Background: an optimization exercise with open tools, aiming at small area, a short achievable clock period and few clock cycles per item. Do not read the settings as production practice.
At most, simulation tests tie the RTL to the original design; equivalence was not proved.
The series may have gaps, and a smaller design here may also do less where the tests do not look.
No functional check of the RTL was part of run 8.

==> design/flow/design.v <==
`timescale 1ns / 1ps
`default_nettype none
module fpu_expand (
    input wire [31:0] i,
    output reg o_sign,
    output reg [8:0] o_exp,
    output reg [22:0] o_frac,
    output reg o_is_zero,
    output reg o_is_inf,
    output reg o_is_nan
);
    wire [7:0] i_exp = i[30:23];
    assign o_sign = i[31];
    assign o_exp = i_exp - 8'd127;
    assign o_frac = i[22:0];
    wire is_frac_zero = (o_frac == 23'd0);
    wire is_exp_zero = (i_exp == 8'd0);
    wire is_exp_max = (i_exp == 8'hff);
    assign o_is_zero = (is_exp_zero) && (is_frac_zero);
    assign o_is_inf = (is_exp_max) && (is_frac_zero);
    assign o_is_nan = (is_exp_max) && (!is_frac_zero);
endmodule
`timescale 1ns / 1ps
`default_nettype none
module fpu_rsh (
    input wire [25:0] data,
    input wire [4:0] shamt,
    output wire [25:0] shifted
);
    wire [25:0] sh = data >> shamt;
    wire [25:0] mask;   
    genvar i;
    generate
        for (i = 0; i < 26; i = i + 1) begin : m
            assign mask[i] = (shamt >= i);
        end
    endgenerate
    assign shifted = {sh[25:1], |(data & mask)};
endmodule
`timescale 1ns / 1ps
`default_nettype none
module fpu_clz (
    input wire [25:0] data,
    output wire [4:0] count,
    output wire zero
);
    wire [31:0] d = {data, 6'b0};
    wire [15:0] v1;
    wire [15:0] c1;
    genvar i;
    generate
        for (i = 0; i < 16; i = i + 1) begin : l1
            assign v1[i] = d[2*i+1] | d[2*i];
            assign c1[i] = !d[2*i+1];
        end
    endgenerate
    wire [7:0] v2;
    wire [15:0] c2;
    generate
        for (i = 0; i < 8; i = i + 1) begin : l2
            assign v2[i] = v1[2*i+1] | v1[2*i];
            assign c2[2*i+:2] = v1[2*i+1] ? {1'b0, c1[2*i+1]} : {1'b1, c1[2*i]};
        end
    endgenerate
    wire [3:0] v3;
    wire [11:0] c3;
    generate
        for (i = 0; i < 4; i = i + 1) begin : l3
            assign v3[i] = v2[2*i+1] | v2[2*i];
            assign c3[3*i+:3] = v2[2*i+1] ? {1'b0, c2[4*i+2+:2]} : {1'b1, c2[4*i+:2]};
        end
    endgenerate
    wire [1:0] v4;
    wire [7:0] c4;
    generate
        for (i = 0; i < 2; i = i + 1) begin : l4
            assign v4[i] = v3[2*i+1] | v3[2*i];
            assign c4[4*i+:4] = v3[2*i+1] ? {1'b0, c3[6*i+3+:3]} : {1'b1, c3[6*i+:3]};
        end
    endgenerate
    wire [4:0] c5 = v4[1] ? {1'b0, c4[7:4]} : {1'b1, c4[3:0]};
    assign zero = !(v4[1] | v4[0]);
    assign count = zero ? 5'd0 : c5;
endmodule
module fpu_mul (
    input wire [23:0] a,
    input wire [23:0] b,
    output wire [25:0] hi,
    output wire sticky
);
    wire pp1;
    wire pp2;
    wire pp3;
    wire pp4;
    wire pp5;
    wire pp6;
    wire pp7;
    wire pp8;
    wire pp9;
    wire pp10;
    wire pp11;
    wire pp12;
    wire pp13;
    wire pp14;
    wire pp15;
    wire pp16;
    wire pp17;
    wire pp18;
    wire pp19;
    wire pp20;
    wire pp21;
    wire pp22;
    wire pp23;
    wire pp24;
    wire pp25;
    wire pp26;
    wire pp27;
    wire pp28;
    wire pp29;
    wire pp30;
    wire pp31;
    wire pp32;
    wire pp33;
    wire pp34;
    wire pp35;
    wire pp36;
    wire pp37;
    wire pp38;
    wire pp39;
    wire pp40;
    wire pp41;
    wire pp42;
    wire pp43;
    wire pp44;
    wire pp45;
    wire pp46;
    wire pp47;
    wire pp48;
    wire pp49;
    wire pp50;
    wire pp51;
    wire pp52;
    wire pp53;
    wire pp54;
    wire pp55;
    wire pp56;
    wire pp57;
    wire pp58;
    wire pp59;
    wire pp60;
    wire pp61;
    wire pp62;
    wire pp63;
    wire pp64;
    wire pp65;
    wire pp66;
    wire pp67;
    wire pp68;
    wire pp69;
    wire pp70;
    wire pp71;
    wire pp72;
    wire pp73;
    wire pp74;
    wire pp75;
    wire pp76;
    wire pp77;
    wire pp78;
    wire pp79;
    wire pp80;
    wire pp81;
    wire pp82;
    wire pp83;
    wire pp84;
    wire pp85;
    wire pp86;
    wire pp87;
    wire pp88;
    wire pp89;
    wire pp90;
    wire pp91;
    wire pp92;
    wire pp93;
    wire pp94;
    wire pp95;
    wire pp96;
    wire pp97;
    wire pp98;
    wire pp99;
    wire pp100;
    wire pp101;
    wire pp102;
    wire pp103;
    wire pp104;
    wire pp105;
    wire pp106;
    wire pp107;
    wire pp108;
    wire pp109;
    wire pp110;
    wire pp111;
    wire pp112;
    wire pp113;
    wire pp114;
    wire pp115;
    wire pp116;
    wire pp117;
    wire pp118;
    wire pp119;
    wire pp120;
    wire pp121;
    wire pp122;
    wire pp123;
    wire pp124;
    wire pp125;
    wire pp126;
    wire pp127;
    wire pp128;
    wire pp129;
    wire pp130;
    wire pp131;
    wire pp132;
    wire pp133;
    wire pp134;
    wire pp135;
    wire pp136;
    wire pp137;
    wire pp138;
    wire pp139;
    wire pp140;
    wire pp141;
    wire pp142;
    wire pp143;
    wire pp144;
    wire pp145;
    wire pp146;
    wire pp147;
    wire pp148;
    wire pp149;
    wire pp150;
    wire pp151;
    wire pp152;
    wire pp153;
    wire pp154;
    wire pp155;
    wire pp156;
    wire pp157;
    wire pp158;
    wire pp159;
    wire pp160;
    wire pp161;
    wire pp162;
    wire pp163;
    wire pp164;
    wire pp165;
    wire pp166;
    wire pp167;
    wire pp168;
    wire pp169;
    wire pp170;
    wire pp171;
    wire pp172;
    wire pp173;
    wire pp174;
    wire pp175;
    wire pp176;
    wire pp177;
    wire pp178;
    wire pp179;
    wire pp180;
    wire pp181;
    wire pp182;
    wire pp183;
    wire pp184;
    wire pp185;
    wire pp186;
    wire pp187;
    wire pp188;
    wire pp189;
    wire pp190;
    wire pp191;
    wire pp192;
    wire pp193;
    wire pp194;
    wire pp195;
    wire pp196;
    wire pp197;
    wire pp198;
    wire pp199;
    wire pp200;
    wire pp201;
    wire pp202;
    wire pp203;
    wire pp204;
    wire pp205;
    wire pp206;
    wire pp207;
    wire pp208;
    wire pp209;
    wire pp210;
    wire pp211;
    wire pp212;
    wire pp213;
    wire pp214;
    wire pp215;
    wire pp216;
    wire pp217;
    wire pp218;
    wire pp219;
    wire pp220;
    wire pp221;
    wire pp222;
    wire pp223;
    wire pp224;
    wire pp225;
    wire pp226;
    wire pp227;
    wire pp228;
    wire pp229;
    wire pp230;
    wire pp231;
    wire pp232;
    wire pp233;
    wire pp234;
    wire pp235;
    wire pp236;
    wire pp237;
    wire pp238;
    wire pp239;
    wire pp240;
    wire pp241;
    wire pp242;
    wire pp243;
    wire pp244;
    wire pp245;
    wire pp246;
    wire pp247;
    wire pp248;
    wire pp249;
    wire pp250;
    wire pp251;
    wire pp252;
    wire pp253;
    wire pp254;
    wire pp255;
    wire pp256;
    wire pp257;
    wire pp258;
    wire pp259;
    wire pp260;
    wire pp261;
    wire pp262;
    wire pp263;
    wire pp264;
    wire pp265;
    wire pp266;
    wire pp267;
    wire pp268;
    wire pp269;
    wire pp270;
    wire pp271;
    wire pp272;
    wire pp273;
    wire pp274;
    wire pp275;
    wire pp276;
    wire pp277;
    wire pp278;
    wire pp279;
    wire pp280;
    wire pp281;
    wire pp282;
    wire pp283;
    wire pp284;
    wire pp285;
    wire pp286;
    wire pp287;
    wire pp288;
    wire pp289;
    wire pp290;
    wire pp291;
    wire pp292;
    wire pp293;
    wire pp294;
    wire pp295;
    wire pp296;
    wire pp297;
    wire pp298;
    wire pp299;
    wire pp300;
    wire pp301;
    wire pp302;
    wire pp303;
    wire pp304;
    wire pp305;
    wire pp306;
    wire pp307;
    wire pp308;
    wire pp309;
    wire pp310;
    wire pp311;
    wire pp312;
    wire pp313;
    wire pp314;
    wire pp315;
    wire pp316;
    wire pp317;
    wire pp318;
    wire pp319;
    wire pp320;
    wire pp321;
    wire pp322;
    wire pp323;
    wire pp324;
    wire pp325;
    wire pp326;
    wire pp327;
    wire pp328;
    wire pp329;
    wire pp330;
    wire pp331;
    wire pp332;
    wire pp333;
    wire pp334;
    wire pp335;
    wire pp336;
    wire pp337;
    wire pp338;
    wire pp339;
    wire pp340;
    wire pp341;
    wire pp342;
    wire pp343;
    wire pp344;
    wire pp345;
    wire pp346;
    wire pp347;
    wire pp348;
    wire pp349;
    wire pp350;
    wire pp351;
    wire pp352;
    wire pp353;
    wire pp354;
    wire pp355;
    wire pp356;
    wire pp357;
    wire pp358;
    wire pp359;
    wire pp360;
    wire pp361;
    wire pp362;
    wire pp363;
    wire pp364;
    wire pp365;
    wire pp366;
    wire pp367;
    wire pp368;
    wire pp369;
    wire pp370;
    wire pp371;
    wire pp372;
    wire pp373;
    wire pp374;
    wire pp375;
    wire pp376;
    wire pp377;
    wire pp378;
    wire pp379;
    wire pp380;
    wire pp381;
    wire pp382;
    wire pp383;
    wire pp384;
    wire pp385;
    wire pp386;
    wire pp387;
    wire pp388;
    wire pp389;
    wire pp390;
    wire pp391;
    wire pp392;
    wire pp393;
    wire pp394;
    wire pp395;
    wire pp396;
    wire pp397;
    wire pp398;
    wire pp399;
    wire pp400;
    wire pp401;
    wire pp402;
    wire pp403;
    wire pp404;
    wire pp405;
    wire pp406;
    wire pp407;
    wire pp408;
    wire pp409;
    wire pp410;
    wire pp411;
    wire pp412;
    wire pp413;
    wire pp414;
    wire pp415;
    wire pp416;
    wire pp417;
    wire pp418;
    wire pp419;
    wire pp420;
    wire pp421;
    wire pp422;
    wire pp423;
    wire pp424;
    wire pp425;
    wire pp426;
    wire pp427;
    wire pp428;
    wire pp429;
    wire pp430;
    wire pp431;
    wire pp432;
    wire pp433;
    wire pp434;
    wire pp435;
    wire pp436;
    wire pp437;
    wire pp438;
    wire pp439;
    wire pp440;
    wire pp441;
    wire pp442;
    wire pp443;
    wire pp444;
    wire pp445;
    wire pp446;
    wire pp447;
    wire pp448;
    wire pp449;
    wire pp450;
    wire pp451;
    wire pp452;
    wire pp453;
    wire pp454;
    wire pp455;
    wire pp456;
    wire pp457;
    wire pp458;
    wire pp459;
    wire pp460;
    wire pp461;
    wire pp462;
    wire pp463;
    wire pp464;
    wire pp465;
    wire pp466;
    wire pp467;
    wire pp468;
    wire pp469;
    wire pp470;
    wire pp471;
    wire pp472;
    wire pp473;
    wire pp474;
    wire pp475;
    wire pp476;
    wire pp477;
    wire pp478;
    wire pp479;
    wire pp480;
    wire pp481;
    wire pp482;
    wire pp483;
    wire pp484;
    wire pp485;
    wire pp486;
    wire pp487;
    wire pp488;
    wire pp489;
    wire pp490;
    wire pp491;
    wire pp492;
    wire pp493;
    wire pp494;
    wire pp495;
    wire pp496;
    wire pp497;
    wire pp498;
    wire pp499;
    wire pp500;
    wire pp501;
    wire pp502;
    wire pp503;
    wire pp504;
    wire pp505;
    wire pp506;
    wire pp507;
    wire pp508;
    wire pp509;
    wire pp510;
    wire pp511;
    wire pp512;
    wire pp513;
    wire pp514;
    wire pp515;
    wire pp516;
    wire pp517;
    wire pp518;
    wire pp519;
    wire pp520;
    wire pp521;
    wire pp522;
    wire pp523;
    wire pp524;
    wire pp525;
    wire pp526;
    wire pp527;
    wire pp528;
    wire pp529;
    wire s530;
    wire c531;
    wire s532;
    wire c533;
    wire s534;
    wire c535;
    wire s536;
    wire c537;
    wire s538;
    wire c539;
    wire s540;
    wire c541;
    wire s542;
    wire c543;
    wire s544;
    wire c545;
    wire s546;
    wire c547;
    wire s548;
    wire c549;
    wire s550;
    wire c551;
    wire s552;
    wire c553;
    wire s554;
    wire c555;
    wire s556;
    wire c557;
    wire s558;
    wire c559;
    wire s560;
    wire c561;
    wire s562;
    wire c563;
    wire s564;
    wire c565;
    wire s566;
    wire c567;
    wire s568;
    wire c569;
    wire s570;
    wire c571;
    wire s572;
    wire c573;
    wire s574;
    wire c575;
    wire s576;
    wire c577;
    wire s578;
    wire c579;
    wire s580;
    wire c581;
    wire s582;
    wire c583;
    wire s584;
    wire c585;
    wire s586;
    wire c587;
    wire s588;
    wire c589;
    wire s590;
    wire c591;
    wire s592;
    wire c593;
    wire s594;
    wire c595;
    wire s596;
    wire c597;
    wire s598;
    wire c599;
    wire s600;
    wire c601;
    wire s602;
    wire c603;
    wire s604;
    wire c605;
    wire s606;
    wire c607;
    wire s608;
    wire c609;
    wire s610;
    wire c611;
    wire s612;
    wire c613;
    wire s614;
    wire c615;
    wire s616;
    wire c617;
    wire s618;
    wire c619;
    wire s620;
    wire c621;
    wire s622;
    wire c623;
    wire s624;
    wire c625;
    wire s626;
    wire c627;
    wire s628;
    wire c629;
    wire s630;
    wire c631;
    wire s632;
    wire c633;
    wire s634;
    wire c635;
    wire s636;
    wire c637;
    wire s638;
    wire c639;
    wire s640;
    wire c641;
    wire s642;
    wire c643;
    wire s644;
    wire c645;
    wire s646;
    wire c647;
    wire s648;
    wire c649;
    wire s650;
    wire c651;
    wire s652;
    wire c653;
    wire s654;
    wire c655;
    wire s656;
    wire c657;
    wire s658;
    wire c659;
    wire s660;
    wire c661;
    wire s662;
    wire c663;
    wire s664;
    wire c665;
    wire s666;
    wire c667;
    wire s668;
    wire c669;
    wire s670;
    wire c671;
    wire s672;
    wire c673;
    wire s674;
    wire c675;
    wire s676;
    wire c677;
    wire s678;
    wire c679;
    wire s680;
    wire c681;
    wire s682;
    wire c683;
    wire s684;
    wire c685;
    wire s686;
    wire c687;
    wire s688;
    wire c689;
    wire s690;
    wire c691;
    wire s692;
    wire c693;
    wire s694;
    wire c695;
    wire s696;
    wire c697;
    wire s698;
    wire c699;
    wire s700;
    wire c701;
    wire s702;
    wire c703;
    wire s704;
    wire c705;
    wire s706;
    wire c707;
    wire s708;
    wire c709;
    wire s710;
    wire c711;
    wire s712;
    wire c713;
    wire s714;
    wire c715;
    wire s716;
    wire c717;
    wire s718;
    wire c719;
    wire s720;
    wire c721;
    wire s722;
    wire c723;
    wire s724;
    wire c725;
    wire s726;
    wire c727;
    wire s728;
    wire c729;
    wire s730;
    wire c731;
    wire s732;
    wire c733;
    wire s734;
    wire c735;
    wire s736;
    wire c737;
    wire s738;
    wire c739;
    wire s740;
    wire c741;
    wire s742;
    wire c743;
    wire s744;
    wire c745;
    wire s746;
    wire c747;
    wire s748;
    wire c749;
    wire s750;
    wire c751;
    wire s752;
    wire c753;
    wire s754;
    wire c755;
    wire s756;
    wire c757;
    wire s758;
    wire c759;
    wire s760;
    wire c761;
    wire s762;
    wire c763;
    wire s764;
    wire c765;
    wire s766;
    wire c767;
    wire s768;
    wire c769;
    wire s770;
    wire c771;
    wire s772;
    wire c773;
    wire s774;
    wire c775;
    wire s776;
    wire c777;
    wire s778;
    wire c779;
    wire s780;
    wire c781;
    wire s782;
    wire c783;
    wire s784;
    wire c785;
    wire s786;
    wire c787;
    wire s788;
    wire c789;
    wire s790;
    wire c791;
    wire s792;
    wire c793;
    wire s794;
    wire c795;
    wire s796;
    wire c797;
    wire s798;
    wire c799;
    wire s800;
    wire c801;
    wire s802;
    wire c803;
    wire s804;
    wire c805;
    wire s806;
    wire c807;
    wire s808;
    wire c809;
    wire s810;
    wire c811;
    wire s812;
    wire c813;
    wire s814;
    wire c815;
    wire s816;
    wire c817;
    wire s818;
    wire c819;
    wire s820;
    wire c821;
    wire s822;
    wire c823;
    wire s824;
    wire c825;
    wire s826;
    wire c827;
    wire s828;
    wire c829;
    wire s830;
    wire c831;
    wire s832;
    wire c833;
    wire s834;
    wire c835;
    wire s836;
    wire c837;
    wire s838;
    wire c839;
    wire s840;
    wire c841;
    wire s842;
    wire c843;
    wire s844;
    wire c845;
    wire s846;
    wire c847;
    wire s848;
    wire c849;
    wire s850;
    wire c851;
    wire s852;
    wire c853;
    wire s854;
    wire c855;
    wire s856;
    wire c857;
    wire s858;
    wire c859;
    wire s860;
    wire c861;
    wire s862;
    wire c863;
    wire s864;
    wire c865;
    wire s866;
    wire c867;
    wire s868;
    wire c869;
    wire s870;
    wire c871;
    wire s872;
    wire c873;
    wire s874;
    wire c875;
    wire s876;
    wire c877;
    wire s878;
    wire c879;
    wire s880;
    wire c881;
    wire s882;
    wire c883;
    wire s884;
    wire c885;
    wire s886;
    wire c887;
    wire s888;
    wire c889;
    wire s890;
    wire c891;
    wire s892;
    wire c893;
    wire s894;
    wire c895;
    wire s896;
    wire c897;
    wire s898;
    wire c899;
    wire s900;
    wire c901;
    wire s902;
    wire c903;
    wire s904;
    wire c905;
    wire s906;
    wire c907;
    wire s908;
    wire c909;
    wire s910;
    wire c911;
    wire s912;
    wire c913;
    wire s914;
    wire c915;
    wire s916;
    wire c917;
    wire s918;
    wire c919;
    wire s920;
    wire c921;
    wire s922;
    wire c923;
    wire s924;
    wire c925;
    wire s926;
    wire c927;
    wire s928;
    wire c929;
    wire s930;
    wire c931;
    wire s932;
    wire c933;
    wire s934;
    wire c935;
    wire s936;
    wire c937;
    wire s938;
    wire c939;
    wire s940;
    wire c941;
    wire s942;
    wire c943;
    wire s944;
    wire c945;
    wire s946;
    wire c947;
    wire s948;
    wire c949;
    wire s950;
    wire c951;
    wire s952;
    wire c953;
    wire s954;
    wire c955;
    wire s956;
    wire c957;
    wire s958;
    wire c959;
    wire s960;
    wire c961;
    wire s962;
    wire c963;
    wire s964;
    wire c965;
    wire s966;
    wire c967;
    wire s968;
    wire c969;
    wire s970;
    wire c971;
    wire s972;
    wire c973;
    wire s974;
    wire c975;
    wire s976;
    wire c977;
    wire s978;
    wire c979;
    wire s980;
    wire c981;
    wire s982;
    wire c983;
    wire s984;
    wire c985;
    wire s986;
    wire c987;
    wire s988;
    wire c989;
    wire s990;
    wire c991;
    wire s992;
    wire c993;
    wire s994;
    wire c995;
    wire s996;
    wire c997;
    wire s998;
    wire c999;
    wire s1000;
    wire c1001;
    wire s1002;
    wire c1003;
    wire s1004;
    wire c1005;
    wire s1006;
    wire c1007;
    wire s1008;
    wire c1009;
    wire s1010;
    wire c1011;
    wire s1012;
    wire c1013;
    wire s1014;
    wire c1015;
    wire s1016;
    wire c1017;
    wire s1018;
    wire c1019;
    wire s1020;
    wire c1021;
    wire s1022;
    wire c1023;
    wire s1024;
    wire c1025;
    wire s1026;
    wire c1027;
    wire s1028;
    wire c1029;
    wire s1030;
    wire c1031;
    wire s1032;
    wire c1033;
    wire s1034;
    wire c1035;
    wire s1036;
    wire c1037;
    wire s1038;
    wire c1039;
    wire s1040;
    wire c1041;
    wire s1042;
    wire c1043;
    wire s1044;
    wire c1045;
    wire s1046;
    wire c1047;
    wire s1048;
    wire c1049;
    wire s1050;
    wire c1051;
    wire s1052;
    wire c1053;
    wire s1054;
    wire c1055;
    wire s1056;
    wire c1057;
    wire s1058;
    wire c1059;
    wire s1060;
    wire c1061;
    wire s1062;
    wire c1063;
    wire s1064;
    wire c1065;
    wire s1066;
    wire c1067;
    wire s1068;
    wire c1069;
    wire s1070;
    wire c1071;
    wire s1072;
    wire c1073;
    wire s1074;
    wire c1075;
    wire s1076;
    wire c1077;
    wire s1078;
    wire c1079;
    wire s1080;
    wire c1081;
    wire s1082;
    wire c1083;
    wire s1084;
    wire c1085;
    wire s1086;
    wire c1087;
    wire s1088;
    wire c1089;
    wire s1090;
    wire c1091;
    wire s1092;
    wire c1093;
    wire s1094;
    wire c1095;
    wire s1096;
    wire c1097;
    wire s1098;
    wire c1099;
    wire s1100;
    wire c1101;
    wire s1102;
    wire c1103;
    wire s1104;
    wire c1105;
    wire s1106;
    wire c1107;
    wire s1108;
    wire c1109;
    wire s1110;
    wire c1111;
    wire s1112;
    wire c1113;
    wire s1114;
    wire c1115;
    wire s1116;
    wire c1117;
    wire s1118;
    wire c1119;
    wire s1120;
    wire c1121;
    wire s1122;
    wire c1123;
    wire s1124;
    wire c1125;
    wire s1126;
    wire c1127;
    wire s1128;
    wire c1129;
    wire s1130;
    wire c1131;
    wire s1132;
    wire c1133;
    wire s1134;
    wire c1135;
    wire s1136;
    wire c1137;
    wire s1138;
    wire c1139;
    wire s1140;
    wire c1141;
    wire s1142;
    wire c1143;
    wire s1144;
    wire c1145;
    wire s1146;
    wire c1147;
    wire s1148;
    wire c1149;
    wire s1150;
    wire c1151;
    wire s1152;
    wire c1153;
    wire s1154;
    wire c1155;
    wire s1156;
    wire c1157;
    wire s1158;
    wire c1159;
    wire s1160;
    wire c1161;
    wire s1162;
    wire c1163;
    wire s1164;
    wire c1165;
    wire s1166;
    wire c1167;
    wire s1168;
    wire c1169;
    wire s1170;
    wire c1171;
    wire s1172;
    wire c1173;
    wire s1174;
    wire c1175;
    wire s1176;
    wire c1177;
    wire s1178;
    wire c1179;
    wire s1180;
    wire c1181;
    wire s1182;
    wire c1183;
    wire s1184;
    wire c1185;
    wire s1186;
    wire c1187;
    wire s1188;
    wire c1189;
    wire s1190;
    wire c1191;
    wire s1192;
    wire c1193;
    wire s1194;
    wire c1195;
    wire s1196;
    wire c1197;
    wire s1198;
    wire c1199;
    wire s1200;
    wire c1201;
    wire s1202;
    wire c1203;
    wire s1204;
    wire c1205;
    wire s1206;
    wire c1207;
    wire s1208;
    wire c1209;
    wire s1210;
    wire c1211;
    wire s1212;
    wire c1213;
    wire s1214;
    wire c1215;
    wire s1216;
    wire c1217;
    wire s1218;
    wire c1219;
    wire s1220;
    wire c1221;
    wire s1222;
    wire c1223;
    wire s1224;
    wire c1225;
    wire s1226;
    wire c1227;
    wire s1228;
    wire c1229;
    wire s1230;
    wire c1231;
    wire s1232;
    wire c1233;
    wire s1234;
    wire c1235;
    wire s1236;
    wire c1237;
    wire s1238;
    wire c1239;
    wire s1240;
    wire c1241;
    wire s1242;
    wire c1243;
    wire s1244;
    wire c1245;
    wire s1246;
    wire c1247;
    wire s1248;
    wire c1249;
    wire s1250;
    wire c1251;
    wire s1252;
    wire c1253;
    wire s1254;
    wire c1255;
    wire s1256;
    wire c1257;
    wire s1258;
    wire c1259;
    wire s1260;
    wire c1261;
    wire s1262;
    wire c1263;
    wire s1264;
    wire c1265;
    wire s1266;
    wire c1267;
    wire s1268;
    wire c1269;
    wire s1270;
    wire c1271;
    wire s1272;
    wire c1273;
    wire s1274;
    wire c1275;
    wire s1276;
    wire c1277;
    wire s1278;
    wire c1279;
    wire s1280;
    wire c1281;
    wire s1282;
    wire c1283;
    wire s1284;
    wire c1285;
    wire s1286;
    wire c1287;
    wire s1288;
    wire c1289;
    wire s1290;
    wire c1291;
    wire s1292;
    wire c1293;
    wire s1294;
    wire c1295;
    wire s1296;
    wire c1297;
    wire s1298;
    wire c1299;
    wire s1300;
    wire c1301;
    wire s1302;
    wire c1303;
    wire s1304;
    wire c1305;
    wire s1306;
    wire c1307;
    wire s1308;
    wire c1309;
    wire s1310;
    wire c1311;
    wire s1312;
    wire c1313;
    wire s1314;
    wire c1315;
    wire s1316;
    wire c1317;
    wire s1318;
    wire c1319;
    wire s1320;
    wire c1321;
    wire s1322;
    wire c1323;
    wire s1324;
    wire c1325;
    wire s1326;
    wire c1327;
    wire s1328;
    wire c1329;
    wire s1330;
    wire c1331;
    wire s1332;
    wire c1333;
    wire s1334;
    wire c1335;
    wire s1336;
    wire c1337;
    wire s1338;
    wire c1339;
    wire s1340;
    wire c1341;
    wire s1342;
    wire c1343;
    wire s1344;
    wire c1345;
    wire s1346;
    wire c1347;
    wire s1348;
    wire c1349;
    wire s1350;
    wire c1351;
    wire s1352;
    wire c1353;
    wire s1354;
    wire c1355;
    wire s1356;
    wire c1357;
    wire s1358;
    wire c1359;
    wire s1360;
    wire c1361;
    wire s1362;
    wire c1363;
    wire s1364;
    wire c1365;
    wire s1366;
    wire c1367;
    wire s1368;
    wire c1369;
    wire s1370;
    wire c1371;
    wire s1372;
    wire c1373;
    wire s1374;
    wire c1375;
    wire s1376;
    wire c1377;
    wire s1378;
    wire c1379;
    wire s1380;
    wire c1381;
    wire s1382;
    wire c1383;
    wire s1384;
    wire c1385;
    wire s1386;
    wire c1387;
    wire s1388;
    wire c1389;
    wire s1390;
    wire c1391;
    wire s1392;
    wire c1393;
    wire s1394;
    wire c1395;
    wire s1396;
    wire c1397;
    wire s1398;
    wire c1399;
    wire s1400;
    wire c1401;
    wire s1402;
    wire c1403;
    wire s1404;
    wire c1405;
    wire s1406;
    wire c1407;
    wire s1408;
    wire c1409;
    wire s1410;
    wire c1411;
    wire s1412;
    wire c1413;
    wire s1414;
    wire c1415;
    wire s1416;
    wire c1417;
    wire s1418;
    wire c1419;
    wire s1420;
    wire c1421;
    wire s1422;
    wire c1423;
    wire s1424;
    wire c1425;
    wire s1426;
    wire c1427;
    wire s1428;
    wire c1429;
    wire s1430;
    wire c1431;
    wire s1432;
    wire c1433;
    wire s1434;
    wire c1435;
    wire s1436;
    wire c1437;
    wire s1438;
    wire c1439;
    wire s1440;
    wire c1441;
    wire s1442;
    wire c1443;
    wire s1444;
    wire c1445;
    wire s1446;
    wire c1447;
    wire s1448;
    wire c1449;
    wire s1450;
    wire c1451;
    wire s1452;
    wire c1453;
    wire s1454;
    wire c1455;
    wire s1456;
    wire c1457;
    wire s1458;
    wire c1459;
    wire s1460;
    wire c1461;
    wire s1462;
    wire c1463;
    wire s1464;
    wire c1465;
    wire s1466;
    wire c1467;
    wire s1468;
    wire c1469;
    wire s1470;
    wire c1471;
    wire s1472;
    wire c1473;
    wire s1474;
    wire c1475;
    wire s1476;
    wire c1477;
    wire s1478;
    wire c1479;
    wire s1480;
    wire c1481;
    wire s1482;
    wire c1483;
    wire s1484;
    wire c1485;
    wire s1486;
    wire c1487;
    wire s1488;
    wire c1489;
    wire s1490;
    wire c1491;
    wire s1492;
    wire c1493;
    wire s1494;
    wire c1495;
    wire s1496;
    wire c1497;
    wire s1498;
    wire c1499;
    wire s1500;
    wire c1501;
    wire s1502;
    wire c1503;
    wire s1504;
    wire c1505;
    wire s1506;
    wire c1507;
    wire s1508;
    wire c1509;
    wire s1510;
    wire c1511;
    wire s1512;
    wire c1513;
    wire s1514;
    wire c1515;
    wire s1516;
    wire c1517;
    wire s1518;
    wire c1519;
    wire s1520;
    wire c1521;
    wire s1522;
    wire c1523;
    wire s1524;
    wire c1525;
    wire s1526;
    wire c1527;
    wire s1528;
    wire c1529;
    wire s1530;
    wire c1531;
    wire s1532;
    wire c1533;
    wire s1534;
    wire c1535;
    wire s1536;
    wire c1537;
    wire s1538;
    wire c1539;
    wire s1540;
    wire c1541;
    wire pg1542;
    wire pp1543;
    wire pg1544;
    wire pp1545;
    wire pg1546;
    wire pp1547;
    wire pg1548;
    wire pp1549;
    wire pg1550;
    wire pp1551;
    wire pg1552;
    wire pp1553;
    wire pg1554;
    wire pp1555;
    wire pg1556;
    wire pp1557;
    wire pg1558;
    wire pp1559;
    wire pg1560;
    wire pp1561;
    wire pg1562;
    wire pp1563;
    wire pg1564;
    wire pp1565;
    wire pg1566;
    wire pp1567;
    wire pg1568;
    wire pp1569;
    wire pg1570;
    wire pp1571;
    wire pg1572;
    wire pp1573;
    wire pg1574;
    wire pp1575;
    wire pg1576;
    wire pp1577;
    wire pg1578;
    wire pp1579;
    wire pg1580;
    wire pp1581;
    wire pg1582;
    wire pp1583;
    wire pg1584;
    wire pp1585;
    wire pg1586;
    wire pp1587;
    wire pg1588;
    wire pp1589;
    wire pg1590;
    wire pp1591;
    wire pg1592;
    wire pp1593;
    wire pg1594;
    wire pp1595;
    wire pg1596;
    wire pp1597;
    wire pg1598;
    wire pp1599;
    wire pg1600;
    wire pp1601;
    wire pg1602;
    wire pp1603;
    wire pg1604;
    wire pp1605;
    wire pg1606;
    wire pp1607;
    wire pg1608;
    wire pp1609;
    wire pg1610;
    wire pp1611;
    wire pg1612;
    wire pp1613;
    wire pg1614;
    wire pp1615;
    wire pg1616;
    wire pp1617;
    wire pg1618;
    wire pp1619;
    wire pg1620;
    wire pp1621;
    wire pg1622;
    wire pp1623;
    wire pg1624;
    wire pp1625;
    wire pg1626;
    wire pp1627;
    wire pg1628;
    wire pp1629;
    wire pg1630;
    wire pp1631;
    wire pg1632;
    wire pp1633;
    wire pg1634;
    wire pp1635;
    wire pg1636;
    wire pp1637;
    wire pg1638;
    wire pp1639;
    wire pg1640;
    wire pp1641;
    wire pg1642;
    wire pp1643;
    wire pg1644;
    wire pp1645;
    wire pg1646;
    wire pp1647;
    wire pg1648;
    wire pp1649;
    wire pg1650;
    wire pp1651;
    wire pg1652;
    wire pp1653;
    wire pg1654;
    wire pp1655;
    wire pg1656;
    wire pp1657;
    wire pg1658;
    wire pp1659;
    wire pg1660;
    wire pp1661;
    wire pg1662;
    wire pp1663;
    wire pg1664;
    wire pp1665;
    wire pg1666;
    wire pp1667;
    wire pg1668;
    wire pp1669;
    wire pg1670;
    wire pp1671;
    wire pg1672;
    wire pp1673;
    wire pg1674;
    wire pp1675;
    wire pg1676;
    wire pp1677;
    wire pg1678;
    wire pp1679;
    wire pg1680;
    wire pp1681;
    wire pg1682;
    wire pp1683;
    wire pg1684;
    wire pp1685;
    wire pg1686;
    wire pp1687;
    wire pg1688;
    wire pp1689;
    wire pg1690;
    wire pp1691;
    wire pg1692;
    wire pp1693;
    wire pg1694;
    wire pp1695;
    wire pg1696;
    wire pp1697;
    wire pg1698;
    wire pp1699;
    wire pg1700;
    wire pp1701;
    wire pg1702;
    wire pp1703;
    wire pg1704;
    wire pp1705;
    wire pg1706;
    wire pp1707;
    wire pg1708;
    wire pp1709;
    wire pg1710;
    wire pp1711;
    wire pg1712;
    wire pp1713;
    wire pg1714;
    wire pp1715;
    wire pg1716;
    wire pp1717;
    wire pg1718;
    wire pp1719;
    wire pg1720;
    wire pp1721;
    wire pg1722;
    wire pp1723;
    wire pg1724;
    wire pp1725;
    wire pg1726;
    wire pp1727;
    wire pg1728;
    wire pp1729;
    wire pg1730;
    wire pp1731;
    wire pg1732;
    wire pp1733;
    wire pg1734;
    wire pp1735;
    wire pg1736;
    wire pp1737;
    wire pg1738;
    wire pp1739;
    wire pg1740;
    wire pp1741;
    wire pg1742;
    wire pp1743;
    wire pg1744;
    wire pp1745;
    wire pg1746;
    wire pp1747;
    wire pg1748;
    wire pp1749;
    wire pg1750;
    wire pp1751;
    wire pg1752;
    wire pp1753;
    wire pg1754;
    wire pp1755;
    wire pg1756;
    wire pp1757;
    wire pg1758;
    wire pp1759;
    wire pg1760;
    wire pp1761;
    wire pg1762;
    wire pp1763;
    wire pg1764;
    wire pp1765;
    wire pg1766;
    wire pp1767;
    wire pg1768;
    wire pp1769;
    wire pg1770;
    wire pp1771;
    wire pg1772;
    wire pp1773;
    wire pg1774;
    wire pp1775;
    wire pg1776;
    wire pp1777;
    wire pg1778;
    wire pp1779;
    wire pg1780;
    wire pp1781;
    wire pg1782;
    wire pp1783;
    wire pg1784;
    wire pp1785;
    wire pg1786;
    wire pp1787;
    wire pg1788;
    wire pp1789;
    wire pg1790;
    wire pp1791;
    wire pg1792;
    wire pp1793;
    wire pg1794;
    wire pp1795;
    wire pg1796;
    wire pp1797;
    assign pp1 = a[0] & b[0];
    assign pp2 = a[1] & b[0];
    assign pp3 = a[2] & b[0];
    assign pp4 = a[3] & b[0];
    assign pp5 = a[4] & b[0];
    assign pp6 = a[5] & b[0];
    assign pp7 = a[6] & b[0];
    assign pp8 = a[7] & b[0];
    assign pp9 = a[8] & b[0];
    assign pp10 = a[9] & b[0];
    assign pp11 = a[10] & b[0];
    assign pp12 = a[11] & b[0];
    assign pp13 = a[12] & b[0];
    assign pp14 = a[13] & b[0];
    assign pp15 = a[14] & b[0];
    assign pp16 = a[15] & b[0];
    assign pp17 = a[16] & b[0];
    assign pp18 = a[17] & b[0];
    assign pp19 = a[18] & b[0];
    assign pp20 = a[19] & b[0];
    assign pp21 = a[20] & b[0];
    assign pp22 = a[21] & b[0];
    assign pp23 = a[22] & b[0];
    assign pp24 = a[0] & b[1];
    assign pp25 = a[1] & b[1];
    assign pp26 = a[2] & b[1];
    assign pp27 = a[3] & b[1];
    assign pp28 = a[4] & b[1];
    assign pp29 = a[5] & b[1];
    assign pp30 = a[6] & b[1];
    assign pp31 = a[7] & b[1];
    assign pp32 = a[8] & b[1];
    assign pp33 = a[9] & b[1];
    assign pp34 = a[10] & b[1];
    assign pp35 = a[11] & b[1];
    assign pp36 = a[12] & b[1];
    assign pp37 = a[13] & b[1];
    assign pp38 = a[14] & b[1];
    assign pp39 = a[15] & b[1];
    assign pp40 = a[16] & b[1];
    assign pp41 = a[17] & b[1];
    assign pp42 = a[18] & b[1];
    assign pp43 = a[19] & b[1];
    assign pp44 = a[20] & b[1];
    assign pp45 = a[21] & b[1];
    assign pp46 = a[22] & b[1];
    assign pp47 = a[0] & b[2];
    assign pp48 = a[1] & b[2];
    assign pp49 = a[2] & b[2];
    assign pp50 = a[3] & b[2];
    assign pp51 = a[4] & b[2];
    assign pp52 = a[5] & b[2];
    assign pp53 = a[6] & b[2];
    assign pp54 = a[7] & b[2];
    assign pp55 = a[8] & b[2];
    assign pp56 = a[9] & b[2];
    assign pp57 = a[10] & b[2];
    assign pp58 = a[11] & b[2];
    assign pp59 = a[12] & b[2];
    assign pp60 = a[13] & b[2];
    assign pp61 = a[14] & b[2];
    assign pp62 = a[15] & b[2];
    assign pp63 = a[16] & b[2];
    assign pp64 = a[17] & b[2];
    assign pp65 = a[18] & b[2];
    assign pp66 = a[19] & b[2];
    assign pp67 = a[20] & b[2];
    assign pp68 = a[21] & b[2];
    assign pp69 = a[22] & b[2];
    assign pp70 = a[0] & b[3];
    assign pp71 = a[1] & b[3];
    assign pp72 = a[2] & b[3];
    assign pp73 = a[3] & b[3];
    assign pp74 = a[4] & b[3];
    assign pp75 = a[5] & b[3];
    assign pp76 = a[6] & b[3];
    assign pp77 = a[7] & b[3];
    assign pp78 = a[8] & b[3];
    assign pp79 = a[9] & b[3];
    assign pp80 = a[10] & b[3];
    assign pp81 = a[11] & b[3];
    assign pp82 = a[12] & b[3];
    assign pp83 = a[13] & b[3];
    assign pp84 = a[14] & b[3];
    assign pp85 = a[15] & b[3];
    assign pp86 = a[16] & b[3];
    assign pp87 = a[17] & b[3];
    assign pp88 = a[18] & b[3];
    assign pp89 = a[19] & b[3];
    assign pp90 = a[20] & b[3];
    assign pp91 = a[21] & b[3];
    assign pp92 = a[22] & b[3];
    assign pp93 = a[0] & b[4];
    assign pp94 = a[1] & b[4];
    assign pp95 = a[2] & b[4];
    assign pp96 = a[3] & b[4];
    assign pp97 = a[4] & b[4];
    assign pp98 = a[5] & b[4];
    assign pp99 = a[6] & b[4];
    assign pp100 = a[7] & b[4];
    assign pp101 = a[8] & b[4];
    assign pp102 = a[9] & b[4];
    assign pp103 = a[10] & b[4];
    assign pp104 = a[11] & b[4];
    assign pp105 = a[12] & b[4];
    assign pp106 = a[13] & b[4];
    assign pp107 = a[14] & b[4];
    assign pp108 = a[15] & b[4];
    assign pp109 = a[16] & b[4];
    assign pp110 = a[17] & b[4];
    assign pp111 = a[18] & b[4];
    assign pp112 = a[19] & b[4];
    assign pp113 = a[20] & b[4];
    assign pp114 = a[21] & b[4];
    assign pp115 = a[22] & b[4];
    assign pp116 = a[0] & b[5];
    assign pp117 = a[1] & b[5];
    assign pp118 = a[2] & b[5];
    assign pp119 = a[3] & b[5];
    assign pp120 = a[4] & b[5];
    assign pp121 = a[5] & b[5];
    assign pp122 = a[6] & b[5];
    assign pp123 = a[7] & b[5];
    assign pp124 = a[8] & b[5];
    assign pp125 = a[9] & b[5];
    assign pp126 = a[10] & b[5];
    assign pp127 = a[11] & b[5];
    assign pp128 = a[12] & b[5];
    assign pp129 = a[13] & b[5];
    assign pp130 = a[14] & b[5];
    assign pp131 = a[15] & b[5];
    assign pp132 = a[16] & b[5];
    assign pp133 = a[17] & b[5];
    assign pp134 = a[18] & b[5];
    assign pp135 = a[19] & b[5];
    assign pp136 = a[20] & b[5];
    assign pp137 = a[21] & b[5];
    assign pp138 = a[22] & b[5];
    assign pp139 = a[0] & b[6];
    assign pp140 = a[1] & b[6];
    assign pp141 = a[2] & b[6];
    assign pp142 = a[3] & b[6];
    assign pp143 = a[4] & b[6];
    assign pp144 = a[5] & b[6];
    assign pp145 = a[6] & b[6];
    assign pp146 = a[7] & b[6];
    assign pp147 = a[8] & b[6];
    assign pp148 = a[9] & b[6];
    assign pp149 = a[10] & b[6];
    assign pp150 = a[11] & b[6];
    assign pp151 = a[12] & b[6];
    assign pp152 = a[13] & b[6];
    assign pp153 = a[14] & b[6];
    assign pp154 = a[15] & b[6];
    assign pp155 = a[16] & b[6];
    assign pp156 = a[17] & b[6];
    assign pp157 = a[18] & b[6];
    assign pp158 = a[19] & b[6];
    assign pp159 = a[20] & b[6];
    assign pp160 = a[21] & b[6];
    assign pp161 = a[22] & b[6];
    assign pp162 = a[0] & b[7];
    assign pp163 = a[1] & b[7];
    assign pp164 = a[2] & b[7];
    assign pp165 = a[3] & b[7];
    assign pp166 = a[4] & b[7];
    assign pp167 = a[5] & b[7];
    assign pp168 = a[6] & b[7];
    assign pp169 = a[7] & b[7];
    assign pp170 = a[8] & b[7];
    assign pp171 = a[9] & b[7];
    assign pp172 = a[10] & b[7];
    assign pp173 = a[11] & b[7];
    assign pp174 = a[12] & b[7];
    assign pp175 = a[13] & b[7];
    assign pp176 = a[14] & b[7];
    assign pp177 = a[15] & b[7];
    assign pp178 = a[16] & b[7];
    assign pp179 = a[17] & b[7];
    assign pp180 = a[18] & b[7];
    assign pp181 = a[19] & b[7];
    assign pp182 = a[20] & b[7];
    assign pp183 = a[21] & b[7];
    assign pp184 = a[22] & b[7];
    assign pp185 = a[0] & b[8];
    assign pp186 = a[1] & b[8];
    assign pp187 = a[2] & b[8];
    assign pp188 = a[3] & b[8];
    assign pp189 = a[4] & b[8];
    assign pp190 = a[5] & b[8];
    assign pp191 = a[6] & b[8];
    assign pp192 = a[7] & b[8];
    assign pp193 = a[8] & b[8];
    assign pp194 = a[9] & b[8];
    assign pp195 = a[10] & b[8];
    assign pp196 = a[11] & b[8];
    assign pp197 = a[12] & b[8];
    assign pp198 = a[13] & b[8];
    assign pp199 = a[14] & b[8];
    assign pp200 = a[15] & b[8];
    assign pp201 = a[16] & b[8];
    assign pp202 = a[17] & b[8];
    assign pp203 = a[18] & b[8];
    assign pp204 = a[19] & b[8];
    assign pp205 = a[20] & b[8];
    assign pp206 = a[21] & b[8];
    assign pp207 = a[22] & b[8];
    assign pp208 = a[0] & b[9];
    assign pp209 = a[1] & b[9];
    assign pp210 = a[2] & b[9];
    assign pp211 = a[3] & b[9];
    assign pp212 = a[4] & b[9];
    assign pp213 = a[5] & b[9];
    assign pp214 = a[6] & b[9];
    assign pp215 = a[7] & b[9];
    assign pp216 = a[8] & b[9];
    assign pp217 = a[9] & b[9];
    assign pp218 = a[10] & b[9];
    assign pp219 = a[11] & b[9];
    assign pp220 = a[12] & b[9];
    assign pp221 = a[13] & b[9];
    assign pp222 = a[14] & b[9];
    assign pp223 = a[15] & b[9];
    assign pp224 = a[16] & b[9];
    assign pp225 = a[17] & b[9];
    assign pp226 = a[18] & b[9];
    assign pp227 = a[19] & b[9];
    assign pp228 = a[20] & b[9];
    assign pp229 = a[21] & b[9];
    assign pp230 = a[22] & b[9];
    assign pp231 = a[0] & b[10];
    assign pp232 = a[1] & b[10];
    assign pp233 = a[2] & b[10];
    assign pp234 = a[3] & b[10];
    assign pp235 = a[4] & b[10];
    assign pp236 = a[5] & b[10];
    assign pp237 = a[6] & b[10];
    assign pp238 = a[7] & b[10];
    assign pp239 = a[8] & b[10];
    assign pp240 = a[9] & b[10];
    assign pp241 = a[10] & b[10];
    assign pp242 = a[11] & b[10];
    assign pp243 = a[12] & b[10];
    assign pp244 = a[13] & b[10];
    assign pp245 = a[14] & b[10];
    assign pp246 = a[15] & b[10];
    assign pp247 = a[16] & b[10];
    assign pp248 = a[17] & b[10];
    assign pp249 = a[18] & b[10];
    assign pp250 = a[19] & b[10];
    assign pp251 = a[20] & b[10];
    assign pp252 = a[21] & b[10];
    assign pp253 = a[22] & b[10];
    assign pp254 = a[0] & b[11];
    assign pp255 = a[1] & b[11];
    assign pp256 = a[2] & b[11];
    assign pp257 = a[3] & b[11];
    assign pp258 = a[4] & b[11];
    assign pp259 = a[5] & b[11];
    assign pp260 = a[6] & b[11];
    assign pp261 = a[7] & b[11];
    assign pp262 = a[8] & b[11];
    assign pp263 = a[9] & b[11];
    assign pp264 = a[10] & b[11];
    assign pp265 = a[11] & b[11];
    assign pp266 = a[12] & b[11];
    assign pp267 = a[13] & b[11];
    assign pp268 = a[14] & b[11];
    assign pp269 = a[15] & b[11];
    assign pp270 = a[16] & b[11];
    assign pp271 = a[17] & b[11];
    assign pp272 = a[18] & b[11];
    assign pp273 = a[19] & b[11];
    assign pp274 = a[20] & b[11];
    assign pp275 = a[21] & b[11];
    assign pp276 = a[22] & b[11];
    assign pp277 = a[0] & b[12];
    assign pp278 = a[1] & b[12];
    assign pp279 = a[2] & b[12];
    assign pp280 = a[3] & b[12];
    assign pp281 = a[4] & b[12];
    assign pp282 = a[5] & b[12];
    assign pp283 = a[6] & b[12];
    assign pp284 = a[7] & b[12];
    assign pp285 = a[8] & b[12];
    assign pp286 = a[9] & b[12];
    assign pp287 = a[10] & b[12];
    assign pp288 = a[11] & b[12];
    assign pp289 = a[12] & b[12];
    assign pp290 = a[13] & b[12];
    assign pp291 = a[14] & b[12];
    assign pp292 = a[15] & b[12];
    assign pp293 = a[16] & b[12];
    assign pp294 = a[17] & b[12];
    assign pp295 = a[18] & b[12];
    assign pp296 = a[19] & b[12];
    assign pp297 = a[20] & b[12];
    assign pp298 = a[21] & b[12];
    assign pp299 = a[22] & b[12];
    assign pp300 = a[0] & b[13];
    assign pp301 = a[1] & b[13];
    assign pp302 = a[2] & b[13];
    assign pp303 = a[3] & b[13];
    assign pp304 = a[4] & b[13];
    assign pp305 = a[5] & b[13];
    assign pp306 = a[6] & b[13];
    assign pp307 = a[7] & b[13];
    assign pp308 = a[8] & b[13];
    assign pp309 = a[9] & b[13];
    assign pp310 = a[10] & b[13];
    assign pp311 = a[11] & b[13];
    assign pp312 = a[12] & b[13];
    assign pp313 = a[13] & b[13];
    assign pp314 = a[14] & b[13];
    assign pp315 = a[15] & b[13];
    assign pp316 = a[16] & b[13];
    assign pp317 = a[17] & b[13];
    assign pp318 = a[18] & b[13];
    assign pp319 = a[19] & b[13];
    assign pp320 = a[20] & b[13];
    assign pp321 = a[21] & b[13];
    assign pp322 = a[22] & b[13];
    assign pp323 = a[0] & b[14];
    assign pp324 = a[1] & b[14];
    assign pp325 = a[2] & b[14];
    assign pp326 = a[3] & b[14];
    assign pp327 = a[4] & b[14];
    assign pp328 = a[5] & b[14];
    assign pp329 = a[6] & b[14];
    assign pp330 = a[7] & b[14];
    assign pp331 = a[8] & b[14];
    assign pp332 = a[9] & b[14];
    assign pp333 = a[10] & b[14];
    assign pp334 = a[11] & b[14];
    assign pp335 = a[12] & b[14];
    assign pp336 = a[13] & b[14];
    assign pp337 = a[14] & b[14];
    assign pp338 = a[15] & b[14];
    assign pp339 = a[16] & b[14];
    assign pp340 = a[17] & b[14];
    assign pp341 = a[18] & b[14];
    assign pp342 = a[19] & b[14];
    assign pp343 = a[20] & b[14];
    assign pp344 = a[21] & b[14];
    assign pp345 = a[22] & b[14];
    assign pp346 = a[0] & b[15];
    assign pp347 = a[1] & b[15];
    assign pp348 = a[2] & b[15];
    assign pp349 = a[3] & b[15];
    assign pp350 = a[4] & b[15];
    assign pp351 = a[5] & b[15];
    assign pp352 = a[6] & b[15];
    assign pp353 = a[7] & b[15];
    assign pp354 = a[8] & b[15];
    assign pp355 = a[9] & b[15];
    assign pp356 = a[10] & b[15];
    assign pp357 = a[11] & b[15];
    assign pp358 = a[12] & b[15];
    assign pp359 = a[13] & b[15];
    assign pp360 = a[14] & b[15];
    assign pp361 = a[15] & b[15];
    assign pp362 = a[16] & b[15];
    assign pp363 = a[17] & b[15];
    assign pp364 = a[18] & b[15];
    assign pp365 = a[19] & b[15];
    assign pp366 = a[20] & b[15];
    assign pp367 = a[21] & b[15];
    assign pp368 = a[22] & b[15];
    assign pp369 = a[0] & b[16];
    assign pp370 = a[1] & b[16];
    assign pp371 = a[2] & b[16];
    assign pp372 = a[3] & b[16];
    assign pp373 = a[4] & b[16];
    assign pp374 = a[5] & b[16];
    assign pp375 = a[6] & b[16];
    assign pp376 = a[7] & b[16];
    assign pp377 = a[8] & b[16];
    assign pp378 = a[9] & b[16];
    assign pp379 = a[10] & b[16];
    assign pp380 = a[11] & b[16];
    assign pp381 = a[12] & b[16];
    assign pp382 = a[13] & b[16];
    assign pp383 = a[14] & b[16];
    assign pp384 = a[15] & b[16];
    assign pp385 = a[16] & b[16];
    assign pp386 = a[17] & b[16];
    assign pp387 = a[18] & b[16];
    assign pp388 = a[19] & b[16];
    assign pp389 = a[20] & b[16];
    assign pp390 = a[21] & b[16];
    assign pp391 = a[22] & b[16];
    assign pp392 = a[0] & b[17];
    assign pp393 = a[1] & b[17];
    assign pp394 = a[2] & b[17];
    assign pp395 = a[3] & b[17];
    assign pp396 = a[4] & b[17];
    assign pp397 = a[5] & b[17];
    assign pp398 = a[6] & b[17];
    assign pp399 = a[7] & b[17];
    assign pp400 = a[8] & b[17];
    assign pp401 = a[9] & b[17];
    assign pp402 = a[10] & b[17];
    assign pp403 = a[11] & b[17];
    assign pp404 = a[12] & b[17];
    assign pp405 = a[13] & b[17];
    assign pp406 = a[14] & b[17];
    assign pp407 = a[15] & b[17];
    assign pp408 = a[16] & b[17];
    assign pp409 = a[17] & b[17];
    assign pp410 = a[18] & b[17];
    assign pp411 = a[19] & b[17];
    assign pp412 = a[20] & b[17];
    assign pp413 = a[21] & b[17];
    assign pp414 = a[22] & b[17];
    assign pp415 = a[0] & b[18];
    assign pp416 = a[1] & b[18];
    assign pp417 = a[2] & b[18];
    assign pp418 = a[3] & b[18];
    assign pp419 = a[4] & b[18];
    assign pp420 = a[5] & b[18];
    assign pp421 = a[6] & b[18];
    assign pp422 = a[7] & b[18];
    assign pp423 = a[8] & b[18];
    assign pp424 = a[9] & b[18];
    assign pp425 = a[10] & b[18];
    assign pp426 = a[11] & b[18];
    assign pp427 = a[12] & b[18];
    assign pp428 = a[13] & b[18];
    assign pp429 = a[14] & b[18];
    assign pp430 = a[15] & b[18];
    assign pp431 = a[16] & b[18];
    assign pp432 = a[17] & b[18];
    assign pp433 = a[18] & b[18];
    assign pp434 = a[19] & b[18];
    assign pp435 = a[20] & b[18];
    assign pp436 = a[21] & b[18];
    assign pp437 = a[22] & b[18];
    assign pp438 = a[0] & b[19];
    assign pp439 = a[1] & b[19];
    assign pp440 = a[2] & b[19];
    assign pp441 = a[3] & b[19];
    assign pp442 = a[4] & b[19];
    assign pp443 = a[5] & b[19];
    assign pp444 = a[6] & b[19];
    assign pp445 = a[7] & b[19];
    assign pp446 = a[8] & b[19];
    assign pp447 = a[9] & b[19];
    assign pp448 = a[10] & b[19];
    assign pp449 = a[11] & b[19];
    assign pp450 = a[12] & b[19];
    assign pp451 = a[13] & b[19];
    assign pp452 = a[14] & b[19];
    assign pp453 = a[15] & b[19];
    assign pp454 = a[16] & b[19];
    assign pp455 = a[17] & b[19];
    assign pp456 = a[18] & b[19];
    assign pp457 = a[19] & b[19];
    assign pp458 = a[20] & b[19];
    assign pp459 = a[21] & b[19];
    assign pp460 = a[22] & b[19];
    assign pp461 = a[0] & b[20];
    assign pp462 = a[1] & b[20];
    assign pp463 = a[2] & b[20];
    assign pp464 = a[3] & b[20];
    assign pp465 = a[4] & b[20];
    assign pp466 = a[5] & b[20];
    assign pp467 = a[6] & b[20];
    assign pp468 = a[7] & b[20];
    assign pp469 = a[8] & b[20];
    assign pp470 = a[9] & b[20];
    assign pp471 = a[10] & b[20];
    assign pp472 = a[11] & b[20];
    assign pp473 = a[12] & b[20];
    assign pp474 = a[13] & b[20];
    assign pp475 = a[14] & b[20];
    assign pp476 = a[15] & b[20];
    assign pp477 = a[16] & b[20];
    assign pp478 = a[17] & b[20];
    assign pp479 = a[18] & b[20];
    assign pp480 = a[19] & b[20];
    assign pp481 = a[20] & b[20];
    assign pp482 = a[21] & b[20];
    assign pp483 = a[22] & b[20];
    assign pp484 = a[0] & b[21];
    assign pp485 = a[1] & b[21];
    assign pp486 = a[2] & b[21];
    assign pp487 = a[3] & b[21];
    assign pp488 = a[4] & b[21];
    assign pp489 = a[5] & b[21];
    assign pp490 = a[6] & b[21];
    assign pp491 = a[7] & b[21];
    assign pp492 = a[8] & b[21];
    assign pp493 = a[9] & b[21];
    assign pp494 = a[10] & b[21];
    assign pp495 = a[11] & b[21];
    assign pp496 = a[12] & b[21];
    assign pp497 = a[13] & b[21];
    assign pp498 = a[14] & b[21];
    assign pp499 = a[15] & b[21];
    assign pp500 = a[16] & b[21];
    assign pp501 = a[17] & b[21];
    assign pp502 = a[18] & b[21];
    assign pp503 = a[19] & b[21];
    assign pp504 = a[20] & b[21];
    assign pp505 = a[21] & b[21];
    assign pp506 = a[22] & b[21];
    assign pp507 = a[0] & b[22];
    assign pp508 = a[1] & b[22];
    assign pp509 = a[2] & b[22];
    assign pp510 = a[3] & b[22];
    assign pp511 = a[4] & b[22];
    assign pp512 = a[5] & b[22];
    assign pp513 = a[6] & b[22];
    assign pp514 = a[7] & b[22];
    assign pp515 = a[8] & b[22];
    assign pp516 = a[9] & b[22];
    assign pp517 = a[10] & b[22];
    assign pp518 = a[11] & b[22];
    assign pp519 = a[12] & b[22];
    assign pp520 = a[13] & b[22];
    assign pp521 = a[14] & b[22];
    assign pp522 = a[15] & b[22];
    assign pp523 = a[16] & b[22];
    assign pp524 = a[17] & b[22];
    assign pp525 = a[18] & b[22];
    assign pp526 = a[19] & b[22];
    assign pp527 = a[20] & b[22];
    assign pp528 = a[21] & b[22];
    assign pp529 = a[22] & b[22];
    assign s530 = pp20 ^ pp42;
    assign c531 = pp20 & pp42;
    assign s532 = pp21 ^ pp43 ^ pp65;
    assign c533 = (pp21 & pp43) | (pp21 & pp65) | (pp43 & pp65);
    assign s534 = pp87 ^ pp109;
    assign c535 = pp87 & pp109;
    assign s536 = pp22 ^ pp44 ^ pp66;
    assign c537 = (pp22 & pp44) | (pp22 & pp66) | (pp44 & pp66);
    assign s538 = pp88 ^ pp110 ^ pp132;
    assign c539 = (pp88 & pp110) | (pp88 & pp132) | (pp110 & pp132);
    assign s540 = pp154 ^ pp176;
    assign c541 = pp154 & pp176;
    assign s542 = pp23 ^ pp45 ^ pp67;
    assign c543 = (pp23 & pp45) | (pp23 & pp67) | (pp45 & pp67);
    assign s544 = pp89 ^ pp111 ^ pp133;
    assign c545 = (pp89 & pp111) | (pp89 & pp133) | (pp111 & pp133);
    assign s546 = pp155 ^ pp177 ^ pp199;
    assign c547 = (pp155 & pp177) | (pp155 & pp199) | (pp177 & pp199);
    assign s548 = pp221 ^ pp243;
    assign c549 = pp221 & pp243;
    assign s550 = b[0] ^ a[0] ^ pp46;
    assign c551 = (b[0] & a[0]) | (b[0] & pp46) | (a[0] & pp46);
    assign s552 = pp68 ^ pp90 ^ pp112;
    assign c553 = (pp68 & pp90) | (pp68 & pp112) | (pp90 & pp112);
    assign s554 = pp134 ^ pp156 ^ pp178;
    assign c555 = (pp134 & pp156) | (pp134 & pp178) | (pp156 & pp178);
    assign s556 = pp200 ^ pp222 ^ pp244;
    assign c557 = (pp200 & pp222) | (pp200 & pp244) | (pp222 & pp244);
    assign s558 = pp266 ^ pp288;
    assign c559 = pp266 & pp288;
    assign s560 = b[1] ^ a[1] ^ pp69;
    assign c561 = (b[1] & a[1]) | (b[1] & pp69) | (a[1] & pp69);
    assign s562 = pp91 ^ pp113 ^ pp135;
    assign c563 = (pp91 & pp113) | (pp91 & pp135) | (pp113 & pp135);
    assign s564 = pp157 ^ pp179 ^ pp201;
    assign c565 = (pp157 & pp179) | (pp157 & pp201) | (pp179 & pp201);
    assign s566 = pp223 ^ pp245 ^ pp267;
    assign c567 = (pp223 & pp245) | (pp223 & pp267) | (pp245 & pp267);
    assign s568 = pp289 ^ pp311;
    assign c569 = pp289 & pp311;
    assign s570 = b[2] ^ a[2] ^ pp92;
    assign c571 = (b[2] & a[2]) | (b[2] & pp92) | (a[2] & pp92);
    assign s572 = pp114 ^ pp136 ^ pp158;
    assign c573 = (pp114 & pp136) | (pp114 & pp158) | (pp136 & pp158);
    assign s574 = pp180 ^ pp202 ^ pp224;
    assign c575 = (pp180 & pp202) | (pp180 & pp224) | (pp202 & pp224);
    assign s576 = pp246 ^ pp268 ^ pp290;
    assign c577 = (pp246 & pp268) | (pp246 & pp290) | (pp268 & pp290);
    assign s578 = b[3] ^ a[3] ^ pp115;
    assign c579 = (b[3] & a[3]) | (b[3] & pp115) | (a[3] & pp115);
    assign s580 = pp137 ^ pp159 ^ pp181;
    assign c581 = (pp137 & pp159) | (pp137 & pp181) | (pp159 & pp181);
    assign s582 = pp203 ^ pp225 ^ pp247;
    assign c583 = (pp203 & pp225) | (pp203 & pp247) | (pp225 & pp247);
    assign s584 = b[4] ^ a[4] ^ pp138;
    assign c585 = (b[4] & a[4]) | (b[4] & pp138) | (a[4] & pp138);
    assign s586 = pp160 ^ pp182 ^ pp204;
    assign c587 = (pp160 & pp182) | (pp160 & pp204) | (pp182 & pp204);
    assign s588 = b[5] ^ a[5] ^ pp161;
    assign c589 = (b[5] & a[5]) | (b[5] & pp161) | (a[5] & pp161);
    assign s590 = pp14 ^ pp36;
    assign c591 = pp14 & pp36;
    assign s592 = pp15 ^ pp37 ^ pp59;
    assign c593 = (pp15 & pp37) | (pp15 & pp59) | (pp37 & pp59);
    assign s594 = pp81 ^ pp103;
    assign c595 = pp81 & pp103;
    assign s596 = pp16 ^ pp38 ^ pp60;
    assign c597 = (pp16 & pp38) | (pp16 & pp60) | (pp38 & pp60);
    assign s598 = pp82 ^ pp104 ^ pp126;
    assign c599 = (pp82 & pp104) | (pp82 & pp126) | (pp104 & pp126);
    assign s600 = pp148 ^ pp170;
    assign c601 = pp148 & pp170;
    assign s602 = pp17 ^ pp39 ^ pp61;
    assign c603 = (pp17 & pp39) | (pp17 & pp61) | (pp39 & pp61);
    assign s604 = pp83 ^ pp105 ^ pp127;
    assign c605 = (pp83 & pp105) | (pp83 & pp127) | (pp105 & pp127);
    assign s606 = pp149 ^ pp171 ^ pp193;
    assign c607 = (pp149 & pp171) | (pp149 & pp193) | (pp171 & pp193);
    assign s608 = pp215 ^ pp237;
    assign c609 = pp215 & pp237;
    assign s610 = pp18 ^ pp40 ^ pp62;
    assign c611 = (pp18 & pp40) | (pp18 & pp62) | (pp40 & pp62);
    assign s612 = pp84 ^ pp106 ^ pp128;
    assign c613 = (pp84 & pp106) | (pp84 & pp128) | (pp106 & pp128);
    assign s614 = pp150 ^ pp172 ^ pp194;
    assign c615 = (pp150 & pp172) | (pp150 & pp194) | (pp172 & pp194);
    assign s616 = pp216 ^ pp238 ^ pp260;
    assign c617 = (pp216 & pp238) | (pp216 & pp260) | (pp238 & pp260);
    assign s618 = pp282 ^ pp304;
    assign c619 = pp282 & pp304;
    assign s620 = pp19 ^ pp41 ^ pp63;
    assign c621 = (pp19 & pp41) | (pp19 & pp63) | (pp41 & pp63);
    assign s622 = pp85 ^ pp107 ^ pp129;
    assign c623 = (pp85 & pp107) | (pp85 & pp129) | (pp107 & pp129);
    assign s624 = pp151 ^ pp173 ^ pp195;
    assign c625 = (pp151 & pp173) | (pp151 & pp195) | (pp173 & pp195);
    assign s626 = pp217 ^ pp239 ^ pp261;
    assign c627 = (pp217 & pp239) | (pp217 & pp261) | (pp239 & pp261);
    assign s628 = pp283 ^ pp305 ^ pp327;
    assign c629 = (pp283 & pp305) | (pp283 & pp327) | (pp305 & pp327);
    assign s630 = pp349 ^ pp371;
    assign c631 = pp349 & pp371;
    assign s632 = pp64 ^ pp86 ^ pp108;
    assign c633 = (pp64 & pp86) | (pp64 & pp108) | (pp86 & pp108);
    assign s634 = pp130 ^ pp152 ^ pp174;
    assign c635 = (pp130 & pp152) | (pp130 & pp174) | (pp152 & pp174);
    assign s636 = pp196 ^ pp218 ^ pp240;
    assign c637 = (pp196 & pp218) | (pp196 & pp240) | (pp218 & pp240);
    assign s638 = pp262 ^ pp284 ^ pp306;
    assign c639 = (pp262 & pp284) | (pp262 & pp306) | (pp284 & pp306);
    assign s640 = pp328 ^ pp350 ^ pp372;
    assign c641 = (pp328 & pp350) | (pp328 & pp372) | (pp350 & pp372);
    assign s642 = pp394 ^ pp416 ^ pp438;
    assign c643 = (pp394 & pp416) | (pp394 & pp438) | (pp416 & pp438);
    assign s644 = pp131 ^ pp153 ^ pp175;
    assign c645 = (pp131 & pp153) | (pp131 & pp175) | (pp153 & pp175);
    assign s646 = pp197 ^ pp219 ^ pp241;
    assign c647 = (pp197 & pp219) | (pp197 & pp241) | (pp219 & pp241);
    assign s648 = pp263 ^ pp285 ^ pp307;
    assign c649 = (pp263 & pp285) | (pp263 & pp307) | (pp285 & pp307);
    assign s650 = pp329 ^ pp351 ^ pp373;
    assign c651 = (pp329 & pp351) | (pp329 & pp373) | (pp351 & pp373);
    assign s652 = pp395 ^ pp417 ^ pp439;
    assign c653 = (pp395 & pp417) | (pp395 & pp439) | (pp417 & pp439);
    assign s654 = pp461 ^ c531 ^ s534;
    assign c655 = (pp461 & c531) | (pp461 & s534) | (c531 & s534);
    assign s656 = pp198 ^ pp220 ^ pp242;
    assign c657 = (pp198 & pp220) | (pp198 & pp242) | (pp220 & pp242);
    assign s658 = pp264 ^ pp286 ^ pp308;
    assign c659 = (pp264 & pp286) | (pp264 & pp308) | (pp286 & pp308);
    assign s660 = pp330 ^ pp352 ^ pp374;
    assign c661 = (pp330 & pp352) | (pp330 & pp374) | (pp352 & pp374);
    assign s662 = pp396 ^ pp418 ^ pp440;
    assign c663 = (pp396 & pp418) | (pp396 & pp440) | (pp418 & pp440);
    assign s664 = pp462 ^ pp484 ^ c535;
    assign c665 = (pp462 & pp484) | (pp462 & c535) | (pp484 & c535);
    assign s666 = s540 ^ c533 ^ s536;
    assign c667 = (s540 & c533) | (s540 & s536) | (c533 & s536);
    assign s668 = pp265 ^ pp287 ^ pp309;
    assign c669 = (pp265 & pp287) | (pp265 & pp309) | (pp287 & pp309);
    assign s670 = pp331 ^ pp353 ^ pp375;
    assign c671 = (pp331 & pp353) | (pp331 & pp375) | (pp353 & pp375);
    assign s672 = pp397 ^ pp419 ^ pp441;
    assign c673 = (pp397 & pp419) | (pp397 & pp441) | (pp419 & pp441);
    assign s674 = pp463 ^ pp485 ^ pp507;
    assign c675 = (pp463 & pp485) | (pp463 & pp507) | (pp485 & pp507);
    assign s676 = c541 ^ s548 ^ c537;
    assign c677 = (c541 & s548) | (c541 & c537) | (s548 & c537);
    assign s678 = c539 ^ s542 ^ s544;
    assign c679 = (c539 & s542) | (c539 & s544) | (s542 & s544);
    assign s680 = pp310 ^ pp332 ^ pp354;
    assign c681 = (pp310 & pp332) | (pp310 & pp354) | (pp332 & pp354);
    assign s682 = pp376 ^ pp398 ^ pp420;
    assign c683 = (pp376 & pp398) | (pp376 & pp420) | (pp398 & pp420);
    assign s684 = pp442 ^ pp464 ^ pp486;
    assign c685 = (pp442 & pp464) | (pp442 & pp486) | (pp464 & pp486);
    assign s686 = pp508 ^ c549 ^ s558;
    assign c687 = (pp508 & c549) | (pp508 & s558) | (c549 & s558);
    assign s688 = c543 ^ c545 ^ c547;
    assign c689 = (c543 & c545) | (c543 & c547) | (c545 & c547);
    assign s690 = s550 ^ s552 ^ s554;
    assign c691 = (s550 & s552) | (s550 & s554) | (s552 & s554);
    assign s692 = pp333 ^ pp355 ^ pp377;
    assign c693 = (pp333 & pp355) | (pp333 & pp377) | (pp355 & pp377);
    assign s694 = pp399 ^ pp421 ^ pp443;
    assign c695 = (pp399 & pp421) | (pp399 & pp443) | (pp421 & pp443);
    assign s696 = pp465 ^ pp487 ^ pp509;
    assign c697 = (pp465 & pp487) | (pp465 & pp509) | (pp487 & pp509);
    assign s698 = c559 ^ s568 ^ c551;
    assign c699 = (c559 & s568) | (c559 & c551) | (s568 & c551);
    assign s700 = c553 ^ c555 ^ c557;
    assign c701 = (c553 & c555) | (c553 & c557) | (c555 & c557);
    assign s702 = s560 ^ s562 ^ s564;
    assign c703 = (s560 & s562) | (s560 & s564) | (s562 & s564);
    assign s704 = pp312 ^ pp334 ^ pp356;
    assign c705 = (pp312 & pp334) | (pp312 & pp356) | (pp334 & pp356);
    assign s706 = pp378 ^ pp400 ^ pp422;
    assign c707 = (pp378 & pp400) | (pp378 & pp422) | (pp400 & pp422);
    assign s708 = pp444 ^ pp466 ^ pp488;
    assign c709 = (pp444 & pp466) | (pp444 & pp488) | (pp466 & pp488);
    assign s710 = pp510 ^ c569 ^ c561;
    assign c711 = (pp510 & c569) | (pp510 & c561) | (c569 & c561);
    assign s712 = c563 ^ c565 ^ c567;
    assign c713 = (c563 & c565) | (c563 & c567) | (c565 & c567);
    assign s714 = s570 ^ s572 ^ s574;
    assign c715 = (s570 & s572) | (s570 & s574) | (s572 & s574);
    assign s716 = pp269 ^ pp291 ^ pp313;
    assign c717 = (pp269 & pp291) | (pp269 & pp313) | (pp291 & pp313);
    assign s718 = pp335 ^ pp357 ^ pp379;
    assign c719 = (pp335 & pp357) | (pp335 & pp379) | (pp357 & pp379);
    assign s720 = pp401 ^ pp423 ^ pp445;
    assign c721 = (pp401 & pp423) | (pp401 & pp445) | (pp423 & pp445);
    assign s722 = pp467 ^ pp489 ^ pp511;
    assign c723 = (pp467 & pp489) | (pp467 & pp511) | (pp489 & pp511);
    assign s724 = c571 ^ c573 ^ c575;
    assign c725 = (c571 & c573) | (c571 & c575) | (c573 & c575);
    assign s726 = c577 ^ s578 ^ s580;
    assign c727 = (c577 & s578) | (c577 & s580) | (s578 & s580);
    assign s728 = pp226 ^ pp248 ^ pp270;
    assign c729 = (pp226 & pp248) | (pp226 & pp270) | (pp248 & pp270);
    assign s730 = pp292 ^ pp314 ^ pp336;
    assign c731 = (pp292 & pp314) | (pp292 & pp336) | (pp314 & pp336);
    assign s732 = pp358 ^ pp380 ^ pp402;
    assign c733 = (pp358 & pp380) | (pp358 & pp402) | (pp380 & pp402);
    assign s734 = pp424 ^ pp446 ^ pp468;
    assign c735 = (pp424 & pp446) | (pp424 & pp468) | (pp446 & pp468);
    assign s736 = pp490 ^ pp512 ^ c579;
    assign c737 = (pp490 & pp512) | (pp490 & c579) | (pp512 & c579);
    assign s738 = c581 ^ c583 ^ s584;
    assign c739 = (c581 & c583) | (c581 & s584) | (c583 & s584);
    assign s740 = pp183 ^ pp205 ^ pp227;
    assign c741 = (pp183 & pp205) | (pp183 & pp227) | (pp205 & pp227);
    assign s742 = pp249 ^ pp271 ^ pp293;
    assign c743 = (pp249 & pp271) | (pp249 & pp293) | (pp271 & pp293);
    assign s744 = pp315 ^ pp337 ^ pp359;
    assign c745 = (pp315 & pp337) | (pp315 & pp359) | (pp337 & pp359);
    assign s746 = pp381 ^ pp403 ^ pp425;
    assign c747 = (pp381 & pp403) | (pp381 & pp425) | (pp403 & pp425);
    assign s748 = pp447 ^ pp469 ^ pp491;
    assign c749 = (pp447 & pp469) | (pp447 & pp491) | (pp469 & pp491);
    assign s750 = pp513 ^ c585 ^ c587;
    assign c751 = (pp513 & c585) | (pp513 & c587) | (c585 & c587);
    assign s752 = b[6] ^ a[6] ^ pp184;
    assign c753 = (b[6] & a[6]) | (b[6] & pp184) | (a[6] & pp184);
    assign s754 = pp206 ^ pp228 ^ pp250;
    assign c755 = (pp206 & pp228) | (pp206 & pp250) | (pp228 & pp250);
    assign s756 = pp272 ^ pp294 ^ pp316;
    assign c757 = (pp272 & pp294) | (pp272 & pp316) | (pp294 & pp316);
    assign s758 = pp338 ^ pp360 ^ pp382;
    assign c759 = (pp338 & pp360) | (pp338 & pp382) | (pp360 & pp382);
    assign s760 = pp404 ^ pp426 ^ pp448;
    assign c761 = (pp404 & pp426) | (pp404 & pp448) | (pp426 & pp448);
    assign s762 = pp470 ^ pp492 ^ pp514;
    assign c763 = (pp470 & pp492) | (pp470 & pp514) | (pp492 & pp514);
    assign s764 = b[7] ^ a[7] ^ pp207;
    assign c765 = (b[7] & a[7]) | (b[7] & pp207) | (a[7] & pp207);
    assign s766 = pp229 ^ pp251 ^ pp273;
    assign c767 = (pp229 & pp251) | (pp229 & pp273) | (pp251 & pp273);
    assign s768 = pp295 ^ pp317 ^ pp339;
    assign c769 = (pp295 & pp317) | (pp295 & pp339) | (pp317 & pp339);
    assign s770 = pp361 ^ pp383 ^ pp405;
    assign c771 = (pp361 & pp383) | (pp361 & pp405) | (pp383 & pp405);
    assign s772 = pp427 ^ pp449 ^ pp471;
    assign c773 = (pp427 & pp449) | (pp427 & pp471) | (pp449 & pp471);
    assign s774 = b[8] ^ a[8] ^ pp230;
    assign c775 = (b[8] & a[8]) | (b[8] & pp230) | (a[8] & pp230);
    assign s776 = pp252 ^ pp274 ^ pp296;
    assign c777 = (pp252 & pp274) | (pp252 & pp296) | (pp274 & pp296);
    assign s778 = pp318 ^ pp340 ^ pp362;
    assign c779 = (pp318 & pp340) | (pp318 & pp362) | (pp340 & pp362);
    assign s780 = pp384 ^ pp406 ^ pp428;
    assign c781 = (pp384 & pp406) | (pp384 & pp428) | (pp406 & pp428);
    assign s782 = b[9] ^ a[9] ^ pp253;
    assign c783 = (b[9] & a[9]) | (b[9] & pp253) | (a[9] & pp253);
    assign s784 = pp275 ^ pp297 ^ pp319;
    assign c785 = (pp275 & pp297) | (pp275 & pp319) | (pp297 & pp319);
    assign s786 = pp341 ^ pp363 ^ pp385;
    assign c787 = (pp341 & pp363) | (pp341 & pp385) | (pp363 & pp385);
    assign s788 = b[10] ^ a[10] ^ pp276;
    assign c789 = (b[10] & a[10]) | (b[10] & pp276) | (a[10] & pp276);
    assign s790 = pp298 ^ pp320 ^ pp342;
    assign c791 = (pp298 & pp320) | (pp298 & pp342) | (pp320 & pp342);
    assign s792 = b[11] ^ a[11] ^ pp299;
    assign c793 = (b[11] & a[11]) | (b[11] & pp299) | (a[11] & pp299);
    assign s794 = pp10 ^ pp32;
    assign c795 = pp10 & pp32;
    assign s796 = pp11 ^ pp33 ^ pp55;
    assign c797 = (pp11 & pp33) | (pp11 & pp55) | (pp33 & pp55);
    assign s798 = pp77 ^ pp99;
    assign c799 = pp77 & pp99;
    assign s800 = pp12 ^ pp34 ^ pp56;
    assign c801 = (pp12 & pp34) | (pp12 & pp56) | (pp34 & pp56);
    assign s802 = pp78 ^ pp100 ^ pp122;
    assign c803 = (pp78 & pp100) | (pp78 & pp122) | (pp100 & pp122);
    assign s804 = pp144 ^ pp166;
    assign c805 = pp144 & pp166;
    assign s806 = pp13 ^ pp35 ^ pp57;
    assign c807 = (pp13 & pp35) | (pp13 & pp57) | (pp35 & pp57);
    assign s808 = pp79 ^ pp101 ^ pp123;
    assign c809 = (pp79 & pp101) | (pp79 & pp123) | (pp101 & pp123);
    assign s810 = pp145 ^ pp167 ^ pp189;
    assign c811 = (pp145 & pp167) | (pp145 & pp189) | (pp167 & pp189);
    assign s812 = pp211 ^ pp233;
    assign c813 = pp211 & pp233;
    assign s814 = pp58 ^ pp80 ^ pp102;
    assign c815 = (pp58 & pp80) | (pp58 & pp102) | (pp80 & pp102);
    assign s816 = pp124 ^ pp146 ^ pp168;
    assign c817 = (pp124 & pp146) | (pp124 & pp168) | (pp146 & pp168);
    assign s818 = pp190 ^ pp212 ^ pp234;
    assign c819 = (pp190 & pp212) | (pp190 & pp234) | (pp212 & pp234);
    assign s820 = pp256 ^ pp278 ^ pp300;
    assign c821 = (pp256 & pp278) | (pp256 & pp300) | (pp278 & pp300);
    assign s822 = pp125 ^ pp147 ^ pp169;
    assign c823 = (pp125 & pp147) | (pp125 & pp169) | (pp147 & pp169);
    assign s824 = pp191 ^ pp213 ^ pp235;
    assign c825 = (pp191 & pp213) | (pp191 & pp235) | (pp213 & pp235);
    assign s826 = pp257 ^ pp279 ^ pp301;
    assign c827 = (pp257 & pp279) | (pp257 & pp301) | (pp279 & pp301);
    assign s828 = pp323 ^ c591 ^ s594;
    assign c829 = (pp323 & c591) | (pp323 & s594) | (c591 & s594);
    assign s830 = pp192 ^ pp214 ^ pp236;
    assign c831 = (pp192 & pp214) | (pp192 & pp236) | (pp214 & pp236);
    assign s832 = pp258 ^ pp280 ^ pp302;
    assign c833 = (pp258 & pp280) | (pp258 & pp302) | (pp280 & pp302);
    assign s834 = pp324 ^ pp346 ^ c595;
    assign c835 = (pp324 & pp346) | (pp324 & c595) | (pp346 & c595);
    assign s836 = s600 ^ c593 ^ s596;
    assign c837 = (s600 & c593) | (s600 & s596) | (c593 & s596);
    assign s838 = pp259 ^ pp281 ^ pp303;
    assign c839 = (pp259 & pp281) | (pp259 & pp303) | (pp281 & pp303);
    assign s840 = pp325 ^ pp347 ^ pp369;
    assign c841 = (pp325 & pp347) | (pp325 & pp369) | (pp347 & pp369);
    assign s842 = c601 ^ s608 ^ c597;
    assign c843 = (c601 & s608) | (c601 & c597) | (s608 & c597);
    assign s844 = c599 ^ s602 ^ s604;
    assign c845 = (c599 & s602) | (c599 & s604) | (s602 & s604);
    assign s846 = pp326 ^ pp348 ^ pp370;
    assign c847 = (pp326 & pp348) | (pp326 & pp370) | (pp348 & pp370);
    assign s848 = pp392 ^ c609 ^ s618;
    assign c849 = (pp392 & c609) | (pp392 & s618) | (c609 & s618);
    assign s850 = c603 ^ c605 ^ c607;
    assign c851 = (c603 & c605) | (c603 & c607) | (c605 & c607);
    assign s852 = s610 ^ s612 ^ s614;
    assign c853 = (s610 & s612) | (s610 & s614) | (s612 & s614);
    assign s854 = pp393 ^ pp415 ^ c619;
    assign c855 = (pp393 & pp415) | (pp393 & c619) | (pp415 & c619);
    assign s856 = s630 ^ c611 ^ c613;
    assign c857 = (s630 & c611) | (s630 & c613) | (c611 & c613);
    assign s858 = c615 ^ c617 ^ s620;
    assign c859 = (c615 & c617) | (c615 & s620) | (c617 & s620);
    assign s860 = s622 ^ s624 ^ s626;
    assign c861 = (s622 & s624) | (s622 & s626) | (s624 & s626);
    assign s862 = c631 ^ s530 ^ c621;
    assign c863 = (c631 & s530) | (c631 & c621) | (s530 & c621);
    assign s864 = c623 ^ c625 ^ c627;
    assign c865 = (c623 & c625) | (c623 & c627) | (c625 & c627);
    assign s866 = c629 ^ s632 ^ s634;
    assign c867 = (c629 & s632) | (c629 & s634) | (s632 & s634);
    assign s868 = s636 ^ s638 ^ s640;
    assign c869 = (s636 & s638) | (s636 & s640) | (s638 & s640);
    assign s870 = c633 ^ c635 ^ c637;
    assign c871 = (c633 & c635) | (c633 & c637) | (c635 & c637);
    assign s872 = c639 ^ c641 ^ c643;
    assign c873 = (c639 & c641) | (c639 & c643) | (c641 & c643);
    assign s874 = s644 ^ s646 ^ s648;
    assign c875 = (s644 & s646) | (s644 & s648) | (s646 & s648);
    assign s876 = s650 ^ s652 ^ s532;
    assign c877 = (s650 & s652) | (s650 & s532) | (s652 & s532);
    assign s878 = c645 ^ c647 ^ c649;
    assign c879 = (c645 & c647) | (c645 & c649) | (c647 & c649);
    assign s880 = c651 ^ c653 ^ s656;
    assign c881 = (c651 & c653) | (c651 & s656) | (c653 & s656);
    assign s882 = s658 ^ s660 ^ s662;
    assign c883 = (s658 & s660) | (s658 & s662) | (s660 & s662);
    assign s884 = s538 ^ c655 ^ s664;
    assign c885 = (s538 & c655) | (s538 & s664) | (c655 & s664);
    assign s886 = c657 ^ c659 ^ c661;
    assign c887 = (c657 & c659) | (c657 & c661) | (c659 & c661);
    assign s888 = c663 ^ s668 ^ s670;
    assign c889 = (c663 & s668) | (c663 & s670) | (s668 & s670);
    assign s890 = s672 ^ s674 ^ s546;
    assign c891 = (s672 & s674) | (s672 & s546) | (s674 & s546);
    assign s892 = c665 ^ c667 ^ s676;
    assign c893 = (c665 & c667) | (c665 & s676) | (c667 & s676);
    assign s894 = c669 ^ c671 ^ c673;
    assign c895 = (c669 & c671) | (c669 & c673) | (c671 & c673);
    assign s896 = c675 ^ s680 ^ s682;
    assign c897 = (c675 & s680) | (c675 & s682) | (s680 & s682);
    assign s898 = s684 ^ s556 ^ s686;
    assign c899 = (s684 & s556) | (s684 & s686) | (s556 & s686);
    assign s900 = c677 ^ c679 ^ s688;
    assign c901 = (c677 & c679) | (c677 & s688) | (c679 & s688);
    assign s902 = c681 ^ c683 ^ c685;
    assign c903 = (c681 & c683) | (c681 & c685) | (c683 & c685);
    assign s904 = s692 ^ s694 ^ s696;
    assign c905 = (s692 & s694) | (s692 & s696) | (s694 & s696);
    assign s906 = s566 ^ c687 ^ c689;
    assign c907 = (s566 & c687) | (s566 & c689) | (c687 & c689);
    assign s908 = c691 ^ s698 ^ s700;
    assign c909 = (c691 & s698) | (c691 & s700) | (s698 & s700);
    assign s910 = c693 ^ c695 ^ c697;
    assign c911 = (c693 & c695) | (c693 & c697) | (c695 & c697);
    assign s912 = s704 ^ s706 ^ s708;
    assign c913 = (s704 & s706) | (s704 & s708) | (s706 & s708);
    assign s914 = s576 ^ c699 ^ c701;
    assign c915 = (s576 & c699) | (s576 & c701) | (c699 & c701);
    assign s916 = c703 ^ s710 ^ s712;
    assign c917 = (c703 & s710) | (c703 & s712) | (s710 & s712);
    assign s918 = c705 ^ c707 ^ c709;
    assign c919 = (c705 & c707) | (c705 & c709) | (c707 & c709);
    assign s920 = s716 ^ s718 ^ s720;
    assign c921 = (s716 & s718) | (s716 & s720) | (s718 & s720);
    assign s922 = s722 ^ s582 ^ c711;
    assign c923 = (s722 & s582) | (s722 & c711) | (s582 & c711);
    assign s924 = c713 ^ c715 ^ s724;
    assign c925 = (c713 & c715) | (c713 & s724) | (c715 & s724);
    assign s926 = c717 ^ c719 ^ c721;
    assign c927 = (c717 & c719) | (c717 & c721) | (c719 & c721);
    assign s928 = c723 ^ s728 ^ s730;
    assign c929 = (c723 & s728) | (c723 & s730) | (s728 & s730);
    assign s930 = s732 ^ s734 ^ s586;
    assign c931 = (s732 & s734) | (s732 & s586) | (s734 & s586);
    assign s932 = c725 ^ c727 ^ s736;
    assign c933 = (c725 & c727) | (c725 & s736) | (c727 & s736);
    assign s934 = c729 ^ c731 ^ c733;
    assign c935 = (c729 & c731) | (c729 & c733) | (c731 & c733);
    assign s936 = c735 ^ s740 ^ s742;
    assign c937 = (c735 & s740) | (c735 & s742) | (s740 & s742);
    assign s938 = s744 ^ s746 ^ s748;
    assign c939 = (s744 & s746) | (s744 & s748) | (s746 & s748);
    assign s940 = s588 ^ c737 ^ c739;
    assign c941 = (s588 & c737) | (s588 & c739) | (c737 & c739);
    assign s942 = c741 ^ c743 ^ c745;
    assign c943 = (c741 & c743) | (c741 & c745) | (c743 & c745);
    assign s944 = c747 ^ c749 ^ c589;
    assign c945 = (c747 & c749) | (c747 & c589) | (c749 & c589);
    assign s946 = s752 ^ s754 ^ s756;
    assign c947 = (s752 & s754) | (s752 & s756) | (s754 & s756);
    assign s948 = s758 ^ s760 ^ s762;
    assign c949 = (s758 & s760) | (s758 & s762) | (s760 & s762);
    assign s950 = pp493 ^ pp515 ^ c753;
    assign c951 = (pp493 & pp515) | (pp493 & c753) | (pp515 & c753);
    assign s952 = c755 ^ c757 ^ c759;
    assign c953 = (c755 & c757) | (c755 & c759) | (c757 & c759);
    assign s954 = c761 ^ c763 ^ s764;
    assign c955 = (c761 & c763) | (c761 & s764) | (c763 & s764);
    assign s956 = s766 ^ s768 ^ s770;
    assign c957 = (s766 & s768) | (s766 & s770) | (s768 & s770);
    assign s958 = pp450 ^ pp472 ^ pp494;
    assign c959 = (pp450 & pp472) | (pp450 & pp494) | (pp472 & pp494);
    assign s960 = pp516 ^ c765 ^ c767;
    assign c961 = (pp516 & c765) | (pp516 & c767) | (c765 & c767);
    assign s962 = c769 ^ c771 ^ c773;
    assign c963 = (c769 & c771) | (c769 & c773) | (c771 & c773);
    assign s964 = s774 ^ s776 ^ s778;
    assign c965 = (s774 & s776) | (s774 & s778) | (s776 & s778);
    assign s966 = pp407 ^ pp429 ^ pp451;
    assign c967 = (pp407 & pp429) | (pp407 & pp451) | (pp429 & pp451);
    assign s968 = pp473 ^ pp495 ^ pp517;
    assign c969 = (pp473 & pp495) | (pp473 & pp517) | (pp495 & pp517);
    assign s970 = c775 ^ c777 ^ c779;
    assign c971 = (c775 & c777) | (c775 & c779) | (c777 & c779);
    assign s972 = c781 ^ s782 ^ s784;
    assign c973 = (c781 & s782) | (c781 & s784) | (s782 & s784);
    assign s974 = pp364 ^ pp386 ^ pp408;
    assign c975 = (pp364 & pp386) | (pp364 & pp408) | (pp386 & pp408);
    assign s976 = pp430 ^ pp452 ^ pp474;
    assign c977 = (pp430 & pp452) | (pp430 & pp474) | (pp452 & pp474);
    assign s978 = pp496 ^ pp518 ^ c783;
    assign c979 = (pp496 & pp518) | (pp496 & c783) | (pp518 & c783);
    assign s980 = c785 ^ c787 ^ s788;
    assign c981 = (c785 & c787) | (c785 & s788) | (c787 & s788);
    assign s982 = pp321 ^ pp343 ^ pp365;
    assign c983 = (pp321 & pp343) | (pp321 & pp365) | (pp343 & pp365);
    assign s984 = pp387 ^ pp409 ^ pp431;
    assign c985 = (pp387 & pp409) | (pp387 & pp431) | (pp409 & pp431);
    assign s986 = pp453 ^ pp475 ^ pp497;
    assign c987 = (pp453 & pp475) | (pp453 & pp497) | (pp475 & pp497);
    assign s988 = pp519 ^ c789 ^ c791;
    assign c989 = (pp519 & c789) | (pp519 & c791) | (c789 & c791);
    assign s990 = b[12] ^ a[12] ^ pp322;
    assign c991 = (b[12] & a[12]) | (b[12] & pp322) | (a[12] & pp322);
    assign s992 = pp344 ^ pp366 ^ pp388;
    assign c993 = (pp344 & pp366) | (pp344 & pp388) | (pp366 & pp388);
    assign s994 = pp410 ^ pp432 ^ pp454;
    assign c995 = (pp410 & pp432) | (pp410 & pp454) | (pp432 & pp454);
    assign s996 = pp476 ^ pp498 ^ pp520;
    assign c997 = (pp476 & pp498) | (pp476 & pp520) | (pp498 & pp520);
    assign s998 = b[13] ^ a[13] ^ pp345;
    assign c999 = (b[13] & a[13]) | (b[13] & pp345) | (a[13] & pp345);
    assign s1000 = pp367 ^ pp389 ^ pp411;
    assign c1001 = (pp367 & pp389) | (pp367 & pp411) | (pp389 & pp411);
    assign s1002 = pp433 ^ pp455 ^ pp477;
    assign c1003 = (pp433 & pp455) | (pp433 & pp477) | (pp455 & pp477);
    assign s1004 = b[14] ^ a[14] ^ pp368;
    assign c1005 = (b[14] & a[14]) | (b[14] & pp368) | (a[14] & pp368);
    assign s1006 = pp390 ^ pp412 ^ pp434;
    assign c1007 = (pp390 & pp412) | (pp390 & pp434) | (pp412 & pp434);
    assign s1008 = b[15] ^ a[15] ^ pp391;
    assign c1009 = (b[15] & a[15]) | (b[15] & pp391) | (a[15] & pp391);
    assign s1010 = pp7 ^ pp29;
    assign c1011 = pp7 & pp29;
    assign s1012 = pp8 ^ pp30 ^ pp52;
    assign c1013 = (pp8 & pp30) | (pp8 & pp52) | (pp30 & pp52);
    assign s1014 = pp74 ^ pp96;
    assign c1015 = pp74 & pp96;
    assign s1016 = pp9 ^ pp31 ^ pp53;
    assign c1017 = (pp9 & pp31) | (pp9 & pp53) | (pp31 & pp53);
    assign s1018 = pp75 ^ pp97 ^ pp119;
    assign c1019 = (pp75 & pp97) | (pp75 & pp119) | (pp97 & pp119);
    assign s1020 = pp141 ^ pp163;
    assign c1021 = pp141 & pp163;
    assign s1022 = pp54 ^ pp76 ^ pp98;
    assign c1023 = (pp54 & pp76) | (pp54 & pp98) | (pp76 & pp98);
    assign s1024 = pp120 ^ pp142 ^ pp164;
    assign c1025 = (pp120 & pp142) | (pp120 & pp164) | (pp142 & pp164);
    assign s1026 = pp186 ^ pp208 ^ s794;
    assign c1027 = (pp186 & pp208) | (pp186 & s794) | (pp208 & s794);
    assign s1028 = pp121 ^ pp143 ^ pp165;
    assign c1029 = (pp121 & pp143) | (pp121 & pp165) | (pp143 & pp165);
    assign s1030 = pp187 ^ pp209 ^ pp231;
    assign c1031 = (pp187 & pp209) | (pp187 & pp231) | (pp209 & pp231);
    assign s1032 = c795 ^ s798 ^ s796;
    assign c1033 = (c795 & s798) | (c795 & s796) | (s798 & s796);
    assign s1034 = pp188 ^ pp210 ^ pp232;
    assign c1035 = (pp188 & pp210) | (pp188 & pp232) | (pp210 & pp232);
    assign s1036 = pp254 ^ c799 ^ s804;
    assign c1037 = (pp254 & c799) | (pp254 & s804) | (c799 & s804);
    assign s1038 = c797 ^ s800 ^ s802;
    assign c1039 = (c797 & s800) | (c797 & s802) | (s800 & s802);
    assign s1040 = pp255 ^ pp277 ^ c805;
    assign c1041 = (pp255 & pp277) | (pp255 & c805) | (pp277 & c805);
    assign s1042 = s812 ^ c801 ^ c803;
    assign c1043 = (s812 & c801) | (s812 & c803) | (c801 & c803);
    assign s1044 = s806 ^ s808 ^ s810;
    assign c1045 = (s806 & s808) | (s806 & s810) | (s808 & s810);
    assign s1046 = c813 ^ s590 ^ c807;
    assign c1047 = (c813 & s590) | (c813 & c807) | (s590 & c807);
    assign s1048 = c809 ^ c811 ^ s814;
    assign c1049 = (c809 & c811) | (c809 & s814) | (c811 & s814);
    assign s1050 = s816 ^ s818 ^ s820;
    assign c1051 = (s816 & s818) | (s816 & s820) | (s818 & s820);
    assign s1052 = c815 ^ c817 ^ c819;
    assign c1053 = (c815 & c817) | (c815 & c819) | (c817 & c819);
    assign s1054 = c821 ^ s822 ^ s824;
    assign c1055 = (c821 & s822) | (c821 & s824) | (s822 & s824);
    assign s1056 = s826 ^ s592 ^ s828;
    assign c1057 = (s826 & s592) | (s826 & s828) | (s592 & s828);
    assign s1058 = c823 ^ c825 ^ c827;
    assign c1059 = (c823 & c825) | (c823 & c827) | (c825 & c827);
    assign s1060 = s830 ^ s832 ^ s598;
    assign c1061 = (s830 & s832) | (s830 & s598) | (s832 & s598);
    assign s1062 = c829 ^ s834 ^ s836;
    assign c1063 = (c829 & s834) | (c829 & s836) | (s834 & s836);
    assign s1064 = c831 ^ c833 ^ s838;
    assign c1065 = (c831 & c833) | (c831 & s838) | (c833 & s838);
    assign s1066 = s840 ^ s606 ^ c835;
    assign c1067 = (s840 & s606) | (s840 & c835) | (s606 & c835);
    assign s1068 = c837 ^ s842 ^ s844;
    assign c1069 = (c837 & s842) | (c837 & s844) | (s842 & s844);
    assign s1070 = c839 ^ c841 ^ s846;
    assign c1071 = (c839 & c841) | (c839 & s846) | (c841 & s846);
    assign s1072 = s616 ^ s848 ^ c843;
    assign c1073 = (s616 & s848) | (s616 & c843) | (s848 & c843);
    assign s1074 = c845 ^ s850 ^ s852;
    assign c1075 = (c845 & s850) | (c845 & s852) | (s850 & s852);
    assign s1076 = c847 ^ s628 ^ c849;
    assign c1077 = (c847 & s628) | (c847 & c849) | (s628 & c849);
    assign s1078 = s854 ^ c851 ^ c853;
    assign c1079 = (s854 & c851) | (s854 & c853) | (c851 & c853);
    assign s1080 = s856 ^ s858 ^ s860;
    assign c1081 = (s856 & s858) | (s856 & s860) | (s858 & s860);
    assign s1082 = s642 ^ c855 ^ c857;
    assign c1083 = (s642 & c855) | (s642 & c857) | (c855 & c857);
    assign s1084 = c859 ^ c861 ^ s862;
    assign c1085 = (c859 & c861) | (c859 & s862) | (c861 & s862);
    assign s1086 = s864 ^ s866 ^ s868;
    assign c1087 = (s864 & s866) | (s864 & s868) | (s866 & s868);
    assign s1088 = s654 ^ c863 ^ c865;
    assign c1089 = (s654 & c863) | (s654 & c865) | (c863 & c865);
    assign s1090 = c867 ^ c869 ^ s870;
    assign c1091 = (c867 & c869) | (c867 & s870) | (c869 & s870);
    assign s1092 = s872 ^ s874 ^ s876;
    assign c1093 = (s872 & s874) | (s872 & s876) | (s874 & s876);
    assign s1094 = c871 ^ c873 ^ c875;
    assign c1095 = (c871 & c873) | (c871 & c875) | (c873 & c875);
    assign s1096 = c877 ^ s878 ^ s880;
    assign c1097 = (c877 & s878) | (c877 & s880) | (s878 & s880);
    assign s1098 = s882 ^ s666 ^ s884;
    assign c1099 = (s882 & s666) | (s882 & s884) | (s666 & s884);
    assign s1100 = c879 ^ c881 ^ c883;
    assign c1101 = (c879 & c881) | (c879 & c883) | (c881 & c883);
    assign s1102 = s886 ^ s888 ^ s890;
    assign c1103 = (s886 & s888) | (s886 & s890) | (s888 & s890);
    assign s1104 = s678 ^ c885 ^ s892;
    assign c1105 = (s678 & c885) | (s678 & s892) | (c885 & s892);
    assign s1106 = c887 ^ c889 ^ c891;
    assign c1107 = (c887 & c889) | (c887 & c891) | (c889 & c891);
    assign s1108 = s894 ^ s896 ^ s690;
    assign c1109 = (s894 & s896) | (s894 & s690) | (s896 & s690);
    assign s1110 = s898 ^ c893 ^ s900;
    assign c1111 = (s898 & c893) | (s898 & s900) | (c893 & s900);
    assign s1112 = c895 ^ c897 ^ s902;
    assign c1113 = (c895 & c897) | (c895 & s902) | (c897 & s902);
    assign s1114 = s904 ^ s702 ^ c899;
    assign c1115 = (s904 & s702) | (s904 & c899) | (s702 & c899);
    assign s1116 = c901 ^ s906 ^ s908;
    assign c1117 = (c901 & s906) | (c901 & s908) | (s906 & s908);
    assign s1118 = c903 ^ c905 ^ s910;
    assign c1119 = (c903 & c905) | (c903 & s910) | (c905 & s910);
    assign s1120 = s912 ^ s714 ^ c907;
    assign c1121 = (s912 & s714) | (s912 & c907) | (s714 & c907);
    assign s1122 = c909 ^ s914 ^ s916;
    assign c1123 = (c909 & s914) | (c909 & s916) | (s914 & s916);
    assign s1124 = c911 ^ c913 ^ s918;
    assign c1125 = (c911 & c913) | (c911 & s918) | (c913 & s918);
    assign s1126 = s920 ^ s726 ^ c915;
    assign c1127 = (s920 & s726) | (s920 & c915) | (s726 & c915);
    assign s1128 = c917 ^ s922 ^ s924;
    assign c1129 = (c917 & s922) | (c917 & s924) | (s922 & s924);
    assign s1130 = c919 ^ c921 ^ s926;
    assign c1131 = (c919 & c921) | (c919 & s926) | (c921 & s926);
    assign s1132 = s928 ^ s930 ^ s738;
    assign c1133 = (s928 & s930) | (s928 & s738) | (s930 & s738);
    assign s1134 = c923 ^ c925 ^ s932;
    assign c1135 = (c923 & c925) | (c923 & s932) | (c925 & s932);
    assign s1136 = c927 ^ c929 ^ c931;
    assign c1137 = (c927 & c929) | (c927 & c931) | (c929 & c931);
    assign s1138 = s934 ^ s750 ^ s936;
    assign c1139 = (s934 & s750) | (s934 & s936) | (s750 & s936);
    assign s1140 = s938 ^ c933 ^ s940;
    assign c1141 = (s938 & c933) | (s938 & s940) | (c933 & s940);
    assign s1142 = c935 ^ c751 ^ c937;
    assign c1143 = (c935 & c751) | (c935 & c937) | (c751 & c937);
    assign s1144 = c939 ^ s942 ^ s944;
    assign c1145 = (c939 & s942) | (c939 & s944) | (s942 & s944);
    assign s1146 = s946 ^ s948 ^ c941;
    assign c1147 = (s946 & s948) | (s946 & c941) | (s948 & c941);
    assign s1148 = s772 ^ c943 ^ c945;
    assign c1149 = (s772 & c943) | (s772 & c945) | (c943 & c945);
    assign s1150 = c947 ^ c949 ^ s950;
    assign c1151 = (c947 & c949) | (c947 & s950) | (c949 & s950);
    assign s1152 = s952 ^ s954 ^ s956;
    assign c1153 = (s952 & s954) | (s952 & s956) | (s954 & s956);
    assign s1154 = s958 ^ s780 ^ c951;
    assign c1155 = (s958 & s780) | (s958 & c951) | (s780 & c951);
    assign s1156 = c953 ^ c955 ^ c957;
    assign c1157 = (c953 & c955) | (c953 & c957) | (c955 & c957);
    assign s1158 = s960 ^ s962 ^ s964;
    assign c1159 = (s960 & s962) | (s960 & s964) | (s962 & s964);
    assign s1160 = c959 ^ s966 ^ s968;
    assign c1161 = (c959 & s966) | (c959 & s968) | (s966 & s968);
    assign s1162 = s786 ^ c961 ^ c963;
    assign c1163 = (s786 & c961) | (s786 & c963) | (c961 & c963);
    assign s1164 = c965 ^ s970 ^ s972;
    assign c1165 = (c965 & s970) | (c965 & s972) | (s970 & s972);
    assign s1166 = c967 ^ c969 ^ s974;
    assign c1167 = (c967 & c969) | (c967 & s974) | (c969 & s974);
    assign s1168 = s976 ^ s790 ^ c971;
    assign c1169 = (s976 & s790) | (s976 & c971) | (s790 & c971);
    assign s1170 = c973 ^ s978 ^ s980;
    assign c1171 = (c973 & s978) | (c973 & s980) | (s978 & s980);
    assign s1172 = c975 ^ c977 ^ s982;
    assign c1173 = (c975 & c977) | (c975 & s982) | (c977 & s982);
    assign s1174 = s984 ^ s986 ^ s792;
    assign c1175 = (s984 & s986) | (s984 & s792) | (s986 & s792);
    assign s1176 = c979 ^ c981 ^ s988;
    assign c1177 = (c979 & c981) | (c979 & s988) | (c981 & s988);
    assign s1178 = c983 ^ c985 ^ c987;
    assign c1179 = (c983 & c985) | (c983 & c987) | (c985 & c987);
    assign s1180 = c793 ^ s990 ^ s992;
    assign c1181 = (c793 & s990) | (c793 & s992) | (s990 & s992);
    assign s1182 = s994 ^ s996 ^ c989;
    assign c1183 = (s994 & s996) | (s994 & c989) | (s996 & c989);
    assign s1184 = pp499 ^ pp521 ^ c991;
    assign c1185 = (pp499 & pp521) | (pp499 & c991) | (pp521 & c991);
    assign s1186 = c993 ^ c995 ^ c997;
    assign c1187 = (c993 & c995) | (c993 & c997) | (c995 & c997);
    assign s1188 = s998 ^ s1000 ^ s1002;
    assign c1189 = (s998 & s1000) | (s998 & s1002) | (s1000 & s1002);
    assign s1190 = pp456 ^ pp478 ^ pp500;
    assign c1191 = (pp456 & pp478) | (pp456 & pp500) | (pp478 & pp500);
    assign s1192 = pp522 ^ c999 ^ c1001;
    assign c1193 = (pp522 & c999) | (pp522 & c1001) | (c999 & c1001);
    assign s1194 = c1003 ^ s1004 ^ s1006;
    assign c1195 = (c1003 & s1004) | (c1003 & s1006) | (s1004 & s1006);
    assign s1196 = pp413 ^ pp435 ^ pp457;
    assign c1197 = (pp413 & pp435) | (pp413 & pp457) | (pp435 & pp457);
    assign s1198 = pp479 ^ pp501 ^ pp523;
    assign c1199 = (pp479 & pp501) | (pp479 & pp523) | (pp501 & pp523);
    assign s1200 = c1005 ^ c1007 ^ s1008;
    assign c1201 = (c1005 & c1007) | (c1005 & s1008) | (c1007 & s1008);
    assign s1202 = b[16] ^ a[16] ^ pp414;
    assign c1203 = (b[16] & a[16]) | (b[16] & pp414) | (a[16] & pp414);
    assign s1204 = pp436 ^ pp458 ^ pp480;
    assign c1205 = (pp436 & pp458) | (pp436 & pp480) | (pp458 & pp480);
    assign s1206 = pp502 ^ pp524 ^ c1009;
    assign c1207 = (pp502 & pp524) | (pp502 & c1009) | (pp524 & c1009);
    assign s1208 = b[17] ^ a[17] ^ pp437;
    assign c1209 = (b[17] & a[17]) | (b[17] & pp437) | (a[17] & pp437);
    assign s1210 = pp459 ^ pp481 ^ pp503;
    assign c1211 = (pp459 & pp481) | (pp459 & pp503) | (pp481 & pp503);
    assign s1212 = b[18] ^ a[18] ^ pp460;
    assign c1213 = (b[18] & a[18]) | (b[18] & pp460) | (a[18] & pp460);
    assign s1214 = pp5 ^ pp27;
    assign c1215 = pp5 & pp27;
    assign s1216 = pp6 ^ pp28 ^ pp50;
    assign c1217 = (pp6 & pp28) | (pp6 & pp50) | (pp28 & pp50);
    assign s1218 = pp72 ^ pp94;
    assign c1219 = pp72 & pp94;
    assign s1220 = pp51 ^ pp73 ^ pp95;
    assign c1221 = (pp51 & pp73) | (pp51 & pp95) | (pp73 & pp95);
    assign s1222 = pp117 ^ pp139 ^ s1010;
    assign c1223 = (pp117 & pp139) | (pp117 & s1010) | (pp139 & s1010);
    assign s1224 = pp118 ^ pp140 ^ pp162;
    assign c1225 = (pp118 & pp140) | (pp118 & pp162) | (pp140 & pp162);
    assign s1226 = c1011 ^ s1014 ^ s1012;
    assign c1227 = (c1011 & s1014) | (c1011 & s1012) | (s1014 & s1012);
    assign s1228 = pp185 ^ c1015 ^ s1020;
    assign c1229 = (pp185 & c1015) | (pp185 & s1020) | (c1015 & s1020);
    assign s1230 = c1013 ^ s1016 ^ s1018;
    assign c1231 = (c1013 & s1016) | (c1013 & s1018) | (s1016 & s1018);
    assign s1232 = c1021 ^ c1017 ^ c1019;
    assign c1233 = (c1021 & c1017) | (c1021 & c1019) | (c1017 & c1019);
    assign s1234 = s1022 ^ s1024 ^ s1026;
    assign c1235 = (s1022 & s1024) | (s1022 & s1026) | (s1024 & s1026);
    assign s1236 = c1023 ^ c1025 ^ s1028;
    assign c1237 = (c1023 & c1025) | (c1023 & s1028) | (c1025 & s1028);
    assign s1238 = s1030 ^ c1027 ^ s1032;
    assign c1239 = (s1030 & c1027) | (s1030 & s1032) | (c1027 & s1032);
    assign s1240 = c1029 ^ c1031 ^ s1034;
    assign c1241 = (c1029 & c1031) | (c1029 & s1034) | (c1031 & s1034);
    assign s1242 = s1036 ^ c1033 ^ s1038;
    assign c1243 = (s1036 & c1033) | (s1036 & s1038) | (c1033 & s1038);
    assign s1244 = c1035 ^ c1037 ^ s1040;
    assign c1245 = (c1035 & c1037) | (c1035 & s1040) | (c1037 & s1040);
    assign s1246 = c1039 ^ s1042 ^ s1044;
    assign c1247 = (c1039 & s1042) | (c1039 & s1044) | (s1042 & s1044);
    assign s1248 = c1041 ^ c1043 ^ c1045;
    assign c1249 = (c1041 & c1043) | (c1041 & c1045) | (c1043 & c1045);
    assign s1250 = s1046 ^ s1048 ^ s1050;
    assign c1251 = (s1046 & s1048) | (s1046 & s1050) | (s1048 & s1050);
    assign s1252 = c1047 ^ c1049 ^ c1051;
    assign c1253 = (c1047 & c1049) | (c1047 & c1051) | (c1049 & c1051);
    assign s1254 = s1052 ^ s1054 ^ s1056;
    assign c1255 = (s1052 & s1054) | (s1052 & s1056) | (s1054 & s1056);
    assign s1256 = c1053 ^ c1055 ^ s1058;
    assign c1257 = (c1053 & c1055) | (c1053 & s1058) | (c1055 & s1058);
    assign s1258 = s1060 ^ c1057 ^ s1062;
    assign c1259 = (s1060 & c1057) | (s1060 & s1062) | (c1057 & s1062);
    assign s1260 = c1059 ^ c1061 ^ s1064;
    assign c1261 = (c1059 & c1061) | (c1059 & s1064) | (c1061 & s1064);
    assign s1262 = s1066 ^ c1063 ^ s1068;
    assign c1263 = (s1066 & c1063) | (s1066 & s1068) | (c1063 & s1068);
    assign s1264 = c1065 ^ s1070 ^ c1067;
    assign c1265 = (c1065 & s1070) | (c1065 & c1067) | (s1070 & c1067);
    assign s1266 = s1072 ^ c1069 ^ s1074;
    assign c1267 = (s1072 & c1069) | (s1072 & s1074) | (c1069 & s1074);
    assign s1268 = c1071 ^ c1073 ^ s1076;
    assign c1269 = (c1071 & c1073) | (c1071 & s1076) | (c1073 & s1076);
    assign s1270 = c1075 ^ s1078 ^ s1080;
    assign c1271 = (c1075 & s1078) | (c1075 & s1080) | (s1078 & s1080);
    assign s1272 = c1077 ^ c1079 ^ s1082;
    assign c1273 = (c1077 & c1079) | (c1077 & s1082) | (c1079 & s1082);
    assign s1274 = c1081 ^ s1084 ^ s1086;
    assign c1275 = (c1081 & s1084) | (c1081 & s1086) | (s1084 & s1086);
    assign s1276 = c1083 ^ c1085 ^ s1088;
    assign c1277 = (c1083 & c1085) | (c1083 & s1088) | (c1085 & s1088);
    assign s1278 = c1087 ^ s1090 ^ s1092;
    assign c1279 = (c1087 & s1090) | (c1087 & s1092) | (s1090 & s1092);
    assign s1280 = c1089 ^ c1091 ^ c1093;
    assign c1281 = (c1089 & c1091) | (c1089 & c1093) | (c1091 & c1093);
    assign s1282 = s1094 ^ s1096 ^ s1098;
    assign c1283 = (s1094 & s1096) | (s1094 & s1098) | (s1096 & s1098);
    assign s1284 = c1095 ^ c1097 ^ s1100;
    assign c1285 = (c1095 & c1097) | (c1095 & s1100) | (c1097 & s1100);
    assign s1286 = s1102 ^ c1099 ^ s1104;
    assign c1287 = (s1102 & c1099) | (s1102 & s1104) | (c1099 & s1104);
    assign s1288 = c1101 ^ c1103 ^ s1106;
    assign c1289 = (c1101 & c1103) | (c1101 & s1106) | (c1103 & s1106);
    assign s1290 = s1108 ^ c1105 ^ s1110;
    assign c1291 = (s1108 & c1105) | (s1108 & s1110) | (c1105 & s1110);
    assign s1292 = c1107 ^ c1109 ^ s1112;
    assign c1293 = (c1107 & c1109) | (c1107 & s1112) | (c1109 & s1112);
    assign s1294 = s1114 ^ c1111 ^ s1116;
    assign c1295 = (s1114 & c1111) | (s1114 & s1116) | (c1111 & s1116);
    assign s1296 = c1113 ^ s1118 ^ c1115;
    assign c1297 = (c1113 & s1118) | (c1113 & c1115) | (s1118 & c1115);
    assign s1298 = s1120 ^ c1117 ^ s1122;
    assign c1299 = (s1120 & c1117) | (s1120 & s1122) | (c1117 & s1122);
    assign s1300 = c1119 ^ s1124 ^ c1121;
    assign c1301 = (c1119 & s1124) | (c1119 & c1121) | (s1124 & c1121);
    assign s1302 = s1126 ^ c1123 ^ s1128;
    assign c1303 = (s1126 & c1123) | (s1126 & s1128) | (c1123 & s1128);
    assign s1304 = c1125 ^ s1130 ^ s1132;
    assign c1305 = (c1125 & s1130) | (c1125 & s1132) | (s1130 & s1132);
    assign s1306 = c1127 ^ c1129 ^ s1134;
    assign c1307 = (c1127 & c1129) | (c1127 & s1134) | (c1129 & s1134);
    assign s1308 = c1131 ^ c1133 ^ s1136;
    assign c1309 = (c1131 & c1133) | (c1131 & s1136) | (c1133 & s1136);
    assign s1310 = s1138 ^ c1135 ^ s1140;
    assign c1311 = (s1138 & c1135) | (s1138 & s1140) | (c1135 & s1140);
    assign s1312 = c1137 ^ c1139 ^ s1142;
    assign c1313 = (c1137 & c1139) | (c1137 & s1142) | (c1139 & s1142);
    assign s1314 = s1144 ^ c1141 ^ s1146;
    assign c1315 = (s1144 & c1141) | (s1144 & s1146) | (c1141 & s1146);
    assign s1316 = c1143 ^ c1145 ^ s1148;
    assign c1317 = (c1143 & c1145) | (c1143 & s1148) | (c1145 & s1148);
    assign s1318 = s1150 ^ s1152 ^ c1147;
    assign c1319 = (s1150 & s1152) | (s1150 & c1147) | (s1152 & c1147);
    assign s1320 = c1149 ^ c1151 ^ s1154;
    assign c1321 = (c1149 & c1151) | (c1149 & s1154) | (c1151 & s1154);
    assign s1322 = c1153 ^ s1156 ^ s1158;
    assign c1323 = (c1153 & s1156) | (c1153 & s1158) | (s1156 & s1158);
    assign s1324 = s1160 ^ c1155 ^ c1157;
    assign c1325 = (s1160 & c1155) | (s1160 & c1157) | (c1155 & c1157);
    assign s1326 = s1162 ^ c1159 ^ s1164;
    assign c1327 = (s1162 & c1159) | (s1162 & s1164) | (c1159 & s1164);
    assign s1328 = c1161 ^ s1166 ^ c1163;
    assign c1329 = (c1161 & s1166) | (c1161 & c1163) | (s1166 & c1163);
    assign s1330 = s1168 ^ c1165 ^ s1170;
    assign c1331 = (s1168 & c1165) | (s1168 & s1170) | (c1165 & s1170);
    assign s1332 = c1167 ^ s1172 ^ s1174;
    assign c1333 = (c1167 & s1172) | (c1167 & s1174) | (s1172 & s1174);
    assign s1334 = c1169 ^ c1171 ^ s1176;
    assign c1335 = (c1169 & c1171) | (c1169 & s1176) | (c1171 & s1176);
    assign s1336 = c1173 ^ c1175 ^ s1178;
    assign c1337 = (c1173 & c1175) | (c1173 & s1178) | (c1175 & s1178);
    assign s1338 = s1180 ^ c1177 ^ s1182;
    assign c1339 = (s1180 & c1177) | (s1180 & s1182) | (c1177 & s1182);
    assign s1340 = c1179 ^ c1181 ^ s1184;
    assign c1341 = (c1179 & c1181) | (c1179 & s1184) | (c1181 & s1184);
    assign s1342 = s1186 ^ s1188 ^ c1183;
    assign c1343 = (s1186 & s1188) | (s1186 & c1183) | (s1188 & c1183);
    assign s1344 = s1190 ^ c1185 ^ c1187;
    assign c1345 = (s1190 & c1185) | (s1190 & c1187) | (c1185 & c1187);
    assign s1346 = c1189 ^ s1192 ^ s1194;
    assign c1347 = (c1189 & s1192) | (c1189 & s1194) | (s1192 & s1194);
    assign s1348 = c1191 ^ s1196 ^ s1198;
    assign c1349 = (c1191 & s1196) | (c1191 & s1198) | (s1196 & s1198);
    assign s1350 = c1193 ^ c1195 ^ s1200;
    assign c1351 = (c1193 & c1195) | (c1193 & s1200) | (c1195 & s1200);
    assign s1352 = c1197 ^ c1199 ^ s1202;
    assign c1353 = (c1197 & c1199) | (c1197 & s1202) | (c1199 & s1202);
    assign s1354 = s1204 ^ c1201 ^ s1206;
    assign c1355 = (s1204 & c1201) | (s1204 & s1206) | (c1201 & s1206);
    assign s1356 = pp525 ^ c1203 ^ c1205;
    assign c1357 = (pp525 & c1203) | (pp525 & c1205) | (c1203 & c1205);
    assign s1358 = s1208 ^ s1210 ^ c1207;
    assign c1359 = (s1208 & s1210) | (s1208 & c1207) | (s1210 & c1207);
    assign s1360 = pp482 ^ pp504 ^ pp526;
    assign c1361 = (pp482 & pp504) | (pp482 & pp526) | (pp504 & pp526);
    assign s1362 = c1209 ^ c1211 ^ s1212;
    assign c1363 = (c1209 & c1211) | (c1209 & s1212) | (c1211 & s1212);
    assign s1364 = b[19] ^ a[19] ^ pp483;
    assign c1365 = (b[19] & a[19]) | (b[19] & pp483) | (a[19] & pp483);
    assign s1366 = pp505 ^ pp527 ^ c1213;
    assign c1367 = (pp505 & pp527) | (pp505 & c1213) | (pp527 & c1213);
    assign s1368 = b[20] ^ a[20] ^ pp506;
    assign c1369 = (b[20] & a[20]) | (b[20] & pp506) | (a[20] & pp506);
    assign s1370 = pp4 ^ pp26;
    assign c1371 = pp4 & pp26;
    assign s1372 = pp49 ^ pp71 ^ pp93;
    assign c1373 = (pp49 & pp71) | (pp49 & pp93) | (pp71 & pp93);
    assign s1374 = pp116 ^ c1215 ^ s1218;
    assign c1375 = (pp116 & c1215) | (pp116 & s1218) | (c1215 & s1218);
    assign s1376 = c1219 ^ c1217 ^ s1220;
    assign c1377 = (c1219 & c1217) | (c1219 & s1220) | (c1217 & s1220);
    assign s1378 = c1221 ^ s1224 ^ c1223;
    assign c1379 = (c1221 & s1224) | (c1221 & c1223) | (s1224 & c1223);
    assign s1380 = c1225 ^ s1228 ^ c1227;
    assign c1381 = (c1225 & s1228) | (c1225 & c1227) | (s1228 & c1227);
    assign s1382 = c1229 ^ c1231 ^ s1232;
    assign c1383 = (c1229 & c1231) | (c1229 & s1232) | (c1231 & s1232);
    assign s1384 = c1233 ^ s1236 ^ c1235;
    assign c1385 = (c1233 & s1236) | (c1233 & c1235) | (s1236 & c1235);
    assign s1386 = c1237 ^ s1240 ^ c1239;
    assign c1387 = (c1237 & s1240) | (c1237 & c1239) | (s1240 & c1239);
    assign s1388 = c1241 ^ s1244 ^ c1243;
    assign c1389 = (c1241 & s1244) | (c1241 & c1243) | (s1244 & c1243);
    assign s1390 = c1245 ^ c1247 ^ s1248;
    assign c1391 = (c1245 & c1247) | (c1245 & s1248) | (c1247 & s1248);
    assign s1392 = c1249 ^ c1251 ^ s1252;
    assign c1393 = (c1249 & c1251) | (c1249 & s1252) | (c1251 & s1252);
    assign s1394 = c1253 ^ s1256 ^ c1255;
    assign c1395 = (c1253 & s1256) | (c1253 & c1255) | (s1256 & c1255);
    assign s1396 = c1257 ^ s1260 ^ c1259;
    assign c1397 = (c1257 & s1260) | (c1257 & c1259) | (s1260 & c1259);
    assign s1398 = c1261 ^ s1264 ^ c1263;
    assign c1399 = (c1261 & s1264) | (c1261 & c1263) | (s1264 & c1263);
    assign s1400 = c1265 ^ s1268 ^ c1267;
    assign c1401 = (c1265 & s1268) | (c1265 & c1267) | (s1268 & c1267);
    assign s1402 = c1269 ^ s1272 ^ c1271;
    assign c1403 = (c1269 & s1272) | (c1269 & c1271) | (s1272 & c1271);
    assign s1404 = c1273 ^ s1276 ^ c1275;
    assign c1405 = (c1273 & s1276) | (c1273 & c1275) | (s1276 & c1275);
    assign s1406 = c1277 ^ c1279 ^ s1280;
    assign c1407 = (c1277 & c1279) | (c1277 & s1280) | (c1279 & s1280);
    assign s1408 = c1281 ^ s1284 ^ c1283;
    assign c1409 = (c1281 & s1284) | (c1281 & c1283) | (s1284 & c1283);
    assign s1410 = c1285 ^ s1288 ^ c1287;
    assign c1411 = (c1285 & s1288) | (c1285 & c1287) | (s1288 & c1287);
    assign s1412 = c1289 ^ s1292 ^ c1291;
    assign c1413 = (c1289 & s1292) | (c1289 & c1291) | (s1292 & c1291);
    assign s1414 = c1293 ^ s1296 ^ c1295;
    assign c1415 = (c1293 & s1296) | (c1293 & c1295) | (s1296 & c1295);
    assign s1416 = c1297 ^ s1300 ^ c1299;
    assign c1417 = (c1297 & s1300) | (c1297 & c1299) | (s1300 & c1299);
    assign s1418 = c1301 ^ s1304 ^ c1303;
    assign c1419 = (c1301 & s1304) | (c1301 & c1303) | (s1304 & c1303);
    assign s1420 = c1305 ^ s1308 ^ c1307;
    assign c1421 = (c1305 & s1308) | (c1305 & c1307) | (s1308 & c1307);
    assign s1422 = c1309 ^ s1312 ^ c1311;
    assign c1423 = (c1309 & s1312) | (c1309 & c1311) | (s1312 & c1311);
    assign s1424 = c1313 ^ s1316 ^ c1315;
    assign c1425 = (c1313 & s1316) | (c1313 & c1315) | (s1316 & c1315);
    assign s1426 = c1317 ^ s1320 ^ s1322;
    assign c1427 = (c1317 & s1320) | (c1317 & s1322) | (s1320 & s1322);
    assign s1428 = c1321 ^ s1324 ^ c1323;
    assign c1429 = (c1321 & s1324) | (c1321 & c1323) | (s1324 & c1323);
    assign s1430 = c1325 ^ s1328 ^ c1327;
    assign c1431 = (c1325 & s1328) | (c1325 & c1327) | (s1328 & c1327);
    assign s1432 = s1332 ^ c1329 ^ c1331;
    assign c1433 = (s1332 & c1329) | (s1332 & c1331) | (c1329 & c1331);
    assign s1434 = c1333 ^ s1336 ^ c1335;
    assign c1435 = (c1333 & s1336) | (c1333 & c1335) | (s1336 & c1335);
    assign s1436 = c1337 ^ s1340 ^ c1339;
    assign c1437 = (c1337 & s1340) | (c1337 & c1339) | (s1340 & c1339);
    assign s1438 = c1341 ^ s1344 ^ s1346;
    assign c1439 = (c1341 & s1344) | (c1341 & s1346) | (s1344 & s1346);
    assign s1440 = s1348 ^ c1345 ^ c1347;
    assign c1441 = (s1348 & c1345) | (s1348 & c1347) | (c1345 & c1347);
    assign s1442 = c1349 ^ s1352 ^ c1351;
    assign c1443 = (c1349 & s1352) | (c1349 & c1351) | (s1352 & c1351);
    assign s1444 = c1353 ^ s1356 ^ c1355;
    assign c1445 = (c1353 & s1356) | (c1353 & c1355) | (s1356 & c1355);
    assign s1446 = s1360 ^ c1357 ^ s1362;
    assign c1447 = (s1360 & c1357) | (s1360 & s1362) | (c1357 & s1362);
    assign s1448 = c1361 ^ s1364 ^ c1363;
    assign c1449 = (c1361 & s1364) | (c1361 & c1363) | (s1364 & c1363);
    assign s1450 = pp528 ^ c1365 ^ s1368;
    assign c1451 = (pp528 & c1365) | (pp528 & s1368) | (c1365 & s1368);
    assign s1452 = b[21] ^ a[21] ^ pp529;
    assign c1453 = (b[21] & a[21]) | (b[21] & pp529) | (a[21] & pp529);
    assign s1454 = pp3 ^ pp25;
    assign c1455 = pp3 & pp25;
    assign s1456 = pp48 ^ pp70 ^ s1370;
    assign c1457 = (pp48 & pp70) | (pp48 & s1370) | (pp70 & s1370);
    assign s1458 = c1371 ^ s1214 ^ s1372;
    assign c1459 = (c1371 & s1214) | (c1371 & s1372) | (s1214 & s1372);
    assign s1460 = c1373 ^ s1216 ^ s1374;
    assign c1461 = (c1373 & s1216) | (c1373 & s1374) | (s1216 & s1374);
    assign s1462 = c1375 ^ s1222 ^ s1376;
    assign c1463 = (c1375 & s1222) | (c1375 & s1376) | (s1222 & s1376);
    assign s1464 = c1377 ^ s1226 ^ s1378;
    assign c1465 = (c1377 & s1226) | (c1377 & s1378) | (s1226 & s1378);
    assign s1466 = s1230 ^ c1379 ^ s1380;
    assign c1467 = (s1230 & c1379) | (s1230 & s1380) | (c1379 & s1380);
    assign s1468 = s1234 ^ c1381 ^ s1382;
    assign c1469 = (s1234 & c1381) | (s1234 & s1382) | (c1381 & s1382);
    assign s1470 = c1383 ^ s1238 ^ s1384;
    assign c1471 = (c1383 & s1238) | (c1383 & s1384) | (s1238 & s1384);
    assign s1472 = s1242 ^ c1385 ^ s1386;
    assign c1473 = (s1242 & c1385) | (s1242 & s1386) | (c1385 & s1386);
    assign s1474 = s1246 ^ c1387 ^ s1388;
    assign c1475 = (s1246 & c1387) | (s1246 & s1388) | (c1387 & s1388);
    assign s1476 = s1250 ^ c1389 ^ s1390;
    assign c1477 = (s1250 & c1389) | (s1250 & s1390) | (c1389 & s1390);
    assign s1478 = c1391 ^ s1254 ^ s1392;
    assign c1479 = (c1391 & s1254) | (c1391 & s1392) | (s1254 & s1392);
    assign s1480 = c1393 ^ s1258 ^ s1394;
    assign c1481 = (c1393 & s1258) | (c1393 & s1394) | (s1258 & s1394);
    assign s1482 = s1262 ^ c1395 ^ s1396;
    assign c1483 = (s1262 & c1395) | (s1262 & s1396) | (c1395 & s1396);
    assign s1484 = s1266 ^ c1397 ^ s1398;
    assign c1485 = (s1266 & c1397) | (s1266 & s1398) | (c1397 & s1398);
    assign s1486 = s1270 ^ c1399 ^ s1400;
    assign c1487 = (s1270 & c1399) | (s1270 & s1400) | (c1399 & s1400);
    assign s1488 = s1274 ^ c1401 ^ s1402;
    assign c1489 = (s1274 & c1401) | (s1274 & s1402) | (c1401 & s1402);
    assign s1490 = s1278 ^ c1403 ^ s1404;
    assign c1491 = (s1278 & c1403) | (s1278 & s1404) | (c1403 & s1404);
    assign s1492 = c1405 ^ s1282 ^ s1406;
    assign c1493 = (c1405 & s1282) | (c1405 & s1406) | (s1282 & s1406);
    assign s1494 = c1407 ^ s1286 ^ s1408;
    assign c1495 = (c1407 & s1286) | (c1407 & s1408) | (s1286 & s1408);
    assign s1496 = s1290 ^ c1409 ^ s1410;
    assign c1497 = (s1290 & c1409) | (s1290 & s1410) | (c1409 & s1410);
    assign s1498 = s1294 ^ c1411 ^ s1412;
    assign c1499 = (s1294 & c1411) | (s1294 & s1412) | (c1411 & s1412);
    assign s1500 = s1298 ^ c1413 ^ s1414;
    assign c1501 = (s1298 & c1413) | (s1298 & s1414) | (c1413 & s1414);
    assign s1502 = s1302 ^ c1415 ^ s1416;
    assign c1503 = (s1302 & c1415) | (s1302 & s1416) | (c1415 & s1416);
    assign s1504 = s1306 ^ c1417 ^ s1418;
    assign c1505 = (s1306 & c1417) | (s1306 & s1418) | (c1417 & s1418);
    assign s1506 = s1310 ^ c1419 ^ s1420;
    assign c1507 = (s1310 & c1419) | (s1310 & s1420) | (c1419 & s1420);
    assign s1508 = s1314 ^ c1421 ^ s1422;
    assign c1509 = (s1314 & c1421) | (s1314 & s1422) | (c1421 & s1422);
    assign s1510 = s1318 ^ c1423 ^ s1424;
    assign c1511 = (s1318 & c1423) | (s1318 & s1424) | (c1423 & s1424);
    assign s1512 = c1319 ^ s1426 ^ c1425;
    assign c1513 = (c1319 & s1426) | (c1319 & c1425) | (s1426 & c1425);
    assign s1514 = s1326 ^ c1427 ^ s1428;
    assign c1515 = (s1326 & c1427) | (s1326 & s1428) | (c1427 & s1428);
    assign s1516 = s1330 ^ c1429 ^ s1430;
    assign c1517 = (s1330 & c1429) | (s1330 & s1430) | (c1429 & s1430);
    assign s1518 = s1334 ^ c1431 ^ s1432;
    assign c1519 = (s1334 & c1431) | (s1334 & s1432) | (c1431 & s1432);
    assign s1520 = s1338 ^ c1433 ^ s1434;
    assign c1521 = (s1338 & c1433) | (s1338 & s1434) | (c1433 & s1434);
    assign s1522 = s1342 ^ c1435 ^ s1436;
    assign c1523 = (s1342 & c1435) | (s1342 & s1436) | (c1435 & s1436);
    assign s1524 = c1343 ^ s1438 ^ c1437;
    assign c1525 = (c1343 & s1438) | (c1343 & c1437) | (s1438 & c1437);
    assign s1526 = s1350 ^ c1439 ^ s1440;
    assign c1527 = (s1350 & c1439) | (s1350 & s1440) | (c1439 & s1440);
    assign s1528 = s1354 ^ c1441 ^ s1442;
    assign c1529 = (s1354 & c1441) | (s1354 & s1442) | (c1441 & s1442);
    assign s1530 = s1358 ^ c1443 ^ s1444;
    assign c1531 = (s1358 & c1443) | (s1358 & s1444) | (c1443 & s1444);
    assign s1532 = c1359 ^ s1446 ^ c1445;
    assign c1533 = (c1359 & s1446) | (c1359 & c1445) | (s1446 & c1445);
    assign s1534 = s1366 ^ c1447 ^ s1448;
    assign c1535 = (s1366 & c1447) | (s1366 & s1448) | (c1447 & s1448);
    assign s1536 = c1367 ^ s1450 ^ c1449;
    assign c1537 = (c1367 & s1450) | (c1367 & c1449) | (s1450 & c1449);
    assign s1538 = c1369 ^ s1452 ^ c1451;
    assign c1539 = (c1369 & s1452) | (c1369 & c1451) | (s1452 & c1451);
    assign s1540 = b[22] ^ a[22] ^ c1453;
    assign c1541 = (b[22] & a[22]) | (b[22] & c1453) | (a[22] & c1453);
    assign pg1542 = g0[1] | (p0[1] & g0[0]);
    assign pp1543 = p0[1] & p0[0];
    assign pg1544 = g0[3] | (p0[3] & g0[2]);
    assign pp1545 = p0[3] & p0[2];
    assign pg1546 = g0[5] | (p0[5] & g0[4]);
    assign pp1547 = p0[5] & p0[4];
    assign pg1548 = g0[7] | (p0[7] & g0[6]);
    assign pp1549 = p0[7] & p0[6];
    assign pg1550 = g0[9] | (p0[9] & g0[8]);
    assign pp1551 = p0[9] & p0[8];
    assign pg1552 = g0[11] | (p0[11] & g0[10]);
    assign pp1553 = p0[11] & p0[10];
    assign pg1554 = g0[13] | (p0[13] & g0[12]);
    assign pp1555 = p0[13] & p0[12];
    assign pg1556 = g0[15] | (p0[15] & g0[14]);
    assign pp1557 = p0[15] & p0[14];
    assign pg1558 = g0[17] | (p0[17] & g0[16]);
    assign pp1559 = p0[17] & p0[16];
    assign pg1560 = g0[19] | (p0[19] & g0[18]);
    assign pp1561 = p0[19] & p0[18];
    assign pg1562 = g0[21] | (p0[21] & g0[20]);
    assign pp1563 = p0[21] & p0[20];
    assign pg1564 = g0[23] | (p0[23] & g0[22]);
    assign pp1565 = p0[23] & p0[22];
    assign pg1566 = g0[25] | (p0[25] & g0[24]);
    assign pp1567 = p0[25] & p0[24];
    assign pg1568 = g0[27] | (p0[27] & g0[26]);
    assign pp1569 = p0[27] & p0[26];
    assign pg1570 = g0[29] | (p0[29] & g0[28]);
    assign pp1571 = p0[29] & p0[28];
    assign pg1572 = g0[31] | (p0[31] & g0[30]);
    assign pp1573 = p0[31] & p0[30];
    assign pg1574 = g0[33] | (p0[33] & g0[32]);
    assign pp1575 = p0[33] & p0[32];
    assign pg1576 = g0[35] | (p0[35] & g0[34]);
    assign pp1577 = p0[35] & p0[34];
    assign pg1578 = g0[37] | (p0[37] & g0[36]);
    assign pp1579 = p0[37] & p0[36];
    assign pg1580 = g0[39] | (p0[39] & g0[38]);
    assign pp1581 = p0[39] & p0[38];
    assign pg1582 = g0[41] | (p0[41] & g0[40]);
    assign pp1583 = p0[41] & p0[40];
    assign pg1584 = g0[43] | (p0[43] & g0[42]);
    assign pp1585 = p0[43] & p0[42];
    assign pg1586 = g0[45] | (p0[45] & g0[44]);
    assign pp1587 = p0[45] & p0[44];
    assign pg1588 = g0[47] | (p0[47] & g0[46]);
    assign pp1589 = p0[47] & p0[46];
    assign pg1590 = g0[2] | (p0[2] & pg1542);
    assign pp1591 = p0[2] & pp1543;
    assign pg1592 = pg1544 | (pp1545 & pg1542);
    assign pp1593 = pp1545 & pp1543;
    assign pg1594 = g0[6] | (p0[6] & pg1546);
    assign pp1595 = p0[6] & pp1547;
    assign pg1596 = pg1548 | (pp1549 & pg1546);
    assign pp1597 = pp1549 & pp1547;
    assign pg1598 = g0[10] | (p0[10] & pg1550);
    assign pp1599 = p0[10] & pp1551;
    assign pg1600 = pg1552 | (pp1553 & pg1550);
    assign pp1601 = pp1553 & pp1551;
    assign pg1602 = g0[14] | (p0[14] & pg1554);
    assign pp1603 = p0[14] & pp1555;
    assign pg1604 = pg1556 | (pp1557 & pg1554);
    assign pp1605 = pp1557 & pp1555;
    assign pg1606 = g0[18] | (p0[18] & pg1558);
    assign pp1607 = p0[18] & pp1559;
    assign pg1608 = pg1560 | (pp1561 & pg1558);
    assign pp1609 = pp1561 & pp1559;
    assign pg1610 = g0[22] | (p0[22] & pg1562);
    assign pp1611 = p0[22] & pp1563;
    assign pg1612 = pg1564 | (pp1565 & pg1562);
    assign pp1613 = pp1565 & pp1563;
    assign pg1614 = g0[26] | (p0[26] & pg1566);
    assign pp1615 = p0[26] & pp1567;
    assign pg1616 = pg1568 | (pp1569 & pg1566);
    assign pp1617 = pp1569 & pp1567;
    assign pg1618 = g0[30] | (p0[30] & pg1570);
    assign pp1619 = p0[30] & pp1571;
    assign pg1620 = pg1572 | (pp1573 & pg1570);
    assign pp1621 = pp1573 & pp1571;
    assign pg1622 = g0[34] | (p0[34] & pg1574);
    assign pp1623 = p0[34] & pp1575;
    assign pg1624 = pg1576 | (pp1577 & pg1574);
    assign pp1625 = pp1577 & pp1575;
    assign pg1626 = g0[38] | (p0[38] & pg1578);
    assign pp1627 = p0[38] & pp1579;
    assign pg1628 = pg1580 | (pp1581 & pg1578);
    assign pp1629 = pp1581 & pp1579;
    assign pg1630 = g0[42] | (p0[42] & pg1582);
    assign pp1631 = p0[42] & pp1583;
    assign pg1632 = pg1584 | (pp1585 & pg1582);
    assign pp1633 = pp1585 & pp1583;
    assign pg1634 = g0[46] | (p0[46] & pg1586);
    assign pp1635 = p0[46] & pp1587;
    assign pg1636 = pg1588 | (pp1589 & pg1586);
    assign pp1637 = pp1589 & pp1587;
    assign pg1638 = g0[4] | (p0[4] & pg1592);
    assign pp1639 = p0[4] & pp1593;
    assign pg1640 = pg1546 | (pp1547 & pg1592);
    assign pp1641 = pp1547 & pp1593;
    assign pg1642 = pg1594 | (pp1595 & pg1592);
    assign pp1643 = pp1595 & pp1593;
    assign pg1644 = pg1596 | (pp1597 & pg1592);
    assign pp1645 = pp1597 & pp1593;
    assign pg1646 = g0[12] | (p0[12] & pg1600);
    assign pp1647 = p0[12] & pp1601;
    assign pg1648 = pg1554 | (pp1555 & pg1600);
    assign pp1649 = pp1555 & pp1601;
    assign pg1650 = pg1602 | (pp1603 & pg1600);
    assign pp1651 = pp1603 & pp1601;
    assign pg1652 = pg1604 | (pp1605 & pg1600);
    assign pp1653 = pp1605 & pp1601;
    assign pg1654 = g0[20] | (p0[20] & pg1608);
    assign pp1655 = p0[20] & pp1609;
    assign pg1656 = pg1562 | (pp1563 & pg1608);
    assign pp1657 = pp1563 & pp1609;
    assign pg1658 = pg1610 | (pp1611 & pg1608);
    assign pp1659 = pp1611 & pp1609;
    assign pg1660 = pg1612 | (pp1613 & pg1608);
    assign pp1661 = pp1613 & pp1609;
    assign pg1662 = g0[28] | (p0[28] & pg1616);
    assign pp1663 = p0[28] & pp1617;
    assign pg1664 = pg1570 | (pp1571 & pg1616);
    assign pp1665 = pp1571 & pp1617;
    assign pg1666 = pg1618 | (pp1619 & pg1616);
    assign pp1667 = pp1619 & pp1617;
    assign pg1668 = pg1620 | (pp1621 & pg1616);
    assign pp1669 = pp1621 & pp1617;
    assign pg1670 = g0[36] | (p0[36] & pg1624);
    assign pp1671 = p0[36] & pp1625;
    assign pg1672 = pg1578 | (pp1579 & pg1624);
    assign pp1673 = pp1579 & pp1625;
    assign pg1674 = pg1626 | (pp1627 & pg1624);
    assign pp1675 = pp1627 & pp1625;
    assign pg1676 = pg1628 | (pp1629 & pg1624);
    assign pp1677 = pp1629 & pp1625;
    assign pg1678 = g0[44] | (p0[44] & pg1632);
    assign pp1679 = p0[44] & pp1633;
    assign pg1680 = pg1586 | (pp1587 & pg1632);
    assign pp1681 = pp1587 & pp1633;
    assign pg1682 = pg1634 | (pp1635 & pg1632);
    assign pp1683 = pp1635 & pp1633;
    assign pg1684 = pg1636 | (pp1637 & pg1632);
    assign pp1685 = pp1637 & pp1633;
    assign pg1686 = g0[8] | (p0[8] & pg1644);
    assign pp1687 = p0[8] & pp1645;
    assign pg1688 = pg1550 | (pp1551 & pg1644);
    assign pp1689 = pp1551 & pp1645;
    assign pg1690 = pg1598 | (pp1599 & pg1644);
    assign pp1691 = pp1599 & pp1645;
    assign pg1692 = pg1600 | (pp1601 & pg1644);
    assign pp1693 = pp1601 & pp1645;
    assign pg1694 = pg1646 | (pp1647 & pg1644);
    assign pp1695 = pp1647 & pp1645;
    assign pg1696 = pg1648 | (pp1649 & pg1644);
    assign pp1697 = pp1649 & pp1645;
    assign pg1698 = pg1650 | (pp1651 & pg1644);
    assign pp1699 = pp1651 & pp1645;
    assign pg1700 = pg1652 | (pp1653 & pg1644);
    assign pp1701 = pp1653 & pp1645;
    assign pg1702 = g0[24] | (p0[24] & pg1660);
    assign pp1703 = p0[24] & pp1661;
    assign pg1704 = pg1566 | (pp1567 & pg1660);
    assign pp1705 = pp1567 & pp1661;
    assign pg1706 = pg1614 | (pp1615 & pg1660);
    assign pp1707 = pp1615 & pp1661;
    assign pg1708 = pg1616 | (pp1617 & pg1660);
    assign pp1709 = pp1617 & pp1661;
    assign pg1710 = pg1662 | (pp1663 & pg1660);
    assign pp1711 = pp1663 & pp1661;
    assign pg1712 = pg1664 | (pp1665 & pg1660);
    assign pp1713 = pp1665 & pp1661;
    assign pg1714 = pg1666 | (pp1667 & pg1660);
    assign pp1715 = pp1667 & pp1661;
    assign pg1716 = pg1668 | (pp1669 & pg1660);
    assign pp1717 = pp1669 & pp1661;
    assign pg1718 = g0[40] | (p0[40] & pg1676);
    assign pp1719 = p0[40] & pp1677;
    assign pg1720 = pg1582 | (pp1583 & pg1676);
    assign pp1721 = pp1583 & pp1677;
    assign pg1722 = pg1630 | (pp1631 & pg1676);
    assign pp1723 = pp1631 & pp1677;
    assign pg1724 = pg1632 | (pp1633 & pg1676);
    assign pp1725 = pp1633 & pp1677;
    assign pg1726 = pg1678 | (pp1679 & pg1676);
    assign pp1727 = pp1679 & pp1677;
    assign pg1728 = pg1680 | (pp1681 & pg1676);
    assign pp1729 = pp1681 & pp1677;
    assign pg1730 = pg1682 | (pp1683 & pg1676);
    assign pp1731 = pp1683 & pp1677;
    assign pg1732 = pg1684 | (pp1685 & pg1676);
    assign pp1733 = pp1685 & pp1677;
    assign pg1734 = g0[16] | (p0[16] & pg1700);
    assign pp1735 = p0[16] & pp1701;
    assign pg1736 = pg1558 | (pp1559 & pg1700);
    assign pp1737 = pp1559 & pp1701;
    assign pg1738 = pg1606 | (pp1607 & pg1700);
    assign pp1739 = pp1607 & pp1701;
    assign pg1740 = pg1608 | (pp1609 & pg1700);
    assign pp1741 = pp1609 & pp1701;
    assign pg1742 = pg1654 | (pp1655 & pg1700);
    assign pp1743 = pp1655 & pp1701;
    assign pg1744 = pg1656 | (pp1657 & pg1700);
    assign pp1745 = pp1657 & pp1701;
    assign pg1746 = pg1658 | (pp1659 & pg1700);
    assign pp1747 = pp1659 & pp1701;
    assign pg1748 = pg1660 | (pp1661 & pg1700);
    assign pp1749 = pp1661 & pp1701;
    assign pg1750 = pg1702 | (pp1703 & pg1700);
    assign pp1751 = pp1703 & pp1701;
    assign pg1752 = pg1704 | (pp1705 & pg1700);
    assign pp1753 = pp1705 & pp1701;
    assign pg1754 = pg1706 | (pp1707 & pg1700);
    assign pp1755 = pp1707 & pp1701;
    assign pg1756 = pg1708 | (pp1709 & pg1700);
    assign pp1757 = pp1709 & pp1701;
    assign pg1758 = pg1710 | (pp1711 & pg1700);
    assign pp1759 = pp1711 & pp1701;
    assign pg1760 = pg1712 | (pp1713 & pg1700);
    assign pp1761 = pp1713 & pp1701;
    assign pg1762 = pg1714 | (pp1715 & pg1700);
    assign pp1763 = pp1715 & pp1701;
    assign pg1764 = pg1716 | (pp1717 & pg1700);
    assign pp1765 = pp1717 & pp1701;
    assign pg1766 = g0[32] | (p0[32] & pg1764);
    assign pp1767 = p0[32] & pp1765;
    assign pg1768 = pg1574 | (pp1575 & pg1764);
    assign pp1769 = pp1575 & pp1765;
    assign pg1770 = pg1622 | (pp1623 & pg1764);
    assign pp1771 = pp1623 & pp1765;
    assign pg1772 = pg1624 | (pp1625 & pg1764);
    assign pp1773 = pp1625 & pp1765;
    assign pg1774 = pg1670 | (pp1671 & pg1764);
    assign pp1775 = pp1671 & pp1765;
    assign pg1776 = pg1672 | (pp1673 & pg1764);
    assign pp1777 = pp1673 & pp1765;
    assign pg1778 = pg1674 | (pp1675 & pg1764);
    assign pp1779 = pp1675 & pp1765;
    assign pg1780 = pg1676 | (pp1677 & pg1764);
    assign pp1781 = pp1677 & pp1765;
    assign pg1782 = pg1718 | (pp1719 & pg1764);
    assign pp1783 = pp1719 & pp1765;
    assign pg1784 = pg1720 | (pp1721 & pg1764);
    assign pp1785 = pp1721 & pp1765;
    assign pg1786 = pg1722 | (pp1723 & pg1764);
    assign pp1787 = pp1723 & pp1765;
    assign pg1788 = pg1724 | (pp1725 & pg1764);
    assign pp1789 = pp1725 & pp1765;
    assign pg1790 = pg1726 | (pp1727 & pg1764);
    assign pp1791 = pp1727 & pp1765;
    assign pg1792 = pg1728 | (pp1729 & pg1764);
    assign pp1793 = pp1729 & pp1765;
    assign pg1794 = pg1730 | (pp1731 & pg1764);
    assign pp1795 = pp1731 & pp1765;
    assign pg1796 = pg1732 | (pp1733 & pg1764);
    assign pp1797 = pp1733 & pp1765;
    wire [47:0] r0 = {1'b0, c1541, c1539, c1537, c1535, c1533, c1531, c1529, c1527, c1525, c1523, c1521, c1519, c1517, c1515, c1513, c1511, c1509, c1507, c1505, c1503, c1501, c1499, c1497, c1495, c1493, c1491, c1489, c1487, c1485, c1483, c1481, c1479, c1477, c1475, c1473, c1471, c1469, c1467, c1465, c1463, c1461, c1459, c1457, c1455, s1454, pp2, pp1};
    wire [47:0] r1 = {1'b0, a[23], s1540, s1538, s1536, s1534, s1532, s1530, s1528, s1526, s1524, s1522, s1520, s1518, s1516, s1514, s1512, s1510, s1508, s1506, s1504, s1502, s1500, s1498, s1496, s1494, s1492, s1490, s1488, s1486, s1484, s1482, s1480, s1478, s1476, s1474, s1472, s1470, s1468, s1466, s1464, s1462, s1460, s1458, s1456, pp47, pp24, 1'b0};
    wire [21:0] zp = r0[21:0] ^ r1[21:0];
    wire [21:0] zo = {r0[20:0] | r1[20:0], 1'b0};
    assign sticky = |(zp ^ zo);
    wire [47:0] g0 = r0 & r1;
    wire [47:0] p0 = r0 ^ r1;
    assign hi[0] = p0[22] ^ pg1744;
    assign hi[1] = p0[23] ^ pg1746;
    assign hi[2] = p0[24] ^ pg1748;
    assign hi[3] = p0[25] ^ pg1750;
    assign hi[4] = p0[26] ^ pg1752;
    assign hi[5] = p0[27] ^ pg1754;
    assign hi[6] = p0[28] ^ pg1756;
    assign hi[7] = p0[29] ^ pg1758;
    assign hi[8] = p0[30] ^ pg1760;
    assign hi[9] = p0[31] ^ pg1762;
    assign hi[10] = p0[32] ^ pg1764;
    assign hi[11] = p0[33] ^ pg1766;
    assign hi[12] = p0[34] ^ pg1768;
    assign hi[13] = p0[35] ^ pg1770;
    assign hi[14] = p0[36] ^ pg1772;
    assign hi[15] = p0[37] ^ pg1774;
    assign hi[16] = p0[38] ^ pg1776;
    assign hi[17] = p0[39] ^ pg1778;
    assign hi[18] = p0[40] ^ pg1780;
    assign hi[19] = p0[41] ^ pg1782;
    assign hi[20] = p0[42] ^ pg1784;
    assign hi[21] = p0[43] ^ pg1786;
    assign hi[22] = p0[44] ^ pg1788;
    assign hi[23] = p0[45] ^ pg1790;
    assign hi[24] = p0[46] ^ pg1792;
    assign hi[25] = p0[47] ^ pg1794;
endmodule
`timescale 1ns / 1ps
`default_nettype none
module fpu_fadd (
    input wire [24:0] big,      
    input wire [24:0] sml,    
    input wire [9:0] base,      
    input wire [7:0] zexp,      
    input wire zovf,            
    input wire zsign,           
    input wire zbig,            
    input wire sbig,            
    input wire cs,              
    input wire same,            
    input wire spec,            
    input wire nan,             
    input wire inf,             
    input wire zz,              
    input wire ez,              
    input wire [4:0] sh,        
    output wire [31:0] result
);
    wire [25:0] b_ext = {1'b1, big};
    wire [25:0] s_ext = {1'b1, sml};
    wire [25:0] shd;
    fpu_rsh rsh (.data(s_ext), .shamt(sh), .shifted(shd));
    wire [26:0] sum1;
    wire co1_unused;
    fpu_padd #(.W(27)) add1 (
        .a({1'b0, b_ext}),
        .b(same ? {1'b0, shd} : {1'b1, ~shd}),
        .cin(!same),
        .s(sum1),
        .cout(co1_unused)
    );
    wire [26:0] sum2;
    wire co2_unused;
    fpu_padd #(.W(27)) add2 (
        .a({1'b0, s_ext}),
        .b({1'b1, ~b_ext}),
        .cin(1'b1),
        .s(sum2),
        .cout(co2_unused)
    );
    wire flip = ez & !same & sum1[26];
    wire [26:0] sum = flip ? sum2 : sum1;
    wire [25:0] trunc = {sum[26:2], sum[1] | sum[0]};
    wire [4:0] cnt;
    wire normzero;
    fpu_clz clz (.data(trunc), .count(cnt), .zero(normzero));
    wire [25:0] norm = trunc << cnt;
    wire signed [12:0] tg = $signed({3'b0, base}) + 13'sd1 - $signed({8'b0, cnt});
    wire ovf_g = tg > 13'sd128;
    wire [7:0] exp_g = base[7:0] + 8'd128 - {3'd0, cnt};
    wire sign = spec ? zsign : normzero ? 1'b0 : flip ? cs : sbig;
    wire [7:0] exp8 = spec ? zexp : exp_g;
    wire [22:0] frac = spec ? (zbig ? big[24:2] : sml[24:2]) : norm[24:2];
    wire ovf = spec ? zovf : ovf_g;
    wire is_zero = !nan && (zz || normzero);
    assign result = (is_zero || inf) ? {sign, exp8, frac} :
                    nan ? {sign, 8'hff, 23'h3fffff} :
                    ovf ? {sign, 8'hff, 23'h0} :
                    {sign, exp8, frac};
endmodule
`timescale 1ns / 1ps
`default_nettype none
module fpu_fcmp (
    input wire [31:0] a,
    input wire [31:0] b,
    output wire eq,
    output wire gt
);
    wire sa = a[31];
    wire sb = b[31];
    wire [7:0] ea = a[30:23];
    wire [7:0] eb = b[30:23];
    wire [22:0] fa = a[22:0];
    wire [22:0] fb = b[22:0];
    wire fa_zero = (fa == 23'd0);
    wire fb_zero = (fb == 23'd0);
    wire az = (ea == 8'd0) && fa_zero;
    wire bz = (eb == 8'd0) && fb_zero;
    wire ai = (ea == 8'hff) && fa_zero;
    wire bi = (eb == 8'hff) && fb_zero;
    wire ha = ea[7] | (ea[6:0] == 7'h7f);
    wire hb = eb[7] | (eb[6:0] == 7'h7f);
    wire e_lt, e_eq, f_lt, f_eq;
    fpu_lt #(.W(8)) cmp_e (.a(eb), .b(ea), .lt(e_lt), .eq(e_eq));     
    fpu_lt #(.W(23)) cmp_f (.a(fb), .b(fa), .lt(f_lt), .eq(f_eq));    
    wire exp_gt = (ha != hb) ? hb : e_lt;
    wire exp_frac_gt = exp_gt && f_lt;
    wire same = e_eq && f_eq;
    assign eq = (az && bz) || ((sa == sb) && same);
    assign gt = (az && bz) ? 1'b0 :
                az ? sb :
                bz ? !sa :
                (sa != sb) ? sb :
                (ai && bi) ? 1'b0 :
                ai ? !sa :
                bi ? sb :
                same ? 1'b0 :
                (exp_frac_gt ^ sb);
endmodule
`timescale 1ns / 1ps
`default_nettype none
module fpu_padd #(
    parameter W = 8
) (
    input wire [W-1:0] a,
    input wire [W-1:0] b,
    input wire cin,
    output wire [W-1:0] s,
    output wire cout
);
    localparam N = W + 1;   
    localparam L = $clog2(N);
    wire [N-1:0] g0 = {a & b, cin};
    wire [N-1:0] p0 = {a ^ b, 1'b0};
    wire [N-1:0] c;   
    genvar l, i;
    generate
        for (l = 0; l <= L; l = l + 1) begin : lv
            for (i = 0; i < N; i = i + 1) begin : bt
                wire g;
                wire p;
                if (l == 0) begin : init
                    assign g = g0[i];
                    assign p = p0[i];
                end else if (((i >> (l - 1)) & 1) == 1) begin : cmb
                    localparam integer J = ((i >> (l - 1)) << (l - 1)) - 1;
                    assign g = lv[l-1].bt[i].g | (lv[l-1].bt[i].p & lv[l-1].bt[J].g);
                    assign p = lv[l-1].bt[i].p & lv[l-1].bt[J].p;
                end else begin : pas
                    assign g = lv[l-1].bt[i].g;
                    assign p = lv[l-1].bt[i].p;
                end
                if (l == L) begin : out
                    assign c[i] = g;
                end
            end
        end
    endgenerate
    assign s = p0[W:1] ^ c[W-1:0];
    assign cout = c[W];
endmodule
`timescale 1ns / 1ps
`default_nettype none
module fpu_lt #(
    parameter W = 8
) (
    input wire [W-1:0] a,
    input wire [W-1:0] b,
    output wire lt,
    output wire eq
);
    wire [W-1:0] s_unused;
    wire c;
    fpu_padd #(.W(W)) add (
        .a(a),
        .b(~b),
        .cin(1'b1),
        .s(s_unused),
        .cout(c)
    );
    assign lt = !c;
    assign eq = (a == b);
endmodule
`timescale 1ns / 1ps
`default_nettype none
module fpu (
    input wire clk,
    input wire rst,
    input wire [31:0] fpscr,
    input wire in_valid,
    input wire [15:0] in_raw,
    input wire [3:0] in_fop,
    input wire [31:0] in_frl,
    input wire [31:0] in_frh,
    input wire [31:0] in_fr0,
    output reg out_valid,
    output reg out_t,
    output reg out_t_wen,
    output reg [31:0] out_fpul,
    output reg out_fpul_wen,
    output reg out_wen,
    output reg [3:0] out_wdst,
    output reg out_wbank,
    output reg [31:0] out_wdata
);
    wire arith = in_valid && ((in_fop == 4'd0) || (in_fop == 4'd5) ||
                              (in_fop == 4'd6) || (in_fop == 4'd8));
    wire sel_fmac_a = in_fop[0];                  
    wire sel_fmac_c = in_fop[2] & !in_fop[1];     
    wire sel_fmul = in_fop[1];
    wire sel_mul = in_fop[2];                     
    wire sel_mul_e = in_fop[0] | in_fop[1];       
    wire sel_sub = in_fop[3];
    wire cmp_eq, cmp_gt;
    fpu_fcmp fcmp (.a(in_frh), .b(in_frl), .eq(cmp_eq), .gt(cmp_gt));
    always @(*) begin
        out_t_wen = in_valid && ((in_fop == 4'd1) || (in_fop == 4'd2));
        out_t = in_fop[0] ? cmp_eq : cmp_gt;
        out_fpul_wen = 1'b0;
        out_fpul = 32'b0;
        out_wen = 1'b1;
    end
    wire [31:0] wa = sel_fmac_a ? in_fr0 : in_frh;
    wire [31:0] wc = sel_fmac_c ? in_frh : in_frl;
    wire [7:0] a_e = wa[30:23];
    wire [7:0] b_e = sel_mul_e ? in_frl[30:23] : 8'd127;
    wire [22:0] b_f = sel_mul ? in_frl[22:0] : 23'd0;
    wire a_fz = (wa[22:0] == 23'd0);
    wire b_fz = (b_f == 23'd0);
    wire a_z = (a_e == 8'd0) && a_fz;
    wire a_i = (a_e == 8'hff) && a_fz;
    wire a_n = (a_e == 8'hff) && !a_fz;
    wire b_z = (b_e == 8'd0) && b_fz;
    wire b_i = (b_e == 8'hff) && b_fz;
    wire b_n = (b_e == 8'hff) && !b_fz;
    wire [25:0] p_hi;
    wire p_st;
    fpu_mul mul (.a({1'b1, wa[22:0]}), .b({1'b1, b_f}), .hi(p_hi), .sticky(p_st));
    wire p_n = a_n || b_n || ((a_i || b_i) && (a_z || b_z));
    wire p_i = !p_n && (a_i || b_i);
    wire p_z = !p_n && (a_z || b_z);
    wire p_s = wa[31] ^ (sel_mul_e & in_frl[31]);
    wire [9:0] p_e = {2'b0, a_e} + {2'b0, b_e} - 10'd254;
    wire c_s = sel_fmul ? p_s : (wc[31] ^ sel_sub);
    wire [7:0] c_e = sel_fmul ? 8'd0 : wc[30:23];
    wire [22:0] c_f = sel_fmul ? 23'd0 : wc[22:0];
    wire c_fz = (c_f == 23'd0);
    wire c_z = (c_e == 8'd0) && c_fz;
    wire c_i = (c_e == 8'hff) && c_fz;
    wire c_n = (c_e == 8'hff) && !c_fz;
    wire [8:0] c_e9 = {1'b0, c_e} - 9'd127;
    wire signed [10:0] d0 = $signed({p_e[9], p_e}) - $signed({{2{c_e9[8]}}, c_e9});
    wire signed [10:0] d1 = d0 + 11'sd1;
    wire [10:0] ad0 = d0[10] ? -d0 : d0;
    wire [10:0] ad1 = d1[10] ? -d1 : d1;
    wire [4:0] s0 = (ad0 > 11'd31) ? 5'd31 : ad0[4:0];
    wire [4:0] s1 = (ad1 > 11'd31) ? 5'd31 : ad1[4:0];
    wire x47 = p_hi[25];
    wire [24:0] p_f = x47 ? {p_hi[24:1], p_hi[0] | p_st} : {p_hi[23:0], p_st};
    wire [9:0] p_e1 = p_e + 10'd1;
    wire [9:0] p_en = x47 ? p_e1 : p_e;
    wire [9:0] be = {c_e9[8], c_e9};
    wire neg = x47 ? d1[10] : d0[10];    
    wire ez = x47 ? (d1 == 11'sd0) : (d0 == 11'sd0);
    wire [24:0] c_fx = {c_f, 2'b00};
    wire [24:0] big = neg ? c_fx : p_f;
    wire [24:0] sml = neg ? p_f : c_fx;
    wire [9:0] base = neg ? be : p_en;
    wire [9:0] z_e0 = p_z ? be : p_e;
    wire [9:0] z_e1 = p_z ? be : p_e1;
    wire [7:0] z_exp = x47 ? z_e1[7:0] + 8'd127 : z_e0[7:0] + 8'd127;
    wire z_ovf = x47 ? (z_e1 > 10'd128) : (z_e0 > 10'd128);
    wire z_sign = p_z ? c_s : p_s;
    wire z_big = (p_z == neg);            
    reg r_valid;
    reg [4:0] r_tag;
    reg [24:0] r_big, r_sml;
    reg [9:0] r_base;
    reg [7:0] r_zexp;
    reg r_zovf, r_zsign, r_zbig;
    reg r_sbig, r_cs, r_same;
    reg r_spec, r_nan, r_inf, r_zz;
    reg r_ez;
    reg [4:0] r_sh;
    always @(posedge clk) begin
        r_valid <= arith && !rst;
        r_tag <= {fpscr[21], in_raw[11:8]};
        r_big <= big;
        r_sml <= sml;
        r_base <= base;
        r_zexp <= z_exp;
        r_zovf <= z_ovf;
        r_zsign <= z_sign;
        r_zbig <= z_big;
        r_sbig <= neg ? c_s : p_s;
        r_cs <= c_s;
        r_same <= (p_s == c_s);
        r_spec <= p_z | c_z;
        r_nan <= p_n | c_n;
        r_inf <= p_i | c_i;
        r_zz <= p_z & c_z;
        r_ez <= ez;
        r_sh <= x47 ? s1 : s0;
    end
    wire [31:0] result;
    fpu_fadd fadd (
        .big(r_big), .sml(r_sml), .base(r_base),
        .zexp(r_zexp), .zovf(r_zovf), .zsign(r_zsign), .zbig(r_zbig),
        .sbig(r_sbig), .cs(r_cs), .same(r_same),
        .spec(r_spec), .nan(r_nan), .inf(r_inf), .zz(r_zz),
        .ez(r_ez), .sh(r_sh),
        .result(result)
    );
    always @(*) begin
        out_valid = r_valid;
        out_wdst = r_tag[3:0];
        out_wbank = r_tag[4];
        out_wdata = result;
    end
endmodule
==> design/flow/flow/run.sh <==
#!/bin/bash

set -euo pipefail
bash standard.sh SETUP_SLACK_MARGIN=12 finish > standard_flow.log 2>&1
==> design/flow/standard.sh <==
#!/bin/bash
# synth_recipe.tcl (not shown) runs the flow's synth.tcl, then flattens the netlist and writes it again
# the make line also repeats each setting of config.mk as NAME=value (left out here)
make -C /OpenROAD-flow-scripts/flow DESIGN_CONFIG=/design/flow/config.mk WORK_HOME=/design/flow/orfs CLKGATE_MAP_FILE= SYNTH_SCRIPT=/design/flow/synth_recipe.tcl "${@:-finish}"
==> design/flow/config.mk <==
export PLATFORM = sky130hd
export DESIGN_NAME = fpu
export DESIGN_NICKNAME = fpu
export VERILOG_FILES = /design/flow/design.v
export SDC_FILE = /design/flow/constraint.sdc
export NUM_CORES = 4
export LEC_CHECK = 0
export CAP_MARGIN = 20
export CORE_MARGIN = 2
export CORE_UTILIZATION = 40
export PLACE_DENSITY = 0.6
export SLEW_MARGIN = 20
==> design/flow/constraint.sdc <==
create_clock -name core_clock -period 25.0 [get_ports {clk}]
set_input_delay 5.0000 -clock core_clock [delete_from_list [all_inputs] [get_ports {clk}]]
set_output_delay 5.0000 -clock core_clock [all_outputs]
set_load 0.01 [all_outputs]
**Run 1: met2 routing**

Cells faint in the background.
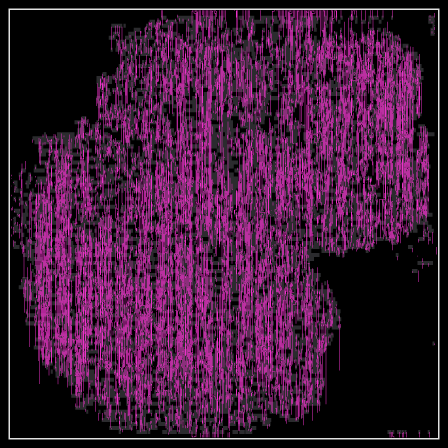
share of all routed wire	42%
longest straight run	101 um
wire length on this layer	56.6 mm
main direction	vertical

**Run 1: a small window of the routed layout**

Region (132, 190) to (157, 215) um. Cells in gray, sequential cells in the stronger gray; small squares are vias.
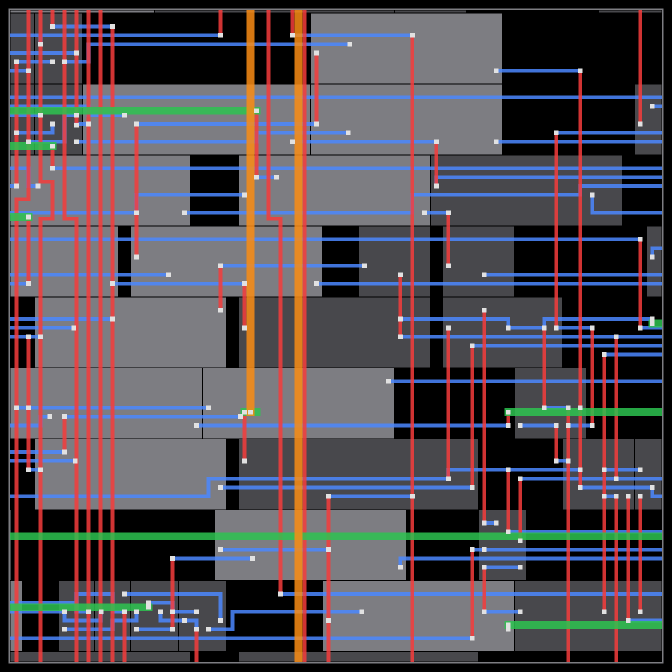
layer	color
M3	green
M1	blue
M2	red
M4	orange
cells with their middle in the window	30
sequential cells in the window	13
netlist names of flops here include	r_sml (5), r_big (4), r_sh (4)
most frequent	dfxtp_1 (12)

**Run 1: the whole layout, all layers**

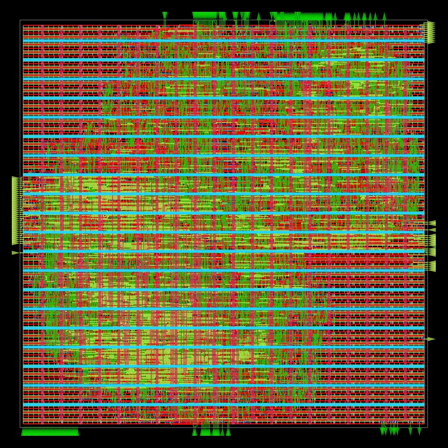
Post-Route WL: 134000 um
DIE WIDTH: 289 um
die area: 0.0838 mm2
I/O pins: 225
Post-Layout Cell Count: 5515

**Run 1: wiring by layer**

Bar = 100 um.
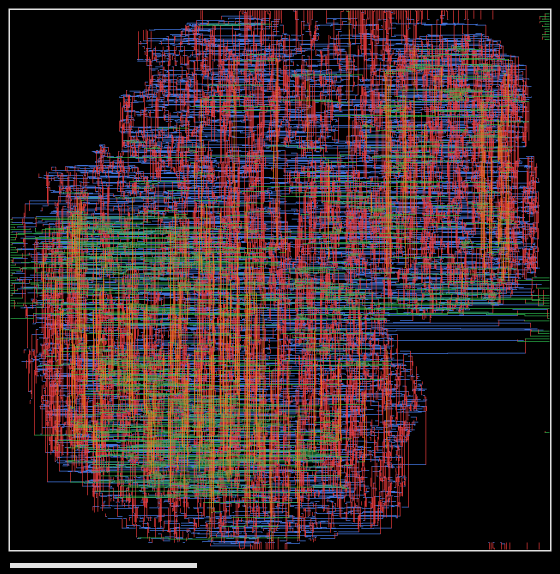
layer	color	wire length
M3	green	16000 um
M2	red	56.6 mm
M4	orange	6870 um
M1	blue	54.3 mm

==> results.ini, run 1 <==
[place]
dp_worst_setup_slack_ps=7620
portBuffers=147
place_congestion=0.995

[die]
taps=1060
start_util_pct=40.5
rows=104
core_area_mm2=0.0805

[outcome]
status=complete, no violations

[worst_setup_path]
critPathCapture=out_wdata[20]
cp.depth=40
worstPathMaxFanout=8

[global_routing]
grt_pass1_wl_um=195000
grtUsageMet3_pct=7.57
top_usage_layer=met2
grtUsageMet2_pct=46.9

[layout]
largestRegisters=r_big: 25 flops, r_sml: 25 flops, r_base: 10 flops
nNonClkInverters=701
ff_latch_area_mm2=0.00181
dominant_cells=multi-input gates
num-multi-input-gates=3171

[timing]
slew-limit-headroom_pct=22.1
fin_ws_ps=11700
period_needed_ps=13300
rsz0062_at_grt=yes
drv_slew=0

[synthesis]
synth_xor_area_share_pct=4.11
synthAdderAreaFrac_pct=39.8
synth_cell_types=102
yosysTopAreaCell=fa_1
yosysSeqAreaShare_pct=5.53
yosys.area_share.simple_pct=18.8
ys.warnings.count=1
yosysMostFrequentCell=inv_1

[route]
route.met3.wl_um=16000
vias=31697
wl_met1_um=54300

[min_path]
hold_path_depth=1
hp-class=input port to register

[clock_tree]
cts_hold_buffers=0
cts_buffers=9

Testbench counts for the RTL of run 1, summed over its fixed seeds: cycles 2,056, ops 2,048.
**Run 1: I/O nets highlighted**

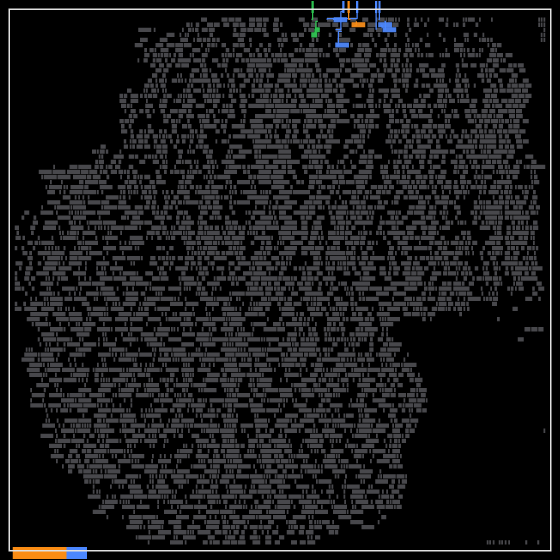

## Run 2: what changed since run 1
==> design/flow/flow/run.sh (replaced) <==
#!/bin/bash
set -euo pipefail
bash standard.sh SETUP_SLACK_MARGIN=11 finish > standard_flow.log 2>&1
--- a/design/flow/config.mk
+++ b/design/flow/config.mk
@@ -7,2 +7,3 @@
 export LEC_CHECK = 0
+export ABC_AREA = 1
 export CAP_MARGIN = 20
**Run 2: I/O nets highlighted**

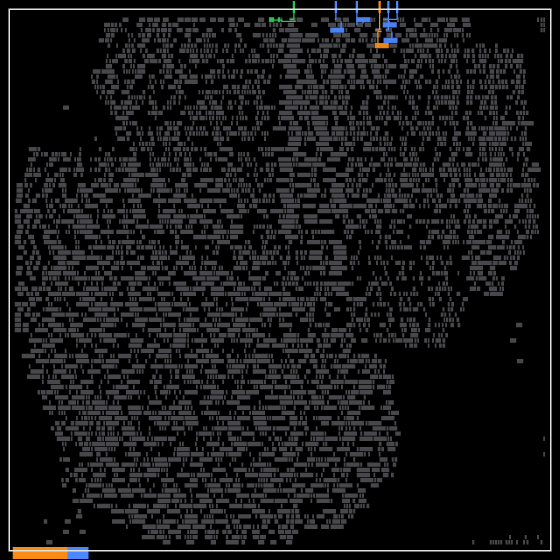
port	color	direction	end cells	buffers	wire
fpscr	orange	input	1	1	22.1 um
in_raw	blue	input	4	4	59.8 um
in_valid	green	input	2	1	21.2 um

**Run 2: a small window of the routed layout**

Region (129, 186) to (154, 211) um. Cells in gray, sequential cells in the stronger gray; small squares are vias.
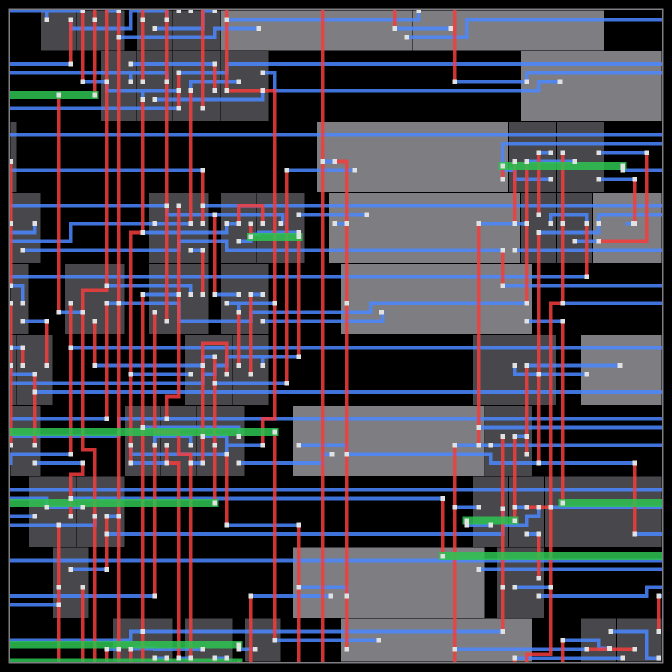
layer	color
M1	blue
M3	green
M2	red
sequential cells in the window	9
netlist names of flops here include	r_big (4), r_sml (3)
most frequent	nand2_1 (18), o21ai_0 (16), dfxtp_1 (9)
cells with their middle in the window	49

==> results.ini, run 2 <==
[outcome]
status=complete, no violations

[clock_tree]
cts_hold_buffers=0  ; unchanged

[timing]
drv_slew=0  ; unchanged
fin_ws_ps=11170  ; -529 ps

[synthesis]
yosysMostFrequentCell=nand2_1
yosysTopAreaCell=fa_1
synthAdderAreaFrac_pct=41.4  ; +1.6 points
synth_cell_types=69  ; -32%
ys.warnings.count=1  ; unchanged

[layout]
ff_latch_area_mm2=0.00180  ; -0.28%
largestRegisters=r_big: 25 flops, r_sml: 25 flops, r_base: 10 flops
num-multi-input-gates=3315  ; +4.5%
stdcell_count=5642  ; +2.3%

[die]
core_area_mm2=0.0775  ; -3.8%
rows=102  ; -1.9%
dieArea_mm2=0.0806  ; -3.8%
io_pins=225  ; unchanged
start_util_pct=40.5  ; about the same

[route]
drt_wl_total_um=119000  ; -11%
wl_met1_um=50400  ; -7.3%
route.met3.wl_um=12400  ; -23%
vias=30169  ; -4.8%

[worst_setup_path]
critPathCapture=out_t
cp.depth=17  ; -57%

[global_routing]
grtUsageMet2_pct=44.7  ; -2.2 points

[place]
dp_worst_setup_slack_ps=9210  ; +1590 ps

[min_path]
hp-class=input port to register

## Run 3: what changed since run 2
==> design/flow/flow/run.sh (replaced) <==
#!/bin/bash
set -euo pipefail
bash standard.sh SETUP_SLACK_MARGIN=12.5 finish > standard_flow.log 2>&1
**Run 3: I/O nets highlighted**

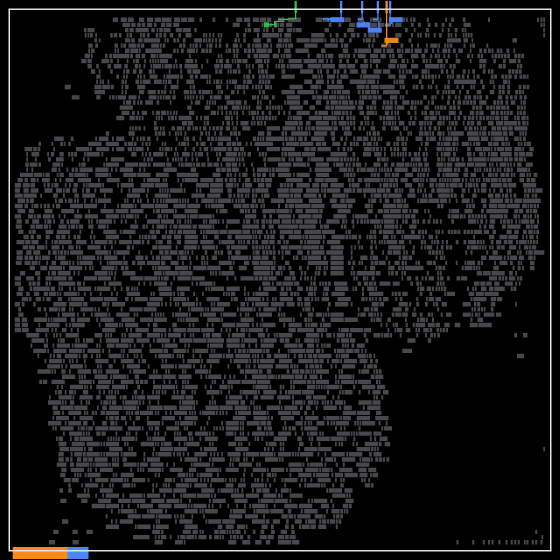
port	color	direction	end cells	buffers	wire
in_valid	green	input	2	1	26.3 um
in_raw	blue	input	4	4	59.0 um
fpscr	orange	input	1	1	23.5 um

**Run 3: wiring by layer**

Bar = 100 um.
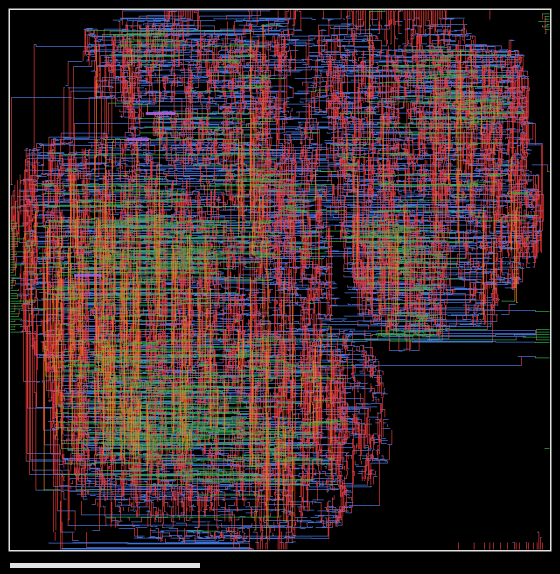
layer	color	wire length
M3	green	14900 um
M2	red	56.1 mm
M1	blue	51.3 mm
M4	orange	7080 um
M5	purple	36.8 um

==> results.ini, run 3 <==
[outcome]
status=complete, no violations

[synthesis]
yosysMostFrequentCell=nand2_1
synthAdderAreaFrac_pct=41.4  ; unchanged
yosysTopAreaCell=fa_1
synth-edff-count=0
synth.top_cell.area_share_pct=31.7
synthTopCellsByArea=fa_1 32%, nand2_1 11%, inv_1 10%
synth.area.mux_share_pct=0.160
ys.warnings.count=1  ; unchanged
synth_cell_types=69  ; unchanged
syn_inst=4476

[route]
detail_route.wl_per_cell_um=22.1
drtIter0Drc=3448
route.met3.wl_um=14900  ; +21%
drt_wl_total_um=129000  ; +8.8%
route.detailed.drc=0
wl_met1_um=51300  ; +1.9%
vias=32054  ; +6.2%

[layout]
num-multi-input-gates=3325  ; +0.30%
fillers=7682
stdcell_count=5872  ; +4.1%
dominant_cells=multi-input gates
n_clock_buffer=11
largestRegisters=r_big: 25 flops, r_sml: 25 flops, r_base: 10 flops
ff_latch_area_mm2=0.00181  ; +0.42%
fin_area_mm2=0.0389
syn2layout_area_growth_pct=24.0

[clock_tree]
cts_hold_buffers=0  ; unchanged
cts_resized=525
cts_buffers=9

[die]
io_pins=225  ; unchanged
die_width_um=284
core_area_mm2=0.0775  ; unchanged
dieArea_mm2=0.0806  ; unchanged
start_util_pct=40.5  ; unchanged
rows=102  ; unchanged

[timing]
drv_slew=0  ; unchanged
rsz0062_at_grt=yes
tightestPinTransition_ps=1170
fin_ws_ps=12390  ; +1220 ps

[worst_setup_path]
critPathCapture=out_wdata[8]
timing.critical_path.mode_cell=nor2_1
arrival_ps=7610
required_ps=20000
worst-path-buf-inv=12
cp.depth=54  ; +37
worstPathMaxFanout=13

[global_routing]
grt_use_total_pct=30.7
grtUsageMet2_pct=47.3  ; +2.6 points
grt.overflow.total=0
grt_pass1_vias=30688

[place]
dp_worst_setup_slack_ps=8860  ; -346 ps
dpl.hpwl_um=92400

[min_path]
hp-class=input port to register

**Run 3: a small window of the routed layout**

Region (129, 186) to (154, 211) um. Cells in gray, sequential cells in the stronger gray; small squares are vias.
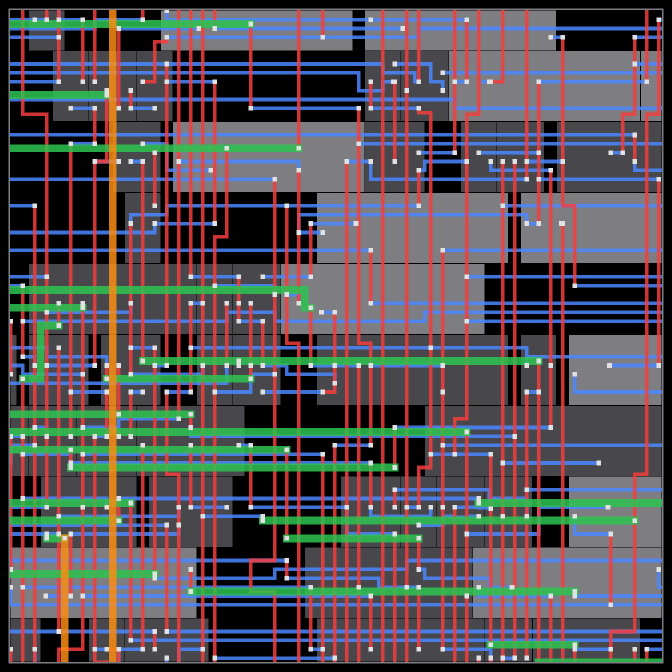

## Run 4: what changed since run 3
==> design/flow/flow/run.sh (replaced) <==
#!/bin/bash
set -euo pipefail
bash standard.sh SETUP_SLACK_MARGIN=11.75 finish > standard_flow.log 2>&1
**Run 4: a small window of the routed layout**

Region (129, 186) to (154, 211) um. Cells in gray, sequential cells in the stronger gray; small squares are vias.
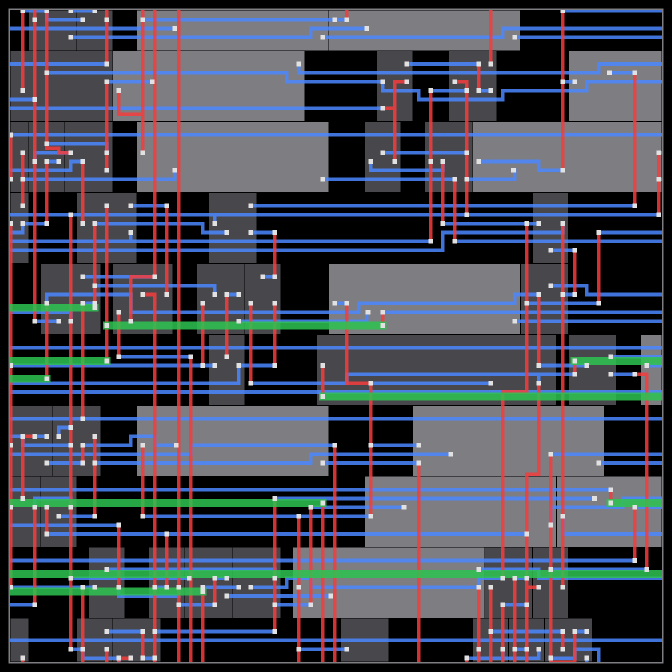
layer	color
M2	red
M1	blue
M3	green
most frequent	nand2_1 (16), o21ai_0 (15), dfxtp_1 (11)
cells with their middle in the window	48
sequential cells in the window	11
netlist names of flops here include	r_sml (6), r_big (4)

**Run 4: the whole layout, all layers**

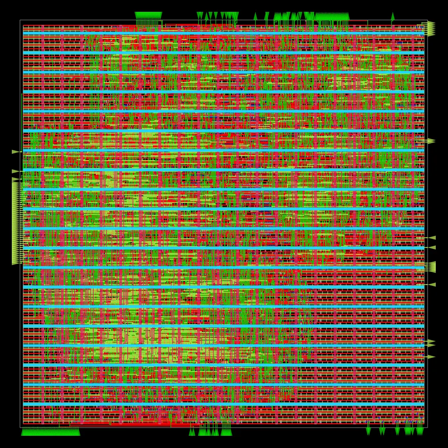
Die Ht: 284 um
Post-Layout Cell Count: 5687

==> results.ini, run 4 <==
[outcome]
status=complete, no violations

[clock_tree]
cts_hold_buffers=0  ; unchanged
cts_resized=166  ; -68%
cts_buffers=9  ; unchanged

[route]
route.met3.wl_um=12800  ; -14%
vias=30590  ; -4.6%
drt_wl_total_um=121000  ; -6.8%
detail_route.wl_per_cell_um=21.2  ; -3.8%
drtIter0Drc=2963  ; -14%
route.detailed.drc=0  ; unchanged

[synthesis]
synth-edff-count=0  ; unchanged
synthAdderAreaFrac_pct=41.4  ; unchanged
synth_cell_types=69  ; unchanged
synth.top_cell.area_share_pct=31.7  ; unchanged
yosysTopAreaCell=fa_1
syn_inst=4476  ; unchanged
synth.area.mux_share_pct=0.160  ; unchanged

[layout]
ff_latch_area_mm2=0.00181  ; -0.28%
fin_area_mm2=0.0359  ; -7.7%
fillers=8032  ; +4.6%
syn2layout_area_growth_pct=14.4
n_clock_buffer=12  ; +1
largestRegisters=r_big: 25 flops, r_sml: 25 flops, r_base: 10 flops
dominant_cells=multi-input gates
num-multi-input-gates=3317  ; -0.24%

[global_routing]
grt_max_degree=53
grtUsageMet2_pct=44.7  ; -2.7 points
grt_use_total_pct=29.3  ; -1.4 points
grt_pass1_vias=30039  ; -2.1%
grt.overflow.total=0  ; unchanged

[worst_setup_path]
arrival_ps=8130  ; +520 ps
cp.depth=14  ; -74%
required_ps=20000  ; about the same
worst-path-buf-inv=2  ; -10
timing.critical_path.mode_cell=nand3_1
critPathCapture=out_t
worstPathMaxFanout=3  ; -10

[die]
dieArea_mm2=0.0806  ; unchanged
start_util_pct=40.5  ; unchanged
io_pins=225  ; unchanged
rows=102  ; unchanged
core_area_mm2=0.0775  ; unchanged
die_width_um=284  ; unchanged

[place]
dp_worst_setup_slack_ps=8970  ; +107 ps
dpl.hpwl_um=92500  ; +0.11%

[timing]
fin_ws_ps=11870  ; -521 ps
rsz0062_at_grt=yes
tightestPinTransition_ps=1190  ; +17.8 ps

[min_path]
hp-class=input port to register

## Run 5: what changed since run 4
==> design/flow/flow/run.sh (replaced) <==
#!/bin/bash
set -euo pipefail
bash standard.sh SETUP_SLACK_MARGIN=12 finish > standard_flow.log 2>&1
**Run 5: I/O nets highlighted**

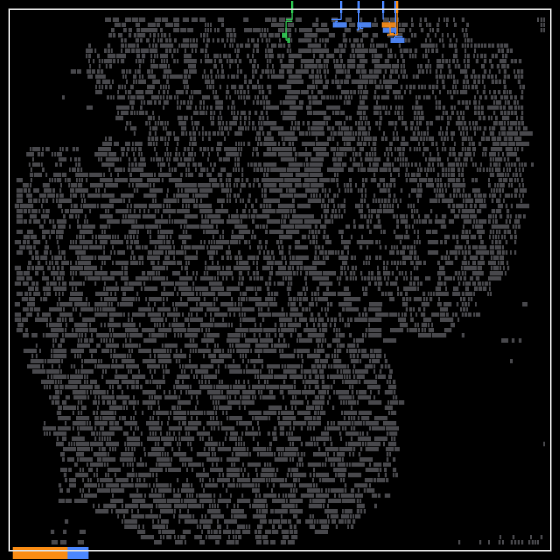
port	color	direction	end cells	buffers	wire
fpscr	orange	input	1	1	27.0 um
in_raw	blue	input	4	4	57.6 um
in_valid	green	input	2	1	23.2 um

==> results.ini, run 5 <==
[outcome]
status=complete, no violations

[timing]
rsz0062_at_grt=yes
fin_ws_ps=12150  ; +279 ps

[layout]
fin_area_mm2=0.0361  ; +0.75%
largestRegisters=r_big: 25 flops, r_sml: 25 flops, r_base: 10 flops
num-multi-input-gates=3316  ; -0.030%
syn2layout_area_growth_pct=15.3
n_clock_buffer=9  ; -3
fillers=7999  ; -0.41%
ff_latch_area_mm2=0.00181  ; +0.21%
stdcell_count=5704  ; +0.30%

[place]
dp_worst_setup_slack_ps=8940  ; -28.8 ps

[clock_tree]
cts_buffers=9  ; unchanged
cts_hold_buffers=0  ; unchanged

[global_routing]
grt.overflow.total=0  ; unchanged
grt_max_degree=48  ; -9.4%
grt_use_total_pct=29.5  ; +0.17 points
grt_pass1_vias=29679  ; -1.2%

[synthesis]
syn_inst=4476  ; unchanged
synth-edff-count=0  ; unchanged
synthAdderAreaFrac_pct=41.4  ; unchanged
synth.top_cell.area_share_pct=31.7  ; unchanged
synth_cell_types=69  ; unchanged

[worst_setup_path]
arrival_ps=7850  ; -280 ps
critPathCapture=out_t
worstPathMaxFanout=4  ; +1
cp.depth=11  ; -3
required_ps=20000  ; about the same

[route]
drtIter0Drc=3033  ; +2.4%
drt_wl_total_um=121000  ; +0.29%
route.met3.wl_um=12500  ; -2.2%

[min_path]
hp-class=input port to register

[die]
io_pins=225  ; unchanged
rows=102  ; unchanged
die_width_um=284  ; unchanged
start_util_pct=40.5  ; unchanged
dieArea_mm2=0.0806  ; unchanged

**Run 5: wiring by layer**

Bar = 100 um.
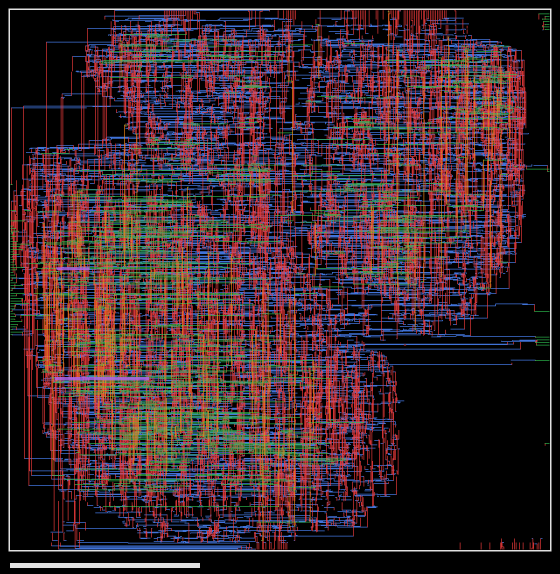
layer	color	wire length
M5	purple	63.5 um
M3	green	12500 um
M2	red	52.7 mm
M4	orange	5230 um
M1	blue	50.5 mm

**Run 5: the whole layout, all layers**

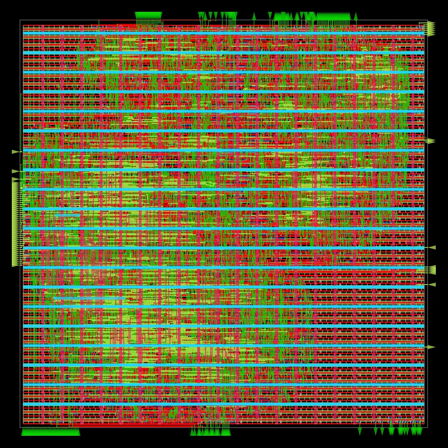

## Run 6: what changed since run 5
--- a/design/flow/config.mk
+++ b/design/flow/config.mk
@@ -10,4 +10,4 @@
 export CORE_MARGIN = 2
-export CORE_UTILIZATION = 40
-export PLACE_DENSITY = 0.6
+export CORE_UTILIZATION = 55
+export PLACE_DENSITY = 0.7
 export SLEW_MARGIN = 20
**Run 6: the whole layout, all layers**

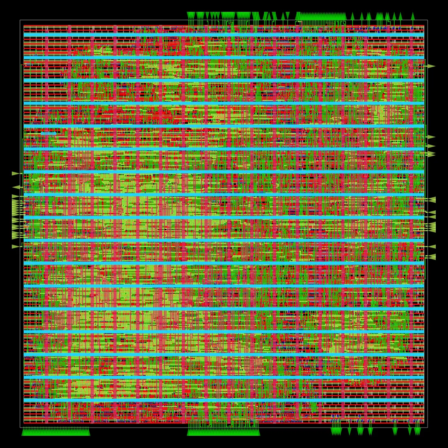
Post-Route WL: 121000 um
row count: 87
Die Ht: 243 um

==> results.ini, run 6 <==
[outcome]
status=complete, no violations

[synthesis]
syn_inst=4476  ; unchanged
synth-edff-count=0  ; unchanged
synth_top_family_by_area=adder cells
yosysTopAreaCell=fa_1
synthAdderAreaFrac_pct=41.4  ; unchanged
synth.area.mux_share_pct=0.160
synth.top_cell.area_share_pct=31.7  ; unchanged
synth_cell_types=69  ; unchanged

[route]
highest_layer=met5
drtIter0Drc=3402  ; +12%
route.met3.wl_um=16600  ; +33%
route.detailed.drc=0

[die]
die_width_um=243  ; -15%
start_util_pct=55.6  ; +15 points
io_pins=225  ; unchanged
dieArea_mm2=0.0589  ; -27%

[place]
dp_worst_setup_slack_ps=9500  ; +561 ps

[worst_setup_path]
cp.depth=41  ; +30
arrival_ps=13140  ; +5290 ps
slowest_stage=fa_1
worstPathMaxFanout=24  ; +20
required_ps=25210  ; +5210 ps
critPathCapture=r_zexp[6]

[timing]
tightestPinTransition_ps=1010
tns_ps=0
fin_ws_ps=12070  ; -80.7 ps
rsz0062_at_grt=yes

[global_routing]
grt.overflow.total=0  ; unchanged
grt_pass1_vias=30266  ; +2.0%
grt_use_total_pct=40.0  ; +11 points
grt_max_degree=69  ; +44%

[layout]
n_clock_buffer=9  ; unchanged
num-multi-input-gates=3316  ; unchanged
fin_area_mm2=0.0365  ; +1.0%
multi_input_area_share_pct=71.7
ff_latch_area_mm2=0.00181  ; about the same
largestRegisters=r_big: 25 flops, r_sml: 25 flops, r_base: 10 flops

[min_path]
hp-class=input port to register

[clock_tree]
cts_hold_buffers=0  ; unchanged
cts_buffers=9  ; unchanged

**Run 6: a small window of the routed layout**

Region (109, 157) to (134, 182) um. Cells in gray, sequential cells in the stronger gray; small squares are vias.
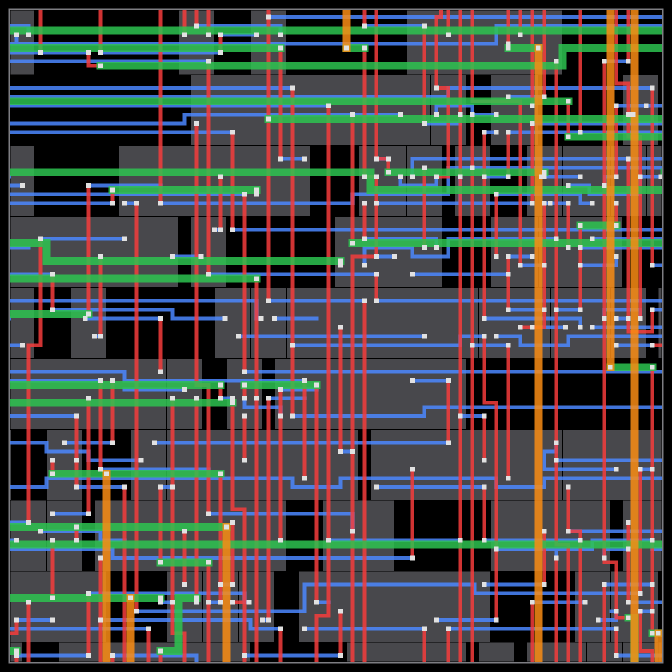
layer	color
M2	red
M3	green
M1	blue
M4	orange
sequential cells in the window	0
cells with their middle in the window	50
most frequent	nor2_1 (11), inv_1 (11), fa_1 (10)

## Run 7: what changed since run 6
--- a/design/flow/config.mk
+++ b/design/flow/config.mk
@@ -10,4 +10,4 @@
 export CORE_MARGIN = 2
-export CORE_UTILIZATION = 55
-export PLACE_DENSITY = 0.7
+export CORE_UTILIZATION = 30
+export PLACE_DENSITY = 0.5
 export SLEW_MARGIN = 20
**Run 7: a small window of the routed layout**

Region (151, 217) to (176, 242) um. Cells in gray, sequential cells in the stronger gray; small squares are vias.
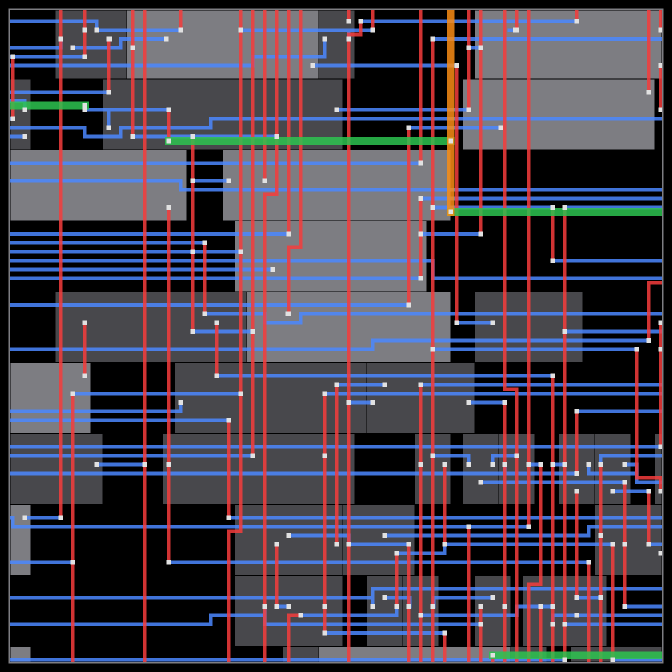
layer	color
M3	green
M1	blue
M4	orange
M2	red
cells with their middle in the window	28
most frequent	nand2_1 (9), dfxtp_1 (4)
sequential cells in the window	7
netlist names of flops here include	r_sh (4)

**Run 7: the whole layout, all layers**

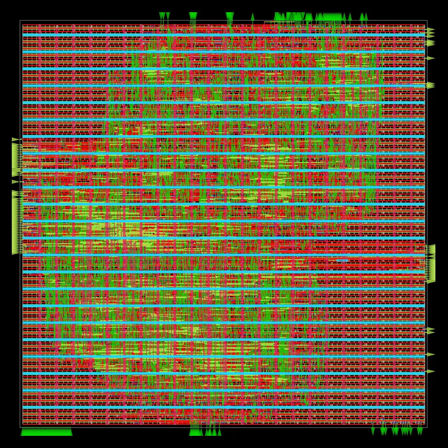
Post-Layout Cell Count: 6124
DIE WIDTH: 327 um
final instance area: 0.0376 mm2
Post-Route WL: 132000 um
row count: 118

==> results.ini, run 7 <==
[synthesis]
yosysTopAreaCell=fa_1
synth.area.mux_share_pct=0.160  ; unchanged
synthAdderAreaFrac_pct=41.4  ; unchanged
synth_top_family_by_area=adder cells
synth-edff-count=0  ; unchanged
synth_cell_types=69  ; unchanged
syn_inst=4476  ; unchanged
synth.top_cell.area_share_pct=31.7  ; unchanged

[place]
portBuffers=147
dp_worst_setup_slack_ps=9030  ; -475 ps

[route]
drtIter0Drc=2891  ; -15%
route.met3.wl_um=11500  ; -31%
highest_layer=met5

[layout]
syn2layout_area_growth_pct=20.0
final_cell_mix=887 x nand2_1, 846 x inv_1, 495 x fa_1
n_clock_buffer=10  ; +1
sh_seq_area_pct=4.84
final_common_cell=nand2_1
multi_input_area_share_pct=70.0  ; -1.7 points
ff_latch_area_mm2=0.00182  ; +0.48%
largestRegisters=r_big: 25 flops, r_sml: 25 flops, r_base: 10 flops
num-multi-input-gates=3319  ; +0.090%

[die]
io_pins=225  ; unchanged
dieArea_mm2=0.107  ; +82%
start_util_pct=30.2  ; -25 points

[worst_setup_path]
required_ps=20000  ; -5210 ps
cp.depth=13  ; -68%
worstPathMaxFanout=3  ; -88%
critPathCapture=out_t
slowest_stage=clkdlybuf4s50_1
arrival_ps=7910  ; -5230 ps

[clock_tree]
cts_buffers=9  ; unchanged
clk_pin_slew_ps=70
cts_hold_buffers=0  ; unchanged

[timing]
fin_ws_ps=12090  ; +20.6 ps
finalHoldViolCount=0
rsz0062_at_grt=yes
tightestPinTransition_ps=1040  ; +31.1 ps

[global_routing]
grt_use_total_pct=24.1  ; -16 points
grt_pass1_vias=30423  ; +0.52%
grt.overflow.total=0  ; unchanged

[outcome]
status=complete, no violations

[min_path]
hp-class=input port to register

## Run 8: what changed since run 7
--- a/design/flow/design.v
+++ b/design/flow/design.v
@@ -3803,5 +3803,9 @@
     wire hb = eb[7] | (eb[6:0] == 7'h7f);
-    wire e_lt, e_eq, f_lt, f_eq;
-    fpu_lt #(.W(8)) cmp_e (.a(eb), .b(ea), .lt(e_lt), .eq(e_eq));     
-    fpu_lt #(.W(23)) cmp_f (.a(fb), .b(fa), .lt(f_lt), .eq(f_eq));    
+    wire e_gt, f_gt;
+    fpu_gt #(.W(8)) cmp_e (.a(ea), .b(eb), .gt(e_gt));
+    fpu_gt #(.W(23)) cmp_f (.a(fa), .b(fb), .gt(f_gt));
+    wire e_lt = e_gt;
+    wire f_lt = f_gt;
+    wire e_eq = (ea == eb);
+    wire f_eq = (fa == fb);
     wire exp_gt = (ha != hb) ? hb : e_lt;
@@ -3820,2 +3824,31 @@
 endmodule
+module fpu_gt #(
+    parameter W = 8
+) (
+    input wire [W-1:0] a,
+    input wire [W-1:0] b,
+    output wire gt
+);
+    localparam L = $clog2(W);
+    genvar l, i;
+    generate
+        for (l = 0; l <= L; l = l + 1) begin : lv
+            for (i = 0; i < (W >> l) + ((W % (1 << l)) != 0); i = i + 1) begin : nd
+                wire g;
+                wire p;
+                if (l == 0) begin : leaf
+                    assign g = a[i] & !b[i];
+                    assign p = a[i] | !b[i];
+                end else if (2 * i + 1 < (W >> (l - 1)) + ((W % (1 << (l - 1))) != 0)) begin : cmb
+                    assign g = lv[l-1].nd[2*i+1].g | (lv[l-1].nd[2*i+1].p & lv[l-1].nd[2*i].g);
+                    assign p = lv[l-1].nd[2*i+1].p & lv[l-1].nd[2*i].p;
+                end else begin : pas
+                    assign g = lv[l-1].nd[2*i].g;
+                    assign p = lv[l-1].nd[2*i].p;
+                end
+            end
+        end
+    endgenerate
+    assign gt = lv[L].nd[0].g;
+endmodule
 `timescale 1ns / 1ps
--- a/design/flow/config.mk
+++ b/design/flow/config.mk
@@ -10,4 +10,4 @@
 export CORE_MARGIN = 2
-export CORE_UTILIZATION = 30
-export PLACE_DENSITY = 0.5
+export CORE_UTILIZATION = 40
+export PLACE_DENSITY = 0.6
 export SLEW_MARGIN = 20
==> results.ini, run 8 <==
[layout]
n_clock_buffer=12  ; +2
fin_area_mm2=0.0371  ; -1.5%
largestRegisters=r_big: 25 flops, r_sml: 25 flops, r_base: 10 flops
ff_latch_area_mm2=0.00182  ; -0.14%
syn2layout_area_growth_pct=16.3
sh_seq_area_pct=4.90  ; +0.065 points
final_cell_mix=904 x nand2_1, 894 x inv_1, 492 x fa_1
num-multi-input-gates=3375  ; +1.7%

[synthesis]
syn_inst=4583  ; +2.4%
synth_top_family_by_area=adder cells
yosysTopAreaCell=fa_1
synth.area.mux_share_pct=0.126  ; -0.034 points
synth-edff-count=0  ; unchanged
synthAdderAreaFrac_pct=41.8  ; +0.45 points

[timing]
rsz0062_at_grt=no
fin_ws_ps=12070  ; -14.8 ps
tightestPinTransition_ps=986  ; -53.0 ps
finalHoldViolCount=0  ; unchanged

[clock_tree]
clk_pin_slew_ps=60  ; about the same
cts_buffers=9  ; unchanged
cts_hold_buffers=0  ; unchanged

[worst_setup_path]
critPathCapture=out_t
arrival_ps=7930  ; +20 ps
worstPathMaxFanout=3  ; unchanged

[global_routing]
grt.overflow.total=0  ; unchanged
grt_pass1_vias=30408  ; -0.049%
grt_use_total_pct=29.8  ; +5.7 points

[outcome]
status=complete, no violations

[place]
portBuffers=147  ; unchanged
dp_worst_setup_slack_ps=8260  ; -769 ps

[die]
die_width_um=286  ; -13%
start_util_pct=40.4  ; +10 points

[min_path]
hp-class=input port to register

[route]
highest_layer=met5

**Run 8: the whole layout, all layers**

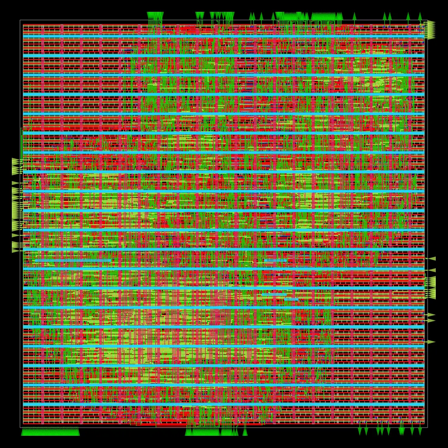
Post-Route WL: 125000 um
die area: 0.0819 mm2
final core utilization: 47.0%
row count: 103

**Run 8: I/O nets highlighted**

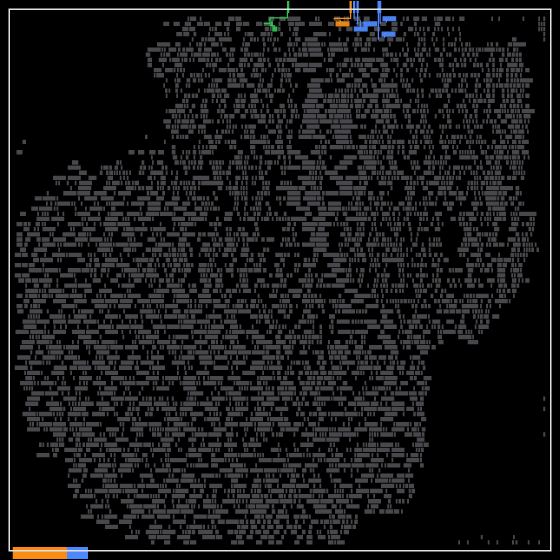
port	color	direction	end cells	buffers	wire
fpscr	orange	input	1	1	15.7 um
in_raw	blue	input	4	4	46.7 um
in_valid	green	input	2	1	25.2 um

**Run 8: met2 routing**

Cells faint in the background.
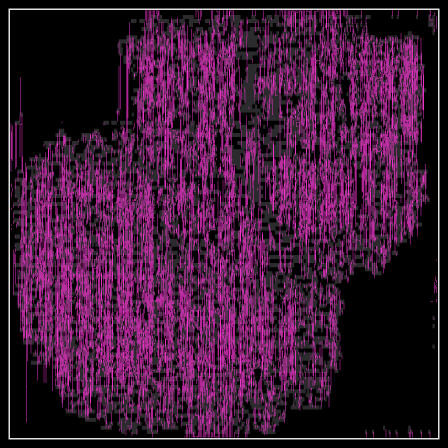

## Run 9: what changed since run 8
--- a/design/flow/design.v
+++ b/design/flow/design.v
@@ -3803,9 +3803,5 @@
     wire hb = eb[7] | (eb[6:0] == 7'h7f);
-    wire e_gt, f_gt;
-    fpu_gt #(.W(8)) cmp_e (.a(ea), .b(eb), .gt(e_gt));
-    fpu_gt #(.W(23)) cmp_f (.a(fa), .b(fb), .gt(f_gt));
-    wire e_lt = e_gt;
-    wire f_lt = f_gt;
-    wire e_eq = (ea == eb);
-    wire f_eq = (fa == fb);
+    wire e_lt, e_eq, f_lt, f_eq;
+    fpu_lt #(.W(8)) cmp_e (.a(eb), .b(ea), .lt(e_lt), .eq(e_eq));     
+    fpu_lt #(.W(23)) cmp_f (.a(fb), .b(fa), .lt(f_lt), .eq(f_eq));    
     wire exp_gt = (ha != hb) ? hb : e_lt;
@@ -3824,31 +3820,2 @@
 endmodule
-module fpu_gt #(
-    parameter W = 8
-) (
-    input wire [W-1:0] a,
-    input wire [W-1:0] b,
-    output wire gt
-);
-    localparam L = $clog2(W);
-    genvar l, i;
-    generate
-        for (l = 0; l <= L; l = l + 1) begin : lv
-            for (i = 0; i < (W >> l) + ((W % (1 << l)) != 0); i = i + 1) begin : nd
-                wire g;
-                wire p;
-                if (l == 0) begin : leaf
-                    assign g = a[i] & !b[i];
-                    assign p = a[i] | !b[i];
-                end else if (2 * i + 1 < (W >> (l - 1)) + ((W % (1 << (l - 1))) != 0)) begin : cmb
-                    assign g = lv[l-1].nd[2*i+1].g | (lv[l-1].nd[2*i+1].p & lv[l-1].nd[2*i].g);
-                    assign p = lv[l-1].nd[2*i+1].p & lv[l-1].nd[2*i].p;
-                end else begin : pas
-                    assign g = lv[l-1].nd[2*i].g;
-                    assign p = lv[l-1].nd[2*i].p;
-                end
-            end
-        end
-    endgenerate
-    assign gt = lv[L].nd[0].g;
-endmodule
 `timescale 1ns / 1ps
==> design/flow/flow/run.sh (replaced) <==
#!/bin/bash
# 1. the standard synthesis.
# 2. polarity.py flips full adders (a full adder is self-dual) to remove
#    most inverters between them; registers and their names are untouched.
set -euo pipefail
R=orfs/results/$FLOW_PLATFORM/fpu/base
bash standard.sh synth > synth.log 2>&1
python3 flow/polarity.py $R/1_2_yosys.v polar.v > polarity.log 2>&1
mkdir -p synth_std
cp $R/1_2_yosys.v synth_std/
rm -rf orfs
bash standard.sh SYNTH_NETLIST_FILES=$PWD/polar.v SETUP_SLACK_MARGIN=12 finish > standard_flow.log 2>&1
==> design/flow/flow/polarity.py (new file) <==
#!/usr/bin/env python3
"""Remove inverters around full-adder cells of a flat sky130 netlist written by
Yosys.  A full adder is self-dual: FA(~a,~b,~c) = (~sum, ~cout).  Each fa cell
may be flipped (inputs and outputs complemented); a greedy search picks the
flips that leave the fewest inverters, then the netlist is rewritten with one
inverter per signal that still needs its complement.
usage: polarity.py IN.v OUT.v"""
import re
import sys
from collections import defaultdict

INV = re.compile(r'sky130_fd_sc_hd__(clk)?inv_\d+$')
FA = re.compile(r'sky130_fd_sc_hd__fa_\d+$')
OUTPINS = {'X', 'Y', 'Q', 'Q_N', 'SUM', 'COUT', 'HI', 'LO'}

text = re.sub(r"\(\*.*?\*\)", "", open(sys.argv[1]).read())
# split the module body into statements
m = re.search(r'(module\s+\w+\s*\(.*?\);)(.*)(endmodule)', text, re.S)
head, body, tail = m.group(1), m.group(2), m.group(3)
stmts = [s.strip() for s in re.split(r';\s*\n', body) if s.strip()]

cells = []   # [type, name, {pin: net}]
other = []   # declarations, assigns
cell_re = re.compile(r'^(sky130_fd_sc_hd__\w+)\s+(\S+)\s*\((.*)\)$', re.S)
pin_re = re.compile(r'\.(\w+)\(\s*((?:\\\S+\s*)|[^()]*?)\s*\)')
for s in stmts:
    mm = cell_re.match(s)
    if mm:
        pins = {p: n.strip() for p, n in pin_re.findall(mm.group(3))}
        cells.append([mm.group(1), mm.group(2), pins])
    else:
        other.append(s)

# drivers
driver = {}
for i, (t, n, pins) in enumerate(cells):
    for p, net in pins.items():
        if p in OUTPINS:
            driver[net] = i

def is_inv(i):
    return INV.match(cells[i][0]) is not None

def base(net):
    """(base net, parity) following inverter chains"""
    par = 0
    seen = 0
    while net in driver and is_inv(driver[net]) and seen < 10:
        net = cells[driver[net]][2]['A']
        par ^= 1
        seen += 1
    return net, par

# loads: for every non-inverter cell input pin, the (base, parity) it wants
# nets read by assigns or ports are kept with their polarity
demand = defaultdict(lambda: [0, 0])   # base -> [count wanting +, count wanting -]
pins_of = []   # (cell index, pin, base, parity)
for i, (t, n, pins) in enumerate(cells):
    if is_inv(i):
        continue
    for p, net in pins.items():
        if p in OUTPINS:
            continue
        b, par = base(net)
        pins_of.append((i, p, b, par))

# nets used outside cells (assigns, module ports) keep their exact net
kept = set()
for s in other:
    if s.startswith('assign'):
        for tok in re.findall(r'\\\S+|[A-Za-z_][\w$]*(?:\[\d+\])?', s[6:]):
            kept.add(tok)
portnames = set()
for s in other:
    mm = re.match(r'^(input|output)\s+(\[\d+:\d+\]\s*)?(\S+)$', s)
    if mm:
        portnames.add(mm.group(3))

def netname_base(net):
    return re.sub(r'\[\d+\]$', '', net)

ext = []  # (base, parity) demands from outside cells
for net in kept:
    if net in driver or True:
        b, par = base(net)
        if b != net:
            ext.append((b, par))
for net in list(driver):
    if netname_base(net) in portnames and is_inv(driver[net]):
        b, par = base(net)
        ext.append((b, par))

fas = [i for i, c in enumerate(cells) if FA.match(c[0])]
flip = {i: 0 for i in fas}
out_of = {}
for i in fas:
    for p in ('SUM', 'COUT'):
        if p in cells[i][2]:
            out_of[cells[i][2][p]] = i

def eff(i, b, par):
    """parity wanted by pin after flips: flip of the reading FA and of the FA driving b"""
    if i in flip:
        par ^= flip[i]
    if b in out_of:
        par ^= flip[out_of[b]]
    return par

def build_cost():
    need = defaultdict(lambda: [0, 0])
    for (i, p, b, par) in pins_of:
        need[b][eff(i, b, par)] += 1
    for (b, par) in ext:
        pp = par ^ (flip[out_of[b]] if b in out_of else 0)
        need[b][pp] += 1
    return need

need = build_cost()
def cost():
    return sum(1 for b, v in need.items() if v[1] > 0)
start = cost()

# incidence for local moves
touch = defaultdict(list)  # fa -> list of (pin record or ext) affected
for k, (i, p, b, par) in enumerate(pins_of):
    if i in flip:
        touch[i].append(('p', k))
    if b in out_of:
        touch[out_of[b]].append(('p', k))
for k, (b, par) in enumerate(ext):
    if b in out_of:
        touch[out_of[b]].append(('e', k))

def rec_par(kind, k):
    if kind == 'p':
        i, p, b, par = pins_of[k]
        return b, eff(i, b, par)
    b, par = ext[k]
    return b, par ^ (flip[out_of[b]] if b in out_of else 0)

def delta(f):
    affected = {}
    for kind, k in touch[f]:
        b, pp = rec_par(kind, k)
        affected.setdefault(b, list(need[b]))
    before = sum(1 for b in affected if need[b][1] > 0)
    tmp = {b: list(v) for b, v in affected.items()}
    for kind, k in touch[f]:
        b, pp = rec_par(kind, k)
        tmp[b][pp] -= 1
    flip[f] ^= 1
    for kind, k in touch[f]:
        b, pp = rec_par(kind, k)
        tmp[b][pp] += 1
    flip[f] ^= 1
    after = sum(1 for b in tmp if tmp[b][1] > 0)
    return after - before, tmp

import random
random.seed(1)
def apply(f, tmp):
    flip[f] ^= 1
    for b, v in tmp.items():
        need[b] = v
cur = cost()
best = cur
best_flip = dict(flip)
T = 1.0
steps = 200000
for step in range(steps):
    f = random.choice(fas)
    d, tmp = delta(f)
    if d <= 0 or random.random() < pow(2.718, -d / T):
        apply(f, tmp)
        cur += d
        if cur < best:
            best = cur
            best_flip = dict(flip)
    T = max(0.05, 1.0 * (1 - step / steps))
flip.update(best_flip)
need = build_cost()
improved = True
while improved:
    improved = False
    for f in fas:
        d, tmp = delta(f)
        if d < 0:
            apply(f, tmp)
            improved = True
end = cost()
old_inv = sum(1 for i in range(len(cells)) if is_inv(i))
sys.stderr.write(f'polarity: {old_inv} inverters before, {start} signals needing one, {end} after {sum(flip.values())} flips\n')

# rewrite: nets of flipped FA outputs now carry the complement
newcells = []
invnet = {}
counter = [0]
decls = []
def comp_of(b):
    """net carrying ~b (b is the name of a base net's logical signal)"""
    if b not in invnet:
        counter[0] += 1
        nn = f'_pol{counter[0]}_'
        decls.append(f'  wire {nn};')
        newcells.append(['sky130_fd_sc_hd__inv_1', f'_polinv{counter[0]}_', {'A': b, 'Y': nn}])
        invnet[b] = nn
    return invnet[b]

def net_for(b, par):
    # the net b itself carries b' = b ^ (flip of its driver); want b ^ par (in original terms)
    pp = par ^ (flip[out_of[b]] if b in out_of else 0)
    return b if pp == 0 else comp_of(b)

for i, (t, n, pins) in enumerate(cells):
    if is_inv(i):
        continue
    newpins = dict(pins)
    for p, net in pins.items():
        if p in OUTPINS:
            continue
        b, par = base(net)
        newpins[p] = net_for(b, par ^ flip.get(i, 0))
    newcells.append([t, n, newpins])

# nets that were inverter outputs and are still used by assigns/ports: drive them again
used_outside = set(kept)
for net, i in driver.items():
    if is_inv(i) and (net in used_outside or netname_base(net) in portnames):
        b, par = base(net)
        src = net_for(b, par ^ 0)
        # net must equal original signal 'net' = b ^ par
        src = net_for(b, par)
        newcells.append(['sky130_fd_sc_hd__buf_1', f'_polbuf_{len(newcells)}_', {'A': src, 'X': net}])
# a net that had a flipped FA output and is read outside keeps its original value
for b, i in out_of.items():
    if flip[i] and (b in used_outside or netname_base(b) in portnames):
        sys.stderr.write(f'warning: flipped output {b} used outside\n')

out = [head]
for s in other:
    out.append('  ' + s + ' ;')
out.extend(decls)
for t, n, pins in newcells:
    ps = ',\n'.join(f'    .{p}({net}{" " if net.startswith(chr(92)) else ""})' for p, net in pins.items())
    out.append(f'  {t} {n} (\n{ps}\n  );')
out.append(tail)
open(sys.argv[2], 'w').write('\n'.join(out) + '\n')
**Run 9: met2 routing**

Cells faint in the background.
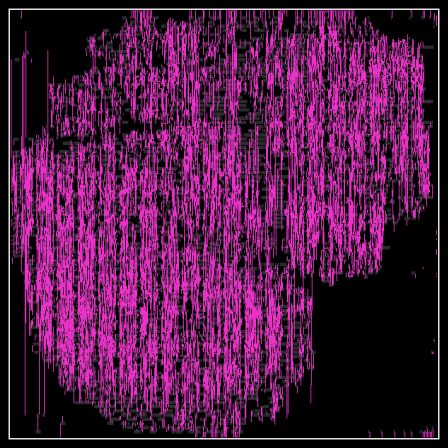
nets with wire on the layer	4400
share of all routed wire	43%
main direction	vertical
wire length on this layer	52.8 mm
longest straight run	118 um

**Run 9: the whole layout, all layers**

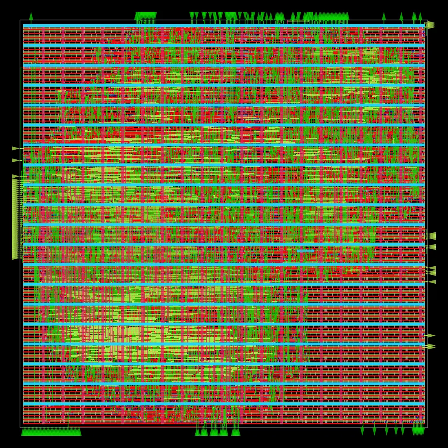
row count: 100
final instance area: 0.0363 mm2
final core utilization: 48.7%

==> results.ini, run 9 <==
[die]
start_util_pct=40.4  ; about the same
die_width_um=278  ; -2.7%
taps=969
dieArea_mm2=0.0776  ; -5.3%

[layout]
largestRegisters=r_big: 25 flops, r_sml: 25 flops, r_base: 10 flops
nets=5347
sh_seq_area_pct=4.99  ; +0.086 points
seq_cell_count=90
final_cell_mix=877 x nand2_1, 540 x inv_1, 493 x fa_1
n_clock_buffer=9  ; -3
ff_latch_area_mm2=0.00181  ; -0.34%
final-clk-cell-share_pct=0.859
num-multi-input-gates=3315  ; -1.8%
stdcell_count=5436
syn2layout_area_growth_pct=20.4
buf_share_pct=11.8

[clock_tree]
cts_hold_buffers=0  ; unchanged
clk_pin_slew_ps=70  ; about the same
cts.path.max_buffers=2
cts_buffers=9  ; unchanged

[global_routing]
grtUsageMet3_pct=6.72
grt.overflow.total=0  ; unchanged
grt_max_degree=53
grt_use_total_pct=30.7  ; +0.85 points
grt_pass1_vias=29408  ; -3.3%

[worst_setup_path]
arrival_ps=7850  ; -80 ps
critPathCapture=out_t
worstPathMaxFanout=3  ; unchanged
cp-start-kind=input port
slowest_delay_ps=520

[timing]
rsz0062_at_grt=yes
drv_slew=0
finalSetupViolCount=0
slew-limit-headroom_pct=28.2
tightestPinTransition_ps=1080  ; +90.8 ps
finalHoldViolCount=0  ; unchanged
fin_ws_ps=12150  ; +74.2 ps

[route]
via_per_inst=5.59
vias=30413
detail_route.wl_per_cell_um=22.6
drt_wl_total_um=123000  ; -1.9%
highest_layer=met5
drtIter0Drc=3284
wl_met1_um=50100

[outcome]
status=complete, no violations

[min_path]
hold_start=in_fop[0]
hp-class=input port to register

[place]
dp_cells=5174
portBuffers=147  ; unchanged
place_congestion=0.977
dp_worst_setup_slack_ps=9290  ; +1030 ps

[synthesis]
avgSynthCellArea_um2=7.25
syn_inst=4157  ; -9.3%

Testbench counts for the RTL of run 9, summed over its fixed seeds: cycles 2,056, ops 2,048.
## Run 10: what changed since run 9
--- a/design/flow/flow/run.sh
+++ b/design/flow/flow/run.sh
@@ -11,2 +11,2 @@
 rm -rf orfs
-bash standard.sh SYNTH_NETLIST_FILES=$PWD/polar.v SETUP_SLACK_MARGIN=12 finish > standard_flow.log 2>&1
+bash standard.sh SYNTH_NETLIST_FILES=$PWD/polar.v SETUP_SLACK_MARGIN=12.4 finish > standard_flow.log 2>&1
**Run 10: met2 routing**

Cells faint in the background.
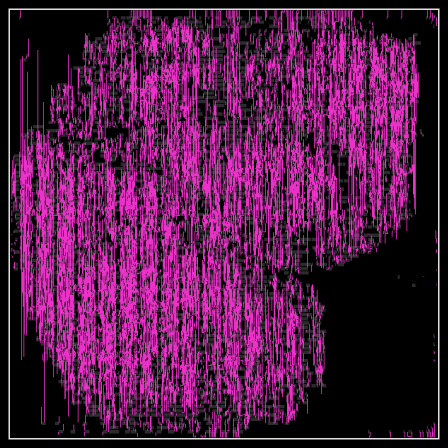
share of all routed wire	42%
main direction	vertical

**Run 10: the whole layout, all layers**

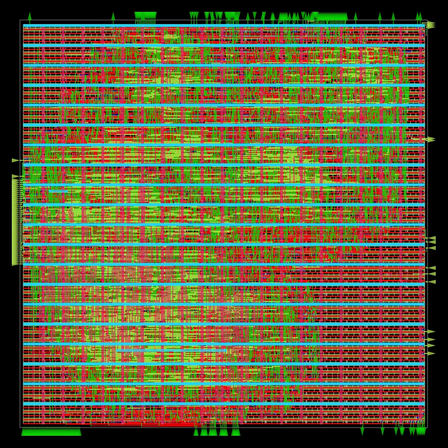
DIE WIDTH: 278 um
Post-Route WL: 130000 um
final core utilization: 50.8%
die area: 0.0776 mm2

==> results.ini, run 10 <==
[place]
dp_cells=5170  ; -0.077%
place_congestion=0.987  ; +1.0%

[outcome]
status=complete, no violations

[timing]
finalSetupViolCount=0  ; unchanged
rsz0062_at_grt=yes

[worst_setup_path]
worstPathMaxFanout=7  ; +4
arrival_ps=7750  ; -100 ps
cp-start-kind=register

[layout]
syn2layout_area_growth_pct=25.7
sh_seq_area_pct=4.80  ; -0.19 points
final_cell_mix=850 x nand2_1, 525 x inv_1, 487 x fa_1
seq_cell_count=90  ; unchanged
stdcell_count=5524  ; +1.6%
largestRegisters=r_big: 25 flops, r_sml: 25 flops, r_base: 10 flops

[min_path]
hp-class=input port to register
hold_start=fpscr[21]

[synthesis]
avgSynthCellArea_um2=7.25  ; unchanged

[clock_tree]
clk_pin_slew_ps=80  ; about the same
cts_hold_buffers=0  ; unchanged

[route]
drtIter0Drc=3977  ; +21%
vias=31516  ; +3.6%

[global_routing]
grt_use_total_pct=32.4  ; +1.7 points
grt_max_degree=50  ; -5.7%


## Gallery

I/O nets highlighted.
picture 1
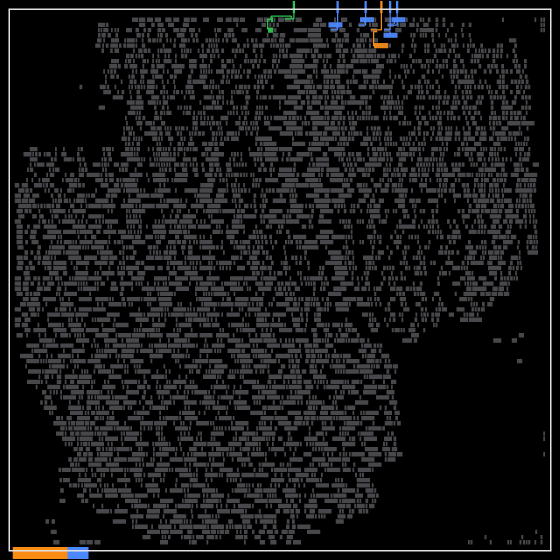
picture 2
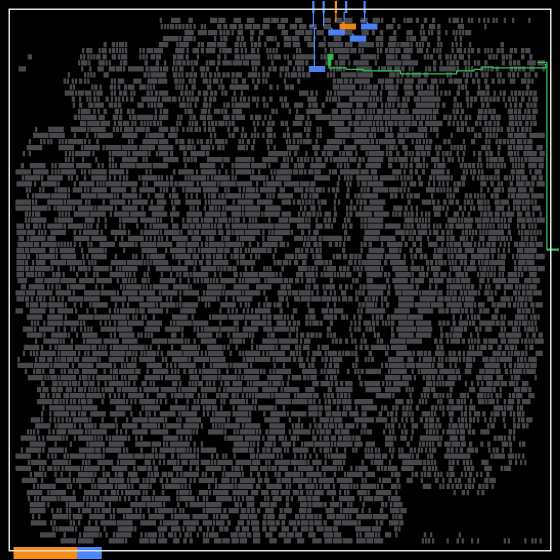
run 6 -> picture 2
run 4 -> picture 1

Key to picture 1:
port	color	direction	end cells	buffers	wire
fpscr	orange	input	1	1	26.7 um
in_valid	green	input	2	1	31.3 um
in_raw	blue	input	4	4	65.4 um

[afterwards: timing with drivers on the ports]
The results above use ideal ports. As a check the final layouts listed here were re-extracted and re-timed, cells and wires unchanged.
Step 1 assumes that a clkbuf_16 drives the clock port and a buf_2 every other input.
Step 2, shift: input delay + t, output delay - t, t = (earliest + latest rising clock arrival at the registers) / 2. This alone moves slack from input paths to output paths.
Slacks: ideal / step 1 / step 2; pairs: ideal / step 1.
run | shift t [ns] | setup WS [ns] | slew at the worst register clock pin (ns)
run 1 | 0.387 | 11.701 / 11.660 / 11.475 | 0.07 / 0.07
run 2 | 0.385 | 11.172 / 11.150 / 11.036 | 0.07 / 0.07
run 3 | 0.374 | 12.388 / 12.348 / 12.173 | 0.07 / 0.07
run 4 | 0.373 | 11.867 / 11.847 / 11.641 | 0.07 / 0.07
run 5 | 0.387 | 12.146 / 12.113 / 11.914 | 0.07 / 0.07
run 6 | 0.379 | 12.065 / 12.083 / 11.704 | 0.07 / 0.07
run 7 | 0.409 | 12.086 / 12.047 / 11.884 | 0.07 / 0.07
run 8 | 0.371 | 12.071 / 12.048 / 11.866 | 0.06 / 0.06
run 9 | 0.374 | 12.145 / 12.068 / 11.853 | 0.07 / 0.07
run 10 | 0.400 | 12.251 / 12.202 / 11.907 | 0.08 / 0.08
After both steps every run listed still meets setup and hold. For run 6, which loses most, drivers alone change the setup slack by +0.018 ns; drivers and shift together by -0.361 ns.
